Background: an optimization exercise with open tools, aiming at small area, a short achievable clock period and few clock cycles. Do not read the settings as production practice. Where RTL was checked, it was by simulation tests only, not by an equivalence proof against the original. Not every run is shown, and edits may drop behaviour that the tests do not exercise. Only the layout flow was run in runs 5 to 7, 11 and 22; the RTL was not checked for function there.

### flow/design.v
module EX#(parameter DATA_WIDTH = 16,
           parameter ADDR_WIDTH = 8,
           parameter IMM8_WIDTH = 8,
           parameter REG_WIDTH  = 4,
           parameter CV_WIDTH   = 11,
           parameter OP_WIDTH   = 4)
       (input clk,
        input rst,
        input[ADDR_WIDTH-1:0] PCE_i,
        input[DATA_WIDTH-1:0] r1_data_r_i,
        input[DATA_WIDTH-1:0] r2_data_r_i,
        input[IMM8_WIDTH-1:0] imm8E_i,
        input[REG_WIDTH-1:0] rsE_i,
        input[REG_WIDTH-1:0] rdE_i,
        input flush_EX_MEM_i,
        input stall_EX_MEM_i,
        input RegWriteE_i ,
        input[1:0] ALUopE_i ,
        input BranchE_i ,
        input MemReadE_i ,
        input RegDstE_i ,
        input MemWriteE_i ,
        input MemToRegE_i ,
        input MovE_i ,
        input FloatingE_i ,
        input jumpE_i,
        output[DATA_WIDTH-1:0] floating_din_1_o,
        output[DATA_WIDTH-1:0] floating_din_2_o,
        output reg[ADDR_WIDTH-1:0] PCM_o,
        output reg[DATA_WIDTH-1:0] WriteDataM_o,
        output reg[IMM8_WIDTH-1:0] imm8M_o,
        output reg[REG_WIDTH-1:0]  rsM_o,
        output reg[REG_WIDTH-1:0]  WriteRegM_o,
        output reg[DATA_WIDTH-1:0] alu_outM_o,
        output reg RegWriteM_o ,
        output reg BranchM_o ,
        output reg MemReadM_o ,
        output reg MemWriteM_o ,
        output reg MemToRegM_o ,
        output reg MovM_o,
        output reg jumpM_o,
        output reg FloatingE_o,
        input[DATA_WIDTH-1:0] WBResultM_i,
        input[DATA_WIDTH-1:0] ResultW_i,
        input[1:0] alu_src1_i,
        input[1:0] alu_src2_i);
reg[DATA_WIDTH-1:0] alu_in1;
reg[DATA_WIDTH-1:0] alu_in2;
wire[DATA_WIDTH-1:0] WriteDataE_w;
wire[DATA_WIDTH-1:0] WriteRegE_w;
reg[DATA_WIDTH-1:0] alu_w;
always @(*)
begin
    case(alu_src1_i)
        'd0:
        begin
            alu_in1 = r1_data_r_i;
        end
        'd1:
        begin
            alu_in1 = WBResultM_i;
        end
        'd2:
        begin
            alu_in1 = ResultW_i;
        end
        default:
        begin
            alu_in1 = r1_data_r_i;
        end
    endcase
end
always @(*)
begin
    case(alu_src2_i)
        'd0:
        begin
            alu_in2 = r2_data_r_i;
        end
        'd1:
        begin
            alu_in2 = WBResultM_i;
        end
        'd2:
        begin
            alu_in2 = ResultW_i;
        end
        default:
        begin
            alu_in2 = r2_data_r_i;
        end
    endcase
end
always @(*)
begin
    case(ALUopE_i)
        2'b00:
            alu_w = alu_in1 + alu_in2;
        2'b01:
            alu_w = alu_in1 - alu_in2;
        2'b10:
            alu_w = alu_in1 < alu_in2;
        default:
            alu_w = 2'd0;
    endcase
end
always @(posedge clk)
begin
    if(rst)
    begin
        PCM_o <= 'd0;
        WriteDataM_o<='d0;
        imm8M_o<='d0;
        rsM_o<='d0;
        WriteRegM_o<='d0;
        alu_outM_o<='d0;
        RegWriteM_o<='d0;
        BranchM_o<='d0;
        MemReadM_o<='d0;
        MemWriteM_o<='d0;
        MemToRegM_o<='d0;
        MovM_o<='d0;
        jumpM_o <= 'd0;
        FloatingE_o <= 'd0;
    end
    else if(flush_EX_MEM_i)
    begin
        PCM_o <= 'd0;
        WriteDataM_o<='d0;
        imm8M_o<= 'd15;
        rsM_o<= 'd15;
        WriteRegM_o<= 'd15;
        alu_outM_o<= 'd15;
        RegWriteM_o<='d0;
        BranchM_o<='d0;
        MemReadM_o<='d0;
        MemWriteM_o<='d0;
        MemToRegM_o<='d0;
        MovM_o<='d0;
        jumpM_o <= 'd0;
        FloatingE_o <= 'd0;
    end
    else if(stall_EX_MEM_i)
    begin
        PCM_o <= PCM_o;
        WriteDataM_o        <=  WriteDataM_o;
        imm8M_o             <=  imm8M_o;
        rsM_o               <=  rsM_o;
        WriteRegM_o         <=  WriteRegM_o;
        alu_outM_o          <=  alu_outM_o;
        RegWriteM_o         <=  RegWriteM_o;
        BranchM_o           <=  BranchM_o;
        MemReadM_o          <=  MemReadM_o;
        MemWriteM_o         <=  MemWriteM_o;
        MemToRegM_o         <=  MemToRegM_o;
        MovM_o              <=  MovM_o;
        jumpM_o <= jumpM_o;
        FloatingE_o <= FloatingE_o;
    end
    else
    begin
        PCM_o <= PCE_i;
        WriteDataM_o        <=  WriteDataE_w;
        imm8M_o             <=  imm8E_i;
        rsM_o               <=  rsE_i;
        WriteRegM_o         <=  WriteRegE_w;
        alu_outM_o          <=  alu_w;
        RegWriteM_o         <=  RegWriteE_i;
        BranchM_o           <=  BranchE_i;
        MemReadM_o          <=  MemReadE_i;
        MemWriteM_o         <=  MemWriteE_i;
        MemToRegM_o         <=  MemToRegE_i;
        MovM_o              <=  MovE_i;
        jumpM_o <= jumpE_i;
        FloatingE_o <= FloatingE_i;
    end
end
assign WriteDataE_w = alu_in1;
assign WriteRegE_w  = RegDstE_i ? rsE_i : rdE_i;
endmodule
module hazardUnit#(parameter REG_WIDTH = 4)
       (
           input  clk,
           input  rst,
           input[REG_WIDTH-1:0] rsE        ,
           input[REG_WIDTH-1:0] rtE        ,
           input RegWriteD  ,
           input RegWriteM  ,
           input RegWriteW  ,
           input R_type     ,
           input[REG_WIDTH-1:0] WriteRegM  ,
           input[REG_WIDTH-1:0] WriteRegW  ,
           input[REG_WIDTH-1:0] rsM        ,
           input[REG_WIDTH-1:0] rsD        ,
           input[REG_WIDTH-1:0] rtD        ,
           input MemReadE   ,
           input MemWriteM  ,
           input MemReadW   ,
           input PCSrc      ,
           input jump       ,
           output reg[1:0] alu_src1,
           output reg[1:0] alu_src2,
           output reg      mem_src,
           output reg      flushEX_MEM,
           output reg      flushIF_ID,
           output reg      pcstall,
           output reg      flushID_EX,
           output reg      IF_IDstall,
           output reg      ID_EXstall,
           output reg      EX_MEMstall,
           output reg      MEM_WBstall);
reg branch_hazard_flag_w;
reg branch_hazard_flag_r;
wire branch_flush_flag = branch_hazard_flag_w ;
reg[2:0] flush_cnt;
wire flush_done_flag  = (flush_cnt == 'd3);
always @(*)
begin
    if((rsE == WriteRegM) && (RegWriteM == 1) && (MemReadE != 1))
    begin
        alu_src1 = 2'b01;
    end
    else if ((rsE == WriteRegW) && (RegWriteW == 1) && (MemReadE != 1))
    begin
        alu_src1 = 2'b10;
    end
    else
    begin
        alu_src1 = 2'b00;
    end
end
always @(*)
begin
    if((rtE == WriteRegM) && (RegWriteM == 1) && (MemReadE != 1))
    begin
        alu_src2 = 2'b01;
    end
    else if ((rtE == WriteRegW) && (RegWriteW == 1) && (MemReadE != 1))
    begin
        alu_src2 = 2'b10;
    end
    else
    begin
        alu_src2 = 2'b00;
    end
end
always @(*)
begin
    if((rsM == WriteRegW) && (MemReadW == 1) && (MemWriteM == 1))
    begin
        mem_src = 1'b1;
    end
    else
    begin
        mem_src = 1'b0;
    end
end
always @(*)
begin
    if(((((rsD == rsE) || (rtD == rsE)) && (MemReadE == 1)) && (R_type == 1)) || (branch_flush_flag))
    begin
        IF_IDstall  = 1'b0;
        ID_EXstall  = 1'b0;
        EX_MEMstall = 1'b0;
        MEM_WBstall = 1'b0;
        pcstall     = 1'b1;
        flushID_EX   = 1'b1;
    end
    else
    begin
        IF_IDstall  = 1'b0;
        ID_EXstall  = 1'b0;
        EX_MEMstall = 1'b0;
        MEM_WBstall = 1'b0;
        pcstall     = 1'b0;
        flushID_EX   = 1'b0;
    end
end
always @(*)
begin
    if(jump==1)
    begin
        flushIF_ID  = 1'b1;
        flushEX_MEM = 1'b0;
    end
    else if(branch_flush_flag)
    begin
        flushIF_ID  = 1'b1;
        flushEX_MEM = 1'b1;
    end
    else
    begin
        flushIF_ID  = 1'b0;
        flushEX_MEM = 1'b0;
    end
end
always @(posedge clk)
begin
    if(rst)
    begin
        flush_cnt <= 3'd0;
    end
    else if(branch_hazard_flag_r || branch_hazard_flag_w)
    begin
        flush_cnt <= flush_cnt + 3'd1;
    end
    else if(flush_done_flag)
    begin
        flush_cnt <= 3'd0;
    end
    else
    begin
        flush_cnt <= flush_cnt;
    end
end
always @(posedge clk)
begin
    branch_hazard_flag_r <= rst ? 1'd0 : branch_hazard_flag_w;
end
always @(*)
begin
    if(rst)
    begin
        branch_hazard_flag_w = 1'b0;
    end
    else if(PCSrc)
    begin
        branch_hazard_flag_w = 1'd1;
    end
    else if(flush_done_flag)
    begin
        branch_hazard_flag_w = 1'b0;
    end
    else
    begin
        branch_hazard_flag_w = branch_hazard_flag_r;
    end
end
endmodule
module ID#(parameter DATA_WIDTH = 16,
           parameter ADDR_WIDTH = 8,
           parameter IMM8_WIDTH = 8,
           parameter REG_WIDTH  = 4,
           parameter CV_WIDTH   = 11,
           parameter OP_WIDTH   = 4)
       (input rst,
        input clk,
        input[ADDR_WIDTH-1:0] PCD_i,
        input[DATA_WIDTH-1:0] instruction_mem_rD_i,
        input flush_ID_EX_i,
        input stall_ID_EX_i,
        output[REG_WIDTH-1:0] reg_file_r1,
        output[REG_WIDTH-1:0] reg_file_r2,
        output[REG_WIDTH-1:0]  rsD ,
        output[REG_WIDTH-1:0]  rtD ,
        output[REG_WIDTH-1:0]  rdD ,
        output RegWrite_o,
        output R_type    ,
        output reg[REG_WIDTH-1:0]  rtE,
        output reg[REG_WIDTH-1:0]  rsE,
        output reg[REG_WIDTH-1:0]  rdE,
        output reg[ADDR_WIDTH-1:0] PCE,
        output reg[IMM8_WIDTH-1:0] imm8D,
        output Stop,
        output reg RegWriteE,
        output reg[1:0] ALUopE,
        output reg BranchE,
        output reg MemReadE,
        output reg RegDstE,
        output reg MemWriteE,
        output reg MemToRegE,
        output reg MovE,
        output reg FloatingE,
        output reg jumpE
       );
assign  rsD     = instruction_mem_rD_i[11:8];
assign  rtD     = instruction_mem_rD_i[7:4];
assign  rdD     = instruction_mem_rD_i[3:0];
wire[IMM8_WIDTH-1:0] imm8D_w = instruction_mem_rD_i[7:0];
wire[OP_WIDTH-1:0]   opcode = instruction_mem_rD_i[15:12];
wire[1:0] ALUop;
wire RegWrite;
wire Branch;
wire MemRead;
wire RegDst;
wire MemWrite;
wire MemToReg;
wire Mov;
wire Floating;
wire Jump;
assign reg_file_r1 = rsD;
assign reg_file_r2 = rtD;
CTR ctr(.opcode_i(opcode),
        .RegWrite(RegWrite),
        .ALUop(ALUop),
        .Branch(Branch),
        .MemRead(MemRead),
        .RegDst(RegDst),
        .MemWrite(MemWrite),
        .Jump(Jump),
        .MemToReg(MemToReg),
        .Mov(Mov),
        .Floating(Floating),
        .Stop(Stop),
        .R_type(R_type));
assign RegWrite_o = RegWrite;
always @(posedge clk)
begin: ID_EX
    if(rst)
    begin
        PCE   <= PCD_i;
        RegWriteE <= 'd0;
        ALUopE <= 'd0;
        BranchE <= 'd0;
        MemReadE <= 'd0;
        RegDstE <= 'd0;
        MemWriteE <= 'd0;
        MemToRegE <= 'd0;
        MovE <= 'd0;
        FloatingE <= 'd0;
        rtE <= 'd15;
        rsE <= 'd15;
        rdE <= 'd15;
        imm8D<= 'd250;
        jumpE <= 'd0;
    end
    else if(stall_ID_EX_i)
    begin
        PCE   <= PCE;
        RegWriteE <= RegWriteE;
        ALUopE <= ALUopE;
        BranchE <= BranchE;
        MemReadE <= MemReadE;
        RegDstE <= RegDstE;
        MemWriteE <= MemWriteE;
        MemToRegE <= MemToRegE;
        MovE <= MovE;
        FloatingE <= FloatingE;
        rtE <= rtE;
        rsE <= rsE;
        rdE <= rdE;
        imm8D<= imm8D;
        jumpE <= jumpE;
    end
    else if(flush_ID_EX_i)
    begin
        PCE   <= 'd0;
        RegWriteE <= 'd0;
        ALUopE <= 'd0;
        BranchE <= 'd0;
        MemReadE <= 'd0;
        RegDstE <= 'd0;
        MemWriteE <= 'd0;
        MemToRegE <= 'd0;
        MovE <= 'd0;
        FloatingE <= 'd0;
        rtE <= 'd0;
        rsE <= 'd0;
        rdE <= 'd0;
        imm8D<='d0;
        jumpE <= 'd0;
    end
    else
    begin
        PCE   <= PCD_i;
        RegWriteE <= RegWrite;
        ALUopE <= ALUop;
        BranchE <= Branch;
        MemReadE <= MemRead;
        RegDstE <= RegDst;
        MemWriteE <= MemWrite;
        MemToRegE <= MemToReg;
        MovE <= Mov;
        FloatingE <= Floating;
        rtE <= rtD;
        rsE <= rsD;
        rdE <= rdD;
        imm8D<=imm8D_w;
        jumpE <= Jump;
    end
end
endmodule
module CTR#(parameter OP_WIDTH = 4,
            parameter CV_WIDTH = 12)
       (input [OP_WIDTH-1:0] opcode_i,
        output RegWrite ,
        output[1:0] ALUop ,
        output Branch ,
        output MemRead ,
        output RegDst ,
        output MemWrite ,
        output Jump ,
        output MemToReg ,
        output Mov ,
        output Floating ,
        output Stop,
        output R_type);
localparam ADD =    4'b0010 ;
localparam SW =     4'b0001 ;
localparam LW =     4'b0000 ;
localparam SUB =    4'b0100 ;
localparam MOV =    4'b0011 ;
localparam JMPZ =   4'b0101 ;
localparam STOP =   4'b0111 ;
localparam ADDF =   4'b1000 ;
localparam MULTF =  4'b1001 ;
localparam NOP =    4'b1111 ;
localparam SLT =    4'b1010 ;
localparam JUMP =   4'b0110 ;
wire _ADD_       = opcode_i == ADD;
wire _SW_        = opcode_i == SW;
wire _LW_        = opcode_i == LW;
wire _SUB_       = opcode_i == SUB;
wire _MOV_       = opcode_i == MOV;
wire _JMPZ_      = opcode_i == JMPZ;
wire _STOP_      = opcode_i == STOP;
wire _ADDF_      = opcode_i == ADDF;
wire _MULTF_     = opcode_i == MULTF;
wire _NOP_       = opcode_i == NOP;
wire _SLT_       = opcode_i == SLT;
wire _JUMP_      = opcode_i == JUMP;
assign R_type    = _ADD_ || _SUB_ || _MULTF_ || _NOP_ || _STOP_ || _JMPZ_ || _SLT_;  
localparam ADD_CV   =       12'b100000000000;
localparam SW_CV    =       12'b000000100000;
localparam LW_CV    =       12'b100011001000;
localparam SUB_CV   =       12'b101000000000;
localparam MOV_CV   =       12'b100001000100;
localparam JMPZ_CV  =       12'b000100000000;
localparam STOP_CV  =       12'b000000000001;
localparam ADDF_CV  =       12'b100000000010;
localparam MULTF_CV =       12'b100000000010;
localparam NOP_CV   =       12'b000000000000;
localparam SLT_CV   =       12'b110000000000;
localparam JUMP_CV  =       12'b000000010000;
reg[CV_WIDTH-1:0] control_vector;
always @(*)
begin
    case(opcode_i)
        ADD:
        begin
            control_vector = ADD_CV;
        end
        SW:
        begin
            control_vector = SW_CV;
        end
        LW:
        begin
            control_vector = LW_CV;
        end
        SUB:
        begin
            control_vector = SUB_CV;
        end
        MOV:
        begin
            control_vector = MOV_CV;
        end
        JMPZ:
        begin
            control_vector = JMPZ_CV;
        end
        STOP:
        begin
            control_vector = STOP_CV;
        end
        ADDF:
        begin
            control_vector = ADDF_CV;
        end
        MULTF:
        begin
            control_vector = MULTF_CV;
        end
        NOP:
        begin
            control_vector = NOP_CV;
        end
        JUMP:
        begin
            control_vector = JUMP_CV;
        end
        SLT:
        begin
            control_vector = SLT_CV;
        end
        default:
        begin
            control_vector = NOP;
        end
    endcase
end
assign {RegWrite,ALUop[1:0],Branch,MemRead,RegDst,MemWrite,Jump,MemToReg,Mov,Floating,Stop} = control_vector;
endmodule
module IF#(parameter DATA_WIDTH = 16,
           parameter ADDR_WIDTH = 8)
       (input rst,
        input clk,
        input jump_i,
        input PC_src_i,
        input start,
        input[ADDR_WIDTH-1:0] branchAddr_i,
        input[ADDR_WIDTH-1:0] jumpAddr_i,
        input flushIF_ID_i,
        input stallIF_ID_i,
        input stallPC_i,
        output[ADDR_WIDTH-1:0]  im_addr_o,
        output                  im_rd_o,
        output reg[ADDR_WIDTH-1:0] PCD_IF_ID_rd_o,
        output reg processor_status_r_o,
        output[ADDR_WIDTH-1:0] PC);
reg[ADDR_WIDTH-1:0] pc_rd;
reg[ADDR_WIDTH-1:0] pc_wr;
wire[ADDR_WIDTH-1:0] PCF;
always @(posedge clk)
begin
    processor_status_r_o <= (rst) ? 1'b0 : (start ? 1'b1 :processor_status_r_o);
end
always @(posedge clk)
begin
    pc_rd <= rst ? 'd0 : pc_wr;
end
always @(*)
begin
    if(stallPC_i)
    begin
        pc_wr = pc_rd;
    end
    else if(PC_src_i)
    begin
        pc_wr = branchAddr_i;
    end
    else if(jump_i)
    begin
        pc_wr = jumpAddr_i;
    end
    else if(processor_status_r_o)
    begin
        pc_wr = PCF;
    end
    else
    begin
        pc_wr = pc_rd;
    end
end
assign PCF = pc_rd + 8'b1;
assign PC  = pc_rd;
assign im_addr_o = pc_rd;
assign im_rd_o   = 1'b1;
always @(posedge clk)
begin
    if(rst)
    begin
        PCD_IF_ID_rd_o <= 8'd0;
    end
    else if(stallIF_ID_i)
    begin
        PCD_IF_ID_rd_o <= PCD_IF_ID_rd_o;
    end
    else if(flushIF_ID_i)
    begin
        PCD_IF_ID_rd_o <= 8'd0;
    end
    else
    begin
        PCD_IF_ID_rd_o <= PCF;
    end
end
endmodule
module MEM #(parameter DATA_WIDTH = 16,
             parameter ADDR_WIDTH = 8,
             parameter IMM8_WIDTH = 8,
             parameter REG_WIDTH  = 4,
             parameter CV_WIDTH   = 11,
             parameter OP_WIDTH   = 4)
       (input clk,
        input rst,
        input[ADDR_WIDTH-1:0] PCM_i,
        input[DATA_WIDTH-1:0] alu_outM_i,
        input[DATA_WIDTH-1:0] WriteDataM_i,
        input[IMM8_WIDTH-1:0] imm8M_i,
        input[REG_WIDTH-1:0] rsM_i,
        input[REG_WIDTH-1:0] WriteRegM_i,
        input stall_MEM_WB_i,
        input MemSrc_i,
        input RegWriteM_i,
        input BranchM_i,
        input MemReadM_i,
        input MemWriteM_i,
        input MemToRegM_i,
        input MovM_i,
        input jumpM_i,
        input FloatingM_i,
        input[DATA_WIDTH-1:0] floating_Result_i,
        input[DATA_WIDTH-1:0] ResultW_i,
        output[ADDR_WIDTH-1:0] branchAddr_o,
        output[ADDR_WIDTH-1:0] jumpAddr_o,
        output jumpM_o,
        output[DATA_WIDTH-1:0] WBResultM_w,
        output reg[DATA_WIDTH-1:0] WBResultM_o,
        output reg[REG_WIDTH-1:0] WriteRegM_o,
        output reg RegWriteM_o ,
        output reg MemToRegM_o ,
        output reg MemReadM_o,
        output dm_rd,
        output dm_wr,
        output[ADDR_WIDTH-1:0] MemAddr_o,
        output[DATA_WIDTH-1:0] WriteDataM_o,
        output PC_src_o
       );
assign PC_src_o = ((WriteDataM_o == 'd0) && (BranchM_i) );
assign jumpM_o = jumpM_i;
assign branchAddr_o = imm8M_i;
assign jumpAddr_o   = imm8M_i;
assign  dm_wr = MemWriteM_i;
assign  dm_rd = MemReadM_i;
assign  MemAddr_o = imm8M_i;
assign WriteDataM_o = MemSrc_i ?  ResultW_i : WriteDataM_i ;
wire[DATA_WIDTH-1:0] sign_extended_val = {{8{imm8M_i[7]}},imm8M_i[7:0]};
assign WBResultM_w = MovM_i ? sign_extended_val : (FloatingM_i ? floating_Result_i:alu_outM_i);
always @(posedge clk)
begin
    if(rst)
    begin
        RegWriteM_o <= 'd0;
        MemToRegM_o <= 'd0;
        WBResultM_o <= 'd0;
        WriteRegM_o <= 'd0;
        MemReadM_o  <= 'd0;
    end
    else if(stall_MEM_WB_i)
    begin
        RegWriteM_o <= RegWriteM_o;
        MemToRegM_o <= MemToRegM_o;
        WBResultM_o <= WBResultM_o;
        WriteRegM_o <= WriteRegM_o;
        MemReadM_o  <= MemReadM_o;
    end
    else
    begin
        RegWriteM_o <= RegWriteM_i;
        MemToRegM_o <= MemToRegM_i;
        WBResultM_o <= WBResultM_w;
        WriteRegM_o <= WriteRegM_i;
        MemReadM_o  <= MemReadM_i;
    end
end
endmodule
module reg_file #(
parameter  DEPTH = 4,
parameter  ADDR = 2,
parameter  WIDTH = 8)
(
input     rst,
input     clk,
input     w_en,                    
input     [ADDR-1:0]    w_addr,    
input     r1_en,                   
input     r2_en,                   
input     [ADDR-1:0]    r1_addr,   
input     [ADDR-1:0]    r2_addr,   
input     [WIDTH-1:0]   w_data,    
output reg   [WIDTH-1:0]   r1_data,   
output reg   [WIDTH-1:0]   r2_data    
);
reg [WIDTH-1:0]    rf[0:DEPTH-1];
always @(posedge clk)
begin
  r1_data <= (r1_en) ? rf[r1_addr] : {(WIDTH){1'b0}};
  r2_data <= (r2_en) ? rf[r2_addr] : {(WIDTH){1'b0}};
end
always@(negedge clk)  
begin: rf_block
  integer i;
  if(rst)
     for(i=0; i<DEPTH; i=i+1)
           rf[i] <= {(WIDTH){1'b0}};
  else if(w_en)
           rf[w_addr] <= w_data;
end
endmodule
module WB #(parameter DATA_WIDTH = 16,
            parameter ADDR_WIDTH = 8,
            parameter IMM8_WIDTH = 8,
            parameter REG_WIDTH  = 4,
            parameter CV_WIDTH   = 11,
            parameter OP_WIDTH   = 4
           )(input clk,
             input rst,
             input[DATA_WIDTH-1:0] WBResultW_i,
             input[REG_WIDTH-1:0] WriteRegW_i,
             input  RegWriteW_i,
             input  MemToRegW_i,
             output RegWriteW_o,
             input[DATA_WIDTH-1:0] memData_r_i,
             output[DATA_WIDTH-1:0] ResultW_o,
             output[REG_WIDTH-1:0] WriteRegW_o
             );
assign ResultW_o = MemToRegW_i ? memData_r_i : WBResultW_i;
assign WriteRegW_o = WriteRegW_i;
assign RegWriteW_o = RegWriteW_i;
endmodule
module pipelinedPS#(parameter OP_WIDTH  = 4,
                    parameter CV_WIDTH  = 10,
                    parameter HZ_CV_WIDTH  = 10,
                    parameter STATES_WIDTH  = 15,
                    parameter ADDR_WIDTH  = 8,
                    parameter DATA_WIDTH  = 16,
                    parameter REG_WIDTH   = 4,
                    parameter IMM8_WIDTH  = 8,
                    parameter REG_NUM     = 16)
       (
           input  clk,
           input  rst,
           input  start,                   
           output reg stop_o,              
           input   [DATA_WIDTH-1:0]  im_r_data,       
           output  [ADDR_WIDTH-1:0]  im_addr,         
           output  [ADDR_WIDTH-1:0] dm_addr,          
           output  dm_wr,                  
           input  [DATA_WIDTH-1:0] dm_r_data,        
           output [DATA_WIDTH-1:0] dm_w_data         
       );
wire[OP_WIDTH-1:0] opcode;
wire RegWriteD; 
wire RegWriteE,BranchE,MemReadE,RegDstE,MemWriteE,MemToRegE ,MovE,FloatingE,jumpE; 
wire[1:0] ALUopE;
wire RegWriteM,BranchM,MemReadM,MemWriteM,MemToRegM ,MovM,jumpM; 
wire RegWriteW,MemToRegW; 
wire[1:0] alu_src1,alu_src2;
wire mem_src,flushEX_MEM,flushIF_ID,pcstall,flushID_EX ,IF_IDstall ,ID_EXstall ,EX_MEMstall,MEM_WBstall ;
wire[REG_WIDTH-1:0] rsI,rtI;
wire R_type;
wire[ADDR_WIDTH-1:0] PCD;
wire[ADDR_WIDTH-1:0] PC;
wire[REG_WIDTH-1:0] rsD,rtD,rdD;
wire[REG_WIDTH-1:0] rf_r1_addr,rf_r2_addr;
wire[DATA_WIDTH-1:0] rf_r1_data,rf_r2_data;
wire[ADDR_WIDTH-1:0]PCE;
wire[REG_WIDTH-1:0] rtE,rsE,rdE;
wire[IMM8_WIDTH-1:0] imm8E;
wire[ADDR_WIDTH-1:0] PCM;
wire[DATA_WIDTH-1:0] WriteDataM;
wire[IMM8_WIDTH-1:0] imm8M;
wire[REG_WIDTH-1:0] rsM;
wire[REG_WIDTH-1:0] WriteRegM;
wire[DATA_WIDTH-1:0] alu_outM;
wire[DATA_WIDTH-1:0] WBResultM;
wire[DATA_WIDTH-1:0] WBResultM_w;
wire MemReadW;
wire PC_src;
wire[ADDR_WIDTH-1:0] branchAddr;
wire[ADDR_WIDTH-1:0] jumpAddr;
wire jumpM_f;
wire[DATA_WIDTH-1:0] ResultW;
wire[REG_WIDTH-1:0]  WriteRegW;
wire[REG_WIDTH-1:0] WriteRegW_rf;
wire RegWriteW_rf;  
wire stop_wr;
always @(posedge clk )
begin
    stop_o <= rst ? 0 : stop_wr;
end
reg[DATA_WIDTH-1:0] instruction_pipe;
reg[DATA_WIDTH-1:0] dm_data_pipe;
hazardUnit#(
              .REG_WIDTH   ( REG_WIDTH )
          )u_hazardUnit(
              .clk         ( clk         ),
              .rst         ( rst         ),
              .rsE         ( rsE         ),
              .rtE         ( rtE         ),
              .RegWriteM   ( RegWriteM   ),
              .RegWriteW   ( RegWriteW   ),
              .WriteRegM   ( WriteRegM   ),
              .WriteRegW   ( WriteRegW   ),
              .rsM         ( rsM         ),
              .rsD         ( rsD         ),
              .rtD         ( rtD         ),
              .MemReadE    ( MemReadE    ),
              .RegWriteD   ( RegWriteD   ),
              .R_type      ( R_type      ),
              .PCSrc       ( PC_src       ),
              .jump        ( jumpM_f      ),
              .alu_src1    ( alu_src1    ),
              .alu_src2    ( alu_src2    ),
              .mem_src     ( mem_src     ),
              .flushEX_MEM ( flushEX_MEM ),
              .flushIF_ID  ( flushIF_ID  ),
              .pcstall     ( pcstall     ),
              .MemReadW    ( MemReadW    ),
              .MemWriteM   ( MemWriteM   ),
              .flushID_EX  ( flushID_EX  ),
              .IF_IDstall  ( IF_IDstall  ),
              .ID_EXstall  ( ID_EXstall  ),
              .EX_MEMstall ( EX_MEMstall ),
              .MEM_WBstall ( MEM_WBstall )
          );
IF#(
      .DATA_WIDTH   ( DATA_WIDTH ),
      .ADDR_WIDTH   ( ADDR_WIDTH )
  )u_IF(
      .rst          ( rst          ),
      .clk          ( clk          ),
      .start(start),
      .jump_i       ( jumpM_f    ),
      .PC_src_i     ( PC_src     ),
      .branchAddr_i ( branchAddr ),
      .jumpAddr_i   ( jumpAddr   ),
      .im_addr_o    ( im_addr    ),
      .im_rd_o      (            ),
      .PCD_IF_ID_rd_o ( PCD ),
      .flushIF_ID_i ( flushIF_ID ),
      .stallIF_ID_i ( IF_IDstall ),
      .PC(PC),
      .stallPC_i    ( pcstall    )
  );
always @(negedge clk)
begin
    instruction_pipe <= (rst || flushIF_ID) ? 16'b1111_0000_0000_0000 : im_r_data;
end
ID#(
      .DATA_WIDTH           ( DATA_WIDTH ),
      .ADDR_WIDTH           ( ADDR_WIDTH ),
      .IMM8_WIDTH           ( IMM8_WIDTH ),
      .REG_WIDTH            ( REG_WIDTH ),
      .CV_WIDTH             ( CV_WIDTH ),
      .OP_WIDTH             ( OP_WIDTH )
  )u_ID(
      .rst                  ( rst                  ),
      .clk                  ( clk                  ),
      .PCD_i                ( PCD             ),
      .instruction_mem_rD_i ( instruction_pipe     ),
      .flush_ID_EX_i        ( flushID_EX           ),
      .stall_ID_EX_i        ( ID_EXstall           ),
      .reg_file_r1          ( rf_r1_addr          ),
      .reg_file_r2          ( rf_r2_addr          ),
      .rsD                  ( rsD                  ),
      .rtD                  ( rtD                  ),
      .Stop                 ( stop_wr              ),
      .rtE                  ( rtE                  ),
      .rsE                  ( rsE                  ),
      .rdE                  ( rdE                  ),
      .PCE                  ( PCE                  ),
      .imm8D                ( imm8E                ),
      .RegWriteE            ( RegWriteE            ),
      .ALUopE               ( ALUopE               ),
      .BranchE              ( BranchE              ),
      .MemReadE             ( MemReadE             ),
      .RegDstE              ( RegDstE              ),
      .MemWriteE            ( MemWriteE            ),
      .MemToRegE            ( MemToRegE            ),
      .MovE                 ( MovE                 ),
      .FloatingE            ( FloatingE            ),
      .jumpE                ( jumpE                ),
      .RegWrite_o(RegWriteD),
      .R_type(R_type)
  );
reg_file#(
            .DEPTH   ( REG_NUM ),
            .ADDR    ( REG_WIDTH ),
            .WIDTH   ( DATA_WIDTH )
        )u_reg_file(
            .rst     ( rst     ),
            .clk     ( clk     ),
            .r1_en   ( 1'b1   ),
            .r2_en   ( 1'b1   ),
            .r1_addr ( rf_r1_addr ),
            .r2_addr ( rf_r2_addr ),
            .w_data  ( ResultW    ),
            .w_addr  ( WriteRegW_rf  ),
            .w_en    ( RegWriteW_rf  ),
            .r1_data ( rf_r1_data ),
            .r2_data ( rf_r2_data )
        );
EX#(
      .DATA_WIDTH     ( DATA_WIDTH ),
      .ADDR_WIDTH     ( ADDR_WIDTH ),
      .IMM8_WIDTH     ( IMM8_WIDTH ),
      .REG_WIDTH      ( REG_WIDTH ),
      .CV_WIDTH       ( CV_WIDTH ),
      .OP_WIDTH       ( OP_WIDTH )
  )u_EX(
      .clk            ( clk            ),
      .rst            ( rst            ),
      .PCE_i          ( PCE          ),
      .r1_data_r_i    ( rf_r1_data    ),
      .r2_data_r_i    ( rf_r2_data    ),
      .imm8E_i        ( imm8E        ),
      .rsE_i          ( rsE          ),
      .rdE_i          ( rdE          ),
      .floating_din_1_o(),
      .floating_din_2_o(),
      .flush_EX_MEM_i ( flushEX_MEM ),
      .stall_EX_MEM_i ( EX_MEMstall ),
      .RegWriteE_i    ( RegWriteE    ),
      .ALUopE_i       ( ALUopE       ),
      .BranchE_i      ( BranchE      ),
      .MemReadE_i     ( MemReadE     ),
      .RegDstE_i      ( RegDstE      ),
      .MemWriteE_i    ( MemWriteE    ),
      .MemToRegE_i    ( MemToRegE    ),
      .MovE_i         ( MovE         ),
      .FloatingE_i    ( FloatingE    ),
      .jumpE_i        ( jumpE        ),
      .PCM_o          ( PCM          ),
      .WriteDataM_o   ( WriteDataM   ),
      .imm8M_o        ( imm8M        ),
      .rsM_o          ( rsM          ),
      .WriteRegM_o    ( WriteRegM    ),
      .RegWriteM_o    ( RegWriteM    ),
      .alu_outM_o     ( alu_outM     ),
      .BranchM_o      ( BranchM      ),
      .MemReadM_o     ( MemReadM     ),
      .MemWriteM_o    ( MemWriteM    ),
      .MemToRegM_o    ( MemToRegM    ),
      .MovM_o         ( MovM         ),
      .jumpM_o        ( jumpM        ),
      .WBResultM_i    ( WBResultM_w  ),
      .ResultW_i      ( ResultW      ),
      .alu_src1_i     ( alu_src1     ),
      .alu_src2_i     ( alu_src2     )
  );
MEM#(
       .DATA_WIDTH     ( DATA_WIDTH ),
       .ADDR_WIDTH     ( ADDR_WIDTH ),
       .IMM8_WIDTH     ( IMM8_WIDTH ),
       .REG_WIDTH      ( REG_WIDTH ),
       .CV_WIDTH       ( CV_WIDTH ),
       .OP_WIDTH       ( OP_WIDTH )
   )u_MEM(
       .clk            ( clk            ),
       .rst            ( rst            ),
       .PCM_i          ( PCM          ),
       .alu_outM_i     ( alu_outM     ),
       .WriteDataM_i   ( WriteDataM   ),
       .imm8M_i        ( imm8M        ),
       .rsM_i          ( rsM          ),
       .stall_MEM_WB_i ( MEM_WBstall   ),
       .MemSrc_i       ( mem_src       ),
       .WriteRegM_i    ( WriteRegM    ),
       .RegWriteM_i    ( RegWriteM    ),
       .MemReadM_o     ( MemReadW     ),
       .ResultW_i      ( ResultW      ),
       .BranchM_i      ( BranchM      ),
       .MemToRegM_i    ( MemToRegM    ),
       .MovM_i         ( MovM         ),
       .jumpM_i        ( jumpM        ),
       .FloatingM_i    ( 1'b0         ),
       .floating_Result_i ( {DATA_WIDTH{1'b0}} ),
       .branchAddr_o   ( branchAddr   ),
       .PC_src_o       ( PC_src       ),
       .jumpAddr_o     ( jumpAddr     ),
       .WBResultM_w    ( WBResultM_w  ),
       .WBResultM_o    ( WBResultM    ),
       .WriteRegM_o    ( WriteRegW    ),
       .RegWriteM_o    ( RegWriteW    ),
       .MemToRegM_o    ( MemToRegW    ),
       .jumpM_o        ( jumpM_f      ),
       .MemWriteM_i    ( MemWriteM    ),
       .MemReadM_i     ( MemReadM     ),
       .dm_rd          (              ),
       .dm_wr          ( dm_wr        ),
       .MemAddr_o      ( dm_addr      ),
       .WriteDataM_o   ( dm_w_data    )
   );
always @(posedge clk)
begin
    dm_data_pipe <= rst ? 'd0 : dm_r_data;  
end
WB#(
      .DATA_WIDTH   ( DATA_WIDTH ),
      .ADDR_WIDTH   ( ADDR_WIDTH ),
      .IMM8_WIDTH   ( IMM8_WIDTH ),
      .REG_WIDTH    ( REG_WIDTH  ),
      .CV_WIDTH     ( CV_WIDTH   ),
      .OP_WIDTH     ( OP_WIDTH   )
  )u_WB(
      .clk          ( clk          ),
      .rst          ( rst          ),
      .WBResultW_i  ( WBResultM  ),
      .WriteRegW_i  ( WriteRegW  ),
      .RegWriteW_i  ( RegWriteW  ),
      .MemToRegW_i  ( MemToRegW  ),
      .RegWriteW_o  ( RegWriteW_rf  ),
      .memData_r_i  ( dm_data_pipe  ),
      .ResultW_o    ( ResultW       ),
      .WriteRegW_o  ( WriteRegW_rf  )
  );
endmodule
### flow/run.sh
#!/bin/bash
# synth_recipe.tcl (not shown) runs the flow's synth.tcl, then flattens the netlist and writes it again
# the make line also repeats each setting of config.mk as NAME=value (left out here)
make -C /OpenROAD-flow-scripts/flow DESIGN_CONFIG=/design/flow/config.mk WORK_HOME=/design/flow/orfs CLKGATE_MAP_FILE= SYNTH_SCRIPT=/design/flow/synth_recipe.tcl finish
### flow/config.mk
export PLATFORM = sky130hd
export DESIGN_NAME = pipelinedPS
export DESIGN_NICKNAME = pipelinedPS
export VERILOG_FILES = /design/flow/design.v
export SDC_FILE = /design/flow/constraint.sdc
export NUM_CORES = 4
export LEC_CHECK = 0
export CAP_MARGIN = 20
export CORE_MARGIN = 2
export CORE_UTILIZATION = 40
export SLEW_MARGIN = 20
### flow/constraint.sdc
create_clock -name core_clock -period 6.0 [get_ports {clk}]
set_input_delay 1.2000 -clock core_clock [delete_from_list [all_inputs] [get_ports {clk}]]
set_output_delay 1.2000 -clock core_clock [all_outputs]
set_load 0.01 [all_outputs]
Run 1, the routed nets:
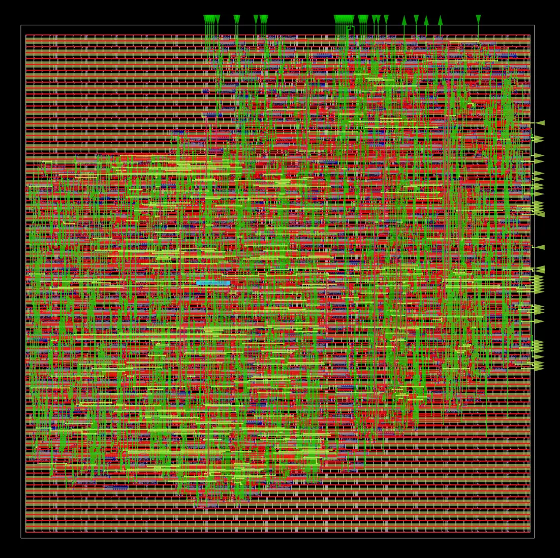
detailed route wirelength on metal2: 28.6 mm
metal1 wirelength: 25.2 mm
total vias in the final route: 15545

Run 1, signal metal coverage by tile:
Scale bar: 50 um. The die is cut into 24 by 24 equal tiles; white is low, dark blue is high, scaled to the fullest tile. Values are wire area over tile area, all layers added.
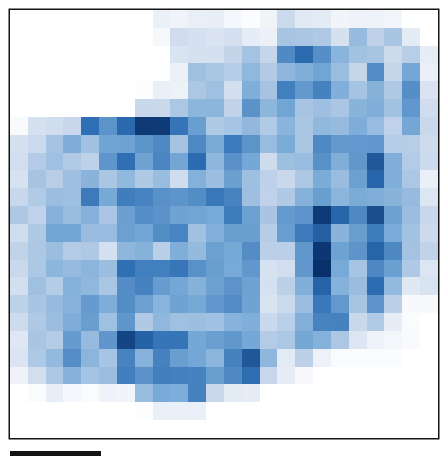
nearly empty tiles	21%
fullest tile	0.53
mean over tiles	0.17
tiles over half the peak	27%

Run 1, routed metal, one color a layer:
Scale bar: 50 um. Two of the layers only.
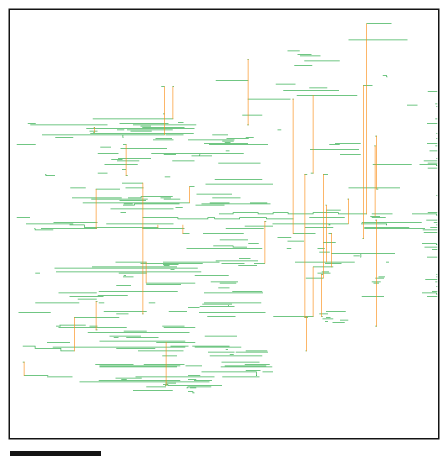
color	layer	wire length
orange	metal 4	1010 um
green	metal 3	4810 um

Run 1, signal wires on met3:
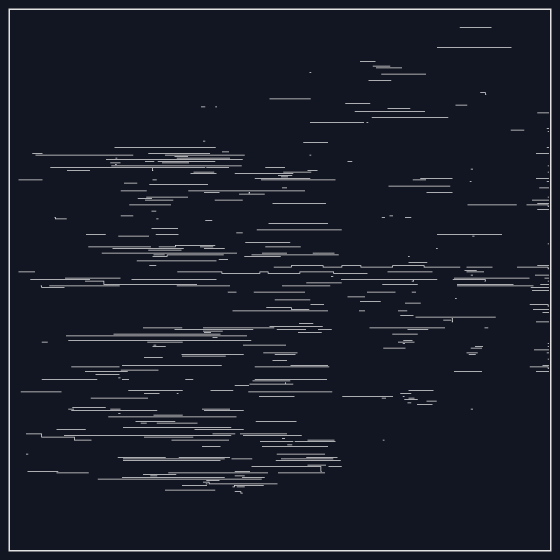
wire length on this layer	4810 um
nets with wire on the layer	228
main direction	horizontal

==> impl_metrics.json, run 1 <==
{
  "status": "timing/DRC/antenna clean",
  "syn-instance-count": 1774,
  "worstMarginPinSlew_ns": 1.08,
  "critical_path_cell_count": 12,
  "ff_latch_area_sq_um": 11500,
  "core_region_area_sq_um": 52900,
  "synth_most_common_cell": "nor2_1",
  "proportion_of_cell_area_occupied_by_multi_input_gates_pct": 35.6,
  "post_route_antenna_net_violation_count": 0,
  "groute.layer.met3.usage_pct": 5.48,
  "seq_area_frac_synth_pct": 53.6,
  "met1_usage_pct": 28.2,
  "ys.warnings.count": 8,
  "synth-seq-cells": 447,
  "slowest_delay_ns": 0.35,
  "netlist-cell-type-count": 72,
  "commonest_cells_after_routing_fill_and_taps_aside": "338 x inv_1, 330 x nor2_1, 256 x edfxtp_1",
  "synthFlopType": "edfxtp_1",
  "path_delay_family": "compound AO/OA/AOI/OAI gates",
  "synth_mux_area_share_pct": 19.4,
  "worstPathRequired_ns": 3.54,
  "critical_path.most_common_cell": "a21oi_1",
  "finalSetupViolations": 0,
  "timing.critical_path.to": "u_ID.ctr.control_vector[11]",
  "cts.repair.resized": 0,
  "clk_root_buffer_cell": "clkbuf_16",
  "finished_layout_cell_area_sq_um": 26100,
  "clock_tree.htree_level_count": 2,
  "postCtsSetupRepairBufs": 0,
  "place_ws_ns": 0.0504,
  "basic_gate_share_of_the_synthesized_area_counting_and_or_nand_and_nor_cells_pct": 13.6,
  "taps": 688,
  "synth_top_family_by_area": "multiplexers",
  "chipHeight_um": 236,
  "critical_path.startpoint": "u_MEM.MemToRegM_o",
  "design.portCount": 69,
  "chipWidth_um": 236,
  "wire_length_per_cell_after_detailed_routing_um": 21.0,
  "grt_busiest_layer": "met2",
  "synth_top_cell_by_area": "edfxtp_1",
  "drt-pass1-iter-count": 5,
  "fin_hold_ws_ns": 0.425,
  "crit_arrival_ns": 3.12,
  "largestClassByArea": "flip-flops and latches",
  "netlist.area_leader.share_pct": 35.8,
  "worstSetupStartpointType": "register",
  "first_global_vias": 15913,
  "worstRegToRegCells": 12,
  "tritoncts_num_sinks": 447,
  "totalNegativeSetupSlack_ns": 0,
  "drv_cap": 0,
  "n_antenna_cell": 0,
  "timing.slew.headroom_pct": 27.8,
  "worstSetupPathType": "register to register",
  "post_drt_via_cell_ratio": 5.46,
  "remaining_drc_errors": 0,
  "place.port_buffers": 68,
  "stdcell_count": 2846,
  "nFlopsAndLatches": 447,
  "cts_max_path_buffers": 3,
  "met2_usage_pct": 34.5,
  "setup_repair_after_global_routing_missed_its_margin": "false",
  "clock_buffers": 60,
  "dr.max_layer_used": "met5",
  "tritoncts.num_buffers": 50,
  "antenna_violations_before_repair": 1,
  "routed_wirelength_mm": 59.6,
  "multiInputCombCellCount": 1142,
  "r2r_start": "u_MEM.MemToRegM_o",
  "worst_setup_path_end_kind": "register",
  "final-hold-violation-count": 0,
  "die_area_sq_um": 55500,
  "critical_path.cell_chain": "buf_12 > nor3_1 > a21oi_1 > a211oi_4 > a221oi_4 > nand3_2 > nor2_1 > inv_1 > ha_1 > a21oi_1 > o21ai_0 > a21oi_1",
  "dp.cells": 2473,
  "netlist_area_sq_um": 21500,
  "critical-path-slowest-cell": "dfxtp_1",
  "clkSlewWorstSetupHoldPaths_ns": 0.06,
  "grtUsageTotal_pct": 21.5,
  "area_growth_from_synthesis_to_final_layout_pct": 21.6,
  "placed_cell_area_sq_um": 23300,
  "worst_skew_pair.late_latency_ns": 0.65,
  "largest_net_degree_at_the_start_of_global_routing": 69,
  "number_of_logic_inverters_in_the_finished_layout": 51,
  "synth_enable_flop_cells": 256,
  "drv_slew": 0,
  "layout.clock.cell_area_share_pct": 10.7,
  "dpl.hpwl_mm": 41.1,
  "grt_remaining_overflow": 0,
  "synth-compound-area-share_pct": 5.92,
  "yosys-top-cells-count": "330 x nor2_1, 256 x edfxtp_1, 191 x dfxtp_1",
  "ff2ff_setup_slack_ns": 0.42,
  "mostFrequentLayoutCell": "inv_1",
  "hold_buffer_count_at_cts": 0,
  "met3WireLength_mm": 4.81,
  "initial_utilization_pct": 40.6,
  "tritoncts": "yes",
  "layout.buffer.nonclock.area_share_pct": 5.59,
  "gp_congestion": 0.904,
  "share_of_async_settable_or_async_resettable_flops_after_synthesis_pct": 0,
  "cp_num_buf_inv": 2,
  "worst_clock_skew_ns": 0.0652,
  "synth-adder-area-share_pct": 2.34,
  "synth.top_cells.by_area": "edfxtp_1 36%, dfxtp_1 18%, mux4_2 17%",
  "total_of_plain_and_repair_buffers_excluding_clock_buffers": 144,
  "synthesized_nets": 1848,
  "grt_pass1_wl_mm": 91.2,
  "row_count": 84,
  "multi_input_comb_area_sq_um": 9300,
  "avgSynthCellArea_sq_um": 12.1,
  "reg2reg_to": "u_ID.ctr.control_vector[11]",
  "fraction_of_area_in_registers_pct": 44.1,
  "final_layout_size_suffix_gt1_share_pct": 16.7,
  "min_path_type": "register to register",
  "synth_xor_xnor_area_share_pct": 1.63,
  "fin_util_pct": 49.4,
  "min_setup_slack_post_route_ns": 0.422,
  "detailedRoute.firstIterationViolations": 1444,
  "fin_nets": 2193,
  "critical_path_peak_fanout": 20,
  "fillers": 4725
}
Testbench counts for the RTL of run 1, summed over its fixed seeds: cycles 83,267.
run 1: sequential cells by signal, summed over array words and instances (netlist names), 2 cells and up:
name	flops
u_ID.rsE	4
u_reg_file.r2_data	16
u_ID.ALUopE	2
u_ID.ctr.control_vector	11
u_MEM.WriteRegM_o	4
u_EX.alu_outM_o	16
instruction_pipe	16
u_ID.rdE	2
u_MEM.WBResultM_o	16
u_EX.imm8M_o	8
u_EX.WriteDataM_o	16
u_IF.pc_rd	8
u_ID.imm8D	8
u_hazardUnit.flush_cnt	3
u_reg_file.rf	256
dm_data_pipe	16
u_EX.WriteRegM_o	4
u_EX.rsM_o	4
u_reg_file.r1_data	16
run 1: worst min path at each step:
stage | startpoint | to | slack (ns) | cells past startpoint
2_1_floorplan | u_ID.BranchE | u_EX.BranchM_o | 0.41 | 1
3_3_place_gp | u_ID.MemToRegE | u_EX.MemToRegM_o | 0.41 | 1
3_5_place_dp | u_ID.BranchE | u_EX.BranchM_o | 0.42 | 1
4_1_cts | u_ID.BranchE | u_EX.BranchM_o | 0.43 | 1
5_1_grt | u_ID.MemToRegE | u_EX.MemToRegM_o | 0.44 | 1
6_report | u_ID.BranchE | u_EX.BranchM_o | 0.42 | 1
Run 1, cell area per tile:
Scale bar: 50 um. The die is cut into 24 by 24 equal tiles; white is low, dark blue is high, 0 to 100% covered.
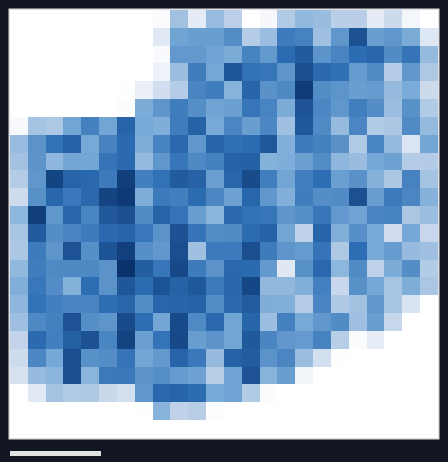

--- run 2 (changed files replaced; the others as in run 1) ---
==> flow/design.v <==
module pipelinedPS#(parameter OP_WIDTH  = 4,
                    parameter CV_WIDTH  = 10,
                    parameter HZ_CV_WIDTH  = 10,
                    parameter STATES_WIDTH  = 15,
                    parameter ADDR_WIDTH  = 8,
                    parameter DATA_WIDTH  = 16,
                    parameter REG_WIDTH   = 4,
                    parameter IMM8_WIDTH  = 8,
                    parameter REG_NUM     = 16)
       (
           input  clk,
           input  rst,
           input  start,
           output reg stop_o,
           input   [DATA_WIDTH-1:0]  im_r_data,
           output  [ADDR_WIDTH-1:0]  im_addr,
           output  [ADDR_WIDTH-1:0] dm_addr,
           output  dm_wr,
           input  [DATA_WIDTH-1:0] dm_r_data,
           output [DATA_WIDTH-1:0] dm_w_data
       );
reg  [7:0]  pc;         
reg         run;
reg         vE;
reg         weE, lwE, swE, jmpzE, jumpE;
reg  [1:0]  aluE;       
reg  [3:0]  rdE;
reg  [7:0]  immE;
reg  [15:0] aE, bE;
reg         gapE;       
reg         dsE;        
reg         weW;
reg  [3:0]  rdW;
reg  [15:0] valW;
reg  [15:0] rf [0:15];
wire [15:0] ins = im_r_data;
wire [3:0]  op  = ins[15:12];
wire [3:0]  rs  = ins[11:8];
wire [3:0]  rt  = ins[7:4];
wire [3:0]  rd  = ins[3:0];
wire vF = run | start;
wire f_lw    = (op == 4'b0000);
wire f_sw    = (op == 4'b0001);
wire f_add   = (op == 4'b0010);
wire f_mov   = (op == 4'b0011);
wire f_sub   = (op == 4'b0100);
wire f_jmpz  = (op == 4'b0101);
wire f_jump  = (op == 4'b0110);
wire f_stop  = (op == 4'b0111);
wire f_addf  = (op == 4'b1000);
wire f_multf = (op == 4'b1001);
wire f_slt   = (op == 4'b1010);
wire f_nop   = (op == 4'b1111);
wire f_we    = f_lw | f_add | f_mov | f_sub | f_addf | f_multf | f_slt;
wire f_rtype = f_add | f_sub | f_multf | f_nop | f_stop | f_jmpz | f_slt;
wire [3:0] f_rd = (f_lw | f_mov) ? rs : rd;
wire [1:0] f_alu = f_sub ? 2'd1 : f_slt ? 2'd2 : f_mov ? 2'd3 : 2'd0;
wire [15:0] sum  = aE + bE;
wire [15:0] diff = aE - bE;
reg  [15:0] aluout;
always @(*) begin
    case (aluE)
        2'd0: aluout = sum;
        2'd1: aluout = diff;
        2'd2: aluout = {15'd0, (aE < bE)};
        default: aluout = {{8{immE[7]}}, immE};
    endcase
end
wire e_skip = vE & jmpzE & (aE == 16'd0);    
wire e_jump = vE & jumpE & ~(f_lw & (rs == 4'd0));
wire gapF = (vE & lwE & f_rtype & ((rs == rdE) | (rt == rdE))) | (vE & dsE) | e_skip;
wire e_fwd_g = lwE & ~(f_addf & ~gapF);
wire [15:0] resE = e_fwd_g ? dm_r_data : aluout;
wire useW_lw = gapE | gapF;
wire hitE_a = vE & weE & (rdE == rs);
wire hitE_b = vE & weE & (rdE == rt);
wire hitW_a = weW & (rdW == rs);
wire hitW_b = weW & (rdW == rt);
reg [15:0] a_n, b_n;
always @(*) begin
    if (f_lw) begin
        a_n = (hitW_a & useW_lw) ? valW : rf[rs];
        b_n = (hitW_b & useW_lw) ? valW : rf[rt];
    end else begin
        a_n = hitE_a ? resE : hitW_a ? valW : rf[rs];
        b_n = hitE_b ? resE : hitW_b ? valW : rf[rt];
    end
end
wire [7:0] fa = e_skip ? pc + 8'd1 : pc;
assign im_addr = fa;
always @(posedge clk) begin
    if (rst) begin
        pc <= 8'd1;
        run <= 1'b0;
        stop_o <= 1'b0;
        vE <= 1'b0;
        weW <= 1'b0;
    end else begin
        if (vF)
            pc <= e_jump ? immE : fa + 8'd1;
        run <= vF & ~f_stop;
        stop_o <= vF & f_stop;
        vE <= vF;
        weW <= vE & weE;
    end
end
always @(posedge clk) begin
    weE   <= f_we;
    lwE   <= f_lw;
    swE   <= f_sw;
    jmpzE <= f_jmpz;
    jumpE <= f_jump;
    aluE  <= f_alu;
    rdE   <= f_rd;
    immE  <= ins[7:0];
    aE    <= a_n;
    bE    <= b_n;
    gapE  <= gapF;
    dsE   <= vE & jumpE;
    rdW   <= rdE;
    valW  <= lwE ? dm_r_data : aluout;
end
always @(posedge clk) begin: rf_write
    integer i;
    for (i = 0; i < 16; i = i + 1)
        if (rst)
            rf[i] <= 16'd0;
        else if (weW && rdW == i)
            rf[i] <= valW;
end
assign dm_addr   = immE;
assign dm_wr     = vE & swE;
assign dm_w_data = aE;
endmodule
==> flow/config.mk <==
export PLATFORM = sky130hd
export DESIGN_NAME = pipelinedPS
export DESIGN_NICKNAME = pipelinedPS
export VERILOG_FILES = /design/flow/design.v
export SDC_FILE = /design/flow/constraint.sdc
export NUM_CORES = 4
export LEC_CHECK = 0
export CAP_MARGIN = 20
export CORE_MARGIN = 2
export CORE_UTILIZATION = 40
export SETUP_SLACK_MARGIN = 3.0
export SLEW_MARGIN = 20
Run 2, cell area per tile:
Scale bar: 50 um. The die is cut into 23 by 23 equal tiles; white is low, dark blue is high, 0 to 100% covered.
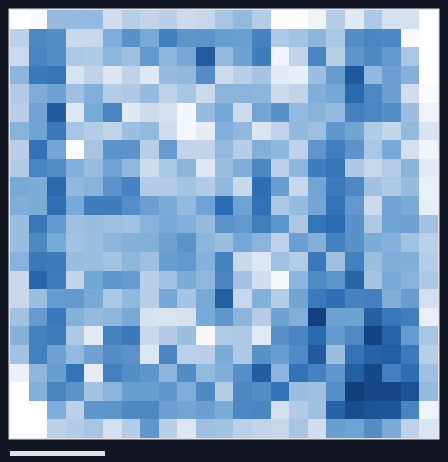
mean over tiles	45%
densest ninth of the die	lower right
fullest tile	94%
tiles over 75% full	5.7%
nearly empty tiles	2.5%
initial core utilization: 40.3%
core region area: 48700 sq um

==> impl_metrics.json, run 2 <==
{
  "place.port_buffers": 68,
  "worst_clock_skew_ns": 0.0221,
  "post_route_antenna_net_violation_count": 0,
  "drv_slew": 0,
  "postCtsSetupRepairBufs": 52,
  "worstSetupPathType": "register to output port",
  "worst_skew_pair.late_latency_ns": 0.59,
  "worstMarginPinSlew_ns": 1.26,
  "worstRegToRegCells": 23,
  "commonest_cells_after_routing_fill_and_taps_aside": "628 x nand2_1, 348 x a21oi_1, 328 x dfxtp_1",
  "largest_reg_flops": 256,
  "met2_usage_pct": 63.7,
  "synth-compound-area-share_pct": 26.4,
  "slowest_delay_ns": 0.44,
  "min_path_type": "register to register",
  "hold_buffer_count_at_cts": 0,
  "groute.layer.met3.usage_pct": 8.34,
  "synth_top_family_by_area": "compound AO/OA/AOI/OAI gates",
  "gp_congestion": 1.03,
  "clock_tree.htree_level_count": 2,
  "dr.max_layer_used": "met4",
  "dp.cells": 3194,
  "design.portCount": 69,
  "final_layout_size_suffix_gt1_share_pct": 16.5,
  "tritoncts": "yes",
  "min_setup_slack_post_route_ns": 2.41,
  "top_register": "rf",
  "critical-path-slowest-cell": "nor4_4",
  "critical_path.most_common_cell": "nor4_4",
  "share_of_async_settable_or_async_resettable_flops_after_synthesis_pct": 0,
  "first_global_vias": 20441,
  "antenna_violations_before_repair": 1,
  "clkSlewWorstSetupHoldPaths_ns": 0.06,
  "synth_xor_xnor_area_share_pct": 1.61,
  "place_ws_ns": 1.55,
  "detailedRoute.firstIterationViolations": 3128,
  "grt_pass1_wl_mm": 147,
  "reg2reg_to": "pc[4]",
  "synthesized_nets": 2680,
  "synth-adder-area-share_pct": 2.31,
  "synthFlopType": "dfxtp_1",
  "critical_path.cell_chain": "nor4_4 > nand3b_4 > buf_8 > nor4_4 > xnor2_1 > buf_2",
  "remaining_drc_errors": 0,
  "detail_route.wirelength.met1_mm": 40.5,
  "worst_setup_path_end_kind": "output port",
  "cts.repair.resized": 193,
  "mostFrequentLayoutCell": "nand2_1",
  "netlist.area_leader.share_pct": 34.8,
  "seq_area_frac_synth_pct": 34.8,
  "avgSynthCellArea_sq_um": 7.52,
  "totalNegativeSetupSlack_ns": 0,
  "synth_enable_flop_cells": 0,
  "critical_path_cell_count": 6,
  "r2r_start": "aE[8]",
  "tritoncts_num_sinks": 341,
  "fin_nets": 2711,
  "whs_endpoint": "rdW[3]",
  "met3WireLength_mm": 10.3,
  "grt_remaining_overflow": 0,
  "tritoncts.num_buffers": 39,
  "hold_path_startpoint": "rdE[3]",
  "ys.warnings.count": 2,
  "syn-instance-count": 2610,
  "met1_usage_pct": 49.8,
  "drt-pass1-iter-count": 9,
  "critical_path_peak_fanout": 5,
  "critical_path.startpoint": "aE[8]",
  "chipWidth_um": 226,
  "met2_wirelength_mm": 46.4,
  "area_growth_from_synthesis_to_final_layout_pct": 20.8,
  "post_drt_via_cell_ratio": 6.46,
  "worstSetupStartpointType": "register",
  "chipHeight_um": 226,
  "status": "timing/DRC/antenna clean",
  "fin_hold_ws_ns": 0.398,
  "fin_util_pct": 48.7,
  "crit_arrival_ns": 2.39
}
Testbench counts for the RTL of run 2, summed over its fixed seeds: cycles 65,245.
Run 2, routed metal, one color a layer:
Scale bar: 50 um. Two of the layers only.
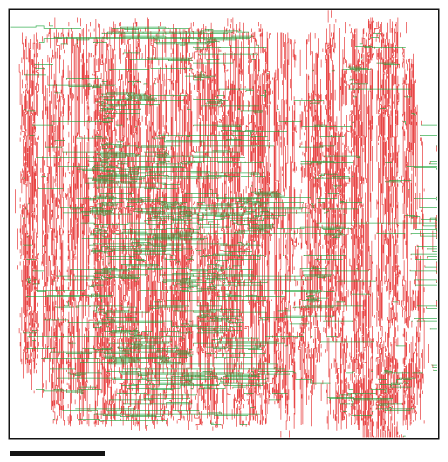
color	layer	wire length
green	metal 3	10300 um
red	metal 2	46.4 mm
global router's overall resource usage: 40.2%
total vias in the final route: 21544
wire length per cell after detailed routing: 31.3 um
drt total wl: 105 mm

[run 2: cell types whose count changed in the layout (fill, tap and decap cells not counted), sizes merged, moves of 28 or more]
cell    before  now
a21oi       49  353
a22o         0   28
a22oi        1   78
buf         77  156
dfxtp      191  341
edfxtp     256    0
inv        343   49
mux2         4   36
mux4       160    0
nand2      128  633
nor2       332  144
[run 2: final cells by class]
cell class | count | area [sq um]
fill | 4818 | 25000
multi-input combinational | 1995 | 12500
sequential | 341 | 6850
timing repair buffer | 213 | 2030
clock buffer | 53 | 1110
tap | 664 | 831
clock inverter | 18 | 223
inverter | 51 | 208
antenna | 1 | 2.50
[run 2: worst register-to-register path: stages, from the launching register on]
cell	delay (ns)
dfxtp_4	0.36
nor4_4	0.44
nand3b_4	0.16
buf_8	0.17
buf_4	0.13
nor3_4	0.14
xnor2_2	0.16
inv_1	0.10
buf_6	0.13
buf_6	0.11
buf_6	0.10
buf_6	0.10
buf_6	0.10
buf_6	0.10
buf_6	0.10
buf_6	0.11
buf_6	0.10
buf_6	0.10
buf_6	0.10
buf_6	0.10
buf_6	0.10
a31oi_1	0.15
o31a_1	0.14
nor3_1	0.04
==> inputs of run 3 (changes only) <==
--- a/flow/config.mk
+++ b/flow/config.mk
@@ -7,2 +7,3 @@
 export LEC_CHECK = 0
+export ABC_CLOCK_PERIOD_IN_PS = 2500
 export CAP_MARGIN = 20
Run 3, the routed nets:
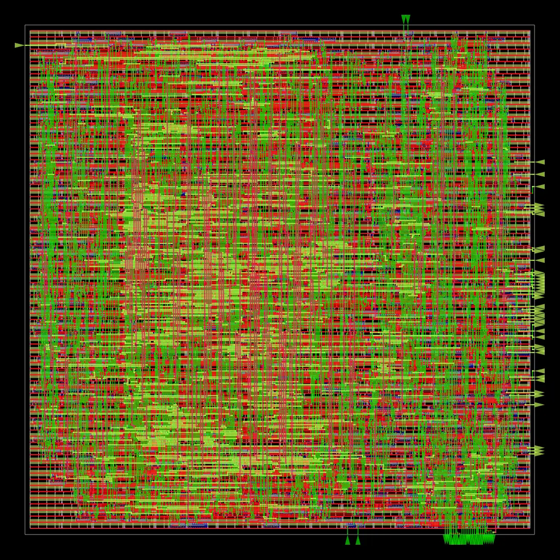
metal1 wirelength: 40.5 mm
highest routed layer: met4

Run 3, signal wires on met3:
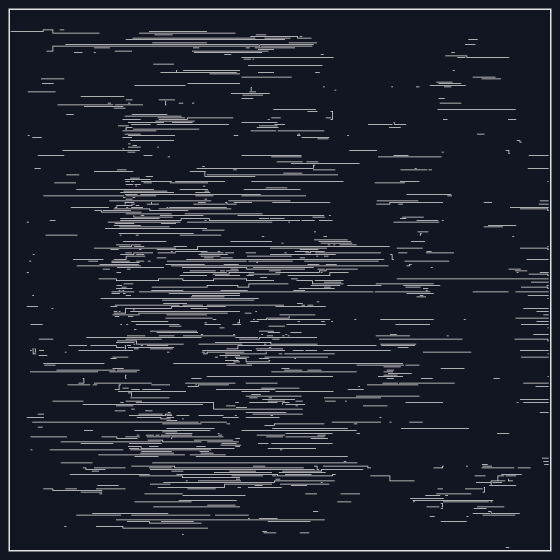
nets with wire on the layer	423
longest straight run	97.5 um
main direction	horizontal
wire length on this layer	10300 um
met3 routing resource usage after global routing: 8.34%

==> impl_metrics.json, run 3 <==
{
  "status": "timing/DRC/antenna clean",
  "setup_repair_after_global_routing_missed_its_margin": "true",
  "met3WireLength_mm": 10.3,
  "clkSlewWorstSetupHoldPaths_ns": 0.06,
  "r2r_start": "aE[8]",
  "yosys-top-cells-count": "633 x nand2_1, 351 x a21oi_1, 341 x dfxtp_1",
  "crit_arrival_ns": 2.39,
  "max_freq_ghz": 0.279,
  "met2_wirelength_mm": 46.4,
  "avgSynthCellArea_sq_um": 7.52,
  "worstSetupPathType": "register to output port",
  "drt-pass1-iter-count": 9,
  "synthesized_nets": 2680,
  "grt_remaining_overflow": 0,
  "synth-seq-cells": 341,
  "tritoncts": "yes",
  "final.min_clock_period_ns": 3.59,
  "row_count": 81,
  "worstRegToRegCells": 23,
  "totalNegativeSetupSlack_ns": 0,
  "share_of_async_settable_or_async_resettable_flops_after_synthesis_pct": 0,
  "synth_top_cell_by_area": "dfxtp_1",
  "area_growth_from_synthesis_to_final_layout_pct": 20.8,
  "whs_endpoint": "rdW[3]",
  "worst_clock_skew_ns": 0.0221,
  "drv_cap": 0,
  "fin_crit_sh_pct": 59.8,
  "drv_slew": 0,
  "path_delay_family": "simple AND/OR/NAND/NOR gates",
  "worst_skew_pair.late_latency_ns": 0.59,
  "met1_usage_pct": 49.8,
  "placed_cell_area_sq_um": 20900,
  "largest_net_degree_at_the_start_of_global_routing": 187,
  "remaining_drc_errors": 0,
  "top_register": "rf",
  "routed_wirelength_mm": 105,
  "timing.critical_path.to": "im_addr[6]",
  "reg2reg_to": "pc[4]",
  "cts_max_path_buffers": 3,
  "met2_usage_pct": 63.7,
  "worstSetupStartpointType": "register",
  "syn-instance-count": 2610,
  "seq_area_frac_synth_pct": 34.8,
  "synth-compound-area-share_pct": 26.4,
  "grtUsageTotal_pct": 40.2,
  "fin_util_pct": 48.7,
  "wire_length_per_cell_after_detailed_routing_um": 31.3,
  "tritoncts.num_buffers": 39,
  "finalSetupViolations": 0,
  "worstMarginPinSlew_ns": 1.26,
  "chipWidth_um": 226,
  "holdPathStages": 0,
  "place.port_buffers": 68,
  "synth.top_cells.by_area": "dfxtp_1 35%, nand2_1 12%, a21oi_1 8.9%",
  "fin_nets": 2711,
  "hold_path_startpoint": "rdE[3]",
  "stdcell_count": 3336,
  "chipHeight_um": 226,
  "postCtsSetupRepairBufs": 52,
  "gp_congestion": 1.03,
  "ys.warnings.count": 2,
  "critical-path-slowest-cell": "nor4_4",
  "timing.slew.headroom_pct": 15.5,
  "hold_buffer_count_at_cts": 0,
  "post_drt_via_cell_ratio": 6.46,
  "antenna_violations_before_repair": 1,
  "dpl.hpwl_mm": 72.0,
  "slowest_delay_ns": 0.44,
  "netlist_area_sq_um": 19600,
  "critical_path.cell_chain": "nor4_4 > nand3b_4 > buf_8 > nor4_4 > xnor2_1 > buf_2",
  "basic_gate_share_of_the_synthesized_area_counting_and_or_nand_and_nor_cells_pct": 23.9,
  "dp.cells": 3194,
  "grt_busiest_layer": "met2",
  "netlist-cell-type-count": 102,
  "synth_xor_xnor_area_share_pct": 1.61,
  "min_path_type": "register to register",
  "initial_utilization_pct": 40.3,
  "critical_path.most_common_cell": "nor4_4",
  "worst_setup_path_end_kind": "output port",
  "final_layout_size_suffix_gt1_share_pct": 16.5,
  "grt_pass1_wl_mm": 147,
  "post_route_antenna_net_violation_count": 0,
  "synth_top_family_by_area": "compound AO/OA/AOI/OAI gates",
  "design.portCount": 69,
  "core_region_area_sq_um": 48700,
  "routed-via-count": 21544,
  "fin_hold_ws_ns": 0.398,
  "ff2ff_setup_slack_ns": 2.52,
  "synth_mux_area_share_pct": 5.14,
  "cp_num_buf_inv": 2,
  "netlist.area_leader.share_pct": 34.8,
  "die_area_sq_um": 50900,
  "largest_reg_flops": 256,
  "clk_root_buffer_cell": "clkbuf_16",
  "critical_path_peak_fanout": 5,
  "clock_tree.htree_level_count": 2,
  "first_global_vias": 20441,
  "critical_path_cell_count": 6,
  "detailedRoute.firstIterationViolations": 3128,
  "synth_most_common_cell": "nand2_1",
  "finished_layout_cell_area_sq_um": 23700,
  "synth-adder-area-share_pct": 2.31,
  "commonest_cells_after_routing_fill_and_taps_aside": "628 x nand2_1, 348 x a21oi_1, 328 x dfxtp_1",
  "mostFrequentLayoutCell": "nand2_1",
  "final-hold-violation-count": 0,
  "tritoncts_num_sinks": 341,
  "critical_path.startpoint": "aE[8]",
  "synthFlopType": "dfxtp_1",
  "cts.repair.resized": 193,
  "worstPathRequired_ns": 4.80,
  "synth_enable_flop_cells": 0
}
-- run 3: cell counts in the layout (fill, tap and decap cells not counted) --
No cell type changed its count.
-- run 3: through the flow --
| stage | setup slack (ns) |
|---|---|
| final | 2.41 |
| after global routing | 2.40 |
| after CTS | 2.41 |
| after detailed placement | 1.55 |
| after global placement | 1.48 |
| after floorplan | 2.98 |
-- run 3: final cells by class --
| cell class | instances | area, sq um |
|---|---|---|
| Tap cell | 664 | 831 |
| Clock buffer | 53 | 1110 |
| Multi-Input combinational cell | 1995 | 12500 |
| Clock inverter | 18 | 223 |
| Inverter | 51 | 208 |
| Sequential cell | 341 | 6850 |
| Fill cell | 4818 | 25000 |
| Antenna cell | 1 | 2.50 |
| Timing Repair Buffer | 213 | 2030 |
-- run 3: logic make-up after synthesis --
logic type	Yosys count
multiplexers	96
buffers and inverters	275
adder cells (fa/ha/maj)	35
flip-flops	341
AO/OA/AOI/OAI	792
XOR/XNOR	36
AND/OR/NAND/NOR	1035
Run 3, signal metal coverage by tile:
Scale bar: 50 um. The die is cut into 23 by 23 equal tiles; white is low, dark blue is high, scaled to the fullest tile. Values are wire area over tile area, all layers added.
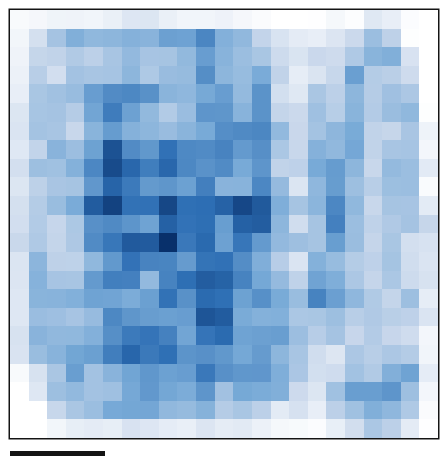

==> inputs of run 4 (changes only) <==
--- a/flow/config.mk
+++ b/flow/config.mk
@@ -7,3 +7,2 @@
 export LEC_CHECK = 0
-export ABC_CLOCK_PERIOD_IN_PS = 2500
 export CAP_MARGIN = 20
@@ -11,3 +10,2 @@
 export CORE_UTILIZATION = 40
-export SETUP_SLACK_MARGIN = 3.0
 export SLEW_MARGIN = 20
Run 4, signal metal coverage by tile:
Scale bar: 50 um. The die is cut into 23 by 23 equal tiles; white is low, dark blue is high, scaled to the fullest tile. Values are wire area over tile area, all layers added.
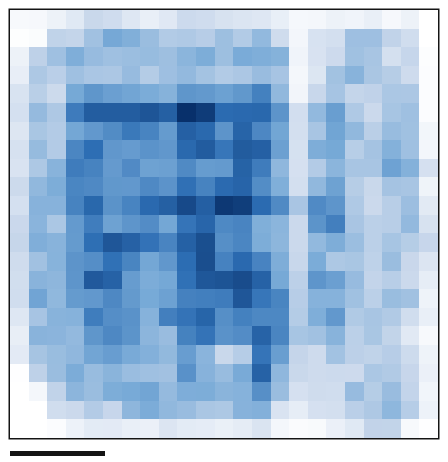
mean over tiles	0.34
fullest tile	0.83
nearly empty tiles	2.8%
tiles over half the peak	33%
densest ninth of the die	center

Run 4, cell area per tile:
Scale bar: 50 um. The die is cut into 23 by 23 equal tiles; white is low, dark blue is high, 0 to 100% covered.
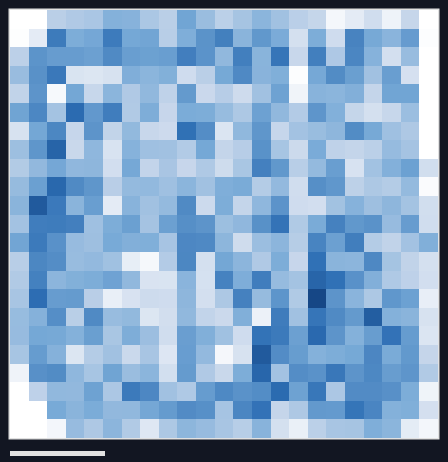
fullest tile	91%
tiles over 75% full	2.3%
nearly empty tiles	3.2%
mean over tiles	42%
emptiest ninth of the die	upper right

==> impl_metrics.json, run 4 <==
{
  "netlist-cell-type-count": 102,
  "placed_cell_area_sq_um": 20800,
  "detailedRoute.firstIterationViolations": 2994,
  "row_count": 81,
  "clk_root_buffer_cell": "clkbuf_16",
  "synth_most_common_cell": "nand2_1",
  "layout.clock.cell_area_share_pct": 6.17,
  "worst_clock_skew_ns": 0.0185,
  "synthesized_nets": 2680,
  "grtUsageTotal_pct": 38.9,
  "area_growth_from_synthesis_to_final_layout_pct": 13.1,
  "critical_path_peak_fanout": 10,
  "drv_cap": 0,
  "critical_path.cell_chain": "nor4_2 > nand3b_2 > or2_1 > nor4_4 > xor2_1 > clkdlybuf4s50_1",
  "worst_setup_path_end_kind": "output port",
  "met1_usage_pct": 49.0,
  "clock_tree.htree_level_count": 2,
  "core_region_area_sq_um": 48700,
  "die_area_sq_um": 50900,
  "hold_buffer_count_at_cts": 0,
  "tritoncts_num_sinks": 341,
  "synth-seq-cells": 341,
  "gp_congestion": 1.01,
  "critical_path.startpoint": "aE[8]",
  "commonest_cells_after_routing_fill_and_taps_aside": "631 x nand2_1, 351 x a21oi_1, 341 x dfxtp_1",
  "slowest_delay_ns": 0.60,
  "fraction_of_area_in_registers_pct": 30.7,
  "proportion_of_cell_area_occupied_by_multi_input_gates_pct": 52.9,
  "top_register": "rf",
  "totalNegativeSetupSlack_ns": 0,
  "ff2ff_setup_slack_ns": 2.44,
  "largestClassByArea": "multi-input combinational cells",
  "avgSynthCellArea_sq_um": 7.52,
  "netlist.area_leader.share_pct": 34.8,
  "final_layout_size_suffix_gt1_share_pct": 9.42,
  "antenna_violations_before_repair": 2,
  "drv_slew": 0,
  "layout.buffer.nonclock.area_share_pct": 5.63,
  "finalSetupViolations": 0,
  "routed-via-count": 20880,
  "fin_nets": 2645,
  "largest_net_degree_at_the_start_of_global_routing": 141,
  "total_of_plain_and_repair_buffers_excluding_clock_buffers": 147,
  "first_global_vias": 19644,
  "worstPathRequired_ns": 4.80,
  "cts.repair.resized": 0,
  "clock_buffers": 57,
  "netlist_area_sq_um": 19600,
  "largest_reg_flops": 256,
  "fin_crit_sh_pct": 79.2,
  "setup_repair_after_global_routing_missed_its_margin": "false",
  "design.portCount": 69,
  "taps": 664,
  "crit_arrival_ns": 3.55,
  "timing.slew.headroom_pct": 14.8,
  "post_route_antenna_net_violation_count": 0,
  "mostFrequentLayoutCell": "nand2_1",
  "ff_latch_area_sq_um": 6830,
  "multiInputCombCellCount": 1994,
  "syn-instance-count": 2610,
  "chipWidth_um": 226,
  "number_of_logic_inverters_in_the_finished_layout": 51,
  "synth.top_cells.by_area": "dfxtp_1 35%, nand2_1 12%, a21oi_1 8.9%",
  "min_path_type": "register to register",
  "yosys-top-cells-count": "633 x nand2_1, 351 x a21oi_1, 341 x dfxtp_1",
  "critical-path-slowest-cell": "clkdlybuf4s50_1",
  "multi_input_comb_area_sq_um": 11700,
  "groute.layer.met3.usage_pct": 8.18,
  "path_delay_family": "simple AND/OR/NAND/NOR gates",
  "synthFlopType": "dfxtp_1",
  "worstMarginPinSlew_ns": 1.28,
  "worstSetupPathType": "register to output port",
  "initial_utilization_pct": 40.3,
  "synth_enable_flop_cells": 0,
  "hold_path_startpoint": "rdE[3]",
  "fillers": 4931,
  "worstSetupStartpointType": "register",
  "drt-pass1-iter-count": 7,
  "cp_num_buf_inv": 1,
  "grt_remaining_overflow": 0,
  "seq_area_frac_synth_pct": 34.8,
  "fin_hold_ws_ns": 0.409,
  "finished_layout_cell_area_sq_um": 22200,
  "grt_busiest_layer": "met2",
  "max_freq_ghz": 0.210,
  "ys.warnings.count": 2,
  "met2_usage_pct": 61.4,
  "share_of_async_settable_or_async_resettable_flops_after_synthesis_pct": 0,
  "synth_top_cell_by_area": "dfxtp_1",
  "dpl.hpwl_mm": 70.0,
  "chipHeight_um": 226,
  "n_antenna_cell": 1,
  "place.port_buffers": 68,
  "grt_pass1_wl_mm": 142,
  "cts_max_path_buffers": 3,
  "postCtsSetupRepairBufs": 0,
  "clkSlewWorstSetupHoldPaths_ns": 0.06,
  "r2r_start": "aE[6]",
  "final-hold-violation-count": 0,
  "worst_skew_pair.late_latency_ns": 0.57,
  "wire_length_per_cell_after_detailed_routing_um": 30.8,
  "tritoncts": "yes",
  "tritoncts.num_buffers": 40,
  "routed_wirelength_mm": 101,
  "status": "timing/DRC/antenna clean",
  "nFlopsAndLatches": 341,
  "final.min_clock_period_ns": 4.75,
  "remaining_drc_errors": 0,
  "post_drt_via_cell_ratio": 6.39
}
==> run 4: per-layer routing <==
metal  vias to the layer above  part of all wire [%]
met5                         -                 0.026
met4                         4                   6.8
met3                       346                   9.9
met2                      1313                    44
met1                      9999                    39
li1                       9218                     -
==> run 4: path summary, 6_finish.rpt <==
kind	endpoint	depth (start not counted)
max	im_addr[7]	6
max reg2reg	bE[15]	9
min	rdW[3]	0
min reg2reg	rdW[3]	0
==> run 4: cells by family after synthesis <==
| logic type | share of synthesized area (%) |
|---|---|
| muxes | 5.14 |
| xor gates and xnor gates | 1.61 |
| AOI/OAI and AO/OA | 26.4 |
| DFF | 34.8 |
| buffers and inverters | 5.89 |
| and+or+nand+nor | 23.9 |
| adders and majority gates | 2.31 |
==> run 4: metrics by stage <==
stage | util [%] | setup slack, ns | instances
2_1_floorplan | - | 2.86 | 2610
3_3_place_gp | 42.7 | 1.57 | 3197
3_5_place_dp | 42.8 | 1.56 | 3197
4_1_cts | 45.6 | 1.24 | 3265
5_1_grt | 45.6 | 1.20 | 3265
6_report | 45.6 | 1.25 | 3266
Run 4, signal wires on met3:
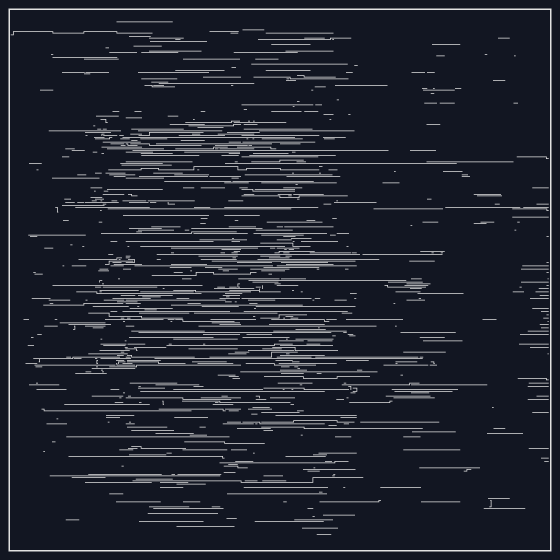

==> inputs of run 5 (changes only) <==
--- a/flow/design.v
+++ b/flow/design.v
@@ -57,16 +57,10 @@
 wire [1:0] f_alu = f_sub ? 2'd1 : f_slt ? 2'd2 : f_mov ? 2'd3 : 2'd0;
-wire [15:0] sum  = aE + bE;
-wire [15:0] diff = aE - bE;
-reg  [15:0] aluout;
-always @(*) begin
-    case (aluE)
-        2'd0: aluout = sum;
-        2'd1: aluout = diff;
-        2'd2: aluout = {15'd0, (aE < bE)};
-        default: aluout = {{8{immE[7]}}, immE};
-    endcase
-end
+wire        inv  = aluE[0] | aluE[1];
+wire [16:0] sum  = {1'b0, aE} + {1'b0, bE ^ {16{inv}}} + {16'd0, inv};
+wire        ltu  = ~sum[16];
+wire [15:0] aluout = (aluE == 2'd3) ? {{8{immE[7]}}, immE} :
+                     (aluE == 2'd2) ? {15'd0, ltu} : sum[15:0];
 wire e_skip = vE & jmpzE & (aE == 16'd0);    
 wire e_jump = vE & jumpE & ~(f_lw & (rs == 4'd0));
-wire gapF = (vE & lwE & f_rtype & ((rs == rdE) | (rt == rdE))) | (vE & dsE) | e_skip;
+wire gapF = (vE & lwE & f_rtype & ((rs == rdE) | (rt == rdE))) | (vE & dsE);
 wire e_fwd_g = lwE & ~(f_addf & ~gapF);
@@ -78,2 +72,14 @@
 wire hitW_b = weW & (rdW == rt);
+wire [15:0] sel_a = 16'd1 << rs;
+wire [15:0] sel_b = 16'd1 << rt;
+reg  [15:0] rf_a, rf_b;
+integer j;
+always @(*) begin
+    rf_a = 16'd0;
+    rf_b = 16'd0;
+    for (j = 0; j < 16; j = j + 1) begin
+        rf_a = rf_a | (rf[j] & {16{sel_a[j]}});
+        rf_b = rf_b | (rf[j] & {16{sel_b[j]}});
+    end
+end
 reg [15:0] a_n, b_n;
@@ -81,11 +87,10 @@
     if (f_lw) begin
-        a_n = (hitW_a & useW_lw) ? valW : rf[rs];
-        b_n = (hitW_b & useW_lw) ? valW : rf[rt];
+        a_n = (hitW_a & useW_lw) ? valW : rf_a;
+        b_n = (hitW_b & useW_lw) ? valW : rf_b;
     end else begin
-        a_n = hitE_a ? resE : hitW_a ? valW : rf[rs];
-        b_n = hitE_b ? resE : hitW_b ? valW : rf[rt];
+        a_n = hitE_a ? resE : hitW_a ? valW : rf_a;
+        b_n = hitE_b ? resE : hitW_b ? valW : rf_b;
     end
 end
-wire [7:0] fa = e_skip ? pc + 8'd1 : pc;
-assign im_addr = fa;
+assign im_addr = pc;
 always @(posedge clk) begin
@@ -99,6 +104,6 @@
         if (vF)
-            pc <= e_jump ? immE : fa + 8'd1;
-        run <= vF & ~f_stop;
-        stop_o <= vF & f_stop;
-        vE <= vF;
+            pc <= e_jump ? immE : pc + 8'd1;
+        run <= vF & ~(f_stop & ~e_skip);
+        stop_o <= vF & f_stop & ~e_skip;
+        vE <= vF & ~e_skip;
         weW <= vE & weE;
--- a/flow/config.mk
+++ b/flow/config.mk
@@ -10,2 +10,3 @@
 export CORE_UTILIZATION = 40
+export SETUP_SLACK_MARGIN = 3.5
 export SLEW_MARGIN = 20
Run 5, signal wires on met3:
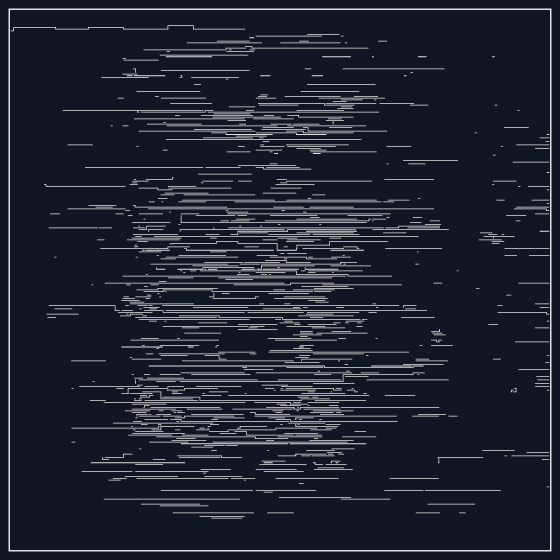
share of all routed wire	11%
main direction	horizontal
longest straight run	112 um
wire length on this layer	9640 um
nets with wire on the layer	356

==> impl_metrics.json, run 5 <==
{
  "detail_route.wirelength.met1_mm": 32.8,
  "synthFlopType": "dfxtp_1",
  "finalSetupViolations": 0,
  "r2r_start": "aluE[1]",
  "antenna_violations_before_repair": 1,
  "die_area_sq_um": 45200,
  "place.port_buffers": 68,
  "worst_clock_skew_ns": 0.0217,
  "synth_most_common_cell": "nand2_1",
  "critical_path_peak_fanout": 5,
  "dp.cells": 2765,
  "mostFrequentLayoutCell": "nand2_1",
  "largest_reg_flops": 256,
  "final_layout_size_suffix_gt1_share_pct": 19.7,
  "seq_area_frac_synth_pct": 39.2,
  "placed_cell_area_sq_um": 18800,
  "fin_crit_sh_pct": 49.4,
  "critical_path.startpoint": "aluE[1]",
  "cts.repair.resized": 270,
  "whs_endpoint": "rdW[0]",
  "netlist-cell-type-count": 84,
  "final-hold-violation-count": 0,
  "met2_usage_pct": 58.0,
  "worst_setup_path_end_kind": "register",
  "n_antenna_cell": 0,
  "synthesized_nets": 2298,
  "commonest_cells_after_routing_fill_and_taps_aside": "592 x nand2_1, 317 x dfxtp_1, 303 x a21oi_1",
  "first_global_vias": 17700,
  "synth_enable_flop_cells": 0,
  "totalNegativeSetupSlack_ns": 0,
  "avgSynthCellArea_sq_um": 7.75,
  "tritoncts": "yes",
  "design.portCount": 69,
  "postCtsSetupRepairBufs": 80,
  "worstRegToRegCells": 12,
  "synth.top_cells.by_area": "dfxtp_1 39%, nand2_1 13%, a21oi_1 8.9%",
  "synth_top_cell_by_area": "dfxtp_1",
  "post_route_antenna_net_violation_count": 0,
  "status": "timing/DRC/antenna clean",
  "gp_congestion": 1.00,
  "reg2reg_to": "aE[12]",
  "holdPathStages": 0,
  "tritoncts_num_sinks": 341,
  "clock_tree.htree_level_count": 2,
  "post_drt_via_cell_ratio": 6.38,
  "met3WireLength_mm": 9.64,
  "yosys-top-cells-count": "599 x nand2_1, 341 x dfxtp_1, 311 x a21oi_1",
  "worst_skew_pair.late_latency_ns": 0.58,
  "fin_hold_ws_ns": 0.432,
  "worstPathRequired_ns": 6.46,
  "groute.layer.met3.usage_pct": 10.2,
  "finished_layout_cell_area_sq_um": 22300,
  "fin_util_pct": 51.8,
  "netlist.area_leader.share_pct": 39.2,
  "ff2ff_setup_slack_ns": 3.03,
  "cts_max_path_buffers": 3,
  "synth-seq-cells": 341,
  "netlist_area_sq_um": 17400,
  "dpl.hpwl_mm": 54.5,
  "drv_cap": 0,
  "setup_repair_after_global_routing_missed_its_margin": "true",
  "top_register": "rf",
  "worstMarginPinSlew_ns": 1.23,
  "max_freq_ghz": 0.337,
  "path_delay_family": "compound AO/OA/AOI/OAI gates",
  "timing.critical_path.to": "aE[12]",
  "wire_length_per_cell_after_detailed_routing_um": 29.2,
  "share_of_async_settable_or_async_resettable_flops_after_synthesis_pct": 0,
  "final.min_clock_period_ns": 2.97,
  "cp_num_buf_inv": 2,
  "critical_path_cell_count": 12,
  "fillers": 4060,
  "drt-pass1-iter-count": 6,
  "grt_busiest_layer": "met2",
  "drv_slew": 0,
  "hold_path_startpoint": "rdE[0]",
  "clk_root_buffer_cell": "clkbuf_16",
  "place_ws_ns": 1.28,
  "grt_remaining_overflow": 0,
  "timing.slew.headroom_pct": 17.9,
  "chipHeight_um": 213,
  "initial_utilization_pct": 40.5,
  "grt_pass1_wl_mm": 122,
  "clkSlewWorstSetupHoldPaths_ns": 0.06,
  "stdcell_count": 2941,
  "area_growth_from_synthesis_to_final_layout_pct": 27.9,
  "row_count": 76,
  "critical-path-slowest-cell": "o311a_1",
  "fin_nets": 2387,
  "worstSetupPathType": "register to register",
  "tritoncts.num_buffers": 40,
  "met1_usage_pct": 46.4,
  "min_path_type": "register to register",
  "remaining_drc_errors": 0,
  "ys.warnings.count": 2,
  "min_setup_slack_post_route_ns": 3.03,
  "syn-instance-count": 2246,
  "hold_buffer_count_at_cts": 0,
  "detailedRoute.firstIterationViolations": 2510,
  "critical_path.cell_chain": "nor2_4 > buf_6 > buf_16 > xnor2_2 > ha_1 > a21o_4 > and2_4 > o21a_4 > o221a_4 > o21a_1 > o311a_1 > o311ai_2",
  "core_region_area_sq_um": 43000,
  "largest_net_degree_at_the_start_of_global_routing": 138,
  "crit_arrival_ns": 3.43
}
Run 5, the routed nets:
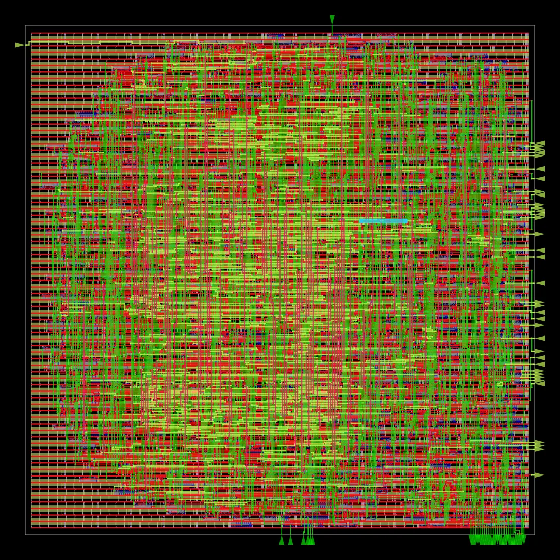
total vias in the final route: 18758
detailed route wirelength on metal2: 37.9 mm
global router's overall resource usage: 37.4%
highest routed layer: met5
drt total wl: 85.8 mm

-- run 5: changes by cell type in the layout (fill, tap and decap cells not counted), moves of 31 or more --
| cell | before | now |
|---|---|---|
| o21ai_0 | 67 | 25 |
| buf_6 | 0 | 31 |
| a21oi_1 | 351 | 303 |
| clkdlybuf4s50_1 | 59 | 21 |
| buf_4 | 78 | 113 |
| nand2_1 | 631 | 592 |
| nor2_1 | 144 | 82 |
| dlygate4sd2_1 | 0 | 33 |
| mux2i_1 | 60 | 24 |
-- run 5: cells by family (layout without fill, tap and decap cells) --
kind of cell / after synthesis / count (layout) / share of synthesized area, %
and+or+nand+nor: 893 / 893 / 23.1
DFF: 341 / 341 / 39.2
adders and majority gates: 17 / 17 / 1.27
buffers and inverters: 220 / 329 / 5.12
muxes: 44 / 44 / 2.68
xor gates and xnor gates: 39 / 39 / 2.01
AOI/OAI and AO/OA: 692 / 693 / 26.6
-- run 5: final cells by class --
cell class                      instances  area (sq um)  share of cell area, %
Clock buffer                           53          1160                   5.22
Clock inverter                         10          52.6                  0.236
Inverter                               24          92.6                  0.416
Multi-Input combinational cell       1686         10800                   48.4
Sequential cell                       341          6860                   30.8
Tap cell                              585           732                   3.29
Timing Repair Buffer                  242          2580                   11.6
Run 5, cell area per tile:
Scale bar: 50 um. The die is cut into 21 by 21 equal tiles; white is low, dark blue is high, 0 to 100% covered.
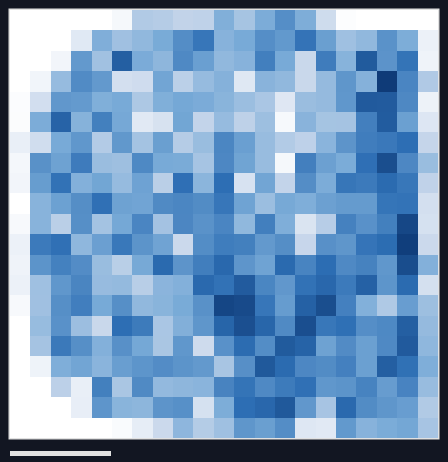

==> inputs of run 6 (changes only) <==
--- a/flow/config.mk
+++ b/flow/config.mk
@@ -10,3 +10,3 @@
 export CORE_UTILIZATION = 40
-export SETUP_SLACK_MARGIN = 3.5
+export SETUP_SLACK_MARGIN = 3.0
 export SLEW_MARGIN = 20
Run 6, cell area per tile:
Scale bar: 50 um. The die is cut into 21 by 21 equal tiles; white is low, dark blue is high, 0 to 100% covered.
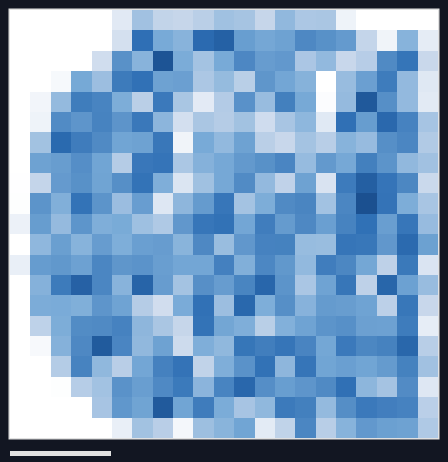
tiles over 75% full	4.1%
nearly empty tiles	11%
fullest tile	87%
mean over tiles	45%

==> impl_metrics.json, run 6 <==
{
  "chipHeight_um": 213,
  "yosys-top-cells-count": "599 x nand2_1, 341 x dfxtp_1, 311 x a21oi_1",
  "top_register": "rf",
  "design.portCount": 69,
  "netlist.area_leader.share_pct": 39.2,
  "critical_path.cell_chain": "buf_6 > and4bb_2 > a22oi_1 > nand2_1 > a221oi_1 > a21oi_1 > a221o_1",
  "critical_path_peak_fanout": 33,
  "clkSlewWorstSetupHoldPaths_ns": 0.06,
  "holdPathStages": 0,
  "n_antenna_cell": 0,
  "commonest_cells_after_routing_fill_and_taps_aside": "596 x nand2_1, 338 x dfxtp_1, 306 x a21oi_1",
  "synth.top_cells.by_area": "dfxtp_1 39%, nand2_1 13%, a21oi_1 8.9%",
  "mostFrequentLayoutCell": "nand2_1",
  "hold_buffer_count_at_cts": 0,
  "placed_cell_area_sq_um": 18700,
  "multi_input_comb_area_sq_um": 10300,
  "stdcell_count": 2887,
  "clk_root_buffer_cell": "clkbuf_16",
  "ff_latch_area_sq_um": 6830,
  "final_layout_size_suffix_gt1_share_pct": 14.3,
  "core_region_area_sq_um": 43000,
  "synth-seq-cells": 341,
  "grt_remaining_overflow": 0,
  "remaining_drc_errors": 0,
  "largest_reg_flops": 256,
  "timing.slew.headroom_pct": 17.8,
  "tritoncts_num_sinks": 341,
  "gp_congestion": 1.03,
  "initial_utilization_pct": 40.5,
  "timing.critical_path.to": "bE[7]",
  "seq_area_frac_synth_pct": 39.2,
  "ys.warnings.count": 2,
  "synth_enable_flop_cells": 0,
  "fin_nets": 2325,
  "fillers": 4212,
  "postCtsSetupRepairBufs": 36,
  "share_of_async_settable_or_async_resettable_flops_after_synthesis_pct": 0,
  "tritoncts": "yes",
  "drv_cap": 0,
  "worst_setup_path_end_kind": "register",
  "fin_util_pct": 48.8,
  "synth_most_common_cell": "nand2_1",
  "dp.cells": 2771,
  "grtUsageTotal_pct": 36.3,
  "place.port_buffers": 68,
  "row_count": 76,
  "post_route_antenna_net_violation_count": 0,
  "detailedRoute.firstIterationViolations": 2841,
  "min_setup_slack_post_route_ns": 2.93,
  "die_area_sq_um": 45200,
  "tritoncts.num_buffers": 39,
  "critical-path-slowest-cell": "a221oi_1",
  "synthesized_nets": 2298,
  "fin_hold_ws_ns": 0.407,
  "dpl.hpwl_mm": 54.5,
  "finalSetupViolations": 0,
  "drt-pass1-iter-count": 8,
  "final.min_clock_period_ns": 3.07,
  "largest_net_degree_at_the_start_of_global_routing": 152,
  "grt_pass1_wl_mm": 119,
  "critical_path_cell_count": 7,
  "area_growth_from_synthesis_to_final_layout_pct": 20.5,
  "first_global_vias": 17307,
  "clock_tree.htree_level_count": 2,
  "worstRegToRegCells": 14,
  "worstPathRequired_ns": 6.46,
  "place_ws_ns": 1.34,
  "avgSynthCellArea_sq_um": 7.75,
  "max_freq_ghz": 0.326,
  "worst_skew_pair.late_latency_ns": 0.58,
  "synth_top_cell_by_area": "dfxtp_1",
  "min_path_type": "register to register",
  "cts_max_path_buffers": 3,
  "status": "timing/DRC/antenna clean",
  "cp_num_buf_inv": 1,
  "reg2reg_to": "bE[7]",
  "worstMarginPinSlew_ns": 1.23,
  "netlist-cell-type-count": 84,
  "worstSetupStartpointType": "primary input",
  "setup_repair_after_global_routing_missed_its_margin": "true",
  "whs_endpoint": "rdW[0]",
  "slowest_delay_ns": 0.67,
  "cts.repair.resized": 95,
  "totalNegativeSetupSlack_ns": 0,
  "ff2ff_setup_slack_ns": 2.97,
  "post_drt_via_cell_ratio": 6.40,
  "netlist_area_sq_um": 17400,
  "hold_path_startpoint": "rdE[0]",
  "critical_path.startpoint": "im_r_data[5]",
  "r2r_start": "aluE[1]",
  "path_delay_family": "compound AO/OA/AOI/OAI gates",
  "antenna_violations_before_repair": 3,
  "chipWidth_um": 213,
  "finished_layout_cell_area_sq_um": 21000,
  "fin_crit_sh_pct": 51.1,
  "drv_slew": 0,
  "crit_arrival_ns": 3.53,
  "worst_clock_skew_ns": 0.0166,
  "synthFlopType": "dfxtp_1",
  "final-hold-violation-count": 0,
  "worstSetupPathType": "primary input to register",
  "syn-instance-count": 2246
}
Run 6, signal metal coverage by tile:
Scale bar: 50 um. The die is cut into 21 by 21 equal tiles; white is low, dark blue is high, scaled to the fullest tile. Values are wire area over tile area, all layers added.
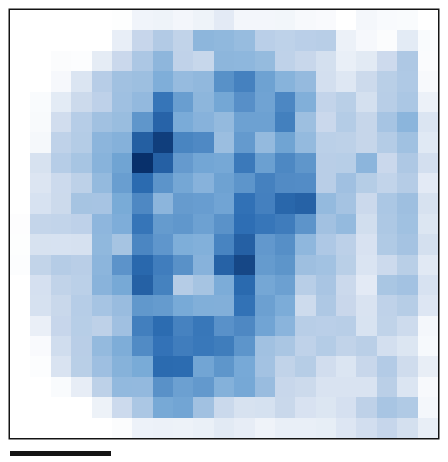
tiles over half the peak	24%
emptiest ninth of the die	upper left
nearly empty tiles	10%
densest ninth of the die	center
fullest tile	0.99
mean over tiles	0.33
drt total wl: 83.1 mm
wire length per cell after detailed routing: 28.8 um
total vias in the final route: 18487

==> run 6: cell types whose count changed in the layout (fill, tap and decap cells not counted), moves of 8 or more <==
cell / delta
clkdlybuf4s50_1: +34
dfxtp_2: -19
buf_6: -22
xnor2_1: +8
buf_12: -12
dlygate4sd2_1: -32
dfxtp_1: +21
buf_16: -9
buf_4: -11
==> run 6: area by class of cell <==
cell class / count / area share [%]
Clock inverter: 16 / 1.04
Sequential cell: 341 / 32.6
Multi-Input combinational cell: 1685 / 49.2
Tap cell: 585 / 3.49
Inverter: 24 / 0.430
Clock buffer: 54 / 5.41
Timing Repair Buffer: 182 / 7.86
==> run 6: per-layer routing <==
metal  global-route usage, %  vias up  part of all wire (%)
met2                    55.7     1299                    44
li1                        -     8120                     -
met3                    10.1      350                    12
met5                       0        -                 0.057
met1                    44.7     8712                    38
met4                    23.1        6                   6.8
==> run 6: logic make-up after synthesis <==
kind of cell             share of synthesized area [%]
AO/OA/AOI/OAI                                     26.6
XOR/XNOR                                          2.01
adder cells (fa/ha/maj)                           1.27
buffers and inverters                             5.12
flip-flops                                        39.2
multiplexers                                      2.68
AND/OR/NAND/NOR                                   23.1
==> inputs of run 7 (changes only) <==
--- a/flow/config.mk
+++ b/flow/config.mk
@@ -9,4 +9,4 @@
 export CORE_MARGIN = 2
-export CORE_UTILIZATION = 40
-export SETUP_SLACK_MARGIN = 3.0
+export CORE_UTILIZATION = 70
+export SETUP_SLACK_MARGIN = 3.2
 export SLEW_MARGIN = 20
==> impl_metrics.json, run 7 <==
{
  "initial_utilization_pct": 71.3,
  "placed_cell_area_sq_um": 18300,
  "globalroute.repair_timing.worst_endpoint": "bE[14]$_DFF_P_/D",
  "yosys-top-cells-count": "599 x nand2_1, 341 x dfxtp_1, 311 x a21oi_1",
  "stop_stage": "global routing (5_1_grt)",
  "synthFlopType": "dfxtp_1",
  "syn-instance-count": 2246,
  "tritoncts.num_buffers": 35,
  "largest_net_degree_at_the_start_of_global_routing": 269,
  "clk_root_buffer_cell": "clkbuf_16",
  "place.port_buffers": 68,
  "share_of_async_settable_or_async_resettable_flops_after_synthesis_pct": 0,
  "status": "stopped before the end",
  "dpl.hpwl_mm": 47.5,
  "dp.cells": 2493,
  "synth-seq-cells": 341,
  "tool.error": "[ERROR GRT-0232] Routing congestion too high. Check the congestion heatmap in the GUI.",
  "worst_path_end_type": "sequential cell input",
  "netlist-cell-type-count": 84,
  "cts.repair.resized": 145,
  "hold_buffer_count_at_cts": 0,
  "seq_area_frac_synth_pct": 39.2,
  "synth_enable_flop_cells": 0,
  "ys.warnings.count": 2,
  "tritoncts_num_sinks": 341,
  "synthesized_nets": 2298,
  "place_ws_ns": 1.33,
  "synth.top_cells.by_area": "dfxtp_1 39%, nand2_1 13%, a21oi_1 8.9%",
  "synth_top_cell_by_area": "dfxtp_1",
  "postCtsSetupRepairBufs": 56,
  "cts_max_path_buffers": 3,
  "chipHeight_um": 162,
  "design.portCount": 69,
  "antenna_violations_before_repair": 14,
  "grtUsageTotal_pct": 83.4,
  "synth_most_common_cell": "nand2_1",
  "gp_congestion": 1.13,
  "netlist.area_leader.share_pct": 39.2,
  "clock_tree.htree_level_count": 2,
  "chipWidth_um": 162,
  "row_count": 57,
  "grt_remaining_overflow": 115,
  "avgSynthCellArea_sq_um": 7.75,
  "netlist_area_sq_um": 17400
}
-- run 7: logic make-up after synthesis --
| family | Yosys count | share of synthesized area [%] |
|---|---|---|
| flip-flops | 341 | 39.2 |
| buffers and inverters | 220 | 5.12 |
| adder cells (fa/ha/maj) | 17 | 1.27 |
| AND/OR/NAND/NOR | 893 | 23.1 |
| multiplexers | 44 | 2.68 |
| AO/OA/AOI/OAI | 692 | 26.6 |
| XOR/XNOR | 39 | 2.01 |
-- run 7: routing by layer --
| metal | GRT usage, % | GRT overflow |
|---|---|---|
| met5 | 46.8 | 1 |
| met2 | 94.7 | 42 |
| met4 | 81.0 | 58 |
| met1 | 84.5 | 6 |
| met3 | 73.4 | 8 |
-- run 7: worst max path at each step --
stage | endpoint | slack (ns) | cells past startpoint
global placement | aE[5] | 1.35 | 9
CTS | bE[14] | 2.96 | 12
detailed placement | bE[10] | 1.33 | 9
floorplan | aE[12] | 2.98 | 13
-- run 7: through the flow --
| stage | util (%) | hold WS [ns] |
|---|---|---|
| floorplan | - | 0.375 |
| global placement | 75.2 | 0.385 |
| detailed placement | 75.2 | 0.391 |
| CTS | 84.2 | 0.393 |
==> inputs of run 8 (changes only) <==
--- a/flow/design.v
+++ b/flow/design.v
@@ -25,3 +25,4 @@
 reg         weE, lwE, swE, jmpzE, jumpE;
-reg  [1:0]  aluE;       
+reg         invE;       
+reg         sltE, movE;
 reg  [3:0]  rdE;
@@ -56,8 +57,6 @@
 wire [3:0] f_rd = (f_lw | f_mov) ? rs : rd;
-wire [1:0] f_alu = f_sub ? 2'd1 : f_slt ? 2'd2 : f_mov ? 2'd3 : 2'd0;
-wire        inv  = aluE[0] | aluE[1];
-wire [16:0] sum  = {1'b0, aE} + {1'b0, bE ^ {16{inv}}} + {16'd0, inv};
+wire [16:0] sum  = {1'b0, aE} + {1'b0, bE ^ {16{invE}}} + {16'd0, invE};
 wire        ltu  = ~sum[16];
-wire [15:0] aluout = (aluE == 2'd3) ? {{8{immE[7]}}, immE} :
-                     (aluE == 2'd2) ? {15'd0, ltu} : sum[15:0];
+wire [15:0] aluout = movE ? {{8{immE[7]}}, immE} :
+                     sltE ? {15'd0, ltu} : sum[15:0];
 wire e_skip = vE & jmpzE & (aE == 16'd0);    
@@ -84,12 +83,10 @@
 end
-reg [15:0] a_n, b_n;
-always @(*) begin
-    if (f_lw) begin
-        a_n = (hitW_a & useW_lw) ? valW : rf_a;
-        b_n = (hitW_b & useW_lw) ? valW : rf_b;
-    end else begin
-        a_n = hitE_a ? resE : hitW_a ? valW : rf_a;
-        b_n = hitE_b ? resE : hitW_b ? valW : rf_b;
-    end
-end
+wire ua_E = hitE_a & ~f_lw;
+wire ub_E = hitE_b & ~f_lw;
+wire ua_W = hitW_a & ~ua_E & (~f_lw | useW_lw);
+wire ub_W = hitW_b & ~ub_E & (~f_lw | useW_lw);
+wire ua_R = ~ua_E & ~ua_W;
+wire ub_R = ~ub_E & ~ub_W;
+wire [15:0] a_n = (resE & {16{ua_E}}) | (valW & {16{ua_W}}) | (rf_a & {16{ua_R}});
+wire [15:0] b_n = (resE & {16{ub_E}}) | (valW & {16{ub_W}}) | (rf_b & {16{ub_R}});
 assign im_addr = pc;
@@ -117,3 +114,5 @@
     jumpE <= f_jump;
-    aluE  <= f_alu;
+    invE  <= f_sub | f_slt;
+    sltE  <= f_slt;
+    movE  <= f_mov;
     rdE   <= f_rd;
--- a/flow/config.mk
+++ b/flow/config.mk
@@ -9,4 +9,4 @@
 export CORE_MARGIN = 2
-export CORE_UTILIZATION = 70
-export SETUP_SLACK_MARGIN = 3.2
+export CORE_UTILIZATION = 50
+export SETUP_SLACK_MARGIN = 3.0
 export SLEW_MARGIN = 20
Run 8, cell area per tile:
Scale bar: 50 um. The die is cut into 19 by 19 equal tiles; white is low, dark blue is high, 0 to 100% covered.
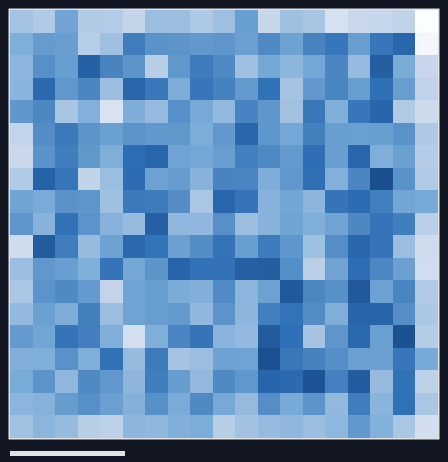
fullest tile	87%
tiles over 75% full	10%
mean over tiles	54%
nearly empty tiles	0.30%
Finished Core Util: 59.1%
initial core utilization: 50.7%
core region area: 32500 sq um

Run 8, signal metal coverage by tile:
Scale bar: 50 um. The die is cut into 37 by 37 equal tiles; white is low, dark blue is high, scaled to the fullest tile. Values are wire area over tile area, all layers added.
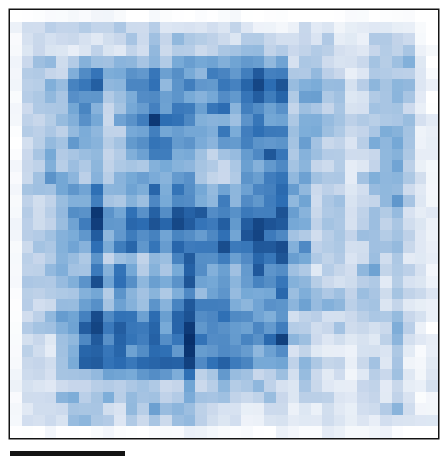
densest ninth of the die	center
emptiest ninth of the die	lower right
tiles over half the peak	29%
mean over tiles	0.39

==> impl_metrics.json, run 8 <==
{
  "chipWidth_um": 186,
  "clkSlewWorstSetupHoldPaths_ns": 0.06,
  "netlist.area_leader.share_pct": 41.5,
  "gp_congestion": 0.953,
  "share_of_async_settable_or_async_resettable_flops_after_synthesis_pct": 0,
  "seq_area_frac_synth_pct": 41.5,
  "multi_input_comb_area_sq_um": 9220,
  "final.min_clock_period_ns": 3.00,
  "ys.warnings.count": 2,
  "cp_num_buf_inv": 2,
  "critical_path.startpoint": "im_r_data[5]",
  "routed_wirelength_mm": 75.3,
  "postCtsSetupRepairBufs": 12,
  "ff_latch_area_sq_um": 6850,
  "cts_max_path_buffers": 3,
  "min_path_type": "register to register",
  "drv_slew": 0,
  "holdPathStages": 0,
  "clock_buffers": 51,
  "worst_setup_path_end_kind": "register",
  "fin_crit_sh_pct": 50.0,
  "wire_length_per_cell_after_detailed_routing_um": 29.1,
  "fillers": 3001,
  "timing.slew.headroom_pct": 12.5,
  "number_of_logic_inverters_in_the_finished_layout": 8,
  "synth_top_cell_by_area": "dfxtp_1",
  "worstSetupStartpointType": "primary input",
  "layout.buffer.nonclock.area_share_pct": 6.54,
  "synth-seq-cells": 342,
  "synth.top_cells.by_area": "dfxtp_1 41%, nand2_1 13%, a21oi_1 9.1%",
  "tritoncts_num_sinks": 342,
  "hold_path_startpoint": "rdE[2]",
  "whs_endpoint": "rdW[2]",
  "chipHeight_um": 186,
  "synth_enable_flop_cells": 0,
  "slowest_delay_ns": 0.61,
  "cts.repair.resized": 55,
  "place_ws_ns": 1.64,
  "total_of_plain_and_repair_buffers_excluding_clock_buffers": 141,
  "crit_arrival_ns": 3.48,
  "fraction_of_area_in_registers_pct": 35.6,
  "first_global_vias": 16006,
  "grtUsageTotal_pct": 42.8,
  "largest_net_degree_at_the_start_of_global_routing": 111,
  "critical-path-slowest-cell": "nor2_2",
  "synthesized_nets": 2152,
  "commonest_cells_after_routing_fill_and_taps_aside": "553 x nand2_1, 341 x dfxtp_1, 298 x a21oi_1",
  "top_register": "rf",
  "worstPathRequired_ns": 6.48,
  "finished_layout_cell_area_sq_um": 19200,
  "taps": 442,
  "finalSetupViolations": 0,
  "avgSynthCellArea_sq_um": 7.86,
  "place.port_buffers": 68,
  "netlist_area_sq_um": 16500,
  "placed_cell_area_sq_um": 17600,
  "tritoncts.num_buffers": 39,
  "row_count": 66,
  "tritoncts": "yes",
  "remaining_drc_errors": 0,
  "dpl.hpwl_mm": 45.3,
  "netlist-cell-type-count": 63,
  "hold_buffer_count_at_cts": 0,
  "post_route_antenna_net_violation_count": 0,
  "max_freq_ghz": 0.333,
  "grt_remaining_overflow": 0,
  "synth_most_common_cell": "nand2_1",
  "final-hold-violation-count": 0,
  "die_area_sq_um": 34500,
  "design.portCount": 69,
  "yosys-top-cells-count": "555 x nand2_1, 342 x dfxtp_1, 300 x a21oi_1",
  "final_layout_size_suffix_gt1_share_pct": 10.9,
  "timing.critical_path.to": "bE[14]",
  "clock_tree.htree_level_count": 2,
  "antenna_violations_before_repair": 1,
  "worstRegToRegCells": 9,
  "critical_path.cell_chain": "clkdlybuf4s15_2 > nand2b_1 > nor2_2 > buf_4 > a221oi_1 > a31oi_1 > a221o_1",
  "clk_root_buffer_cell": "clkbuf_16",
  "synthFlopType": "dfxtp_1",
  "layout.clock.cell_area_share_pct": 6.84,
  "largest_reg_flops": 256,
  "status": "timing/DRC/antenna clean",
  "syn-instance-count": 2100,
  "worstSetupPathType": "primary input to register"
}
Testbench counts for the RTL of run 8, summed over its fixed seeds: cycles 67,337.
[run 8: cell types whose count changed after synthesis, moves of 16 or more]
cell and delta:
and3_1 +20, a31oi_1 +16, nand3_1 -18, a221o_1 +18, a221oi_1 +36, a22o_1 +34
a222oi_1 -20, buf_2 -22, a22oi_1 -16, xor2_1 +17, mux2i_1 -23, nand2_1 -44
[run 8: routing by layer]
metal  track usage, %  part of all wire (%)
met5                0                     0
met4             25.9                   7.2
met3             13.5                    14
met2             64.8                    43
met1             53.2                    36
[run 8: logic make-up after synthesis]
family	share of synthesized area, %
adders and majority gates	1.33
buffers and inverters	4.40
and+or+nand+nor	21.3
AOI/OAI and AO/OA	28.1
xor gates and xnor gates	2.18
muxes	1.15
DFF	41.5
[run 8: metrics by stage]
step | hold WS (ns) | instances
finish | 0.387 | 2584
global placement | 0.388 | 2497
detailed placement | 0.384 | 2499
floorplan | 0.373 | 2100
CTS | 0.388 | 2583
global route | 0.396 | 2583
Run 8, the routed nets:
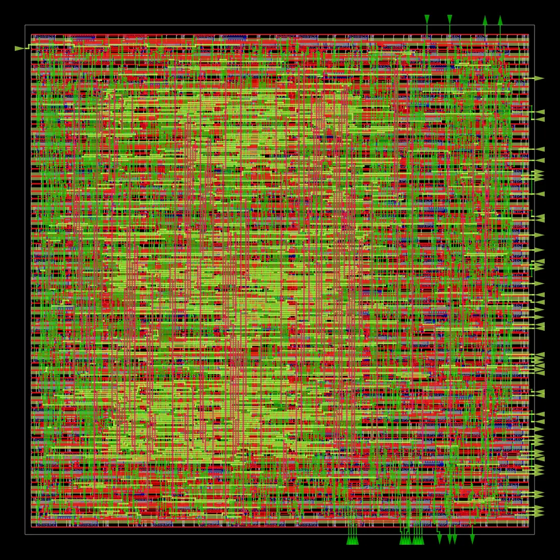

## Run 9: files that changed since run 8, shown whole
==> flow/design.v <==
module pipelinedPS#(parameter OP_WIDTH  = 4,
                    parameter CV_WIDTH  = 10,
                    parameter HZ_CV_WIDTH  = 10,
                    parameter STATES_WIDTH  = 15,
                    parameter ADDR_WIDTH  = 8,
                    parameter DATA_WIDTH  = 16,
                    parameter REG_WIDTH   = 4,
                    parameter IMM8_WIDTH  = 8,
                    parameter REG_NUM     = 16)
       (
           input  clk,
           input  rst,
           input  start,
           output reg stop_o,
           input   [DATA_WIDTH-1:0]  im_r_data,
           output  [ADDR_WIDTH-1:0]  im_addr,
           output  [ADDR_WIDTH-1:0] dm_addr,
           output  dm_wr,
           input  [DATA_WIDTH-1:0] dm_r_data,
           output [DATA_WIDTH-1:0] dm_w_data
       );
reg  [7:0]  pc;         
reg         run;
reg         vR;
reg  [15:0] ir;
reg         dsR;        
reg         vE;
reg         weE, lwE, swE, jmpzE;
reg         invE;       
reg         sltE, movE;
reg  [3:0]  rdE;
reg  [7:0]  immE;
reg  [15:0] aE, bE;
reg         gapE;       
reg         dsE;
reg         weW;
reg  [3:0]  rdW;
reg  [15:0] valW;
reg  [15:0] rf [0:15];
wire vF = run | start;
wire f_stop  = (im_r_data[15:12] == 4'b0111);
wire f_lwr0  = (im_r_data[15:8] == 8'h00);      
wire [3:0]  op  = ir[15:12];
wire [3:0]  rs  = ir[11:8];
wire [3:0]  rt  = ir[7:4];
wire [3:0]  rd  = ir[3:0];
wire r_lw    = (op == 4'b0000);
wire r_sw    = (op == 4'b0001);
wire r_add   = (op == 4'b0010);
wire r_mov   = (op == 4'b0011);
wire r_sub   = (op == 4'b0100);
wire r_jmpz  = (op == 4'b0101);
wire r_jump  = (op == 4'b0110);
wire r_stop  = (op == 4'b0111);
wire r_addf  = (op == 4'b1000);
wire r_multf = (op == 4'b1001);
wire r_slt   = (op == 4'b1010);
wire r_nop   = (op == 4'b1111);
wire r_we    = r_lw | r_add | r_mov | r_sub | r_addf | r_multf | r_slt;
wire r_rtype = r_add | r_sub | r_multf | r_nop | r_stop | r_jmpz | r_slt;
wire [3:0] r_rd = (r_lw | r_mov) ? rs : rd;
wire r_jumpgo = vR & r_jump & ~f_lwr0;
wire [16:0] sum  = {1'b0, aE} + {1'b0, bE ^ {16{invE}}} + {16'd0, invE};
wire        ltu  = ~sum[16];
wire [15:0] aluout = movE ? {{8{immE[7]}}, immE} :
                     sltE ? {15'd0, ltu} : sum[15:0];
wire e_skip = vE & jmpzE & (aE == 16'd0);    
wire gapR = (vE & lwE & r_rtype & ((rs == rdE) | (rt == rdE))) | (vE & dsE);
wire e_fwd_g = lwE & ~(r_addf & ~gapR);
wire [15:0] resE = e_fwd_g ? dm_r_data : aluout;
wire useW_lw = gapE | gapR;
wire hitE_a = vE & weE & (rdE == rs);
wire hitE_b = vE & weE & (rdE == rt);
wire hitW_a = weW & (rdW == rs);
wire hitW_b = weW & (rdW == rt);
wire [15:0] sel_a = 16'd1 << rs;
wire [15:0] sel_b = 16'd1 << rt;
reg  [15:0] rf_a, rf_b;
integer j;
always @(*) begin
    rf_a = 16'd0;
    rf_b = 16'd0;
    for (j = 0; j < 16; j = j + 1) begin
        rf_a = rf_a | (rf[j] & {16{sel_a[j]}});
        rf_b = rf_b | (rf[j] & {16{sel_b[j]}});
    end
end
wire ua_E = hitE_a & ~r_lw;
wire ub_E = hitE_b & ~r_lw;
wire ua_W = hitW_a & ~ua_E & (~r_lw | useW_lw);
wire ub_W = hitW_b & ~ub_E & (~r_lw | useW_lw);
wire ua_R = ~ua_E & ~ua_W;
wire ub_R = ~ub_E & ~ub_W;
wire [15:0] a_n = (resE & {16{ua_E}}) | (valW & {16{ua_W}}) | (rf_a & {16{ua_R}});
wire [15:0] b_n = (resE & {16{ub_E}}) | (valW & {16{ub_W}}) | (rf_b & {16{ub_R}});
assign im_addr = pc;
always @(posedge clk) begin
    if (rst) begin
        pc <= 8'd1;
        run <= 1'b0;
        stop_o <= 1'b0;
        vR <= 1'b0;
        vE <= 1'b0;
        weW <= 1'b0;
    end else begin
        if (vF)
            pc <= r_jumpgo ? ir[7:0] : pc + 8'd1;
        run <= vF & ~f_stop;
        stop_o <= vF & f_stop;
        vR <= vF;
        vE <= vR & ~e_skip;
        weW <= vE & weE;
    end
end
always @(posedge clk) begin
    ir    <= im_r_data;
    dsR   <= vR & r_jump;
    weE   <= r_we;
    lwE   <= r_lw;
    swE   <= r_sw;
    jmpzE <= r_jmpz;
    invE  <= r_sub | r_slt;
    sltE  <= r_slt;
    movE  <= r_mov;
    rdE   <= r_rd;
    immE  <= ir[7:0];
    aE    <= a_n;
    bE    <= b_n;
    gapE  <= gapR;
    dsE   <= dsR;
    rdW   <= rdE;
    valW  <= lwE ? dm_r_data : aluout;
end
always @(posedge clk) begin: rf_write
    integer i;
    for (i = 0; i < 16; i = i + 1)
        if (rst)
            rf[i] <= 16'd0;
        else if (weW && rdW == i)
            rf[i] <= valW;
end
assign dm_addr   = immE;
assign dm_wr     = vE & swE;
assign dm_w_data = aE;
endmodule
==> flow/config.mk <==
export PLATFORM = sky130hd
export DESIGN_NAME = pipelinedPS
export DESIGN_NICKNAME = pipelinedPS
export VERILOG_FILES = /design/flow/design.v
export SDC_FILE = /design/flow/constraint.sdc
export NUM_CORES = 4
export LEC_CHECK = 0
export CAP_MARGIN = 20
export CORE_MARGIN = 2
export CORE_UTILIZATION = 50
export SETUP_SLACK_MARGIN = 3.7
export SLEW_MARGIN = 20
Run 9, the routed nets:
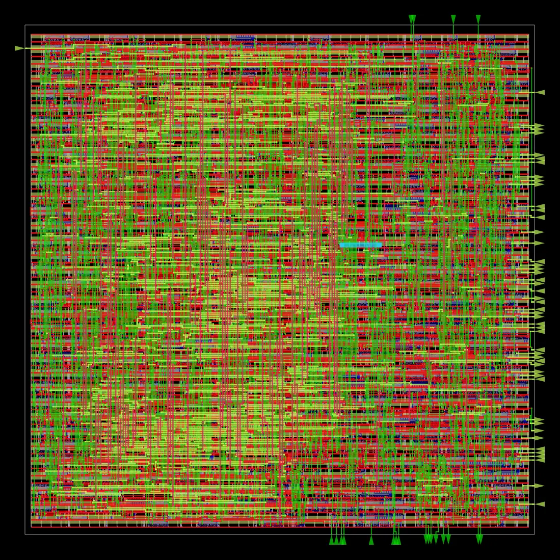
drt total wl: 75.6 mm
wire length per cell after detailed routing: 28.1 um
metal1 wirelength: 28.2 mm
detailed route wirelength on metal2: 32.5 mm

Run 9, signal wires on met3:
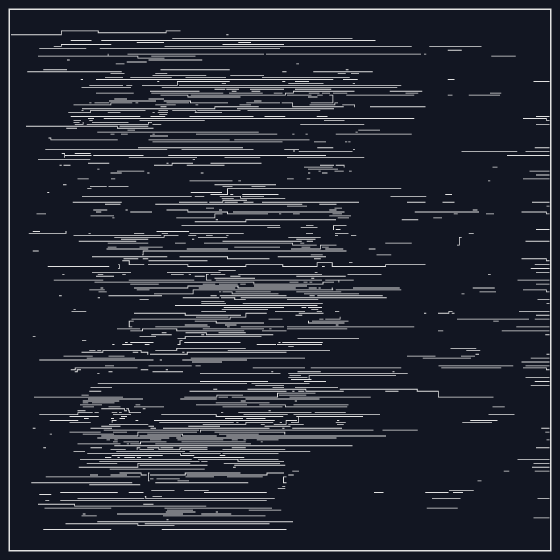
nets with wire on the layer	280
main direction	horizontal
longest straight run	108 um
share of all routed wire	13%

==> impl_metrics.json, run 9 <==
{
  "gp_congestion": 0.923,
  "drv_cap": 0,
  "die_area_sq_um": 35500,
  "dr.max_layer_used": "met5",
  "largest_reg_flops": 256,
  "basic_gate_share_of_the_synthesized_area_counting_and_or_nand_and_nor_cells_pct": 20.9,
  "top_register": "rf",
  "worstSetupPathType": "register to register",
  "initial_utilization_pct": 50.7,
  "final_layout_size_suffix_gt1_share_pct": 19.4,
  "max_freq_ghz": 0.372,
  "path_delay_family": "compound AO/OA/AOI/OAI gates",
  "met3WireLength_mm": 9.81,
  "netlist_area_sq_um": 17000,
  "tritoncts_num_sinks": 359,
  "avgSynthCellArea_sq_um": 8.00,
  "critical-path-slowest-cell": "a311o_1",
  "cp_num_buf_inv": 3,
  "critical_path_peak_fanout": 8,
  "finalSetupViolations": 0,
  "clkSlewWorstSetupHoldPaths_ns": 0.06,
  "slowest_delay_ns": 0.41,
  "crit_arrival_ns": 3.12,
  "design.portCount": 69,
  "remaining_drc_errors": 0,
  "cts_max_path_buffers": 3,
  "antenna_violations_before_repair": 2,
  "yosys-top-cells-count": "561 x nand2_1, 359 x dfxtp_1, 292 x a21oi_1",
  "placed_cell_area_sq_um": 18300,
  "chipWidth_um": 188,
  "netlist.area_leader.share_pct": 42.2,
  "commonest_cells_after_routing_fill_and_taps_aside": "554 x nand2_1, 313 x dfxtp_1, 281 x a21oi_1",
  "status": "timing/DRC/antenna clean",
  "drv_slew": 0,
  "largest_net_degree_at_the_start_of_global_routing": 137,
  "timing.slew.headroom_pct": 16.9,
  "clk_root_buffer_cell": "clkbuf_16",
  "worstSetupStartpointType": "register",
  "fin_hold_ws_ns": 0.328,
  "synth_xor_xnor_area_share_pct": 2.21,
  "final.min_clock_period_ns": 2.69,
  "post_route_antenna_net_violation_count": 0,
  "synth.top_cells.by_area": "dfxtp_1 42%, nand2_1 12%, a21oi_1 8.6%",
  "fin_crit_sh_pct": 44.8,
  "worst_setup_path_end_kind": "register",
  "chipHeight_um": 188,
  "synth_most_common_cell": "nand2_1",
  "synth_top_family_by_area": "compound AO/OA/AOI/OAI gates",
  "synthesized_nets": 2180,
  "place.port_buffers": 68,
  "synth_mux_area_share_pct": 0.985,
  "hold_buffer_count_at_cts": 0,
  "syn-instance-count": 2128,
  "share_of_async_settable_or_async_resettable_flops_after_synthesis_pct": 0,
  "synth-seq-cells": 359,
  "netlist-cell-type-count": 69,
  "final-hold-violation-count": 0,
  "critical_path.cell_chain": "buf_12 > buf_4 > buf_4 > xor2_1 > ha_1 > o21ai_0 > a311o_1 > a22oi_1 > a21bo_1 > a221o_1",
  "tritoncts.num_buffers": 39,
  "synth_top_cell_by_area": "dfxtp_1",
  "min_path_type": "register to register",
  "dpl.hpwl_mm": 43.4,
  "grt_remaining_overflow": 0,
  "seq_area_frac_synth_pct": 42.2,
  "first_global_vias": 16755,
  "clock_tree.htree_level_count": 2,
  "worst_clock_skew_ns": 0.0357,
  "tritoncts": "yes",
  "synth-adder-area-share_pct": 1.29,
  "core_region_area_sq_um": 33500
}
Testbench counts for the RTL of run 9, summed over its fixed seeds: cycles 67,337.
-- run 9: cell type report --
class	instances	area, sq um	share of cell area [%]
flip-flops and latches	359	7290	35.1
multi-input cells	1587	9760	47.0
clock inverters	17	256	1.23
well taps	448	561	2.70
inverters	13	48.8	0.235
clock buffers	54	1140	5.50
repair buffers	209	1700	8.20
-- run 9: repair_timing --
item | in CTS | in global routing
pin swaps | 42 | 30
cloned | 2 | 0
resized for setup | 250 | 80
setup endpoints to repair | 161 | 207
buffers inserted | 54 | 22
-- run 9: layer usage --
layer / vias up / track usage, %
met5: - / 0
met4: 2 / 24.3
met3: 365 / 11.4
met2: 1313 / 62.8
met1: 8373 / 52.4
li1: 7823 / -
-- run 9: final timing paths --
kind,endpoint,cells past startpoint,from
worst min-delay path,dsE,0,dsR
worst max register to register,aE[0],10,invE
worst max-delay path,aE[0],10,invE
worst min register to register,dsE,0,dsR
-- run 9: through the flow --
stage	setup slack, ns	util [%]	cells
after CTS	3.38	60.7	2665
after global placement	2.56	54.4	2537
after detailed placement	2.49	54.5	2538
after global routing	3.24	61.9	2687
after floorplan	3.42	-	2128
final	3.31	61.9	2687
Run 9, cell area per tile:
Scale bar: 50 um. The die is cut into 19 by 19 equal tiles; white is low, dark blue is high, 0 to 100% covered.
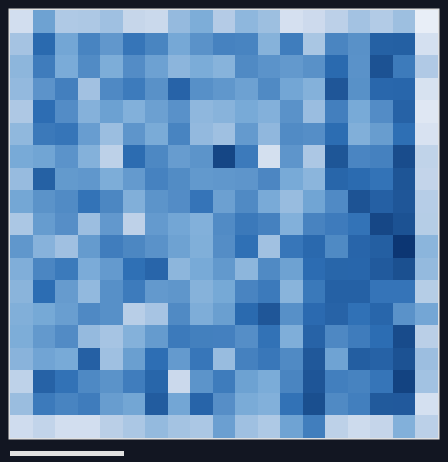

==> inputs of run 10 (changes only) <==
--- a/flow/config.mk
+++ b/flow/config.mk
@@ -10,3 +10,3 @@
 export CORE_UTILIZATION = 50
-export SETUP_SLACK_MARGIN = 3.7
+export SETUP_SLACK_MARGIN = 3.4
 export SLEW_MARGIN = 20
Run 10, cell area per tile:
Scale bar: 50 um. The die is cut into 19 by 19 equal tiles; white is low, dark blue is high, 0 to 100% covered.
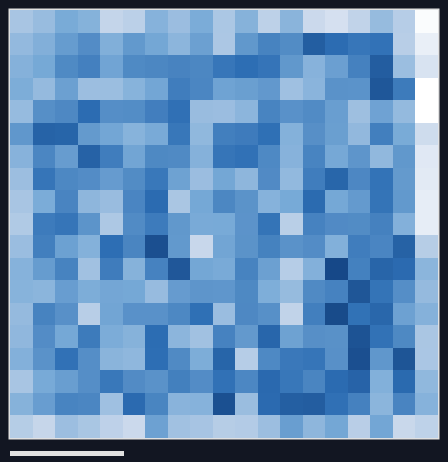
nearly empty tiles	0.60%
fullest tile	90%
tiles over 75% full	10%
mean over tiles	55%
core region area: 33500 sq um
initial core utilization: 50.7%
Finished Core Util: 59.7%

Run 10, the routed nets:
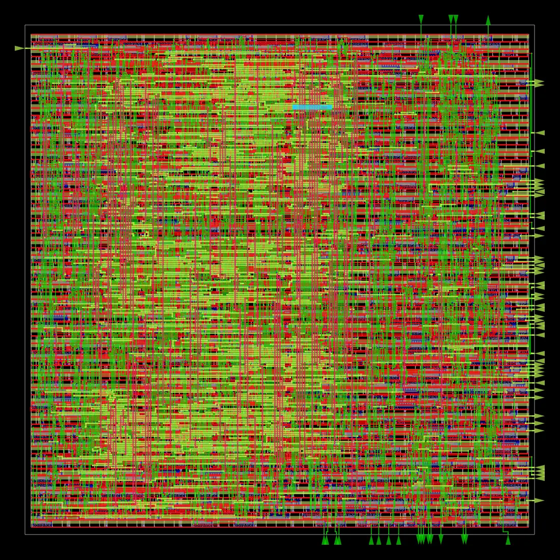
wire length per cell after detailed routing: 28.6 um
met3 wire length: 10.4 mm

==> impl_metrics.json, run 10 <==
{
  "worst_clock_skew_ns": 0.0127,
  "cp_num_buf_inv": 2,
  "first_global_vias": 16686,
  "worstRegToRegCells": 10,
  "routed_wirelength_mm": 75.2,
  "critical_path_cell_count": 10,
  "clk_root_buffer_cell": "clkbuf_16",
  "clkSlewWorstSetupHoldPaths_ns": 0.07,
  "cts_max_path_buffers": 3,
  "fin_crit_sh_pct": 44.2,
  "avgSynthCellArea_sq_um": 8.00,
  "synth_top_cell_by_area": "dfxtp_1",
  "drv_slew": 0,
  "final.min_clock_period_ns": 2.65,
  "dpl.hpwl_mm": 44.1,
  "die_area_sq_um": 35500,
  "tritoncts_num_sinks": 359,
  "netlist-cell-type-count": 69,
  "worstSetupPathType": "register to register",
  "path_delay_family": "compound AO/OA/AOI/OAI gates",
  "met2_usage_pct": 61.7,
  "seq_area_frac_synth_pct": 42.2,
  "gp_congestion": 0.960,
  "critical_path.cell_chain": "buf_6 > xor2_2 > ha_1 > a41oi_4 > nand4_1 > o211ai_1 > buf_4 > mux2i_1 > nand3_1 > a221o_1",
  "synth-seq-cells": 359,
  "clock_tree.htree_level_count": 2,
  "drv_cap": 0,
  "final_layout_size_suffix_gt1_share_pct": 12.5,
  "crit_arrival_ns": 3.11,
  "syn-instance-count": 2128,
  "status": "timing/DRC/antenna clean",
  "post_route_antenna_net_violation_count": 0,
  "synth.top_cells.by_area": "dfxtp_1 42%, nand2_1 12%, a21oi_1 8.6%",
  "grt_busiest_layer": "met2",
  "groute.layer.met3.usage_pct": 12.7,
  "min_path_type": "register to register",
  "largest_reg_flops": 256,
  "share_of_async_settable_or_async_resettable_flops_after_synthesis_pct": 0,
  "largest_net_degree_at_the_start_of_global_routing": 157,
  "commonest_cells_after_routing_fill_and_taps_aside": "559 x nand2_1, 337 x dfxtp_1, 287 x a21oi_1",
  "max_freq_ghz": 0.377,
  "worst_setup_path_end_kind": "register",
  "critical-path-slowest-cell": "dfxtp_4",
  "grt_remaining_overflow": 0,
  "tritoncts.num_buffers": 39,
  "critical_path_peak_fanout": 6,
  "synth_most_common_cell": "nand2_1",
  "dr.max_layer_used": "met5",
  "final-hold-violation-count": 0,
  "place.port_buffers": 68,
  "design.portCount": 69,
  "detail_route.wirelength.met1_mm": 27.6,
  "worstSetupStartpointType": "register",
  "holdPathStages": 0,
  "chipHeight_um": 188,
  "postCtsSetupRepairBufs": 17,
  "netlist.area_leader.share_pct": 42.2,
  "remaining_drc_errors": 0,
  "yosys-top-cells-count": "561 x nand2_1, 359 x dfxtp_1, 292 x a21oi_1",
  "synthesized_nets": 2180,
  "cts.repair.resized": 90,
  "placed_cell_area_sq_um": 18100
}
==> run 10: cell counts after synthesis <==
Identical to the previous run, type by type.
==> run 10: final cells by class <==
cell class	instances	area [sq um]	share of cell area, %
Sequential cell	359	7220	36.0
Multi-Input combinational cell	1586	9480	47.3
Timing Repair Buffer	155	1340	6.67
Clock inverter	17	245	1.22
Clock buffer	52	1140	5.68
Tap cell	448	561	2.80
Inverter	13	48.8	0.244
==> run 10: metrics by stage <==
stage          setup WS (ns)  cells
3_3_place_gp            2.63   2537
5_1_grt                 3.23   2630
6_report                3.35   2630
4_1_cts                 3.36   2623
3_5_place_dp            2.56   2537
2_1_floorplan           3.41   2128
==> run 10: kinds of logic (layout without fill, tap and decap cells) <==
family	Yosys count	after routing	share of synthesized area (%)
AOI/OAI and AO/OA	693	693	27.9
xor gates and xnor gates	43	43	2.21
adders and majority gates	17	17	1.29
buffers and inverters	183	237	4.46
DFF	359	359	42.2
muxes	15	15	0.985
and+or+nand+nor	818	818	20.9
==> run 10: path summary, 6_finish.rpt <==
check                           from  endpoint  slack, ns
worst max-delay path            invE     aE[9]       3.35
worst min-delay path             dsR       dsE       0.34
worst max register to register  invE     aE[9]       3.35
worst min register to register   dsR       dsE       0.34
Run 10, signal wires on met3:
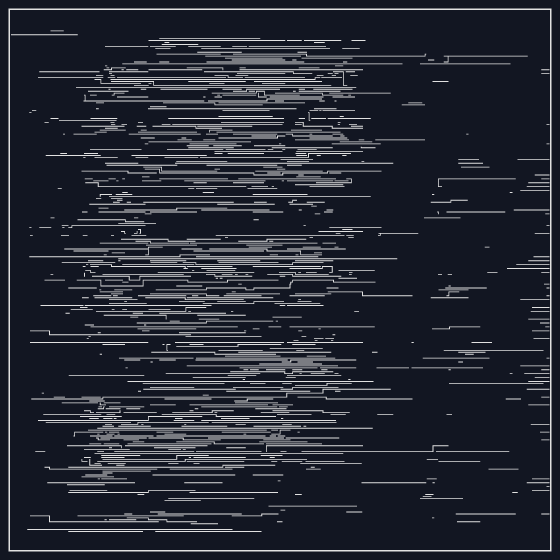

==> inputs of run 11 (changes only) <==
--- a/flow/design.v
+++ b/flow/design.v
@@ -75,14 +75,2 @@
 wire hitW_b = weW & (rdW == rt);
-wire [15:0] sel_a = 16'd1 << rs;
-wire [15:0] sel_b = 16'd1 << rt;
-reg  [15:0] rf_a, rf_b;
-integer j;
-always @(*) begin
-    rf_a = 16'd0;
-    rf_b = 16'd0;
-    for (j = 0; j < 16; j = j + 1) begin
-        rf_a = rf_a | (rf[j] & {16{sel_a[j]}});
-        rf_b = rf_b | (rf[j] & {16{sel_b[j]}});
-    end
-end
 wire ua_E = hitE_a & ~r_lw;
@@ -93,4 +81,18 @@
 wire ub_R = ~ub_E & ~ub_W;
-wire [15:0] a_n = (resE & {16{ua_E}}) | (valW & {16{ua_W}}) | (rf_a & {16{ua_R}});
-wire [15:0] b_n = (resE & {16{ub_E}}) | (valW & {16{ub_W}}) | (rf_b & {16{ub_R}});
+wire [17:0] sel_a = {ua_E, ua_W, (16'd1 << rs) & {16{ua_R}}};
+wire [17:0] sel_b = {ub_E, ub_W, (16'd1 << rt) & {16{ub_R}}};
+wire [15:0] a_n, b_n;
+genvar g, k;
+generate
+    for (g = 0; g < 16; g = g + 1) begin: rdp
+        wire [17:0] col;
+        for (k = 0; k < 16; k = k + 1) begin: c
+            assign col[k] = rf[k][g];
+        end
+        assign col[16] = valW[g];
+        assign col[17] = resE[g];
+        rf_rdmux ua (.d(col), .sel(sel_a), .y(a_n[g]));
+        rf_rdmux ub (.d(col), .sel(sel_b), .y(b_n[g]));
+    end
+endgenerate
 assign im_addr = pc;
@@ -133,2 +135,4 @@
 end
+wire [15:0] rf_wen = {16{rst}} | ({16{weW}} & (16'd1 << rdW));
+wire [15:0] rf_wd  = rst ? 16'd0 : valW;
 always @(posedge clk) begin: rf_write
@@ -136,6 +140,4 @@
     for (i = 0; i < 16; i = i + 1)
-        if (rst)
-            rf[i] <= 16'd0;
-        else if (weW && rdW == i)
-            rf[i] <= valW;
+        if (rf_wen[i])
+            rf[i] <= rf_wd;
 end
@@ -145 +147,24 @@
 endmodule
+module rf_rdmux(input [17:0] d, input [17:0] sel, output y);
+wire [5:0] p;
+wire [1:0] q;
+genvar k;
+generate
+    for (k = 0; k < 6; k = k + 1) begin: g
+        rf_aoi222 u (.a(d[3*k]), .b(sel[3*k]), .c(d[3*k+1]), .d(sel[3*k+1]),
+                     .e(d[3*k+2]), .f(sel[3*k+2]), .y(p[k]));
+    end
+endgenerate
+rf_nand3 n0 (.a(p[0]), .b(p[1]), .c(p[2]), .y(q[0]));
+rf_nand3 n1 (.a(p[3]), .b(p[4]), .c(p[5]), .y(q[1]));
+rf_or2   o  (.a(q[0]), .b(q[1]), .y(y));
+endmodule
+module rf_aoi222(input a, input b, input c, input d, input e, input f, output y);
+assign y = ~((a & b) | (c & d) | (e & f));
+endmodule
+module rf_nand3(input a, input b, input c, output y);
+assign y = ~(a & b & c);
+endmodule
+module rf_or2(input a, input b, output y);
+assign y = a | b;
+endmodule
--- a/flow/config.mk
+++ b/flow/config.mk
@@ -12 +12,3 @@
 export SLEW_MARGIN = 20
+export SYNTH_HIERARCHICAL = 1
+export SYNTH_MINIMUM_KEEP_SIZE = 0
Run 11, signal wires on met3:
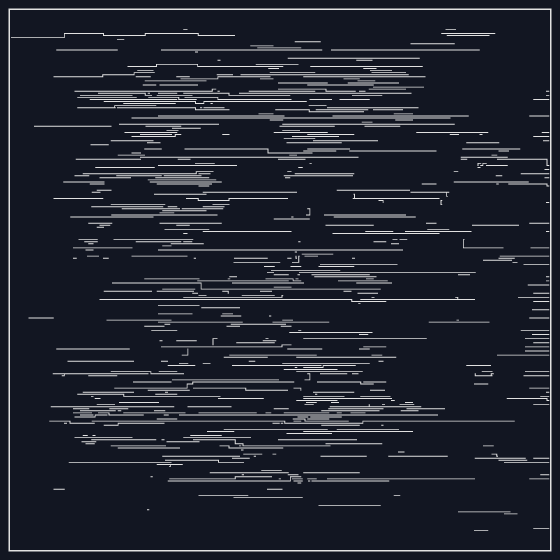
wire length on this layer	6930 um
longest straight run	105 um
share of all routed wire	13%
nets with wire on the layer	310
main direction	horizontal
drt total wl: 53.6 mm
total vias in the final route: 12438
met3 routing resource usage after global routing: 6.71%

Run 11, signal metal coverage by tile:
Scale bar: 50 um. The die is cut into 36 by 36 equal tiles; white is low, dark blue is high, scaled to the fullest tile. Values are wire area over tile area, all layers added.
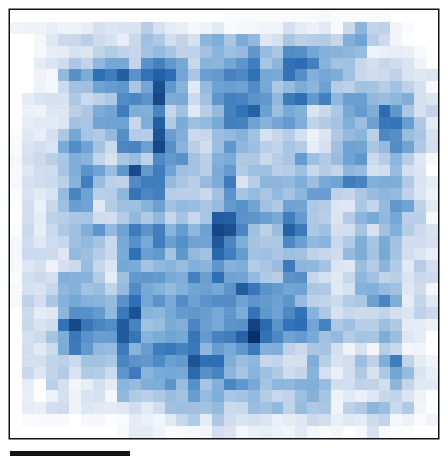
tiles over half the peak	25%
mean over tiles	0.29
fullest tile	0.84
nearly empty tiles	5.9%

==> impl_metrics.json, run 11 <==
{
  "place.port_buffers": 68,
  "fin_util_pct": 67.0,
  "cts_max_path_buffers": 3,
  "ys.warnings.count": 8,
  "chipHeight_um": 178,
  "synth-seq-cells": 359,
  "critical_path_peak_fanout": 7,
  "drt-pass1-iter-count": 17,
  "fin_hold_ws_ns": 0.327,
  "netlist_area_sq_um": 15200,
  "critical-path-slowest-cell": "dfxtp_4",
  "detailedRoute.firstIterationViolations": 2767,
  "path_delay_family": "compound AO/OA/AOI/OAI gates",
  "worst_setup_path_end_kind": "register",
  "largest_reg_flops": 256,
  "netlist.area_leader.share_pct": 50.7,
  "grt_pass1_wl_mm": 76.6,
  "fin_crit_sh_pct": 52.4,
  "met2_usage_pct": 51.6,
  "met1_usage_pct": 47.3,
  "total_of_plain_and_repair_buffers_excluding_clock_buffers": 204,
  "largestClassByArea": "flip-flops and latches",
  "gp_congestion": 0.877,
  "netlist-cell-type-count": 58,
  "number_of_logic_inverters_in_the_finished_layout": 8,
  "synth_most_common_cell": "edfxtp_1",
  "dpl.hpwl_mm": 31.1,
  "clock_buffers": 54,
  "ff2ff_setup_slack_ns": 2.86,
  "setup_repair_after_global_routing_missed_its_margin": "true",
  "chipWidth_um": 178,
  "worst_skew_pair.late_latency_ns": 0.53,
  "die_area_sq_um": 31700,
  "nFlopsAndLatches": 359,
  "place_ws_ns": 2.20,
  "final-hold-violation-count": 0,
  "commonest_cells_after_routing_fill_and_taps_aside": "256 x edfxtp_1, 192 x a222oi_1, 87 x buf_4",
  "ff_latch_area_sq_um": 9820,
  "finalSetupViolations": 0,
  "drv_cap": 0,
  "status": "timing/DRC/antenna clean",
  "clk_root_buffer_cell": "clkbuf_16",
  "syn-instance-count": 1111,
  "drv_slew": 0,
  "dp.cells": 1543,
  "met3WireLength_mm": 6.93,
  "tritoncts": "yes",
  "grt_remaining_overflow": 0,
  "synth.top_cells.by_area": "edfxtp_1 51%, dfxtp_1 14%, a222oi_1 13%",
  "worstSetupStartpointType": "register",
  "crit_arrival_ns": 3.55,
  "layout.buffer.nonclock.area_share_pct": 11.1,
  "area_growth_from_synthesis_to_final_layout_pct": 31.4,
  "layout.clock.cell_area_share_pct": 6.20,
  "multi_input_comb_area_sq_um": 6140,
  "avgSynthCellArea_sq_um": 13.6,
  "timing.slew.headroom_pct": 35.4,
  "min_path_type": "register to register",
  "detail_route.wirelength.met1_mm": 21.1,
  "proportion_of_cell_area_occupied_by_multi_input_gates_pct": 30.8,
  "fin_nets": 1372,
  "post_drt_via_cell_ratio": 7.16,
  "grtUsageTotal_pct": 33.1,
  "worstMarginPinSlew_ns": 0.968,
  "remaining_drc_errors": 0,
  "wire_length_per_cell_after_detailed_routing_um": 30.8,
  "critical_path.cell_chain": "buf_12 > buf_12 > xor2_2 > ha_4 > a21o_1 > a21o_1 > a21o_1 > a21o_1 > xor2_2 > a221o_1 > a222oi_1 > nand3_1 > or2_1",
  "initial_utilization_pct": 51.0,
  "first_global_vias": 11852,
  "synth_top_cell_by_area": "edfxtp_1",
  "synthesized_nets": 1163,
  "core_region_area_sq_um": 29700,
  "finished_layout_cell_area_sq_um": 19900,
  "clock_tree.htree_level_count": 2,
  "stdcell_count": 1738,
  "critical_path.most_common_cell": "a21o_1",
  "totalNegativeSetupSlack_ns": 0,
  "fillers": 2067,
  "synthFlopType": "edfxtp_1",
  "synth_enable_flop_cells": 256,
  "fraction_of_area_in_registers_pct": 49.3,
  "seq_area_frac_synth_pct": 64.3,
  "worst_clock_skew_ns": 0.0141,
  "mostFrequentLayoutCell": "edfxtp_1",
  "taps": 390,
  "tritoncts_num_sinks": 359,
  "placed_cell_area_sq_um": 16500,
  "top_register": "rf",
  "max_freq_ghz": 0.318,
  "hold_buffer_count_at_cts": 0,
  "row_count": 63,
  "min_setup_slack_post_route_ns": 2.86,
  "share_of_async_settable_or_async_resettable_flops_after_synthesis_pct": 0,
  "slowest_delay_ns": 0.36,
  "cp_num_buf_inv": 2,
  "largest_net_degree_at_the_start_of_global_routing": 45,
  "final.min_clock_period_ns": 3.14,
  "worstSetupPathType": "register to register",
  "grt_busiest_layer": "met2",
  "final_layout_size_suffix_gt1_share_pct": 28.4,
  "yosys-top-cells-count": "256 x edfxtp_1, 192 x a222oi_1, 103 x dfxtp_1",
  "antenna_violations_before_repair": 1,
  "worstPathRequired_ns": 6.41,
  "tritoncts.num_buffers": 38,
  "dr.max_layer_used": "met4",
  "multiInputCombCellCount": 709,
  "met2_wirelength_mm": 24.1,
  "post_route_antenna_net_violation_count": 0,
  "n_antenna_cell": 1,
  "design.portCount": 69,
  "clkSlewWorstSetupHoldPaths_ns": 0.06
}
-- run 11: timing repair --
action	4_1_cts	5_1_grt
resized for setup	172	60
cloned	1	0
pin swaps	84	68
endpoints found under the setup margin	421	264
setup buffers	98	28
-- run 11: modules after synthesis (local to each module, per instance), a selection --
module,copies in the design,flops+latches,cells
pipelinedPS,1,359,823
rf_aoi222,192,0,1
rf_or2,32,0,1
rf_nand3,64,0,1
-- run 11: worst paths after layout --
| kind | from | end | depth (start not counted) |
|---|---|---|---|
| max | invE | bE[11] | 13 |
| min | dsR | dsE | 0 |
| max reg2reg | invE | bE[11] | 13 |
| min reg2reg | dsR | dsE | 0 |
-- run 11: cells by family after synthesis --
family / share of synthesized area [%]
buf+inv: 1.13
mux: 1.54
fa+ha+maj: 1.45
compound gates: 18.1
xor+xnor: 2.43
simple gates: 11.0
flops: 64.3
Run 11, the routed nets:
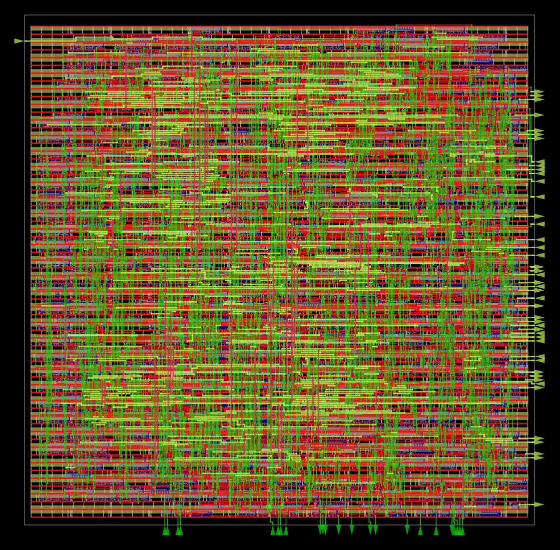

==> inputs of run 12 (changes only) <==
--- a/flow/design.v
+++ b/flow/design.v
@@ -75,2 +75,16 @@
 wire hitW_b = weW & (rdW == rt);
+wire [15:0] sel_a = 16'd1 << rs;
+wire [15:0] sel_b = 16'd1 << rt;
+wire [15:0] rf_a, rf_b;
+genvar g, k;
+generate
+    for (g = 0; g < 16; g = g + 1) begin: rdp
+        wire [15:0] col;
+        for (k = 0; k < 16; k = k + 1) begin: c
+            assign col[k] = rf[k][g];
+        end
+        rf_rdmux ua (.d(col), .sel(sel_a), .y(rf_a[g]));
+        rf_rdmux ub (.d(col), .sel(sel_b), .y(rf_b[g]));
+    end
+endgenerate
 wire ua_E = hitE_a & ~r_lw;
@@ -81,18 +95,4 @@
 wire ub_R = ~ub_E & ~ub_W;
-wire [17:0] sel_a = {ua_E, ua_W, (16'd1 << rs) & {16{ua_R}}};
-wire [17:0] sel_b = {ub_E, ub_W, (16'd1 << rt) & {16{ub_R}}};
-wire [15:0] a_n, b_n;
-genvar g, k;
-generate
-    for (g = 0; g < 16; g = g + 1) begin: rdp
-        wire [17:0] col;
-        for (k = 0; k < 16; k = k + 1) begin: c
-            assign col[k] = rf[k][g];
-        end
-        assign col[16] = valW[g];
-        assign col[17] = resE[g];
-        rf_rdmux ua (.d(col), .sel(sel_a), .y(a_n[g]));
-        rf_rdmux ub (.d(col), .sel(sel_b), .y(b_n[g]));
-    end
-endgenerate
+wire [15:0] a_n = (resE & {16{ua_E}}) | (valW & {16{ua_W}}) | (rf_a & {16{ua_R}});
+wire [15:0] b_n = (resE & {16{ub_E}}) | (valW & {16{ub_W}}) | (rf_b & {16{ub_R}});
 assign im_addr = pc;
@@ -147,3 +147,3 @@
 endmodule
-module rf_rdmux(input [17:0] d, input [17:0] sel, output y);
+module rf_rdmux(input [15:0] d, input [15:0] sel, output y);
 wire [5:0] p;
@@ -152,3 +152,3 @@
 generate
-    for (k = 0; k < 6; k = k + 1) begin: g
+    for (k = 0; k < 5; k = k + 1) begin: g
         rf_aoi222 u (.a(d[3*k]), .b(sel[3*k]), .c(d[3*k+1]), .d(sel[3*k+1]),
@@ -157,2 +157,3 @@
 endgenerate
+rf_nand2 u5 (.a(d[15]), .b(sel[15]), .y(p[5]));
 rf_nand3 n0 (.a(p[0]), .b(p[1]), .c(p[2]), .y(q[0]));
@@ -164,2 +165,5 @@
 endmodule
+module rf_nand2(input a, input b, output y);
+assign y = ~(a & b);
+endmodule
 module rf_nand3(input a, input b, input c, output y);
--- a/flow/config.mk
+++ b/flow/config.mk
@@ -10,3 +10,3 @@
 export CORE_UTILIZATION = 50
-export SETUP_SLACK_MARGIN = 3.4
+export SETUP_SLACK_MARGIN = 3.65
 export SLEW_MARGIN = 20
Run 12, the routed nets:
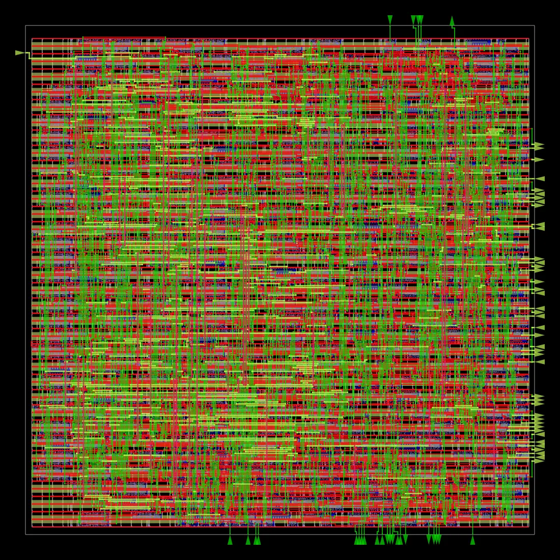
global router's overall resource usage: 30.0%
metal1 wirelength: 20.9 mm

==> impl_metrics.json, run 12 <==
{
  "worst_setup_path_end_kind": "register",
  "nFlopsAndLatches": 359,
  "initial_utilization_pct": 51.1,
  "clock_tree.htree_level_count": 2,
  "cts_max_path_buffers": 3,
  "ys.warnings.count": 8,
  "worstSetupPathType": "register to register",
  "worst_skew_pair.late_latency_ns": 0.54,
  "basic_gate_share_of_the_synthesized_area_counting_and_or_nand_and_nor_cells_pct": 12.5,
  "first_global_vias": 12097,
  "dpl.hpwl_mm": 31.8,
  "total_of_plain_and_repair_buffers_excluding_clock_buffers": 193,
  "post_route_antenna_net_violation_count": 0,
  "design.portCount": 69,
  "final_layout_size_suffix_gt1_share_pct": 31.1,
  "final-hold-violation-count": 0,
  "avgSynthCellArea_sq_um": 12.7,
  "commonest_cells_after_routing_fill_and_taps_aside": "256 x edfxtp_1, 160 x a222oi_1, 99 x buf_4",
  "fraction_of_area_in_registers_pct": 49.2,
  "status": "timing/DRC/antenna clean",
  "synth_mux_area_share_pct": 1.88,
  "final.min_clock_period_ns": 2.46,
  "die_area_sq_um": 32900,
  "synth_most_common_cell": "edfxtp_1",
  "slowest_delay_ns": 0.37,
  "synth-compound-area-share_pct": 18.8,
  "critical-path-slowest-cell": "dfxtp_4",
  "largest_reg_flops": 256,
  "fin_hold_ws_ns": 0.329,
  "antenna_violations_before_repair": 0,
  "tritoncts.num_buffers": 37,
  "fillers": 2329,
  "crit_arrival_ns": 2.85,
  "fin_nets": 1479,
  "share_of_async_settable_or_async_resettable_flops_after_synthesis_pct": 0,
  "tritoncts_num_sinks": 359,
  "worstSetupStartpointType": "register",
  "post_drt_via_cell_ratio": 6.77,
  "gp_congestion": 0.905,
  "drv_cap": 0,
  "synth-seq-cells": 359,
  "taps": 396,
  "number_of_logic_inverters_in_the_finished_layout": 8,
  "worstPathRequired_ns": 6.39,
  "grt_remaining_overflow": 0,
  "clkSlewWorstSetupHoldPaths_ns": 0.06,
  "layout.clock.cell_area_share_pct": 5.99,
  "synth.top_cells.by_area": "edfxtp_1 49%, dfxtp_1 13%, a222oi_1 10%",
  "cp_num_buf_inv": 3,
  "top_register": "rf",
  "ff_latch_area_sq_um": 9860,
  "drt-pass1-iter-count": 9,
  "netlist-cell-type-count": 66,
  "synth-adder-area-share_pct": 1.40,
  "finalSetupViolations": 0,
  "core_region_area_sq_um": 30800,
  "critical_path_peak_fanout": 6,
  "netlist_area_sq_um": 15700,
  "yosys-top-cells-count": "256 x edfxtp_1, 160 x a222oi_1, 103 x dfxtp_1",
  "netlist.area_leader.share_pct": 48.8,
  "row_count": 64,
  "chipHeight_um": 181,
  "drv_slew": 0,
  "fin_crit_sh_pct": 41.0,
  "setup_repair_after_global_routing_missed_its_margin": "true",
  "largest_net_degree_at_the_start_of_global_routing": 45,
  "multiInputCombCellCount": 828,
  "critical_path.cell_chain": "buf_12 > buf_4 > xor2_2 > ha_4 > buf_4 > o2111a_1 > o211ai_1 > and4_1 > o31ai_2 > a21oi_1",
  "remaining_drc_errors": 0,
  "wire_length_per_cell_after_detailed_routing_um": 28.2,
  "place.port_buffers": 68,
  "area_growth_from_synthesis_to_final_layout_pct": 27.4,
  "synth_enable_flop_cells": 256,
  "synthesized_nets": 1290,
  "min_path_type": "register to register",
  "max_freq_ghz": 0.407,
  "grt_pass1_wl_mm": 74.2,
  "critical_path.most_common_cell": "buf_4",
  "multi_input_comb_area_sq_um": 6740,
  "totalNegativeSetupSlack_ns": 0,
  "path_delay_family": "compound AO/OA/AOI/OAI gates",
  "seq_area_frac_synth_pct": 61.9,
  "detailedRoute.firstIterationViolations": 2005,
  "synth_top_family_by_area": "compound AO/OA/AOI/OAI gates",
  "worst_clock_skew_ns": 0.0301,
  "synth_xor_xnor_area_share_pct": 2.06,
  "clk_root_buffer_cell": "clkbuf_16",
  "clock_buffers": 51,
  "postCtsSetupRepairBufs": 36,
  "tritoncts": "yes",
  "n_antenna_cell": 0,
  "hold_buffer_count_at_cts": 0,
  "worstMarginPinSlew_ns": 1.05,
  "syn-instance-count": 1238,
  "largestClassByArea": "flip-flops and latches",
  "mostFrequentLayoutCell": "edfxtp_1",
  "synthFlopType": "edfxtp_1",
  "proportion_of_cell_area_occupied_by_multi_input_gates_pct": 33.6,
  "layout.buffer.nonclock.area_share_pct": 8.61,
  "timing.slew.headroom_pct": 29.8,
  "synth_top_cell_by_area": "edfxtp_1",
  "chipWidth_um": 181,
  "cts.repair.resized": 239
}
Testbench counts for the RTL of run 12, summed over its fixed seeds: cycles 67,337.
Run 12, routed metal, one color a layer:
Scale bar: 50 um. Two of the layers only.
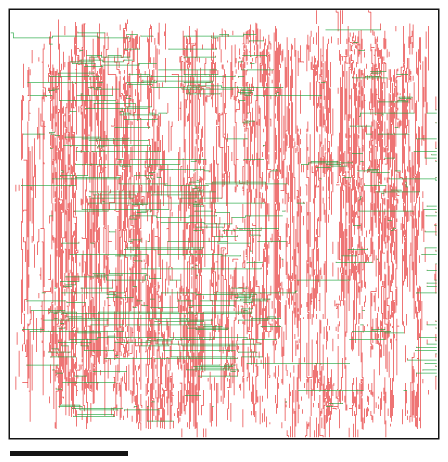
color	layer	wire length
red	metal 2	25.1 mm
green	metal 3	4220 um
drt total wl: 52.1 mm
total vias in the final route: 12496

[run 12: changes by cell type in the layout (fill, tap and decap cells not counted), sizes merged, moves of 13 or more]
cell	delta
dlygate4sd2	-26
nand2	+49
a222oi	-32
a211oi	+13
o21ai	+19
clkdlybuf4s15	+20
nor2	+14
[run 12: through the flow]
| step | instances | area, sq um | util [%] | setup slack (ns) |
|---|---|---|---|---|
| CTS | 1790 | 19200 | 62.2 | 3.50 |
| global route | 1847 | 20100 | 65.1 | 3.46 |
| floorplan | 1238 | 15900 | - | 3.60 |
| detailed placement | 1691 | 17100 | 55.6 | 2.82 |
| finish | 1847 | 20100 | 65.1 | 3.54 |
| global placement | 1691 | 17100 | 55.6 | 2.85 |
[run 12: path summary, 6_finish.rpt]
kind / from / endpoint / slack [ns] / cells past startpoint
max: invE / aE[13] / 3.54 / 10
min: dsR / dsE / 0.33 / 0
max reg2reg: invE / aE[13] / 3.54 / 10
min reg2reg: dsR / dsE / 0.33 / 0
[run 12: layer usage]
layer | share of wire [%] | GRT usage [%] | vias up
met3 | 8.1 | 5.01 | 133
met5 | 0 | 0 | -
met2 | 48 | 50.0 | 683
met4 | 3.6 | 11.6 | 0
met1 | 40 | 39.4 | 6179
li1 | - | - | 5501
Run 12, signal wires on met3:
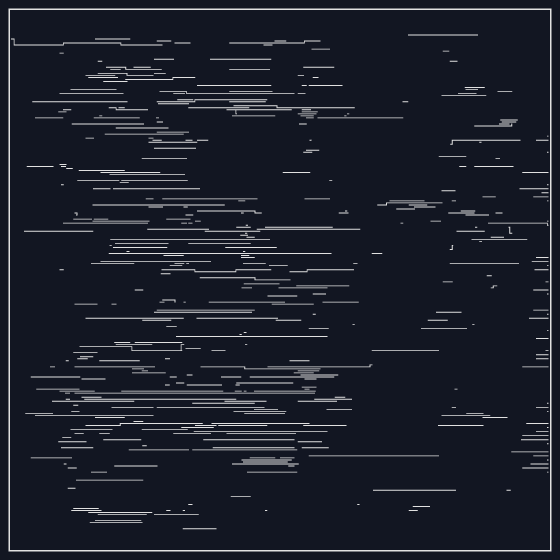

==> inputs of run 13 (changes only) <==
--- a/flow/config.mk
+++ b/flow/config.mk
@@ -10,3 +10,3 @@
 export CORE_UTILIZATION = 50
-export SETUP_SLACK_MARGIN = 3.65
+export SETUP_SLACK_MARGIN = 3.2
 export SLEW_MARGIN = 20
Run 13, signal wires on met3:
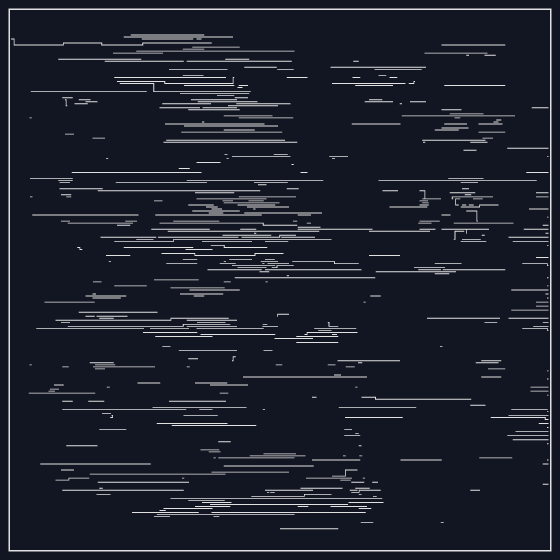
nets with wire on the layer	259
main direction	horizontal
wire length on this layer	5030 um
longest straight run	70.8 um

==> impl_metrics.json, run 13 <==
{
  "synth_enable_flop_cells": 256,
  "synth-seq-cells": 359,
  "clkSlewWorstSetupHoldPaths_ns": 0.06,
  "finalSetupViolations": 0,
  "clock_tree.htree_level_count": 2,
  "netlist_area_sq_um": 15700,
  "postCtsSetupRepairBufs": 0,
  "area_growth_from_synthesis_to_final_layout_pct": 16.9,
  "critical-path-slowest-cell": "dfxtp_2",
  "timing.critical_path.to": "aE[10]",
  "place_ws_ns": 2.77,
  "r2r_start": "ir[11]",
  "routed-via-count": 12211,
  "tritoncts": "yes",
  "synth.top_cells.by_area": "edfxtp_1 49%, dfxtp_1 13%, a222oi_1 10%",
  "critical_path.cell_chain": "nand2b_1 > nor2_1 > buf_4 > a222oi_1 > nand3_1 > or2_1 > and2b_1 > a211oi_1 > a221oi_2",
  "worstPathRequired_ns": 6.39,
  "post_drt_via_cell_ratio": 6.92,
  "worst_clock_skew_ns": 0.0233,
  "remaining_drc_errors": 0,
  "worstSetupStartpointType": "register",
  "antenna_violations_before_repair": 0,
  "mostFrequentLayoutCell": "edfxtp_1",
  "ff2ff_setup_slack_ns": 3.24,
  "fin_hold_ws_ns": 0.338,
  "worstMarginPinSlew_ns": 1.08,
  "avgSynthCellArea_sq_um": 12.7,
  "totalNegativeSetupSlack_ns": 0,
  "first_global_vias": 11545,
  "syn-instance-count": 1238,
  "drv_cap": 0,
  "whs_endpoint": "dsE",
  "post_route_antenna_net_violation_count": 0,
  "ff_latch_area_sq_um": 9770,
  "dpl.hpwl_mm": 32.5,
  "reg2reg_to": "aE[10]",
  "tritoncts_num_sinks": 359,
  "ys.warnings.count": 8,
  "grt_remaining_overflow": 0,
  "fin_util_pct": 59.7,
  "top_register": "rf",
  "hold_path_startpoint": "dsR",
  "drt-pass1-iter-count": 13,
  "status": "timing/DRC/antenna clean",
  "final.min_clock_period_ns": 2.76,
  "routed_wirelength_mm": 50.3,
  "worst_setup_path_end_kind": "register",
  "tritoncts.num_buffers": 39,
  "seq_area_frac_synth_pct": 61.9,
  "yosys-top-cells-count": "256 x edfxtp_1, 160 x a222oi_1, 103 x dfxtp_1",
  "fin_nets": 1392,
  "place.port_buffers": 68,
  "worstSetupPathType": "register to register",
  "worst_skew_pair.late_latency_ns": 0.54,
  "die_area_sq_um": 32900,
  "multi_input_comb_area_sq_um": 5960,
  "chipHeight_um": 181,
  "setup_repair_after_global_routing_missed_its_margin": "true",
  "cp_num_buf_inv": 1,
  "grtUsageTotal_pct": 30.0,
  "critical_path_peak_fanout": 16,
  "row_count": 64,
  "fillers": 2420,
  "cts.repair.resized": 15,
  "netlist.area_leader.share_pct": 48.8,
  "min_setup_slack_post_route_ns": 3.24,
  "cts_max_path_buffers": 3,
  "timing.slew.headroom_pct": 28.1,
  "largest_net_degree_at_the_start_of_global_routing": 45,
  "synth_most_common_cell": "edfxtp_1",
  "gp_congestion": 0.918,
  "placed_cell_area_sq_um": 17100,
  "synth_top_cell_by_area": "edfxtp_1",
  "grt_pass1_wl_mm": 73.5,
  "holdPathStages": 0,
  "core_region_area_sq_um": 30800,
  "initial_utilization_pct": 51.1,
  "worstRegToRegCells": 9,
  "wire_length_per_cell_after_detailed_routing_um": 28.5,
  "clk_root_buffer_cell": "clkbuf_16",
  "dp.cells": 1694,
  "final_layout_size_suffix_gt1_share_pct": 13.5,
  "max_freq_ghz": 0.363,
  "netlist-cell-type-count": 66,
  "stdcell_count": 1764,
  "commonest_cells_after_routing_fill_and_taps_aside": "256 x edfxtp_1, 160 x a222oi_1, 92 x dfxtp_1",
  "critical_path.startpoint": "ir[11]",
  "slowest_delay_ns": 0.51,
  "critical_path_cell_count": 9,
  "synthesized_nets": 1290,
  "final-hold-violation-count": 0
}
Run 13, cell area per tile:
Scale bar: 50 um. The die is cut into 18 by 18 equal tiles; white is low, dark blue is high, 0 to 100% covered.
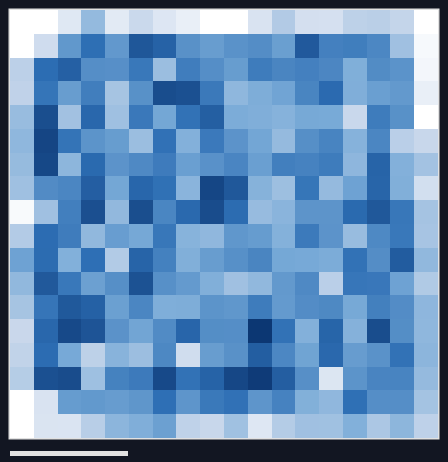
fullest tile	97%
mean over tiles	54%
tiles over 75% full	16%
nearly empty tiles	2.8%

==> run 13: cell counts after synthesis <==
No cell type changed its count.
==> run 13: cell type report <==
cell class,instances,area share (%)
Multi-Input combinational cell,827,32.4
Inverter,8,0.163
Sequential cell,359,53.1
Clock buffer,52,5.73
Tap cell,396,2.69
Clock inverter,15,0.666
Antenna cell,2,0.0272
Timing Repair Buffer,105,5.22
==> run 13: cell families (layout without fill, tap and decap cells) <==
family                     after synthesis  after routing  share of synthesized area [%]
adders and majority gates               17             17                           1.40
DFF                                    359            359                           61.9
and+or+nand+nor                        391            391                           12.5
AOI/OAI and AO/OA                      355            355                           18.8
buffers and inverters                   52            180                           1.43
other                                    0              2                              0
muxes                                   27             27                           1.88
xor gates and xnor gates                37             37                           2.06
==> run 13: metal layers <==
metal  part of all wire, %  global-route usage, %  vias to the layer above  routed length, um
li1                      -                      -                     5341                  -
met1                    41                   41.7                     5983              20600
met2                    45                   47.4                      768              22800
met3                    10                   5.11                      119               5030
met5                     0                      0                        -                  0
met4                   3.7                   11.6                        0               1840
Run 13, signal metal coverage by tile:
Scale bar: 50 um. The die is cut into 36 by 36 equal tiles; white is low, dark blue is high, scaled to the fullest tile. Values are wire area over tile area, all layers added.
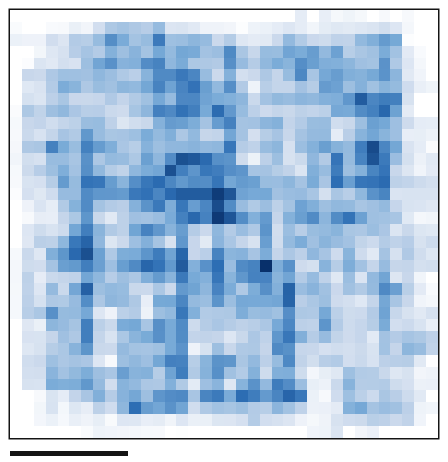

==> inputs of run 14 (changes only) <==
--- a/flow/config.mk
+++ b/flow/config.mk
@@ -9,4 +9,4 @@
 export CORE_MARGIN = 2
-export CORE_UTILIZATION = 50
-export SETUP_SLACK_MARGIN = 3.2
+export CORE_UTILIZATION = 45
+export SETUP_SLACK_MARGIN = 3.4
 export SLEW_MARGIN = 20
Run 14, signal metal coverage by tile:
Scale bar: 50 um. The die is cut into 38 by 38 equal tiles; white is low, dark blue is high, scaled to the fullest tile. Values are wire area over tile area, all layers added.
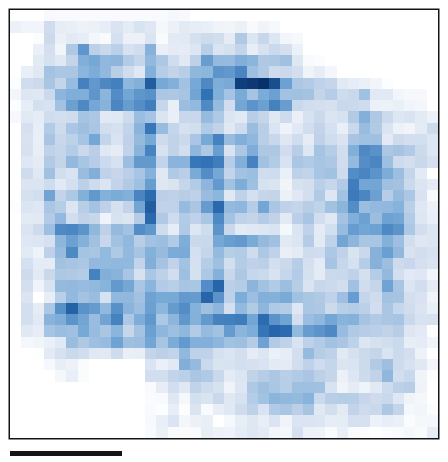
densest ninth of the die	center
emptiest ninth of the die	upper right
tiles over half the peak	11%
wire length per cell after detailed routing: 26.7 um
total vias in the final route: 12317
drt total wl: 49.1 mm

==> impl_metrics.json, run 14 <==
{
  "seq_area_frac_synth_pct": 61.9,
  "synth.top_cells.by_area": "edfxtp_1 49%, dfxtp_1 13%, a222oi_1 10%",
  "netlist-cell-type-count": 66,
  "largest_net_degree_at_the_start_of_global_routing": 45,
  "worst_skew_pair.late_latency_ns": 0.56,
  "place_ws_ns": 2.69,
  "met2_usage_pct": 40.9,
  "worst_clock_skew_ns": 0.0262,
  "critical_path_peak_fanout": 44,
  "first_global_vias": 11653,
  "core_region_area_sq_um": 34500,
  "synth-adder-area-share_pct": 1.40,
  "ys.warnings.count": 8,
  "drv_cap": 0,
  "final-hold-violation-count": 0,
  "fin_hold_ws_ns": 0.333,
  "tritoncts.num_buffers": 38,
  "worstSetupStartpointType": "primary input",
  "synthesized_nets": 1290,
  "fin_crit_sh_pct": 44.3,
  "clkSlewWorstSetupHoldPaths_ns": 0.06,
  "fin_util_pct": 54.6,
  "reg2reg_to": "bE[7]",
  "met1_usage_pct": 37.9,
  "synth_top_family_by_area": "compound AO/OA/AOI/OAI gates",
  "syn-instance-count": 1238,
  "worst_setup_path_end_kind": "register",
  "whs_endpoint": "dsE",
  "worstPathRequired_ns": 6.18,
  "synth_most_common_cell": "edfxtp_1",
  "final_layout_size_suffix_gt1_share_pct": 17.3,
  "final.min_clock_period_ns": 2.66,
  "synth_xor_xnor_area_share_pct": 2.06,
  "yosys-top-cells-count": "256 x edfxtp_1, 160 x a222oi_1, 103 x dfxtp_1",
  "tritoncts": "yes",
  "max_freq_ghz": 0.376,
  "fillers": 2832,
  "synth-seq-cells": 359,
  "place.port_buffers": 68,
  "drv_slew": 0,
  "detailedRoute.firstIterationViolations": 2078,
  "worstRegToRegCells": 9,
  "finalSetupViolations": 0,
  "min_path_type": "register to register",
  "hold_path_startpoint": "dsR",
  "clock_tree.htree_level_count": 2,
  "remaining_drc_errors": 0,
  "row_count": 68,
  "top_register": "rf",
  "hold_buffer_count_at_cts": 0,
  "setup_repair_after_global_routing_missed_its_margin": "true",
  "timing.slew.headroom_pct": 27.1,
  "synth_top_cell_by_area": "edfxtp_1",
  "chipHeight_um": 191,
  "avgSynthCellArea_sq_um": 12.7,
  "holdPathStages": 0,
  "crit_arrival_ns": 2.84,
  "placed_cell_area_sq_um": 17100,
  "area_growth_from_synthesis_to_final_layout_pct": 19.6,
  "netlist_area_sq_um": 15700,
  "synth-compound-area-share_pct": 18.8,
  "synth_enable_flop_cells": 256,
  "tritoncts_num_sinks": 359,
  "chipWidth_um": 191,
  "groute.layer.met3.usage_pct": 4.39,
  "initial_utilization_pct": 45.7,
  "worstSetupPathType": "primary input to register",
  "share_of_async_settable_or_async_resettable_flops_after_synthesis_pct": 0,
  "totalNegativeSetupSlack_ns": 0,
  "netlist.area_leader.share_pct": 48.8,
  "synth_mux_area_share_pct": 1.88,
  "dpl.hpwl_mm": 31.5,
  "clk_root_buffer_cell": "clkbuf_16",
  "stdcell_count": 1836,
  "post_drt_via_cell_ratio": 6.71,
  "mostFrequentLayoutCell": "edfxtp_1",
  "commonest_cells_after_routing_fill_and_taps_aside": "256 x edfxtp_1, 160 x a222oi_1, 83 x nand2_1, 83 x dfxtp_1, 76 x nand3_1",
  "cts_max_path_buffers": 3,
  "largest_reg_flops": 256,
  "grt_pass1_wl_mm": 72.6,
  "gp_congestion": 0.932,
  "r2r_start": "invE",
  "dr.max_layer_used": "met5",
  "status": "timing/DRC/antenna clean",
  "antenna_violations_before_repair": 6,
  "worstMarginPinSlew_ns": 1.09,
  "post_route_antenna_net_violation_count": 0,
  "ff2ff_setup_slack_ns": 3.45,
  "die_area_sq_um": 36500,
  "basic_gate_share_of_the_synthesized_area_counting_and_or_nand_and_nor_cells_pct": 12.5,
  "drt-pass1-iter-count": 10,
  "min_setup_slack_post_route_ns": 3.34,
  "fin_nets": 1400,
  "dp.cells": 1753,
  "grt_busiest_layer": "met2",
  "grt_remaining_overflow": 0
}
Run 14, the routed nets:
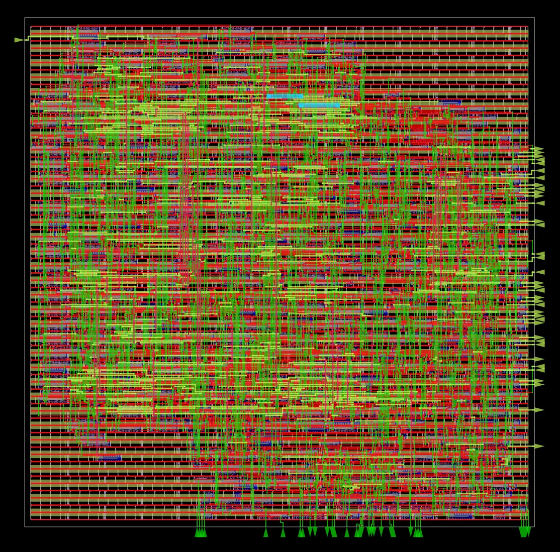
metal1 wirelength: 20.0 mm
global router's overall resource usage: 26.5%
met3 wire length: 5.52 mm
detailed route wirelength on metal2: 22.1 mm

run 14: layout make-up:
class	count	area (sq um)	share of cell area, %
clock buffers	51	1120	5.93
repair buffers	114	1000	5.33
inverters	8	30.0	0.159
diodes	3	7.51	0.0399
flip-flops and latches	359	9800	52.0
well taps	455	569	3.02
clock inverters	19	216	1.15
multi-input cells	827	6090	32.3
run 14: worst max-delay path by stage:
stage,from,to,slack (ns),cells past startpoint
final,rst,rf[7][5],3.34,3
after global placement,im_r_data[12],pc[5],2.66,7
after CTS,rst,rf[6][9],3.33,3
after detailed placement,im_r_data[9],pc[4],2.69,7
after floorplan,invE,aE[13],3.40,10
after global routing,rst,rf[7][5],3.27,3
run 14: timing repair:
| item | 4_1_cts | 5_1_grt |
|---|---|---|
| setup buffers | 5 | 5 |
| endpoints found under the setup margin | 323 | 246 |
| pin swaps | 3 | 12 |
| cloned | 0 | 0 |
| gates resized for setup | 80 | 45 |
run 14: worst max-delay path, cell delays in order:
cell,delay [ns]
clkdlybuf4s50_1,0.39
buf_4,0.30
nor2b_1,0.91
Run 14, signal wires on met3:
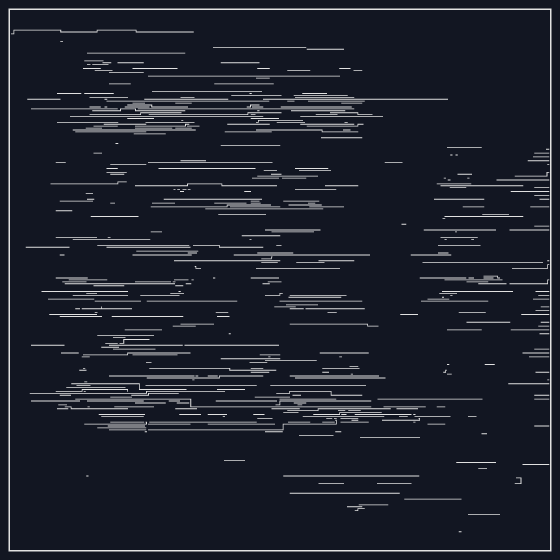

==> inputs of run 15 (changes only) <==
--- a/flow/config.mk
+++ b/flow/config.mk
@@ -9,3 +9,3 @@
 export CORE_MARGIN = 2
-export CORE_UTILIZATION = 45
+export CORE_UTILIZATION = 55
 export SETUP_SLACK_MARGIN = 3.4
Run 15, signal wires on met3:
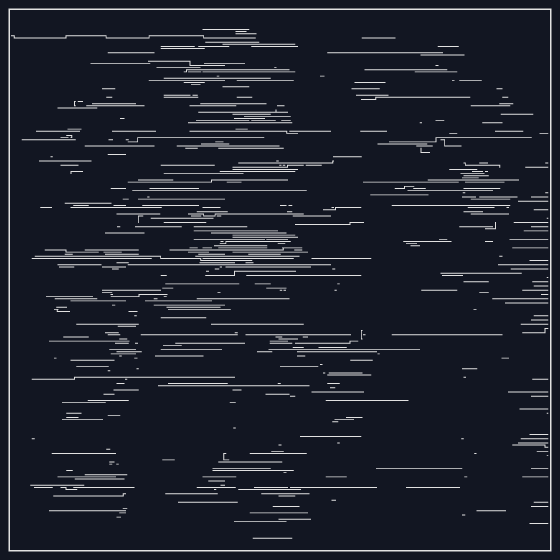
wire length on this layer	4880 um
share of all routed wire	9.8%
nets with wire on the layer	265
main direction	horizontal
longest straight run	64.9 um

==> impl_metrics.json, run 15 <==
{
  "netlist-cell-type-count": 66,
  "largest_reg_flops": 256,
  "holdPathStages": 0,
  "critical-path-slowest-cell": "a2111oi_1",
  "post_route_antenna_net_violation_count": 0,
  "cts.repair.resized": 75,
  "synth-compound-area-share_pct": 18.8,
  "min_setup_slack_post_route_ns": 3.33,
  "fin_crit_sh_pct": 44.6,
  "grt_remaining_overflow": 0,
  "multi_input_comb_area_sq_um": 6290,
  "n_antenna_cell": 0,
  "ys.warnings.count": 8,
  "drv_cap": 0,
  "met1_usage_pct": 42.3,
  "area_growth_from_synthesis_to_final_layout_pct": 20.8,
  "chipHeight_um": 173,
  "slowest_delay_ns": 0.56,
  "largest_net_degree_at_the_start_of_global_routing": 45,
  "synthesized_nets": 1290,
  "netlist.area_leader.share_pct": 48.8,
  "fin_hold_ws_ns": 0.337,
  "worst_skew_pair.late_latency_ns": 0.54,
  "cts_max_path_buffers": 3,
  "grt_pass1_wl_mm": 71.6,
  "place.port_buffers": 68,
  "groute.layer.met3.usage_pct": 6.22,
  "fillers": 2050,
  "synth_top_family_by_area": "compound AO/OA/AOI/OAI gates",
  "drt-pass1-iter-count": 10,
  "finalSetupViolations": 0,
  "clkSlewWorstSetupHoldPaths_ns": 0.07,
  "crit_arrival_ns": 3.07,
  "path_delay_family": "compound AO/OA/AOI/OAI gates",
  "syn-instance-count": 1238,
  "setup_repair_after_global_routing_missed_its_margin": "true",
  "synth_enable_flop_cells": 256,
  "remaining_drc_errors": 0,
  "row_count": 61,
  "synth_xor_xnor_area_share_pct": 2.06,
  "wire_length_per_cell_after_detailed_routing_um": 28.0,
  "final_layout_size_suffix_gt1_share_pct": 19.9,
  "critical_path.cell_chain": "buf_8 > buf_4 > xor2_1 > ha_4 > a2111oi_1 > o211ai_1 > a31oi_1 > nand3b_1 > o2bb2ai_1 > o21ai_0",
  "core_region_area_sq_um": 28000,
  "die_area_sq_um": 30000,
  "avgSynthCellArea_sq_um": 12.7,
  "worstRegToRegCells": 10,
  "worstSetupPathType": "register to register",
  "totalNegativeSetupSlack_ns": 0,
  "critical_path_cell_count": 10,
  "met2_usage_pct": 50.7,
  "top_register": "rf",
  "synth.top_cells.by_area": "edfxtp_1 49%, dfxtp_1 13%, a222oi_1 10%",
  "gp_congestion": 0.950,
  "synth_top_cell_by_area": "edfxtp_1",
  "synth_mux_area_share_pct": 1.88,
  "routed_wirelength_mm": 49.8,
  "worst_setup_path_end_kind": "register",
  "final.min_clock_period_ns": 2.67,
  "min_path_type": "register to register",
  "dpl.hpwl_mm": 32.0,
  "netlist_area_sq_um": 15700,
  "basic_gate_share_of_the_synthesized_area_counting_and_or_nand_and_nor_cells_pct": 12.5,
  "met2_wirelength_mm": 23.4,
  "worst_clock_skew_ns": 0.0218,
  "commonest_cells_after_routing_fill_and_taps_aside": "256 x edfxtp_1, 160 x a222oi_1, 82 x nand2_1",
  "status": "timing/DRC/antenna clean",
  "tritoncts": "yes",
  "first_global_vias": 11731,
  "tritoncts_num_sinks": 359,
  "clock_tree.htree_level_count": 2,
  "synth-seq-cells": 359,
  "chipWidth_um": 173,
  "dr.max_layer_used": "met5",
  "cp_num_buf_inv": 2,
  "synth_most_common_cell": "edfxtp_1",
  "grt_busiest_layer": "met2",
  "fin_nets": 1425,
  "place_ws_ns": 2.70,
  "worstSetupStartpointType": "register",
  "ff_latch_area_sq_um": 9800,
  "detailedRoute.firstIterationViolations": 2024,
  "placed_cell_area_sq_um": 17100,
  "postCtsSetupRepairBufs": 2,
  "stdcell_count": 1779,
  "mostFrequentLayoutCell": "edfxtp_1",
  "share_of_async_settable_or_async_resettable_flops_after_synthesis_pct": 0,
  "seq_area_frac_synth_pct": 61.9,
  "post_drt_via_cell_ratio": 6.94,
  "hold_buffer_count_at_cts": 0,
  "fin_util_pct": 67.9,
  "tritoncts.num_buffers": 37,
  "timing.slew.headroom_pct": 27.7,
  "worstPathRequired_ns": 6.39,
  "worstMarginPinSlew_ns": 1.08,
  "antenna_violations_before_repair": 1,
  "max_freq_ghz": 0.374,
  "yosys-top-cells-count": "256 x edfxtp_1, 160 x a222oi_1, 103 x dfxtp_1",
  "critical_path_peak_fanout": 7,
  "initial_utilization_pct": 56.2
}
Run 15, the routed nets:
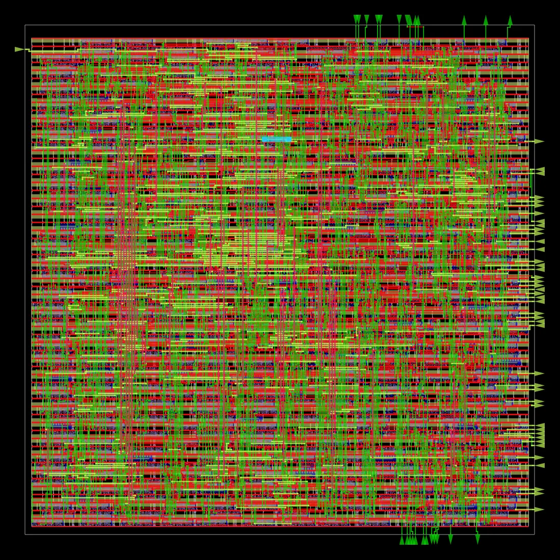
met3 wire length: 4.88 mm
global router's overall resource usage: 31.9%
metal1 wirelength: 19.3 mm
total vias in the final route: 12347

run 15: changes by cell type in the layout (fill, tap and decap cells not counted), moves of 5 or more:
cell and change:
ha_2 -5, a21o_1 +6, a211oi_1 -8, clkbuf_1 +11, a21o_2 -6, nor2b_2 +5
a211oi_2 +7, nand2b_1 -6, nor2b_1 -5, clkinv_2 -6, buf_4 +23
run 15: layout make-up:
cell class                      instances  share of cell area (%)
Clock buffer                           55                    5.49
Clock inverter                         12                   0.855
Inverter                                8                   0.158
Multi-Input combinational cell        827                    33.1
Sequential cell                       359                    51.6
Tap cell                              378                    2.49
Timing Repair Buffer                  140                    6.35
run 15: worst paths after layout:
path	start	to	slack, ns
worst max-delay path	invE	bE[7]	3.33
worst min-delay path	dsR	dsE	0.34
worst max register to register	invE	bE[7]	3.33
worst min register to register	dsR	dsE	0.34
run 15: worst register-to-register path, cell delays in order, from the launching register on:
cell	delay, ns
dfxtp_4	0.40
buf_8	0.15
buf_4	0.13
xor2_1	0.18
ha_4	0.19
a2111oi_1	0.56
o211ai_1	0.24
a31oi_1	0.23
nand3b_1	0.19
o2bb2ai_1	0.17
o21ai_0	0.10
Run 15, routed metal, one color a layer:
Scale bar: 50 um. Two of the layers only.
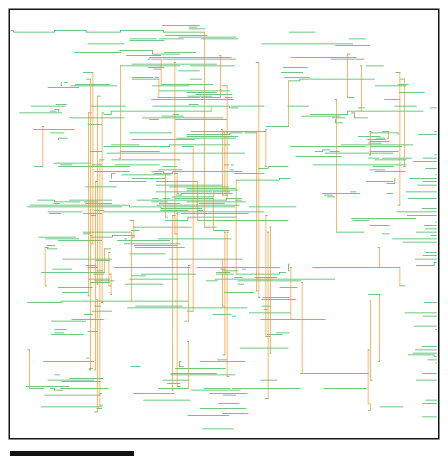

==> inputs of run 16 (changes only) <==
--- a/flow/config.mk
+++ b/flow/config.mk
@@ -9,3 +9,3 @@
 export CORE_MARGIN = 2
-export CORE_UTILIZATION = 55
+export CORE_UTILIZATION = 50
 export SETUP_SLACK_MARGIN = 3.4
@@ -14 +14,2 @@
 export SYNTH_MINIMUM_KEEP_SIZE = 0
+export TNS_END_PERCENT = 5
Run 16, routed metal, one color a layer:
Scale bar: 50 um. Two of the layers only.
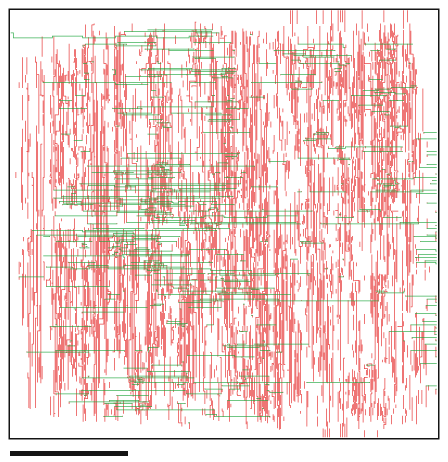
color	layer	wire length
red	metal 2	23.1 mm
green	metal 3	4870 um
total vias in the final route: 12207
global router's overall resource usage: 30.3%
drt total wl: 50.9 mm

==> impl_metrics.json, run 16 <==
{
  "critical_path.cell_chain": "clkdlybuf4s50_1",
  "clock_buffers": 48,
  "r2r_start": "ir[6]",
  "postCtsSetupRepairBufs": 13,
  "met2_wirelength_mm": 23.1,
  "synth-seq-cells": 359,
  "netlist_area_sq_um": 15700,
  "chipHeight_um": 181,
  "remaining_drc_errors": 0,
  "groute.layer.met3.usage_pct": 5.58,
  "yosys-top-cells-count": "256 x edfxtp_1, 160 x a222oi_1, 103 x dfxtp_1",
  "fin_hold_ws_ns": 0.336,
  "wire_length_per_cell_after_detailed_routing_um": 28.4,
  "totalNegativeSetupSlack_ns": 0,
  "top_register": "rf",
  "finalSetupViolations": 0,
  "proportion_of_cell_area_occupied_by_multi_input_gates_pct": 32.5,
  "synth.top_cells.by_area": "edfxtp_1 49%, dfxtp_1 13%, a222oi_1 10%",
  "syn-instance-count": 1238,
  "netlist-cell-type-count": 66,
  "worstPathRequired_ns": 4.80,
  "tritoncts_num_sinks": 359,
  "die_area_sq_um": 32900,
  "path_delay_family": "buffers and inverters",
  "hold_buffer_count_at_cts": 0,
  "chipWidth_um": 181,
  "multiInputCombCellCount": 827,
  "largestClassByArea": "flip-flops and latches",
  "dr.max_layer_used": "met4",
  "area_growth_from_synthesis_to_final_layout_pct": 20.3,
  "n_antenna_cell": 0,
  "cp_num_buf_inv": 1,
  "status": "timing/DRC/antenna clean",
  "fraction_of_area_in_registers_pct": 51.7,
  "cts.repair.resized": 34,
  "layout.clock.cell_area_share_pct": 6.68,
  "first_global_vias": 11763,
  "worst_setup_path_end_kind": "output port",
  "detail_route.wirelength.met1_mm": 20.4,
  "synth_top_family_by_area": "compound AO/OA/AOI/OAI gates",
  "synthesized_nets": 1290,
  "post_route_antenna_net_violation_count": 0,
  "synth-compound-area-share_pct": 18.8,
  "worstRegToRegCells": 9,
  "row_count": 64,
  "worstSetupPathType": "register to output port",
  "critical_path_peak_fanout": 3,
  "place_ws_ns": 2.78,
  "taps": 396,
  "fin_nets": 1424,
  "ff_latch_area_sq_um": 9800,
  "total_of_plain_and_repair_buffers_excluding_clock_buffers": 137,
  "multi_input_comb_area_sq_um": 6150,
  "detailedRoute.firstIterationViolations": 2033,
  "stdcell_count": 1796,
  "clock_tree.htree_level_count": 2,
  "grt_busiest_layer": "met2",
  "met2_usage_pct": 47.4
}
Run 16, cell area per tile:
Scale bar: 50 um. The die is cut into 18 by 18 equal tiles; white is low, dark blue is high, 0 to 100% covered.
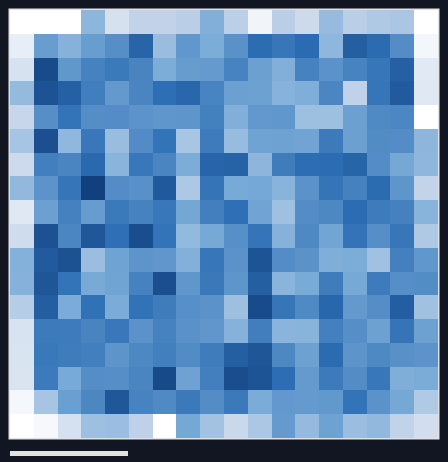
nearly empty tiles	2.2%
mean over tiles	56%
tiles over 75% full	13%
fullest tile	94%
core region area: 30800 sq um
initial core utilization: 51.1%
Finished Core Util: 61.4%

[run 16: cell counts after synthesis]
Identical to the previous run, type by type.
[run 16: stage by stage]
step           utilization (%)  instance area [sq um]
2_1_floorplan                -                  15700
3_3_place_gp              55.3                  17000
3_5_place_dp              55.4                  17100
4_1_cts                   60.1                  18500
5_1_grt                   61.4                  18900
6_report                  61.4                  18900
[run 16: Yosys stat by module, one instance, submodules excluded, excerpt]
module	cells	copies in the design
pipelinedPS	950	1
rf_aoi222	1	160
rf_or2	1	32
rf_nand3	1	64
rf_nand2	1	32
[run 16: worst max path at each step]
stage / start / cells after the start / slack, ns / end
3_5_place_dp: invE / 9 / 2.78 / bE[14]
5_1_grt: aE[7] / 1 / 3.26 / dm_w_data[7]
6_report: aE[7] / 1 / 3.29 / dm_w_data[7]
4_1_cts: immE[7] / 1 / 3.23 / dm_addr[7]
3_3_place_gp: invE / 8 / 2.81 / bE[14]
2_1_floorplan: ir[6] / 8 / 3.37 / bE[10]
Run 16, signal metal coverage by tile:
Scale bar: 50 um. The die is cut into 36 by 36 equal tiles; white is low, dark blue is high, scaled to the fullest tile. Values are wire area over tile area, all layers added.
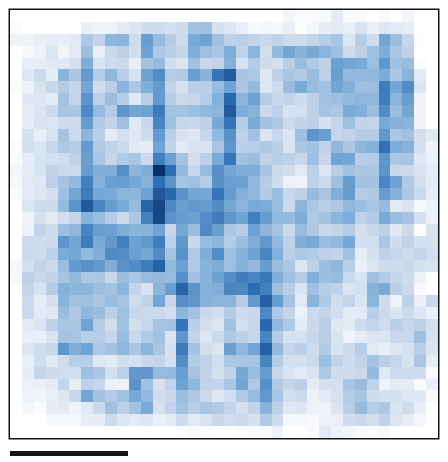

==> inputs of run 17 (changes only) <==
--- a/flow/config.mk
+++ b/flow/config.mk
@@ -14,2 +14 @@
 export SYNTH_MINIMUM_KEEP_SIZE = 0
-export TNS_END_PERCENT = 5
Run 17, signal metal coverage by tile:
Scale bar: 50 um. The die is cut into 36 by 36 equal tiles; white is low, dark blue is high, scaled to the fullest tile. Values are wire area over tile area, all layers added.
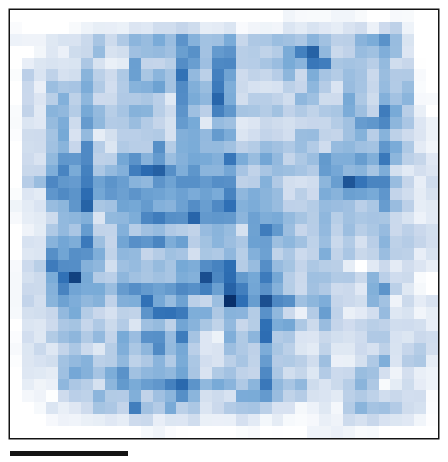
densest ninth of the die	center
nearly empty tiles	7.5%
mean over tiles	0.26
fullest tile	0.82
tiles over half the peak	16%
drt total wl: 50.9 mm
wire length per cell after detailed routing: 28.4 um

==> impl_metrics.json, run 17 <==
{
  "place.port_buffers": 68,
  "netlist-cell-type-count": 66,
  "final_layout_size_suffix_gt1_share_pct": 18.7,
  "synth_enable_flop_cells": 256,
  "critical_path_cell_count": 9,
  "synth-seq-cells": 359,
  "min_path_type": "register to register",
  "finalSetupViolations": 0,
  "met3WireLength_mm": 5.10,
  "grt_pass1_wl_mm": 74.1,
  "avgSynthCellArea_sq_um": 12.7,
  "grt_busiest_layer": "met2",
  "area_growth_from_synthesis_to_final_layout_pct": 19.5,
  "met2_wirelength_mm": 23.4,
  "cp_num_buf_inv": 1,
  "initial_utilization_pct": 51.1,
  "first_global_vias": 11638,
  "grtUsageTotal_pct": 30.3,
  "slowest_delay_ns": 0.46,
  "basic_gate_share_of_the_synthesized_area_counting_and_or_nand_and_nor_cells_pct": 12.5,
  "worst_setup_path_end_kind": "register",
  "worstPathRequired_ns": 6.40,
  "routed-via-count": 12160,
  "timing.critical_path.to": "aE[13]",
  "worstSetupPathType": "register to register",
  "die_area_sq_um": 32900,
  "tritoncts_num_sinks": 359,
  "final.min_clock_period_ns": 2.59,
  "multi_input_comb_area_sq_um": 6200,
  "synth_most_common_cell": "edfxtp_1",
  "detailedRoute.firstIterationViolations": 1845,
  "cts_max_path_buffers": 3,
  "core_region_area_sq_um": 30800,
  "fin_nets": 1420,
  "chipWidth_um": 181,
  "reg2reg_to": "aE[13]",
  "min_setup_slack_post_route_ns": 3.41,
  "gp_congestion": 0.916,
  "n_antenna_cell": 0,
  "largest_reg_flops": 256,
  "mostFrequentLayoutCell": "edfxtp_1",
  "path_delay_family": "simple AND/OR/NAND/NOR gates",
  "clock_tree.htree_level_count": 2,
  "synthesized_nets": 1290,
  "met2_usage_pct": 47.8,
  "commonest_cells_after_routing_fill_and_taps_aside": "256 x edfxtp_1, 160 x a222oi_1, 84 x dfxtp_1",
  "fin_crit_sh_pct": 43.1,
  "hold_buffer_count_at_cts": 0,
  "final-hold-violation-count": 0,
  "synth_mux_area_share_pct": 1.88,
  "synthFlopType": "edfxtp_1",
  "ff2ff_setup_slack_ns": 3.41,
  "fillers": 2470,
  "worstMarginPinSlew_ns": 1.05,
  "critical-path-slowest-cell": "a222oi_1",
  "whs_endpoint": "dsE",
  "yosys-top-cells-count": "256 x edfxtp_1, 160 x a222oi_1, 103 x dfxtp_1",
  "synth-adder-area-share_pct": 1.40,
  "totalNegativeSetupSlack_ns": 0,
  "seq_area_frac_synth_pct": 61.9,
  "remaining_drc_errors": 0,
  "status": "timing/DRC/antenna clean",
  "groute.layer.met3.usage_pct": 4.63,
  "crit_arrival_ns": 2.99,
  "ff_latch_area_sq_um": 9800,
  "r2r_start": "ir[8]",
  "synth.top_cells.by_area": "edfxtp_1 49%, dfxtp_1 13%, a222oi_1 10%",
  "place_ws_ns": 2.72,
  "netlist_area_sq_um": 15700,
  "critical_path.cell_chain": "nand2b_4 > nor2_1 > buf_4 > a222oi_1 > nand3_1 > or2_4 > and2b_1 > a211oi_2 > a21oi_1",
  "row_count": 64,
  "synth_top_family_by_area": "compound AO/OA/AOI/OAI gates",
  "worst_skew_pair.late_latency_ns": 0.54,
  "critical_path.startpoint": "ir[8]",
  "post_route_antenna_net_violation_count": 0,
  "critical_path_peak_fanout": 16,
  "synth-compound-area-share_pct": 18.8,
  "detail_route.wirelength.met1_mm": 20.3,
  "syn-instance-count": 1238,
  "dr.max_layer_used": "met4",
  "chipHeight_um": 181,
  "top_register": "rf",
  "worstRegToRegCells": 9
}
Run 17, cell area per tile:
Scale bar: 50 um. The die is cut into 18 by 18 equal tiles; white is low, dark blue is high, 0 to 100% covered.
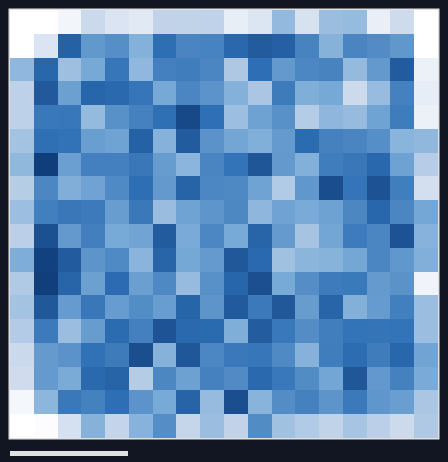
fullest tile	95%
nearly empty tiles	2.2%
mean over tiles	56%
tiles over 75% full	17%
Finished Core Util: 61.0%

==> run 17: timing repair <==
action,CTS,global route
endpoints found under the setup margin,82,33
setup buffers,5,23
gates resized for setup,72,64
hold endpoints to repair,0,0
pin swaps,5,22
==> run 17: metrics by stage <==
| step | utilization (%) | hold WS (ns) | area (sq um) | instances |
|---|---|---|---|---|
| after global routing | 61.0 | 0.349 | 18800 | 1789 |
| after CTS | 59.5 | 0.329 | 18300 | 1766 |
| after floorplan | - | 0.310 | 15800 | 1238 |
| after global placement | 55.4 | 0.317 | 17100 | 1695 |
| after detailed placement | 55.4 | 0.316 | 17100 | 1696 |
| final | 61.0 | 0.329 | 18800 | 1789 |
==> run 17: area by class of cell <==
class / instances / area share [%]
Sequential cell: 359 / 52.1
Multi-Input combinational cell: 827 / 32.9
Timing Repair Buffer: 134 / 6.04
Clock buffer: 51 / 5.65
Tap cell: 396 / 2.63
Clock inverter: 14 / 0.505
Inverter: 8 / 0.160
Run 17, the routed nets:
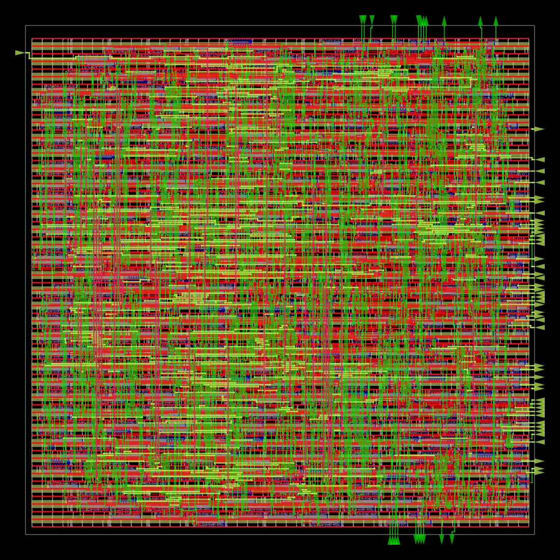

==> inputs of run 18 (changes only) <==
--- a/flow/config.mk
+++ b/flow/config.mk
@@ -10,2 +10,4 @@
 export CORE_UTILIZATION = 50
+export CTS_BUF_LIST = sky130_fd_sc_hd__clkbuf_8
+export CTS_CLUSTER_SIZE = 16
 export SETUP_SLACK_MARGIN = 3.4
Run 18, the routed nets:
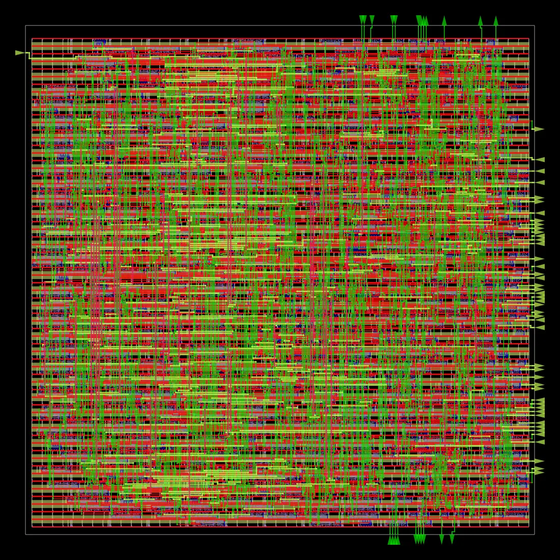
global router's overall resource usage: 30.5%
drt total wl: 51.2 mm

==> impl_metrics.json, run 18 <==
{
  "die_area_sq_um": 32900,
  "layout.clock.cell_area_share_pct": 5.57,
  "total_of_plain_and_repair_buffers_excluding_clock_buffers": 142,
  "critical-path-slowest-cell": "dfxtp_4",
  "hold_buffer_count_at_cts": 0,
  "top_register": "rf",
  "mostFrequentLayoutCell": "edfxtp_1",
  "setup_repair_after_global_routing_missed_its_margin": "true",
  "largest_reg_flops": 256,
  "ff2ff_setup_slack_ns": 3.40,
  "first_global_vias": 11757,
  "min_setup_slack_post_route_ns": 3.40,
  "synthesized_nets": 1290,
  "worstRegToRegCells": 9,
  "tritoncts": "yes",
  "area_growth_from_synthesis_to_final_layout_pct": 19.3,
  "nFlopsAndLatches": 359,
  "commonest_cells_after_routing_fill_and_taps_aside": "256 x edfxtp_1, 160 x a222oi_1, 83 x nand2_1",
  "yosys-top-cells-count": "256 x edfxtp_1, 160 x a222oi_1, 103 x dfxtp_1",
  "number_of_logic_inverters_in_the_finished_layout": 8,
  "fin_crit_sh_pct": 43.3,
  "worstMarginPinSlew_ns": 1.09,
  "postCtsSetupRepairBufs": 7,
  "fin_util_pct": 60.9,
  "largestClassByArea": "flip-flops and latches",
  "ys.warnings.count": 8,
  "design.portCount": 69,
  "holdPathStages": 0,
  "reg2reg_to": "aE[13]",
  "worst_clock_skew_ns": 0.0634,
  "netlist-cell-type-count": 66,
  "max_freq_ghz": 0.385,
  "synth_most_common_cell": "edfxtp_1",
  "gp_congestion": 0.916,
  "largest_net_degree_at_the_start_of_global_routing": 45,
  "tritoncts.num_buffers": 56,
  "multiInputCombCellCount": 827,
  "drv_cap": 0,
  "worstSetupPathType": "register to register",
  "multi_input_comb_area_sq_um": 6200,
  "proportion_of_cell_area_occupied_by_multi_input_gates_pct": 33.0,
  "r2r_start": "ir[8]",
  "worst_skew_pair.late_latency_ns": 0.64,
  "fin_hold_ws_ns": 0.337,
  "place_ws_ns": 2.72,
  "post_drt_via_cell_ratio": 6.69,
  "ff_latch_area_sq_um": 9800,
  "timing.slew.headroom_pct": 27.1,
  "cp_num_buf_inv": 1,
  "hold_path_startpoint": "dsR",
  "wire_length_per_cell_after_detailed_routing_um": 27.9,
  "place.port_buffers": 68,
  "final.min_clock_period_ns": 2.60,
  "drt-pass1-iter-count": 10,
  "stdcell_count": 1838,
  "netlist_area_sq_um": 15700,
  "grt_pass1_wl_mm": 74.5,
  "synth_enable_flop_cells": 256,
  "clock_tree.htree_level_count": 2,
  "min_path_type": "register to register",
  "core_region_area_sq_um": 30800,
  "synth-seq-cells": 359,
  "initial_utilization_pct": 51.1,
  "seq_area_frac_synth_pct": 61.9,
  "dp.cells": 1696,
  "post_route_antenna_net_violation_count": 0,
  "final-hold-violation-count": 0,
  "placed_cell_area_sq_um": 17100,
  "clk_root_buffer_cell": "clkbuf_8",
  "tritoncts_num_sinks": 359,
  "synth.top_cells.by_area": "edfxtp_1 49%, dfxtp_1 13%, a222oi_1 10%",
  "chipWidth_um": 181,
  "drv_slew": 0,
  "totalNegativeSetupSlack_ns": 0,
  "finished_layout_cell_area_sq_um": 18800,
  "chipHeight_um": 181,
  "taps": 396,
  "fin_nets": 1446,
  "grt_remaining_overflow": 0,
  "critical_path.cell_chain": "nand2b_4 > nor2_1 > buf_4 > a222oi_1 > nand3_1 > or2_1 > and2b_1 > a211oi_2 > a21oi_1",
  "avgSynthCellArea_sq_um": 12.7,
  "synth_top_cell_by_area": "edfxtp_1",
  "worstSetupStartpointType": "register",
  "antenna_violations_before_repair": 0,
  "netlist.area_leader.share_pct": 48.8,
  "fraction_of_area_in_registers_pct": 52.2,
  "cts_max_path_buffers": 3,
  "worst_setup_path_end_kind": "register",
  "cts.repair.resized": 86,
  "clkSlewWorstSetupHoldPaths_ns": 0.06,
  "layout.buffer.nonclock.area_share_pct": 6.47,
  "routed-via-count": 12293,
  "path_delay_family": "simple AND/OR/NAND/NOR gates",
  "share_of_async_settable_or_async_resettable_flops_after_synthesis_pct": 0,
  "final_layout_size_suffix_gt1_share_pct": 19.9,
  "row_count": 64,
  "detailedRoute.firstIterationViolations": 1746,
  "worstPathRequired_ns": 6.45,
  "syn-instance-count": 1238,
  "dpl.hpwl_mm": 32.5,
  "n_antenna_cell": 0,
  "remaining_drc_errors": 0,
  "critical_path_peak_fanout": 16,
  "fillers": 2528,
  "status": "timing/DRC/antenna clean",
  "crit_arrival_ns": 3.05,
  "clock_buffers": 61,
  "synthFlopType": "edfxtp_1",
  "whs_endpoint": "dsE",
  "finalSetupViolations": 0,
  "slowest_delay_ns": 0.44
}
Run 18, routed metal, one color a layer:
Scale bar: 50 um. Two of the layers only.
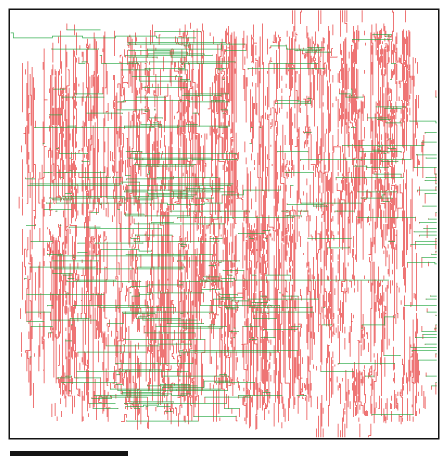
color	layer	wire length
green	metal 3	4880 um
red	metal 2	23.5 mm

[run 18: routing by layer]
metal / part of all wire, % / routed length, um / vias up / GRT usage (%)
li1: - / - / 5457 / -
met1: 41 / 20800 / 6033 / 42.3
met2: 46 / 23500 / 689 / 47.9
met3: 9.5 / 4880 / 114 / 4.49
met4: 4.0 / 2030 / 0 / 13.6
met5: 0 / 0 / - / 0
[run 18: worst max-delay path by stage]
stage / endpoint / slack (ns) / cells past startpoint / startpoint
floorplan: aE[13] / 3.40 / 10 / invE
global placement: bE[14] / 2.83 / 8 / invE
detailed placement: bE[14] / 2.72 / 8 / invE
CTS: bE[14] / 3.38 / 10 / invE
global route: aE[13] / 3.34 / 10 / invE
finish: aE[13] / 3.40 / 9 / ir[8]
[run 18: cells by family after synthesis]
group | synth area share [%]
and+or+nand+nor | 12.5
DFF | 61.9
adders and majority gates | 1.40
xor gates and xnor gates | 2.06
buffers and inverters | 1.43
AOI/OAI and AO/OA | 18.8
muxes | 1.88
Run 18, signal metal coverage by tile:
Scale bar: 50 um. The die is cut into 36 by 36 equal tiles; white is low, dark blue is high, scaled to the fullest tile. Values are wire area over tile area, all layers added.
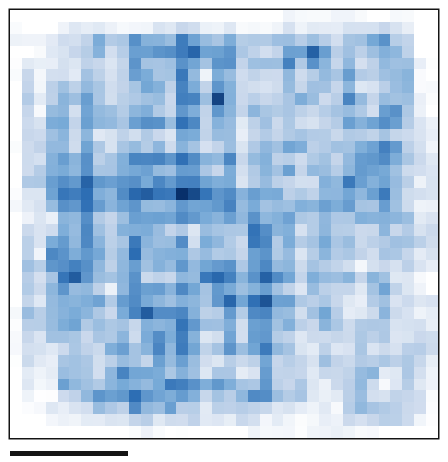

==> inputs of run 19 (changes only) <==
--- a/flow/config.mk
+++ b/flow/config.mk
@@ -10,4 +10,4 @@
 export CORE_UTILIZATION = 50
-export CTS_BUF_LIST = sky130_fd_sc_hd__clkbuf_8
-export CTS_CLUSTER_SIZE = 16
+export CTS_CLUSTER_DIAMETER = 100
+export CTS_CLUSTER_SIZE = 24
 export SETUP_SLACK_MARGIN = 3.4
Run 19, signal metal coverage by tile:
Scale bar: 50 um. The die is cut into 36 by 36 equal tiles; white is low, dark blue is high, scaled to the fullest tile. Values are wire area over tile area, all layers added.
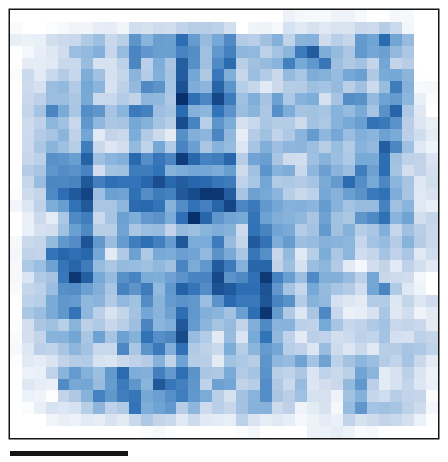
densest ninth of the die	center
mean over tiles	0.26
tiles over half the peak	28%
fullest tile	0.68
nearly empty tiles	7.4%
emptiest ninth of the die	lower right

==> impl_metrics.json, run 19 <==
{
  "status": "timing/DRC/antenna clean",
  "netlist_area_sq_um": 15700,
  "synth-compound-area-share_pct": 18.8,
  "drt-pass1-iter-count": 10,
  "syn-instance-count": 1238,
  "worstPathRequired_ns": 6.39,
  "totalNegativeSetupSlack_ns": 0,
  "tritoncts": "yes",
  "place_ws_ns": 2.72,
  "synth_top_family_by_area": "compound AO/OA/AOI/OAI gates",
  "max_freq_ghz": 0.376,
  "dp.cells": 1696,
  "synth-adder-area-share_pct": 1.40,
  "synth_enable_flop_cells": 256,
  "drv_cap": 0,
  "core_region_area_sq_um": 30800,
  "antenna_violations_before_repair": 0,
  "first_global_vias": 11411,
  "setup_repair_after_global_routing_missed_its_margin": "true",
  "grtUsageTotal_pct": 30.0,
  "postCtsSetupRepairBufs": 5,
  "critical-path-slowest-cell": "dfxtp_4",
  "holdPathStages": 0,
  "chipHeight_um": 181,
  "grt_pass1_wl_mm": 73.5,
  "fillers": 2530,
  "dpl.hpwl_mm": 32.5,
  "grt_remaining_overflow": 0,
  "min_path_type": "register to register",
  "fin_crit_sh_pct": 44.3,
  "synthesized_nets": 1290,
  "commonest_cells_after_routing_fill_and_taps_aside": "256 x edfxtp_1, 160 x a222oi_1, 82 x nand2_1",
  "clock_tree.htree_level_count": 1,
  "design.portCount": 69,
  "clkSlewWorstSetupHoldPaths_ns": 0.09,
  "ys.warnings.count": 8,
  "synth-seq-cells": 359,
  "worst_skew_pair.late_latency_ns": 0.53,
  "final_layout_size_suffix_gt1_share_pct": 17.4,
  "ff2ff_setup_slack_ns": 3.34,
  "final.min_clock_period_ns": 2.66,
  "hold_path_startpoint": "dsR",
  "post_route_antenna_net_violation_count": 0,
  "fin_hold_ws_ns": 0.345,
  "slowest_delay_ns": 0.43,
  "path_delay_family": "simple AND/OR/NAND/NOR gates",
  "cts.repair.resized": 85,
  "stdcell_count": 1755,
  "area_growth_from_synthesis_to_final_layout_pct": 15.7,
  "seq_area_frac_synth_pct": 61.9,
  "mostFrequentLayoutCell": "edfxtp_1",
  "detailedRoute.firstIterationViolations": 1866,
  "remaining_drc_errors": 0,
  "worstRegToRegCells": 9,
  "cp_num_buf_inv": 1,
  "top_register": "rf",
  "synth_top_cell_by_area": "edfxtp_1",
  "ff_latch_area_sq_um": 9820,
  "netlist-cell-type-count": 66,
  "reg2reg_to": "aE[13]",
  "die_area_sq_um": 32900,
  "synthFlopType": "edfxtp_1",
  "initial_utilization_pct": 51.1,
  "synth.top_cells.by_area": "edfxtp_1 49%, dfxtp_1 13%, a222oi_1 10%",
  "hold_buffer_count_at_cts": 0,
  "min_setup_slack_post_route_ns": 3.34,
  "gp_congestion": 0.916,
  "largest_net_degree_at_the_start_of_global_routing": 45,
  "whs_endpoint": "dsE",
  "synth_mux_area_share_pct": 1.88,
  "avgSynthCellArea_sq_um": 12.7,
  "worstSetupPathType": "register to register",
  "n_antenna_cell": 0,
  "row_count": 64,
  "worstMarginPinSlew_ns": 1.02,
  "clk_root_buffer_cell": "clkbuf_16",
  "r2r_start": "ir[8]"
}
Run 19, the routed nets:
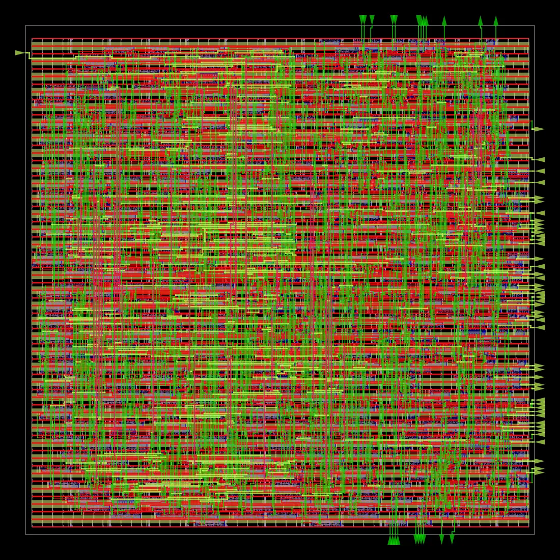
highest routed layer: met4
total vias in the final route: 12097
met3 wire length: 4.57 mm
drt total wl: 50.5 mm

==> run 19: changes by cell type in the layout (fill, tap and decap cells not counted), sizes merged, moves of 2 or more <==
cell	before	now
inv	32	8
clkinvlp	2	0
clkbuf	61	31
buf	75	66
clkinv	19	1
==> run 19: final cells by class <==
type | instances | area share (%)
clock buffer | 31 | 2.98
clock inverter | 1 | 0.165
inverter | 8 | 0.165
multi-input combinational | 827 | 33.9
sequential | 359 | 53.9
tap | 396 | 2.72
timing repair buffer | 133 | 6.20
==> run 19: how the worst max path moves through the flow <==
| stage | cells after the start | slack [ns] | endpoint | startpoint |
|---|---|---|---|---|
| after floorplan | 10 | 3.40 | aE[13] | invE |
| after global placement | 8 | 2.83 | bE[14] | invE |
| after detailed placement | 8 | 2.72 | bE[14] | invE |
| after CTS | 9 | 3.33 | bE[14] | invE |
| after global routing | 11 | 3.33 | bE[4] | invE |
| final | 9 | 3.34 | aE[13] | ir[8] |
==> run 19: per-layer routing <==
layer  vias to the layer above  share of wire (%)  GRT usage [%]
met4                         0                3.8           11.1
li1                       5335                  -              -
met5                         -                  0              0
met3                        90                9.0           4.21
met1                      6017                 41           42.1
met2                       655                 46           47.8
Run 19, signal wires on met3:
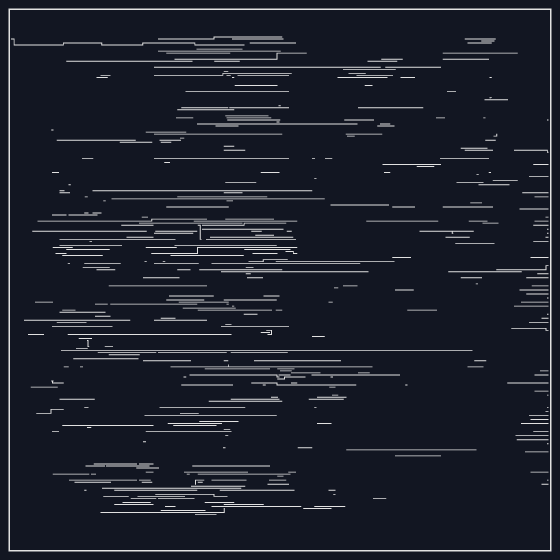

==> inputs of run 20 (changes only) <==
--- a/flow/config.mk
+++ b/flow/config.mk
@@ -12,3 +12,3 @@
 export CTS_CLUSTER_SIZE = 24
-export SETUP_SLACK_MARGIN = 3.4
+export SETUP_SLACK_MARGIN = 3.6
 export SLEW_MARGIN = 20
Run 20, signal wires on met3:
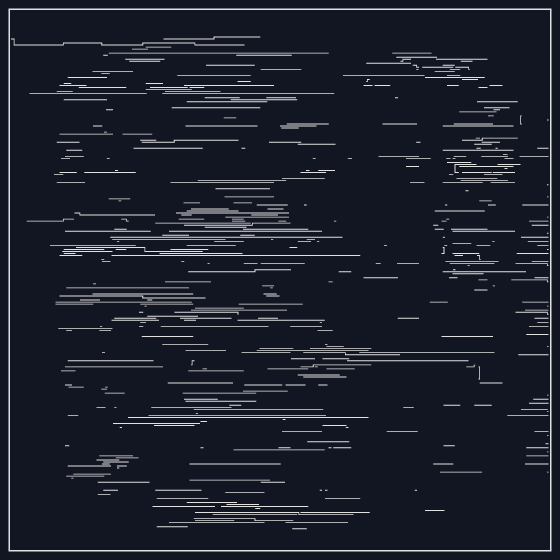
main direction	horizontal
wire length on this layer	4810 um
share of all routed wire	9.2%
longest straight run	83.3 um
nets with wire on the layer	260
met3 routing resource usage after global routing: 3.79%
total vias in the final route: 12379
drt total wl: 52.1 mm

==> impl_metrics.json, run 20 <==
{
  "final.min_clock_period_ns": 2.54,
  "drv_cap": 0,
  "synth-adder-area-share_pct": 1.40,
  "worst_clock_skew_ns": 0.0380,
  "synth_enable_flop_cells": 256,
  "n_antenna_cell": 0,
  "synthFlopType": "edfxtp_1",
  "post_route_antenna_net_violation_count": 0,
  "syn-instance-count": 1238,
  "remaining_drc_errors": 0,
  "met1_usage_pct": 43.4,
  "dr.max_layer_used": "met4",
  "grt_busiest_layer": "met2",
  "synth-seq-cells": 359,
  "critical-path-slowest-cell": "dfxtp_4",
  "hold_path_startpoint": "dsR",
  "min_path_type": "register to register",
  "share_of_async_settable_or_async_resettable_flops_after_synthesis_pct": 0,
  "basic_gate_share_of_the_synthesized_area_counting_and_or_nand_and_nor_cells_pct": 12.5,
  "place.port_buffers": 68,
  "setup_repair_after_global_routing_missed_its_margin": "true",
  "slowest_delay_ns": 0.41,
  "synth-compound-area-share_pct": 18.8,
  "cts.repair.resized": 182,
  "status": "timing/DRC/antenna clean",
  "met2_wirelength_mm": 24.0,
  "max_freq_ghz": 0.394,
  "synth_top_cell_by_area": "edfxtp_1",
  "ys.warnings.count": 8,
  "met2_usage_pct": 49.5,
  "met3WireLength_mm": 4.81,
  "tritoncts.num_buffers": 18,
  "core_region_area_sq_um": 30800,
  "detail_route.wirelength.met1_mm": 21.1,
  "chipHeight_um": 181,
  "detailedRoute.firstIterationViolations": 2063,
  "design.portCount": 69,
  "dp.cells": 1694,
  "synth_most_common_cell": "edfxtp_1",
  "place_ws_ns": 2.81,
  "synth_xor_xnor_area_share_pct": 2.06,
  "grt_remaining_overflow": 0,
  "seq_area_frac_synth_pct": 61.9,
  "min_setup_slack_post_route_ns": 3.46,
  "final_layout_size_suffix_gt1_share_pct": 25.4,
  "holdPathStages": 0,
  "netlist-cell-type-count": 66,
  "fillers": 2422,
  "tritoncts_num_sinks": 359,
  "gp_congestion": 0.942,
  "synth_mux_area_share_pct": 1.88,
  "worstRegToRegCells": 10,
  "worstSetupPathType": "register to register",
  "drv_slew": 0,
  "netlist.area_leader.share_pct": 48.8,
  "final-hold-violation-count": 0,
  "largest_net_degree_at_the_start_of_global_routing": 45,
  "chipWidth_um": 181,
  "antenna_violations_before_repair": 1,
  "synth.top_cells.by_area": "edfxtp_1 49%, dfxtp_1 13%, a222oi_1 10%",
  "placed_cell_area_sq_um": 17100,
  "die_area_sq_um": 32900,
  "critical_path_peak_fanout": 7,
  "clock_tree.htree_level_count": 1,
  "first_global_vias": 11842,
  "largest_reg_flops": 256,
  "hold_buffer_count_at_cts": 0,
  "ff2ff_setup_slack_ns": 3.46,
  "worst_skew_pair.late_latency_ns": 0.55,
  "cp_num_buf_inv": 2,
  "timing.slew.headroom_pct": 31.3,
  "finalSetupViolations": 0,
  "path_delay_family": "compound AO/OA/AOI/OAI gates",
  "synthesized_nets": 1290,
  "worstMarginPinSlew_ns": 1.03,
  "yosys-top-cells-count": "256 x edfxtp_1, 160 x a222oi_1, 103 x dfxtp_1",
  "worstPathRequired_ns": 6.45,
  "cts_max_path_buffers": 3,
  "finished_layout_cell_area_sq_um": 18900,
  "clkSlewWorstSetupHoldPaths_ns": 0.10,
  "avgSynthCellArea_sq_um": 12.7,
  "postCtsSetupRepairBufs": 45,
  "mostFrequentLayoutCell": "edfxtp_1",
  "initial_utilization_pct": 51.1,
  "row_count": 64,
  "clk_root_buffer_cell": "clkbuf_16",
  "fin_hold_ws_ns": 0.337,
  "whs_endpoint": "dsE",
  "worst_setup_path_end_kind": "register",
  "dpl.hpwl_mm": 32.6,
  "stdcell_count": 1783,
  "reg2reg_to": "bE[14]",
  "fin_nets": 1429,
  "fin_crit_sh_pct": 42.3,
  "top_register": "rf",
  "fin_util_pct": 61.4,
  "netlist_area_sq_um": 15700,
  "drt-pass1-iter-count": 10,
  "tritoncts": "yes",
  "totalNegativeSetupSlack_ns": 0,
  "critical_path.cell_chain": "buf_8 > mux2i_4 > inv_2 > fa_2 > a21oi_4 > o21ai_4 > a2111oi_4 > o31a_1 > o21ai_2 > a221oi_2",
  "synth_top_family_by_area": "compound AO/OA/AOI/OAI gates",
  "post_drt_via_cell_ratio": 6.94,
  "area_growth_from_synthesis_to_final_layout_pct": 20.3,
  "grt_pass1_wl_mm": 75.9,
  "crit_arrival_ns": 2.99,
  "worstSetupStartpointType": "register",
  "r2r_start": "invE",
  "commonest_cells_after_routing_fill_and_taps_aside": "256 x edfxtp_1, 160 x a222oi_1, 84 x buf_4"
}
Run 20, signal metal coverage by tile:
Scale bar: 50 um. The die is cut into 36 by 36 equal tiles; white is low, dark blue is high, scaled to the fullest tile. Values are wire area over tile area, all layers added.
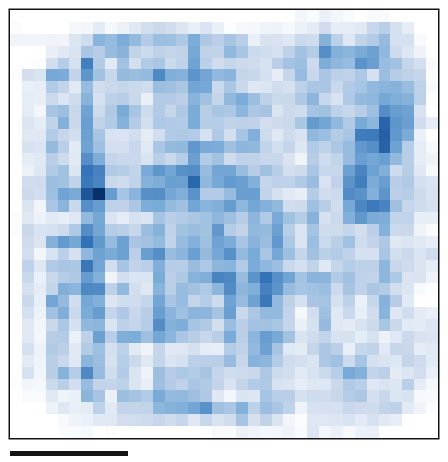
densest ninth of the die	center
tiles over half the peak	11%
mean over tiles	0.27
wire length per cell after detailed routing: 29.2 um
global router's overall resource usage: 30.8%

==> run 20: cell counts after synthesis <==
No cell type changed its count.
==> run 20: worst max path at each step <==
stage / start / endpoint / slack (ns) / cells past startpoint
after floorplan: im_r_data[13] / pc[3] / 3.60 / 6
after global placement: im_r_data[9] / pc[4] / 2.92 / 7
after CTS: invE / aE[13] / 3.45 / 8
final: invE / bE[14] / 3.46 / 10
after detailed placement: invE / aE[13] / 2.81 / 8
after global routing: invE / bE[14] / 3.40 / 9
==> run 20: final cells by class <==
type                    count  area [sq um]  area share [%]
inverters                   8          30.0           0.159
flip-flops and latches    359          9840            52.0
repair buffers            163          1380            7.29
clock buffers              29           492            2.60
clock inverters             1          30.0           0.159
multi-input cells         827          6670            35.2
well taps                 396           495            2.62
==> run 20: worst reg2reg max path, delay by kind of cell, from the launching register on <==
family | cells | cell delay, ns
adder cells (fa/ha/maj) | 1 | 0.39
AO/OA/AOI/OAI | 6 | 1.26
flip-flops | 1 | 0.41
multiplexers | 1 | 0.16
buffers and inverters | 2 | 0.24
Run 20, the routed nets:
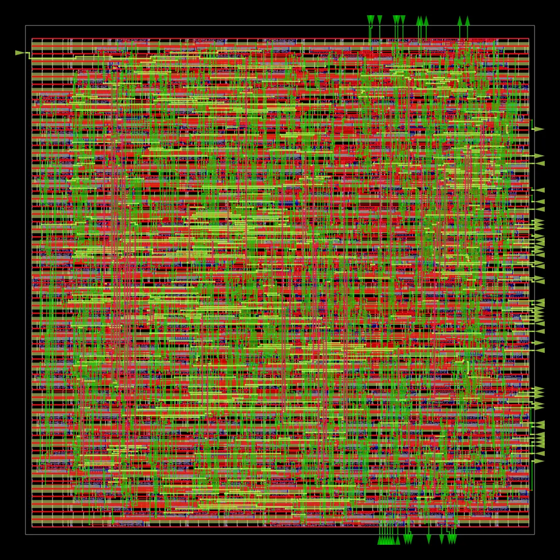

==> inputs of run 21 (changes only) <==
--- a/flow/config.mk
+++ b/flow/config.mk
@@ -10,5 +10,5 @@
 export CORE_UTILIZATION = 50
-export CTS_CLUSTER_DIAMETER = 100
-export CTS_CLUSTER_SIZE = 24
-export SETUP_SLACK_MARGIN = 3.6
+export CTS_BUF_LIST = sky130_fd_sc_hd__clkbuf_4 sky130_fd_sc_hd__clkbuf_8
+export CTS_CLUSTER_SIZE = 10
+export SETUP_SLACK_MARGIN = 3.4
 export SLEW_MARGIN = 20
Run 21, the routed nets:
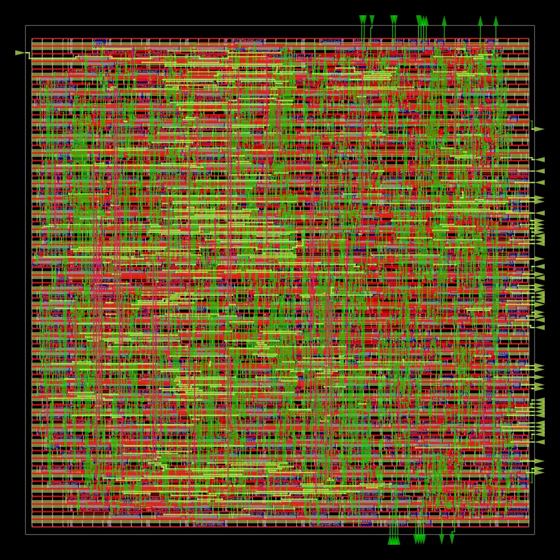
wire length per cell after detailed routing: 27.7 um
met3 wire length: 4.68 mm
detailed route wirelength on metal2: 23.5 mm
metal1 wirelength: 20.9 mm

Run 21, signal metal coverage by tile:
Scale bar: 50 um. The die is cut into 36 by 36 equal tiles; white is low, dark blue is high, scaled to the fullest tile. Values are wire area over tile area, all layers added.
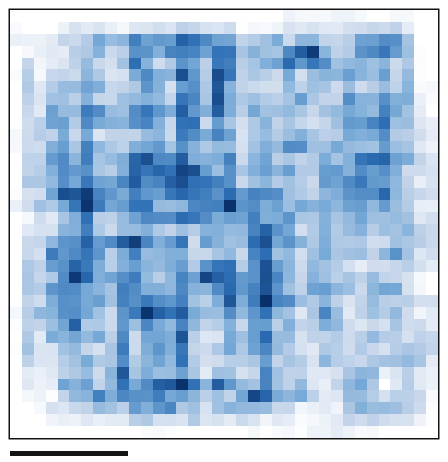
nearly empty tiles	7.9%
tiles over half the peak	28%
densest ninth of the die	center
emptiest ninth of the die	lower right
fullest tile	0.69
global router's overall resource usage: 30.5%
drt total wl: 51.0 mm
total vias in the final route: 12273

==> impl_metrics.json, run 21 <==
{
  "status": "timing/DRC/antenna clean",
  "ff_latch_area_sq_um": 9800,
  "fillers": 2512,
  "initial_utilization_pct": 51.1,
  "ys.warnings.count": 8,
  "slowest_delay_ns": 0.43,
  "area_growth_from_synthesis_to_final_layout_pct": 19.9,
  "critical-path-slowest-cell": "dfxtp_4",
  "netlist.area_leader.share_pct": 48.8,
  "tritoncts": "yes",
  "netlist-cell-type-count": 66,
  "synthFlopType": "edfxtp_1",
  "setup_repair_after_global_routing_missed_its_margin": "true",
  "placed_cell_area_sq_um": 17100,
  "layout.clock.cell_area_share_pct": 5.98,
  "critical_path.startpoint": "ir[8]",
  "final-hold-violation-count": 0,
  "fin_hold_ws_ns": 0.339,
  "critical_path.cell_chain": "nand2b_4 > nor2_1 > buf_4 > a222oi_1 > nand3_1 > or2_1 > and2b_1 > a211oi_2 > a21oi_1",
  "min_setup_slack_post_route_ns": 3.43,
  "final_layout_size_suffix_gt1_share_pct": 21.6,
  "synth.top_cells.by_area": "edfxtp_1 49%, dfxtp_1 13%, a222oi_1 10%",
  "finalSetupViolations": 0,
  "path_delay_family": "simple AND/OR/NAND/NOR gates",
  "worst_clock_skew_ns": 0.0651,
  "netlist_area_sq_um": 15700,
  "worstSetupStartpointType": "register",
  "design.portCount": 69,
  "critical_path_cell_count": 9,
  "worst_setup_path_end_kind": "register",
  "drv_cap": 0,
  "grt_remaining_overflow": 0,
  "chipWidth_um": 181,
  "crit_arrival_ns": 3.03,
  "stdcell_count": 1842,
  "synth-seq-cells": 359,
  "mostFrequentLayoutCell": "edfxtp_1",
  "synthesized_nets": 1290,
  "place.port_buffers": 68,
  "chipHeight_um": 181,
  "multi_input_comb_area_sq_um": 6180,
  "ff2ff_setup_slack_ns": 3.43,
  "finished_layout_cell_area_sq_um": 18900,
  "fraction_of_area_in_registers_pct": 51.9,
  "holdPathStages": 0,
  "tritoncts.num_buffers": 56,
  "fin_util_pct": 61.2,
  "tritoncts_num_sinks": 359,
  "place_ws_ns": 2.72,
  "seq_area_frac_synth_pct": 61.9,
  "top_register": "rf",
  "whs_endpoint": "dsE",
  "synth_enable_flop_cells": 256,
  "grt_pass1_wl_mm": 74.5,
  "final.min_clock_period_ns": 2.57,
  "fin_crit_sh_pct": 42.9,
  "avgSynthCellArea_sq_um": 12.7,
  "drv_slew": 0,
  "layout.buffer.nonclock.area_share_pct": 6.59
}
-- run 21: cell types whose count changed in the layout (fill, tap and decap cells not counted), moves of 12 or more --
| cell | change |
|---|---|
| clkinv_1 | +12 |
| clkbuf_16 | -18 |
| dfxtp_1 | +16 |
| dlygate4sd2_1 | +18 |
| clkbuf_8 | +61 |
| clkdlybuf4s15_1 | -14 |
| clkbuf_4 | +21 |
-- run 21: timing repair --
action                     in CTS  in global routing
setup buffers                   7                 33
resized for setup              85                 44
hold buffers                    0                  0
setup endpoints to repair      80                 38
cloned                          0                  0
pin swaps                       8                 20
-- run 21: cells by family (layout without fill, tap and decap cells) --
group,count (synthesis),in the layout,synth area share [%]
adders and majority gates,17,17,1.40
buffers and inverters,52,260,1.43
xor gates and xnor gates,37,37,2.06
DFF,359,359,61.9
muxes,27,27,1.88
and+or+nand+nor,391,391,12.5
AOI/OAI and AO/OA,355,355,18.8
-- run 21: layer usage --
layer	part of all wire, %	track usage (%)	vias to the layer above
met2	46	48.0	677
li1	-	-	5473
met1	41	42.2	6025
met4	3.9	13.8	0
met5	0	0	-
met3	9.2	4.45	98
Run 21, cell area per tile:
Scale bar: 50 um. The die is cut into 18 by 18 equal tiles; white is low, dark blue is high, 0 to 100% covered.
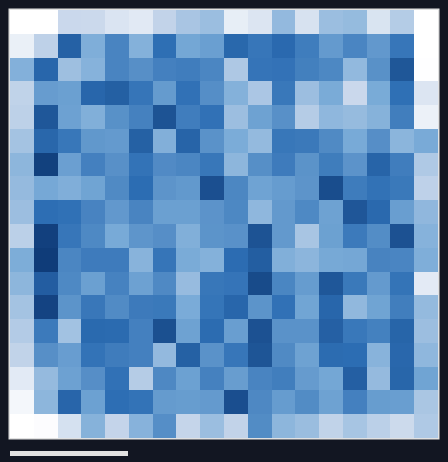

==> inputs of run 22 (changes only) <==
--- a/flow/design.v
+++ b/flow/design.v
@@ -35,4 +35,3 @@
 reg         dsE;
-reg         weW;
-reg  [3:0]  rdW;
+reg  [15:0] wenW;       
 reg  [15:0] valW;
@@ -73,4 +72,4 @@
 wire hitE_b = vE & weE & (rdE == rt);
-wire hitW_a = weW & (rdW == rs);
-wire hitW_b = weW & (rdW == rt);
+wire hitW_a = |(wenW & (16'd1 << rs));
+wire hitW_b = |(wenW & (16'd1 << rt));
 wire [15:0] sel_a = 16'd1 << rs;
@@ -105,3 +104,3 @@
         vE <= 1'b0;
-        weW <= 1'b0;
+        wenW <= 16'd0;
     end else begin
@@ -113,3 +112,3 @@
         vE <= vR & ~e_skip;
-        weW <= vE & weE;
+        wenW <= {16{vE & weE}} & (16'd1 << rdE);
     end
@@ -132,6 +131,5 @@
     dsE   <= dsR;
-    rdW   <= rdE;
     valW  <= lwE ? dm_r_data : aluout;
 end
-wire [15:0] rf_wen = {16{rst}} | ({16{weW}} & (16'd1 << rdW));
+wire [15:0] rf_wen = {16{rst}} | wenW;
 wire [15:0] rf_wd  = rst ? 16'd0 : valW;
--- a/flow/config.mk
+++ b/flow/config.mk
@@ -10,4 +10,2 @@
 export CORE_UTILIZATION = 50
-export CTS_BUF_LIST = sky130_fd_sc_hd__clkbuf_4 sky130_fd_sc_hd__clkbuf_8
-export CTS_CLUSTER_SIZE = 10
 export SETUP_SLACK_MARGIN = 3.4
Run 22, cell area per tile:
Scale bar: 50 um. The die is cut into 18 by 18 equal tiles; white is low, dark blue is high, 0 to 100% covered.
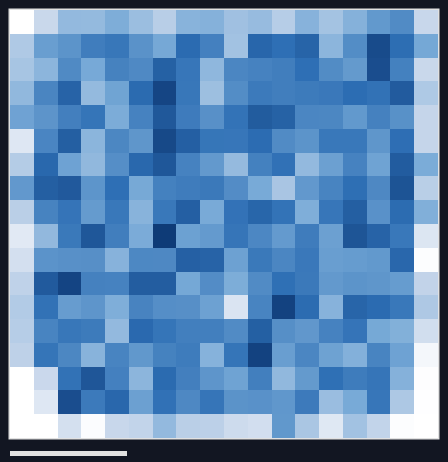
mean over tiles	57%
tiles over 75% full	16%
fullest tile	96%

Run 22, signal wires on met3:
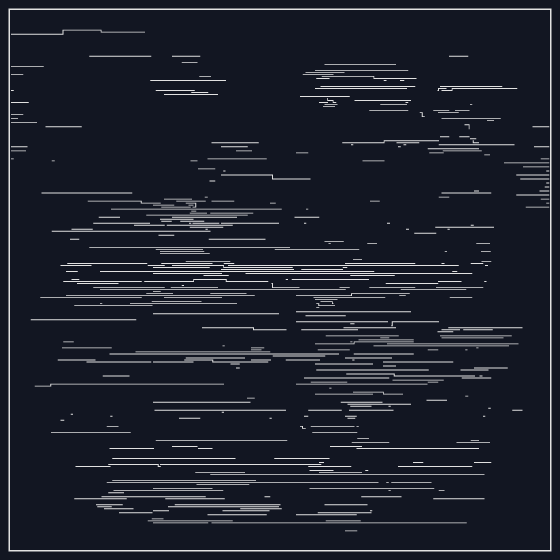
wire length on this layer	5340 um
longest straight run	92.5 um
nets with wire on the layer	224
share of all routed wire	10%
main direction	horizontal

==> impl_metrics.json, run 22 <==
{
  "synthesized_nets": 1306,
  "detail_route.wirelength.met1_mm": 20.8,
  "initial_utilization_pct": 50.7,
  "synth_top_cell_by_area": "edfxtp_1",
  "synth-adder-area-share_pct": 1.38,
  "synth_enable_flop_cells": 256,
  "cp_num_buf_inv": 2,
  "tritoncts.num_buffers": 38,
  "met1_usage_pct": 41.0,
  "worstSetupStartpointType": "register",
  "synth_most_common_cell": "edfxtp_1",
  "fin_nets": 1450,
  "critical_path.cell_chain": "xor2_1 > ha_1 > a21oi_1 > o21ai_4 > a2111oi_4 > o21bai_2 > buf_4 > buf_6 > xor2_1 > a21oi_1 > a21oi_1",
  "min_setup_slack_post_route_ns": 3.31,
  "met2_usage_pct": 46.5,
  "critical-path-slowest-cell": "ha_1",
  "synth-seq-cells": 370,
  "post_drt_via_cell_ratio": 6.80,
  "remaining_drc_errors": 0,
  "worst_setup_path_end_kind": "register",
  "largest_net_degree_at_the_start_of_global_routing": 38,
  "min_path_type": "register to register",
  "routed_wirelength_mm": 51.8,
  "setup_repair_after_global_routing_missed_its_margin": "true",
  "place_ws_ns": 2.55,
  "routed-via-count": 12408,
  "grt_busiest_layer": "met2",
  "fin_crit_sh_pct": 44.8,
  "slowest_delay_ns": 0.43,
  "synth_mux_area_share_pct": 2.81,
  "largest_reg_flops": 256,
  "commonest_cells_after_routing_fill_and_taps_aside": "256 x edfxtp_1, 160 x a222oi_1, 94 x dfxtp_1",
  "grtUsageTotal_pct": 29.9,
  "clkSlewWorstSetupHoldPaths_ns": 0.06,
  "met2_wirelength_mm": 23.8,
  "synth_xor_xnor_area_share_pct": 1.81,
  "groute.layer.met3.usage_pct": 6.84,
  "clk_root_buffer_cell": "clkbuf_16",
  "grt_pass1_wl_mm": 73.7,
  "fin_util_pct": 62.2,
  "row_count": 65,
  "finalSetupViolations": 0,
  "worstSetupPathType": "register to register",
  "drv_slew": 0,
  "chipHeight_um": 183,
  "worst_skew_pair.late_latency_ns": 0.52,
  "stdcell_count": 1826,
  "final_layout_size_suffix_gt1_share_pct": 21.1,
  "worstMarginPinSlew_ns": 1.11,
  "path_delay_family": "compound AO/OA/AOI/OAI gates",
  "core_region_area_sq_um": 31500,
  "place.port_buffers": 68,
  "ys.warnings.count": 8,
  "critical_path.most_common_cell": "a21oi_1",
  "top_register": "rf",
  "synth.top_cells.by_area": "edfxtp_1 48%, dfxtp_1 14%, a222oi_1 10%",
  "chipWidth_um": 183,
  "avgSynthCellArea_sq_um": 12.7,
  "gp_congestion": 0.869,
  "final.min_clock_period_ns": 2.69,
  "basic_gate_share_of_the_synthesized_area_counting_and_or_nand_and_nor_cells_pct": 12.8,
  "critical_path_peak_fanout": 8,
  "worstPathRequired_ns": 6.39,
  "fin_hold_ws_ns": 0.330,
  "detailedRoute.firstIterationViolations": 2018,
  "cts_max_path_buffers": 3,
  "met3WireLength_mm": 5.34,
  "finished_layout_cell_area_sq_um": 19600,
  "n_antenna_cell": 0,
  "placed_cell_area_sq_um": 17300,
  "post_route_antenna_net_violation_count": 0,
  "crit_arrival_ns": 3.08,
  "dp.cells": 1711,
  "netlist-cell-type-count": 66,
  "totalNegativeSetupSlack_ns": 0,
  "final-hold-violation-count": 0,
  "mostFrequentLayoutCell": "edfxtp_1",
  "synth_top_family_by_area": "compound AO/OA/AOI/OAI gates",
  "area_growth_from_synthesis_to_final_layout_pct": 22.6,
  "syn-instance-count": 1254,
  "design.portCount": 69,
  "share_of_async_settable_or_async_resettable_flops_after_synthesis_pct": 0,
  "yosys-top-cells-count": "256 x edfxtp_1, 160 x a222oi_1, 114 x dfxtp_1",
  "clock_tree.htree_level_count": 2,
  "tritoncts_num_sinks": 370,
  "die_area_sq_um": 33300,
  "hold_buffer_count_at_cts": 0,
  "antenna_violations_before_repair": 2,
  "tritoncts": "yes",
  "wire_length_per_cell_after_detailed_routing_um": 28.4,
  "grt_remaining_overflow": 0,
  "worst_clock_skew_ns": 0.0140,
  "synthFlopType": "edfxtp_1",
  "max_freq_ghz": 0.372,
  "first_global_vias": 11639,
  "drv_cap": 0,
  "netlist.area_leader.share_pct": 48.2,
  "timing.slew.headroom_pct": 26.2,
  "status": "timing/DRC/antenna clean",
  "drt-pass1-iter-count": 10,
  "dpl.hpwl_mm": 32.6,
  "synth-compound-area-share_pct": 17.1,
  "seq_area_frac_synth_pct": 62.5,
  "dr.max_layer_used": "met4",
  "netlist_area_sq_um": 15900
}
-- run 22: final timing paths --
| path | from | to | slack (ns) | cells after the start |
|---|---|---|---|---|
| setup reg to reg | invE | valW[12] | 3.31 | 11 |
| hold reg to reg | dsR | dsE | 0.33 | 0 |
| setup / recovery | invE | valW[12] | 3.31 | 11 |
| hold / removal | dsR | dsE | 0.33 | 0 |
-- run 22: cell type report --
| class | count | area (sq um) |
|---|---|---|
| clock buffers | 46 | 1020 |
| clock inverters | 20 | 180 |
| fillers | 2532 | 11900 |
| inverters | 20 | 75.1 |
| multi-input cells | 821 | 6420 |
| flip-flops and latches | 370 | 10000 |
| well taps | 402 | 503 |
| repair buffers | 147 | 1340 |
-- run 22: timing repair --
| item | in CTS | in global routing |
|---|---|---|
| pin swaps | 12 | 39 |
| setup buffers | 12 | 36 |
| setup endpoints to repair | 224 | 61 |
| resized for setup | 110 | 102 |
| gates cloned | 0 | 1 |
Run 22, the routed nets:
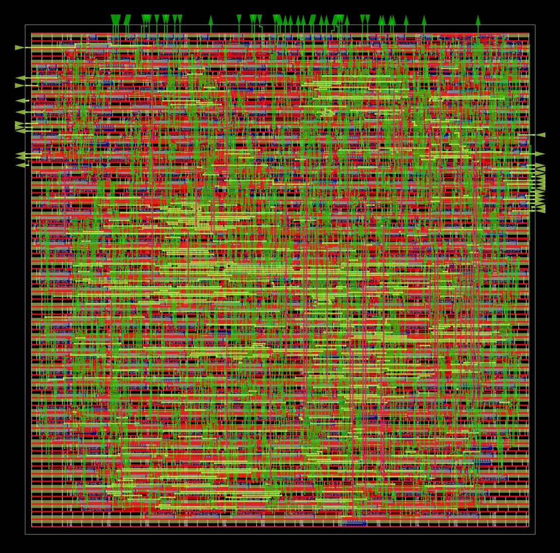

==> inputs of run 23 (changes only) <==
--- a/flow/design.v
+++ b/flow/design.v
@@ -32,6 +32,7 @@
 reg  [7:0]  immE;
-reg  [15:0] aE, bE;
+reg  [15:0] aE, bE;     
 reg         gapE;       
 reg         dsE;
-reg  [15:0] wenW;       
+reg         weW;
+reg  [3:0]  rdW;
 reg  [15:0] valW;
@@ -61,3 +62,3 @@
 wire r_jumpgo = vR & r_jump & ~f_lwr0;
-wire [16:0] sum  = {1'b0, aE} + {1'b0, bE ^ {16{invE}}} + {16'd0, invE};
+wire [16:0] sum  = {1'b0, aE} + {1'b0, bE} + {16'd0, invE};
 wire        ltu  = ~sum[16];
@@ -72,4 +73,4 @@
 wire hitE_b = vE & weE & (rdE == rt);
-wire hitW_a = |(wenW & (16'd1 << rs));
-wire hitW_b = |(wenW & (16'd1 << rt));
+wire hitW_a = weW & (rdW == rs);
+wire hitW_b = weW & (rdW == rt);
 wire [15:0] sel_a = 16'd1 << rs;
@@ -95,3 +96,4 @@
 wire [15:0] a_n = (resE & {16{ua_E}}) | (valW & {16{ua_W}}) | (rf_a & {16{ua_R}});
-wire [15:0] b_n = (resE & {16{ub_E}}) | (valW & {16{ub_W}}) | (rf_b & {16{ub_R}});
+wire [15:0] b_n = ((resE & {16{ub_E}}) | (valW & {16{ub_W}}) | (rf_b & {16{ub_R}})) ^
+                  {16{r_sub | r_slt}};
 assign im_addr = pc;
@@ -104,3 +106,3 @@
         vE <= 1'b0;
-        wenW <= 16'd0;
+        weW <= 1'b0;
     end else begin
@@ -112,3 +114,3 @@
         vE <= vR & ~e_skip;
-        wenW <= {16{vE & weE}} & (16'd1 << rdE);
+        weW <= vE & weE;
     end
@@ -131,5 +133,6 @@
     dsE   <= dsR;
+    rdW   <= rdE;
     valW  <= lwE ? dm_r_data : aluout;
 end
-wire [15:0] rf_wen = {16{rst}} | wenW;
+wire [15:0] rf_wen = {16{rst}} | ({16{weW}} & (16'd1 << rdW));
 wire [15:0] rf_wd  = rst ? 16'd0 : valW;
Run 23, the routed nets:
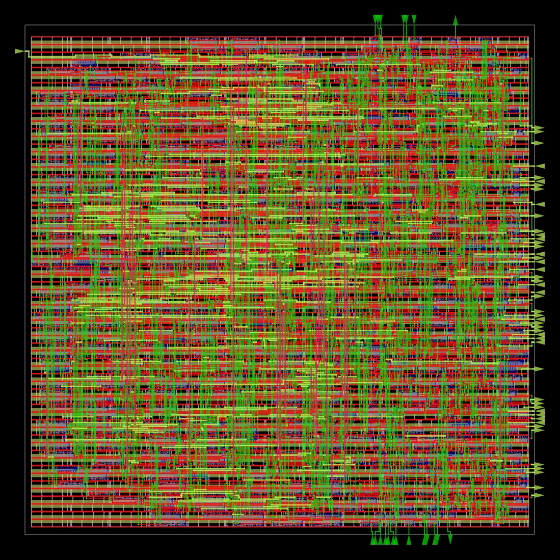
total vias in the final route: 12160
detailed route wirelength on metal2: 23.7 mm
drt total wl: 50.8 mm
wire length per cell after detailed routing: 29.0 um

==> impl_metrics.json, run 23 <==
{
  "status": "timing/DRC/antenna clean",
  "crit_arrival_ns": 2.98,
  "cts.repair.resized": 89,
  "critical_path_peak_fanout": 4,
  "critical_path.startpoint": "aE[0]",
  "yosys-top-cells-count": "256 x edfxtp_1, 160 x a222oi_1, 103 x dfxtp_1",
  "gp_congestion": 0.902,
  "seq_area_frac_synth_pct": 62.2,
  "final_layout_size_suffix_gt1_share_pct": 19.4,
  "worstSetupPathType": "register to register",
  "ff_latch_area_sq_um": 9780,
  "worst_setup_path_end_kind": "register",
  "holdPathStages": 0,
  "synthFlopType": "edfxtp_1",
  "n_antenna_cell": 0,
  "mostFrequentLayoutCell": "edfxtp_1",
  "worstPathRequired_ns": 6.41,
  "layout.buffer.nonclock.area_share_pct": 5.86,
  "number_of_logic_inverters_in_the_finished_layout": 13,
  "ys.warnings.count": 8,
  "commonest_cells_after_routing_fill_and_taps_aside": "256 x edfxtp_1, 160 x a222oi_1, 89 x dfxtp_1",
  "taps": 396,
  "dpl.hpwl_mm": 31.9,
  "die_area_sq_um": 32800,
  "clk_root_buffer_cell": "clkbuf_16",
  "drv_slew": 0,
  "grt_busiest_layer": "met2",
  "tritoncts": "yes",
  "synth_top_cell_by_area": "edfxtp_1",
  "multi_input_comb_area_sq_um": 6120,
  "critical-path-slowest-cell": "fa_2",
  "drt-pass1-iter-count": 10,
  "largest_reg_flops": 256,
  "area_growth_from_synthesis_to_final_layout_pct": 20.0,
  "detailedRoute.firstIterationViolations": 2197,
  "fraction_of_area_in_registers_pct": 52.1,
  "place.port_buffers": 68,
  "top_register": "rf",
  "grtUsageTotal_pct": 30.1,
  "tritoncts.num_buffers": 38,
  "hold_path_startpoint": "dsR",
  "netlist-cell-type-count": 78,
  "tritoncts_num_sinks": 359,
  "min_path_type": "register to register",
  "synth-seq-cells": 359,
  "totalNegativeSetupSlack_ns": 0,
  "row_count": 64,
  "groute.layer.met3.usage_pct": 4.86,
  "total_of_plain_and_repair_buffers_excluding_clock_buffers": 126,
  "worstRegToRegCells": 9,
  "fin_crit_sh_pct": 43.0,
  "synth-compound-area-share_pct": 18.7,
  "layout.clock.cell_area_share_pct": 6.62,
  "synth_most_common_cell": "edfxtp_1",
  "remaining_drc_errors": 0,
  "synth_enable_flop_cells": 256,
  "clock_buffers": 44,
  "chipWidth_um": 181,
  "ff2ff_setup_slack_ns": 3.42,
  "synth-adder-area-share_pct": 1.53,
  "met2_usage_pct": 48.6,
  "core_region_area_sq_um": 30700,
  "finalSetupViolations": 0,
  "drv_cap": 0,
  "chipHeight_um": 181,
  "place_ws_ns": 2.55,
  "netlist.area_leader.share_pct": 49.1,
  "nFlopsAndLatches": 359,
  "initial_utilization_pct": 51.0,
  "design.portCount": 69,
  "synth.top_cells.by_area": "edfxtp_1 49%, dfxtp_1 13%, a222oi_1 10%",
  "first_global_vias": 11483,
  "antenna_violations_before_repair": 1,
  "grt_pass1_wl_mm": 73.4,
  "multiInputCombCellCount": 791,
  "max_freq_ghz": 0.388,
  "largest_net_degree_at_the_start_of_global_routing": 37,
  "proportion_of_cell_area_occupied_by_multi_input_gates_pct": 32.6,
  "slowest_delay_ns": 0.38,
  "worstMarginPinSlew_ns": 1.09,
  "hold_buffer_count_at_cts": 0,
  "synthesized_nets": 1257,
  "synth_top_family_by_area": "compound AO/OA/AOI/OAI gates",
  "cts_max_path_buffers": 3,
  "final-hold-violation-count": 0,
  "basic_gate_share_of_the_synthesized_area_counting_and_or_nand_and_nor_cells_pct": 12.5,
  "setup_repair_after_global_routing_missed_its_margin": "true",
  "timing.slew.headroom_pct": 27.2,
  "dr.max_layer_used": "met4",
  "grt_remaining_overflow": 0,
  "critical_path.most_common_cell": "fa_2",
  "r2r_start": "aE[0]",
  "worst_clock_skew_ns": 0.0307,
  "synth_mux_area_share_pct": 1.39,
  "worst_skew_pair.late_latency_ns": 0.54,
  "detail_route.wirelength.met1_mm": 20.0
}
Testbench counts for the RTL of run 23, summed over its fixed seeds: cycles 67,337.
Run 23, signal wires on met3:
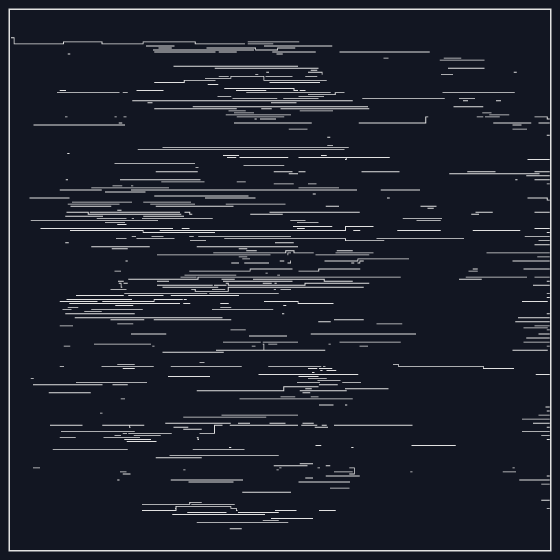
share of all routed wire	10%
wire length on this layer	5100 um
longest straight run	75.4 um
main direction	horizontal

==> run 23: cell count changes after synthesis, sizes merged, moves of 7 or more <==
cell and delta:
xor2 -8, dfxtp -11, a31o +11, nand3 -8, a22o +7, o21ai -21, a221o +7, clkbuf -20
a31oi +8, buf +19, or2 -14, inv -7, xnor2 +7, mux2i -14
==> run 23: critical path: cells and delay by family, from the launching register on <==
family | cells | cell delay [ns]
AOI/OAI and AO/OA | 4 | 0.83
buffers and inverters | 1 | 0.07
and+or+nand+nor | 1 | 0.20
muxes | 1 | 0.27
adders and majority gates | 2 | 0.75
DFF | 1 | 0.34
==> run 23: per-stage QoR <==
step | utilization [%] | cells | cell area, sq um
3_3_place_gp | 55.1 | 1659 | 17000
2_1_floorplan | - | 1204 | 15700
3_5_place_dp | 55.1 | 1659 | 17000
6_report | 61.1 | 1754 | 18800
5_1_grt | 61.1 | 1754 | 18800
4_1_cts | 59.9 | 1741 | 18400
Run 23, signal metal coverage by tile:
Scale bar: 50 um. The die is cut into 36 by 36 equal tiles; white is low, dark blue is high, scaled to the fullest tile. Values are wire area over tile area, all layers added.
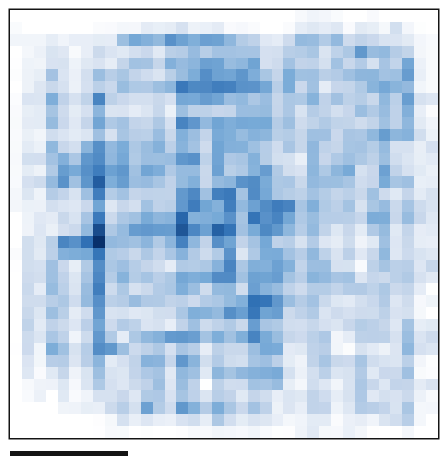

==> inputs of run 24 (changes only) <==
--- a/flow/config.mk
+++ b/flow/config.mk
@@ -10,3 +10,5 @@
 export CORE_UTILIZATION = 50
-export SETUP_SLACK_MARGIN = 3.4
+export CTS_CLUSTER_DIAMETER = 100
+export CTS_CLUSTER_SIZE = 24
+export SETUP_SLACK_MARGIN = 3.55
 export SLEW_MARGIN = 20
Run 24, signal metal coverage by tile:
Scale bar: 50 um. The die is cut into 36 by 36 equal tiles; white is low, dark blue is high, scaled to the fullest tile. Values are wire area over tile area, all layers added.
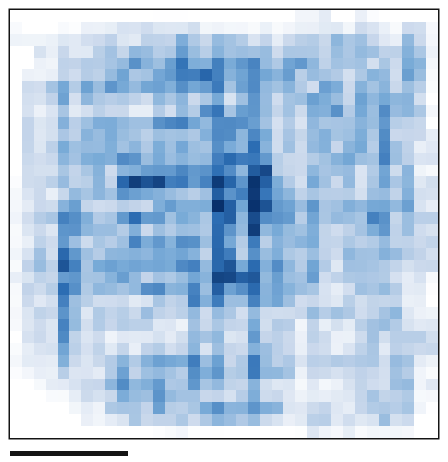
tiles over half the peak	17%
fullest tile	0.83
mean over tiles	0.27

Run 24, the routed nets:
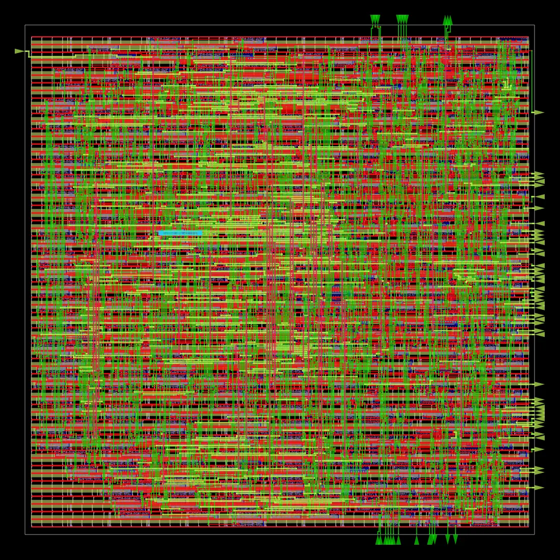
detailed route wirelength on metal2: 23.8 mm
drt total wl: 51.5 mm
global router's overall resource usage: 30.2%

==> impl_metrics.json, run 24 <==
{
  "commonest_cells_after_routing_fill_and_taps_aside": "256 x edfxtp_1, 160 x a222oi_1, 75 x nand3_1",
  "reg2reg_to": "aE[4]",
  "chipWidth_um": 181,
  "status": "timing/DRC/antenna clean",
  "setup_repair_after_global_routing_missed_its_margin": "true",
  "tritoncts_num_sinks": 359,
  "seq_area_frac_synth_pct": 62.2,
  "cts.repair.resized": 168,
  "dpl.hpwl_mm": 31.8,
  "multi_input_comb_area_sq_um": 6440,
  "multiInputCombCellCount": 791,
  "detailedRoute.firstIterationViolations": 1854,
  "synthesized_nets": 1257,
  "grt_pass1_wl_mm": 73.8,
  "hold_buffer_count_at_cts": 0,
  "synth_top_cell_by_area": "edfxtp_1",
  "synthFlopType": "edfxtp_1",
  "nFlopsAndLatches": 359,
  "drv_cap": 0,
  "row_count": 64,
  "synth-seq-cells": 359,
  "stdcell_count": 1728,
  "synth_most_common_cell": "edfxtp_1",
  "largest_reg_flops": 256,
  "layout.clock.cell_area_share_pct": 2.81,
  "synth.top_cells.by_area": "edfxtp_1 49%, dfxtp_1 13%, a222oi_1 10%",
  "netlist.area_leader.share_pct": 49.1,
  "largest_net_degree_at_the_start_of_global_routing": 37,
  "netlist-cell-type-count": 78,
  "yosys-top-cells-count": "256 x edfxtp_1, 160 x a222oi_1, 103 x dfxtp_1",
  "worst_skew_pair.late_latency_ns": 0.55,
  "drv_slew": 0,
  "n_antenna_cell": 0,
  "share_of_async_settable_or_async_resettable_flops_after_synthesis_pct": 0,
  "taps": 396,
  "ys.warnings.count": 8,
  "clk_root_buffer_cell": "clkbuf_16",
  "area_growth_from_synthesis_to_final_layout_pct": 18.6,
  "synth_enable_flop_cells": 256,
  "min_path_type": "register to register",
  "tritoncts.num_buffers": 18,
  "fillers": 2470,
  "dr.max_layer_used": "met5",
  "die_area_sq_um": 32800,
  "worst_clock_skew_ns": 0.0208,
  "basic_gate_share_of_the_synthesized_area_counting_and_or_nand_and_nor_cells_pct": 12.5,
  "ff_latch_area_sq_um": 9810,
  "totalNegativeSetupSlack_ns": 0,
  "r2r_start": "bE[0]",
  "mostFrequentLayoutCell": "edfxtp_1",
  "clock_buffers": 29,
  "design.portCount": 69,
  "first_global_vias": 11528,
  "crit_arrival_ns": 3.11,
  "proportion_of_cell_area_occupied_by_multi_input_gates_pct": 34.7,
  "met2_usage_pct": 49.3,
  "synth_mux_area_share_pct": 1.39,
  "synth-adder-area-share_pct": 1.53,
  "post_drt_via_cell_ratio": 6.97,
  "netlist_area_sq_um": 15700,
  "dp.cells": 1645,
  "place_ws_ns": 2.60,
  "drt-pass1-iter-count": 9,
  "final-hold-violation-count": 0,
  "layout.buffer.nonclock.area_share_pct": 6.79,
  "final_layout_size_suffix_gt1_share_pct": 22.4,
  "grt_remaining_overflow": 0,
  "worstSetupPathType": "register to register",
  "remaining_drc_errors": 0,
  "timing.slew.headroom_pct": 23.7,
  "chipHeight_um": 181,
  "total_of_plain_and_repair_buffers_excluding_clock_buffers": 139,
  "wire_length_per_cell_after_detailed_routing_um": 29.8,
  "synth-compound-area-share_pct": 18.7,
  "max_freq_ghz": 0.373,
  "fin_nets": 1375,
  "routed-via-count": 12052,
  "synth_top_family_by_area": "compound AO/OA/AOI/OAI gates",
  "cts_max_path_buffers": 3,
  "fin_crit_sh_pct": 44.6,
  "place.port_buffers": 68,
  "worstPathRequired_ns": 6.43,
  "critical_path.startpoint": "bE[0]",
  "antenna_violations_before_repair": 1,
  "number_of_logic_inverters_in_the_finished_layout": 13,
  "fraction_of_area_in_registers_pct": 52.8,
  "ff2ff_setup_slack_ns": 3.32,
  "worst_setup_path_end_kind": "register",
  "post_route_antenna_net_violation_count": 0,
  "hold_path_startpoint": "dsR",
  "tritoncts": "yes",
  "groute.layer.met3.usage_pct": 5.28,
  "timing.critical_path.to": "aE[4]",
  "worstMarginPinSlew_ns": 1.14,
  "gp_congestion": 0.938,
  "initial_utilization_pct": 51.0,
  "critical_path_peak_fanout": 3,
  "core_region_area_sq_um": 30700,
  "finalSetupViolations": 0,
  "worstRegToRegCells": 10,
  "detail_route.wirelength.met1_mm": 20.2,
  "holdPathStages": 0,
  "top_register": "rf",
  "grt_busiest_layer": "met2"
}
[run 24: cell counts after synthesis]
Identical to the previous run, type by type.
[run 24: per-module statistics from Yosys, one instance, submodules excluded, excerpt]
module | area [sq um] | flip-flops and latches | times used | cells
rf_nand2 | 3.75 | 0 | 32 | 1
pipelinedPS | 13400 | 359 | 1 | 916
rf_aoi222 | 10.0 | 0 | 160 | 1
rf_or2 | 6.26 | 0 | 32 | 1
rf_nand3 | 5.00 | 0 | 64 | 1
[run 24: stage by stage]
step	hold slack (ns)	cell area [sq um]	util (%)
2_1_floorplan	0.310	15700	-
3_3_place_gp	0.316	16900	55.0
3_5_place_dp	0.323	16900	55.0
4_1_cts	0.345	18100	58.9
5_1_grt	0.360	18600	60.4
6_report	0.340	18600	60.4
[run 24: critical path: stages, from the launching register on]
cell and delay [ns]:
dfxtp_2 0.34, inv_2 0.04, fa_2 0.41, fa_2 0.39, nor2b_4 0.18, buf_4 0.14
o21a_1 0.13, o21ai_1 0.07, a32o_2 0.29, mux2_4 0.27, a221o_1 0.32

## Gallery

Routed metal, one color a layer.
Scale bar: 50 um. Two of the layers only.
shot_01.png
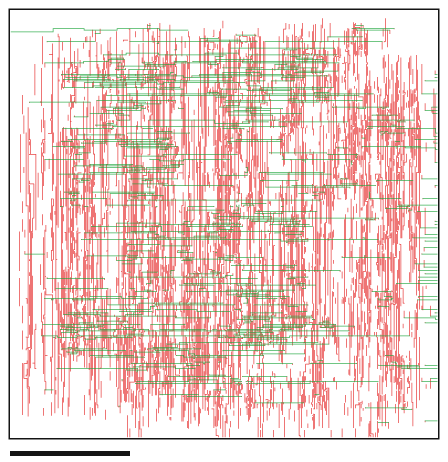
shot_02.png
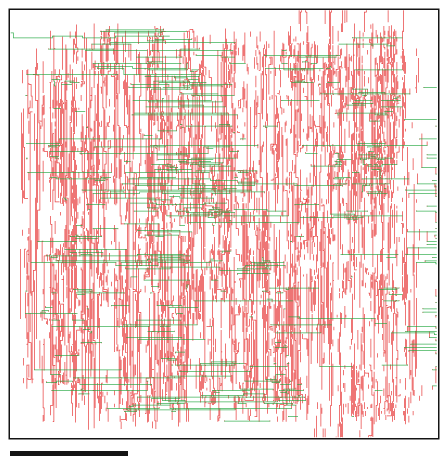
shot_03.png
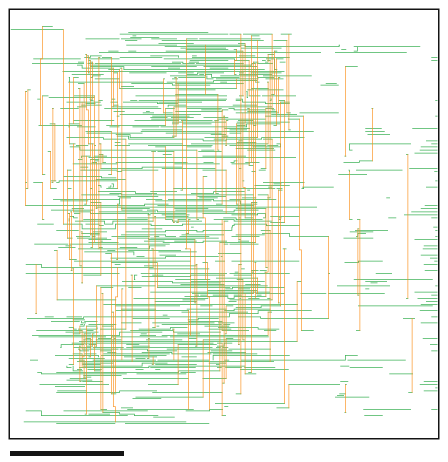
shot_04.png
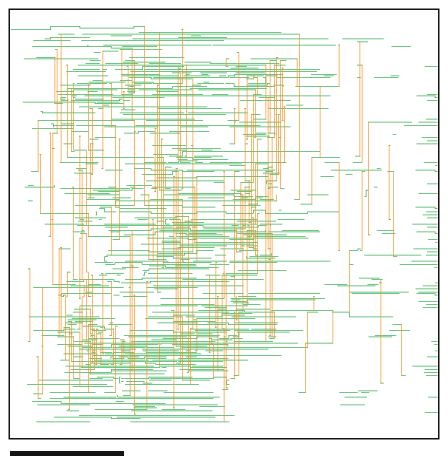
shot_05.png
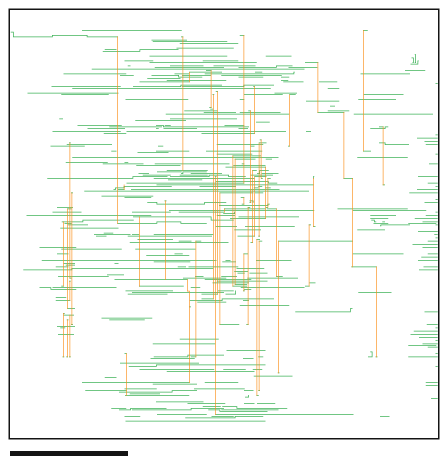
shot_06.png
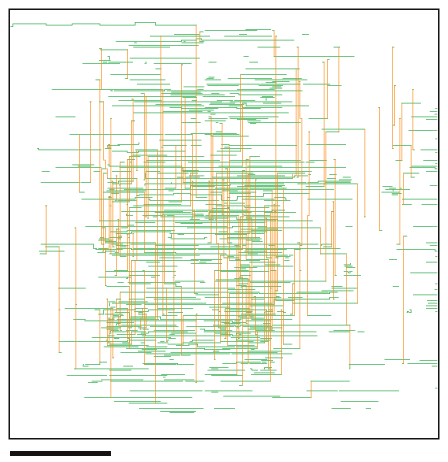
- largest die: shot_06.png
run 10 -> shot_03.png
run 9 -> shot_04.png
run 24 -> shot_05.png
run 11 -> shot_01.png
run 5 -> shot_06.png
run 13 -> shot_02.png


==> layout pictures side by side <==
Routed metal, one color a layer.
Scale bar: 50 um. Two of the layers only.
picture 1
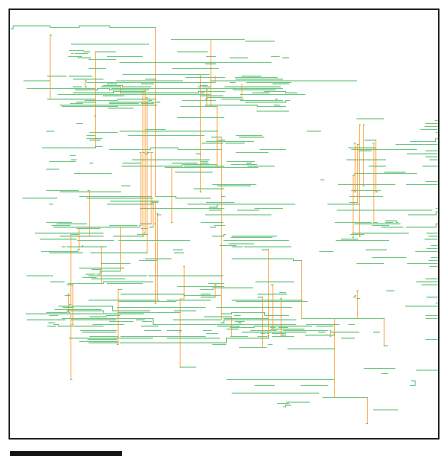
picture 2
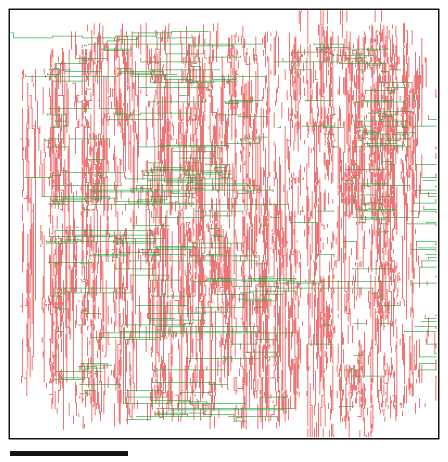
picture 3
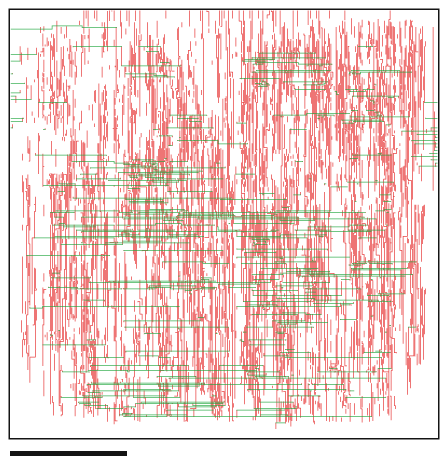
picture 4
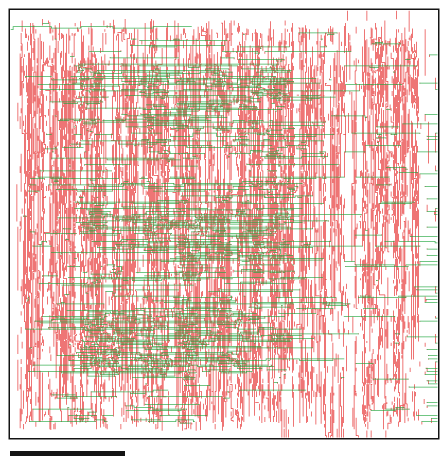
picture 5
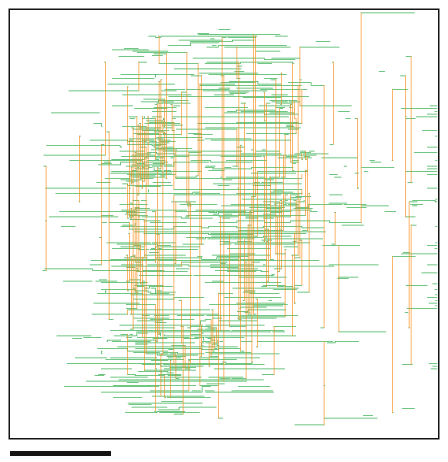
- largest die: picture 5
picture 4 -> run 8
picture 5 -> run 6
picture 2 -> run 20
picture 1 -> run 14
picture 3 -> run 22

## afterwards: timing with drivers on the ports
How much do the figures lean on ideal ports? The routed layouts below were timed once more, with nothing changed but the port constraints.
Step 1 assumes that a clkbuf_16 drives the clock port and a buf_2 every other input.
Step 2 moves the port delays by t, midway between the first and last clock arrival at a register: inputs arrive t later, outputs are due t later. That takes back most of the time a late clock gives input paths.
Three values: no drivers, after step 1, after step 2; two values: the first two.
run | t, ns | slack for setup (ns) | worst setup path after step 2 | slew at the worst register clock pin (ns) | cell pins on the clock port's net
run 2 | 0.641 | 2.414 / 2.351 / 2.203 | input to register | 0.07 / 0.07 | 1
run 3 | 0.641 | 2.414 / 2.351 / 2.203 | input to register | 0.07 / 0.07 | 1
run 4 | 0.629 | 1.248 / 1.187 / 1.258 | input to register | 0.07 / 0.07 | 1
run 5 | 0.621 | 3.033 / 3.033 / 2.514 | input to register | 0.07 / 0.07 | 1
run 6 | 0.629 | 2.934 / 2.952 / 2.323 | input to register | 0.07 / 0.07 | 1
run 8 | 0.595 | 3.001 / 3.017 / 2.422 | input to register | 0.07 / 0.07 | 1
run 9 | 0.612 | 3.311 / 3.311 / 3.150 | input to register | 0.07 / 0.07 | 1
run 10 | 0.620 | 3.348 / 3.348 / 2.852 | input to register | 0.07 / 0.07 | 1
run 11 | 0.572 | 2.857 / 2.857 / 2.857 | register to register | 0.07 / 0.07 | 1
run 12 | 0.575 | 3.540 / 3.540 / 3.165 | input to register | 0.06 / 0.06 | 1
run 13 | 0.579 | 3.244 / 3.194 / 2.848 | input to register | 0.06 / 0.06 | 1
run 14 | 0.593 | 3.342 / 3.369 / 2.775 | input to register | 0.06 / 0.06 | 1
run 15 | 0.583 | 3.326 / 3.326 / 2.934 | input to register | 0.07 / 0.07 | 1
run 16 | 0.583 | 3.286 / 3.233 / 2.820 | input to register | 0.07 / 0.07 | 1
run 17 | 0.583 | 3.411 / 3.400 / 2.942 | input to register | 0.06 / 0.06 | 1
run 18 | 0.651 | 3.400 / 3.400 / 2.902 | input to register | 0.07 / 0.07 | 1
run 19 | 0.574 | 3.341 / 3.341 / 2.957 | input to register | 0.10 / 0.10 | 1
run 20 | 0.585 | 3.461 / 3.461 / 3.081 | input to register | 0.10 / 0.10 | 1
run 21 | 0.651 | 3.425 / 3.425 / 2.927 | input to register | 0.07 / 0.07 | 1
run 22 | 0.569 | 3.313 / 3.313 / 3.020 | input to register | 0.07 / 0.07 | 1
run 23 | 0.577 | 3.422 / 3.401 / 2.887 | input to register | 0.06 / 0.06 | 1
run 24 | 0.591 | 3.322 / 3.322 / 3.135 | input to register | 0.11 / 0.11 | 1
After both steps setup and hold are still met in every run listed. For run 6, which loses most, drivers alone change the setup slack by +0.018 ns; drivers and shift together by -0.611 ns.
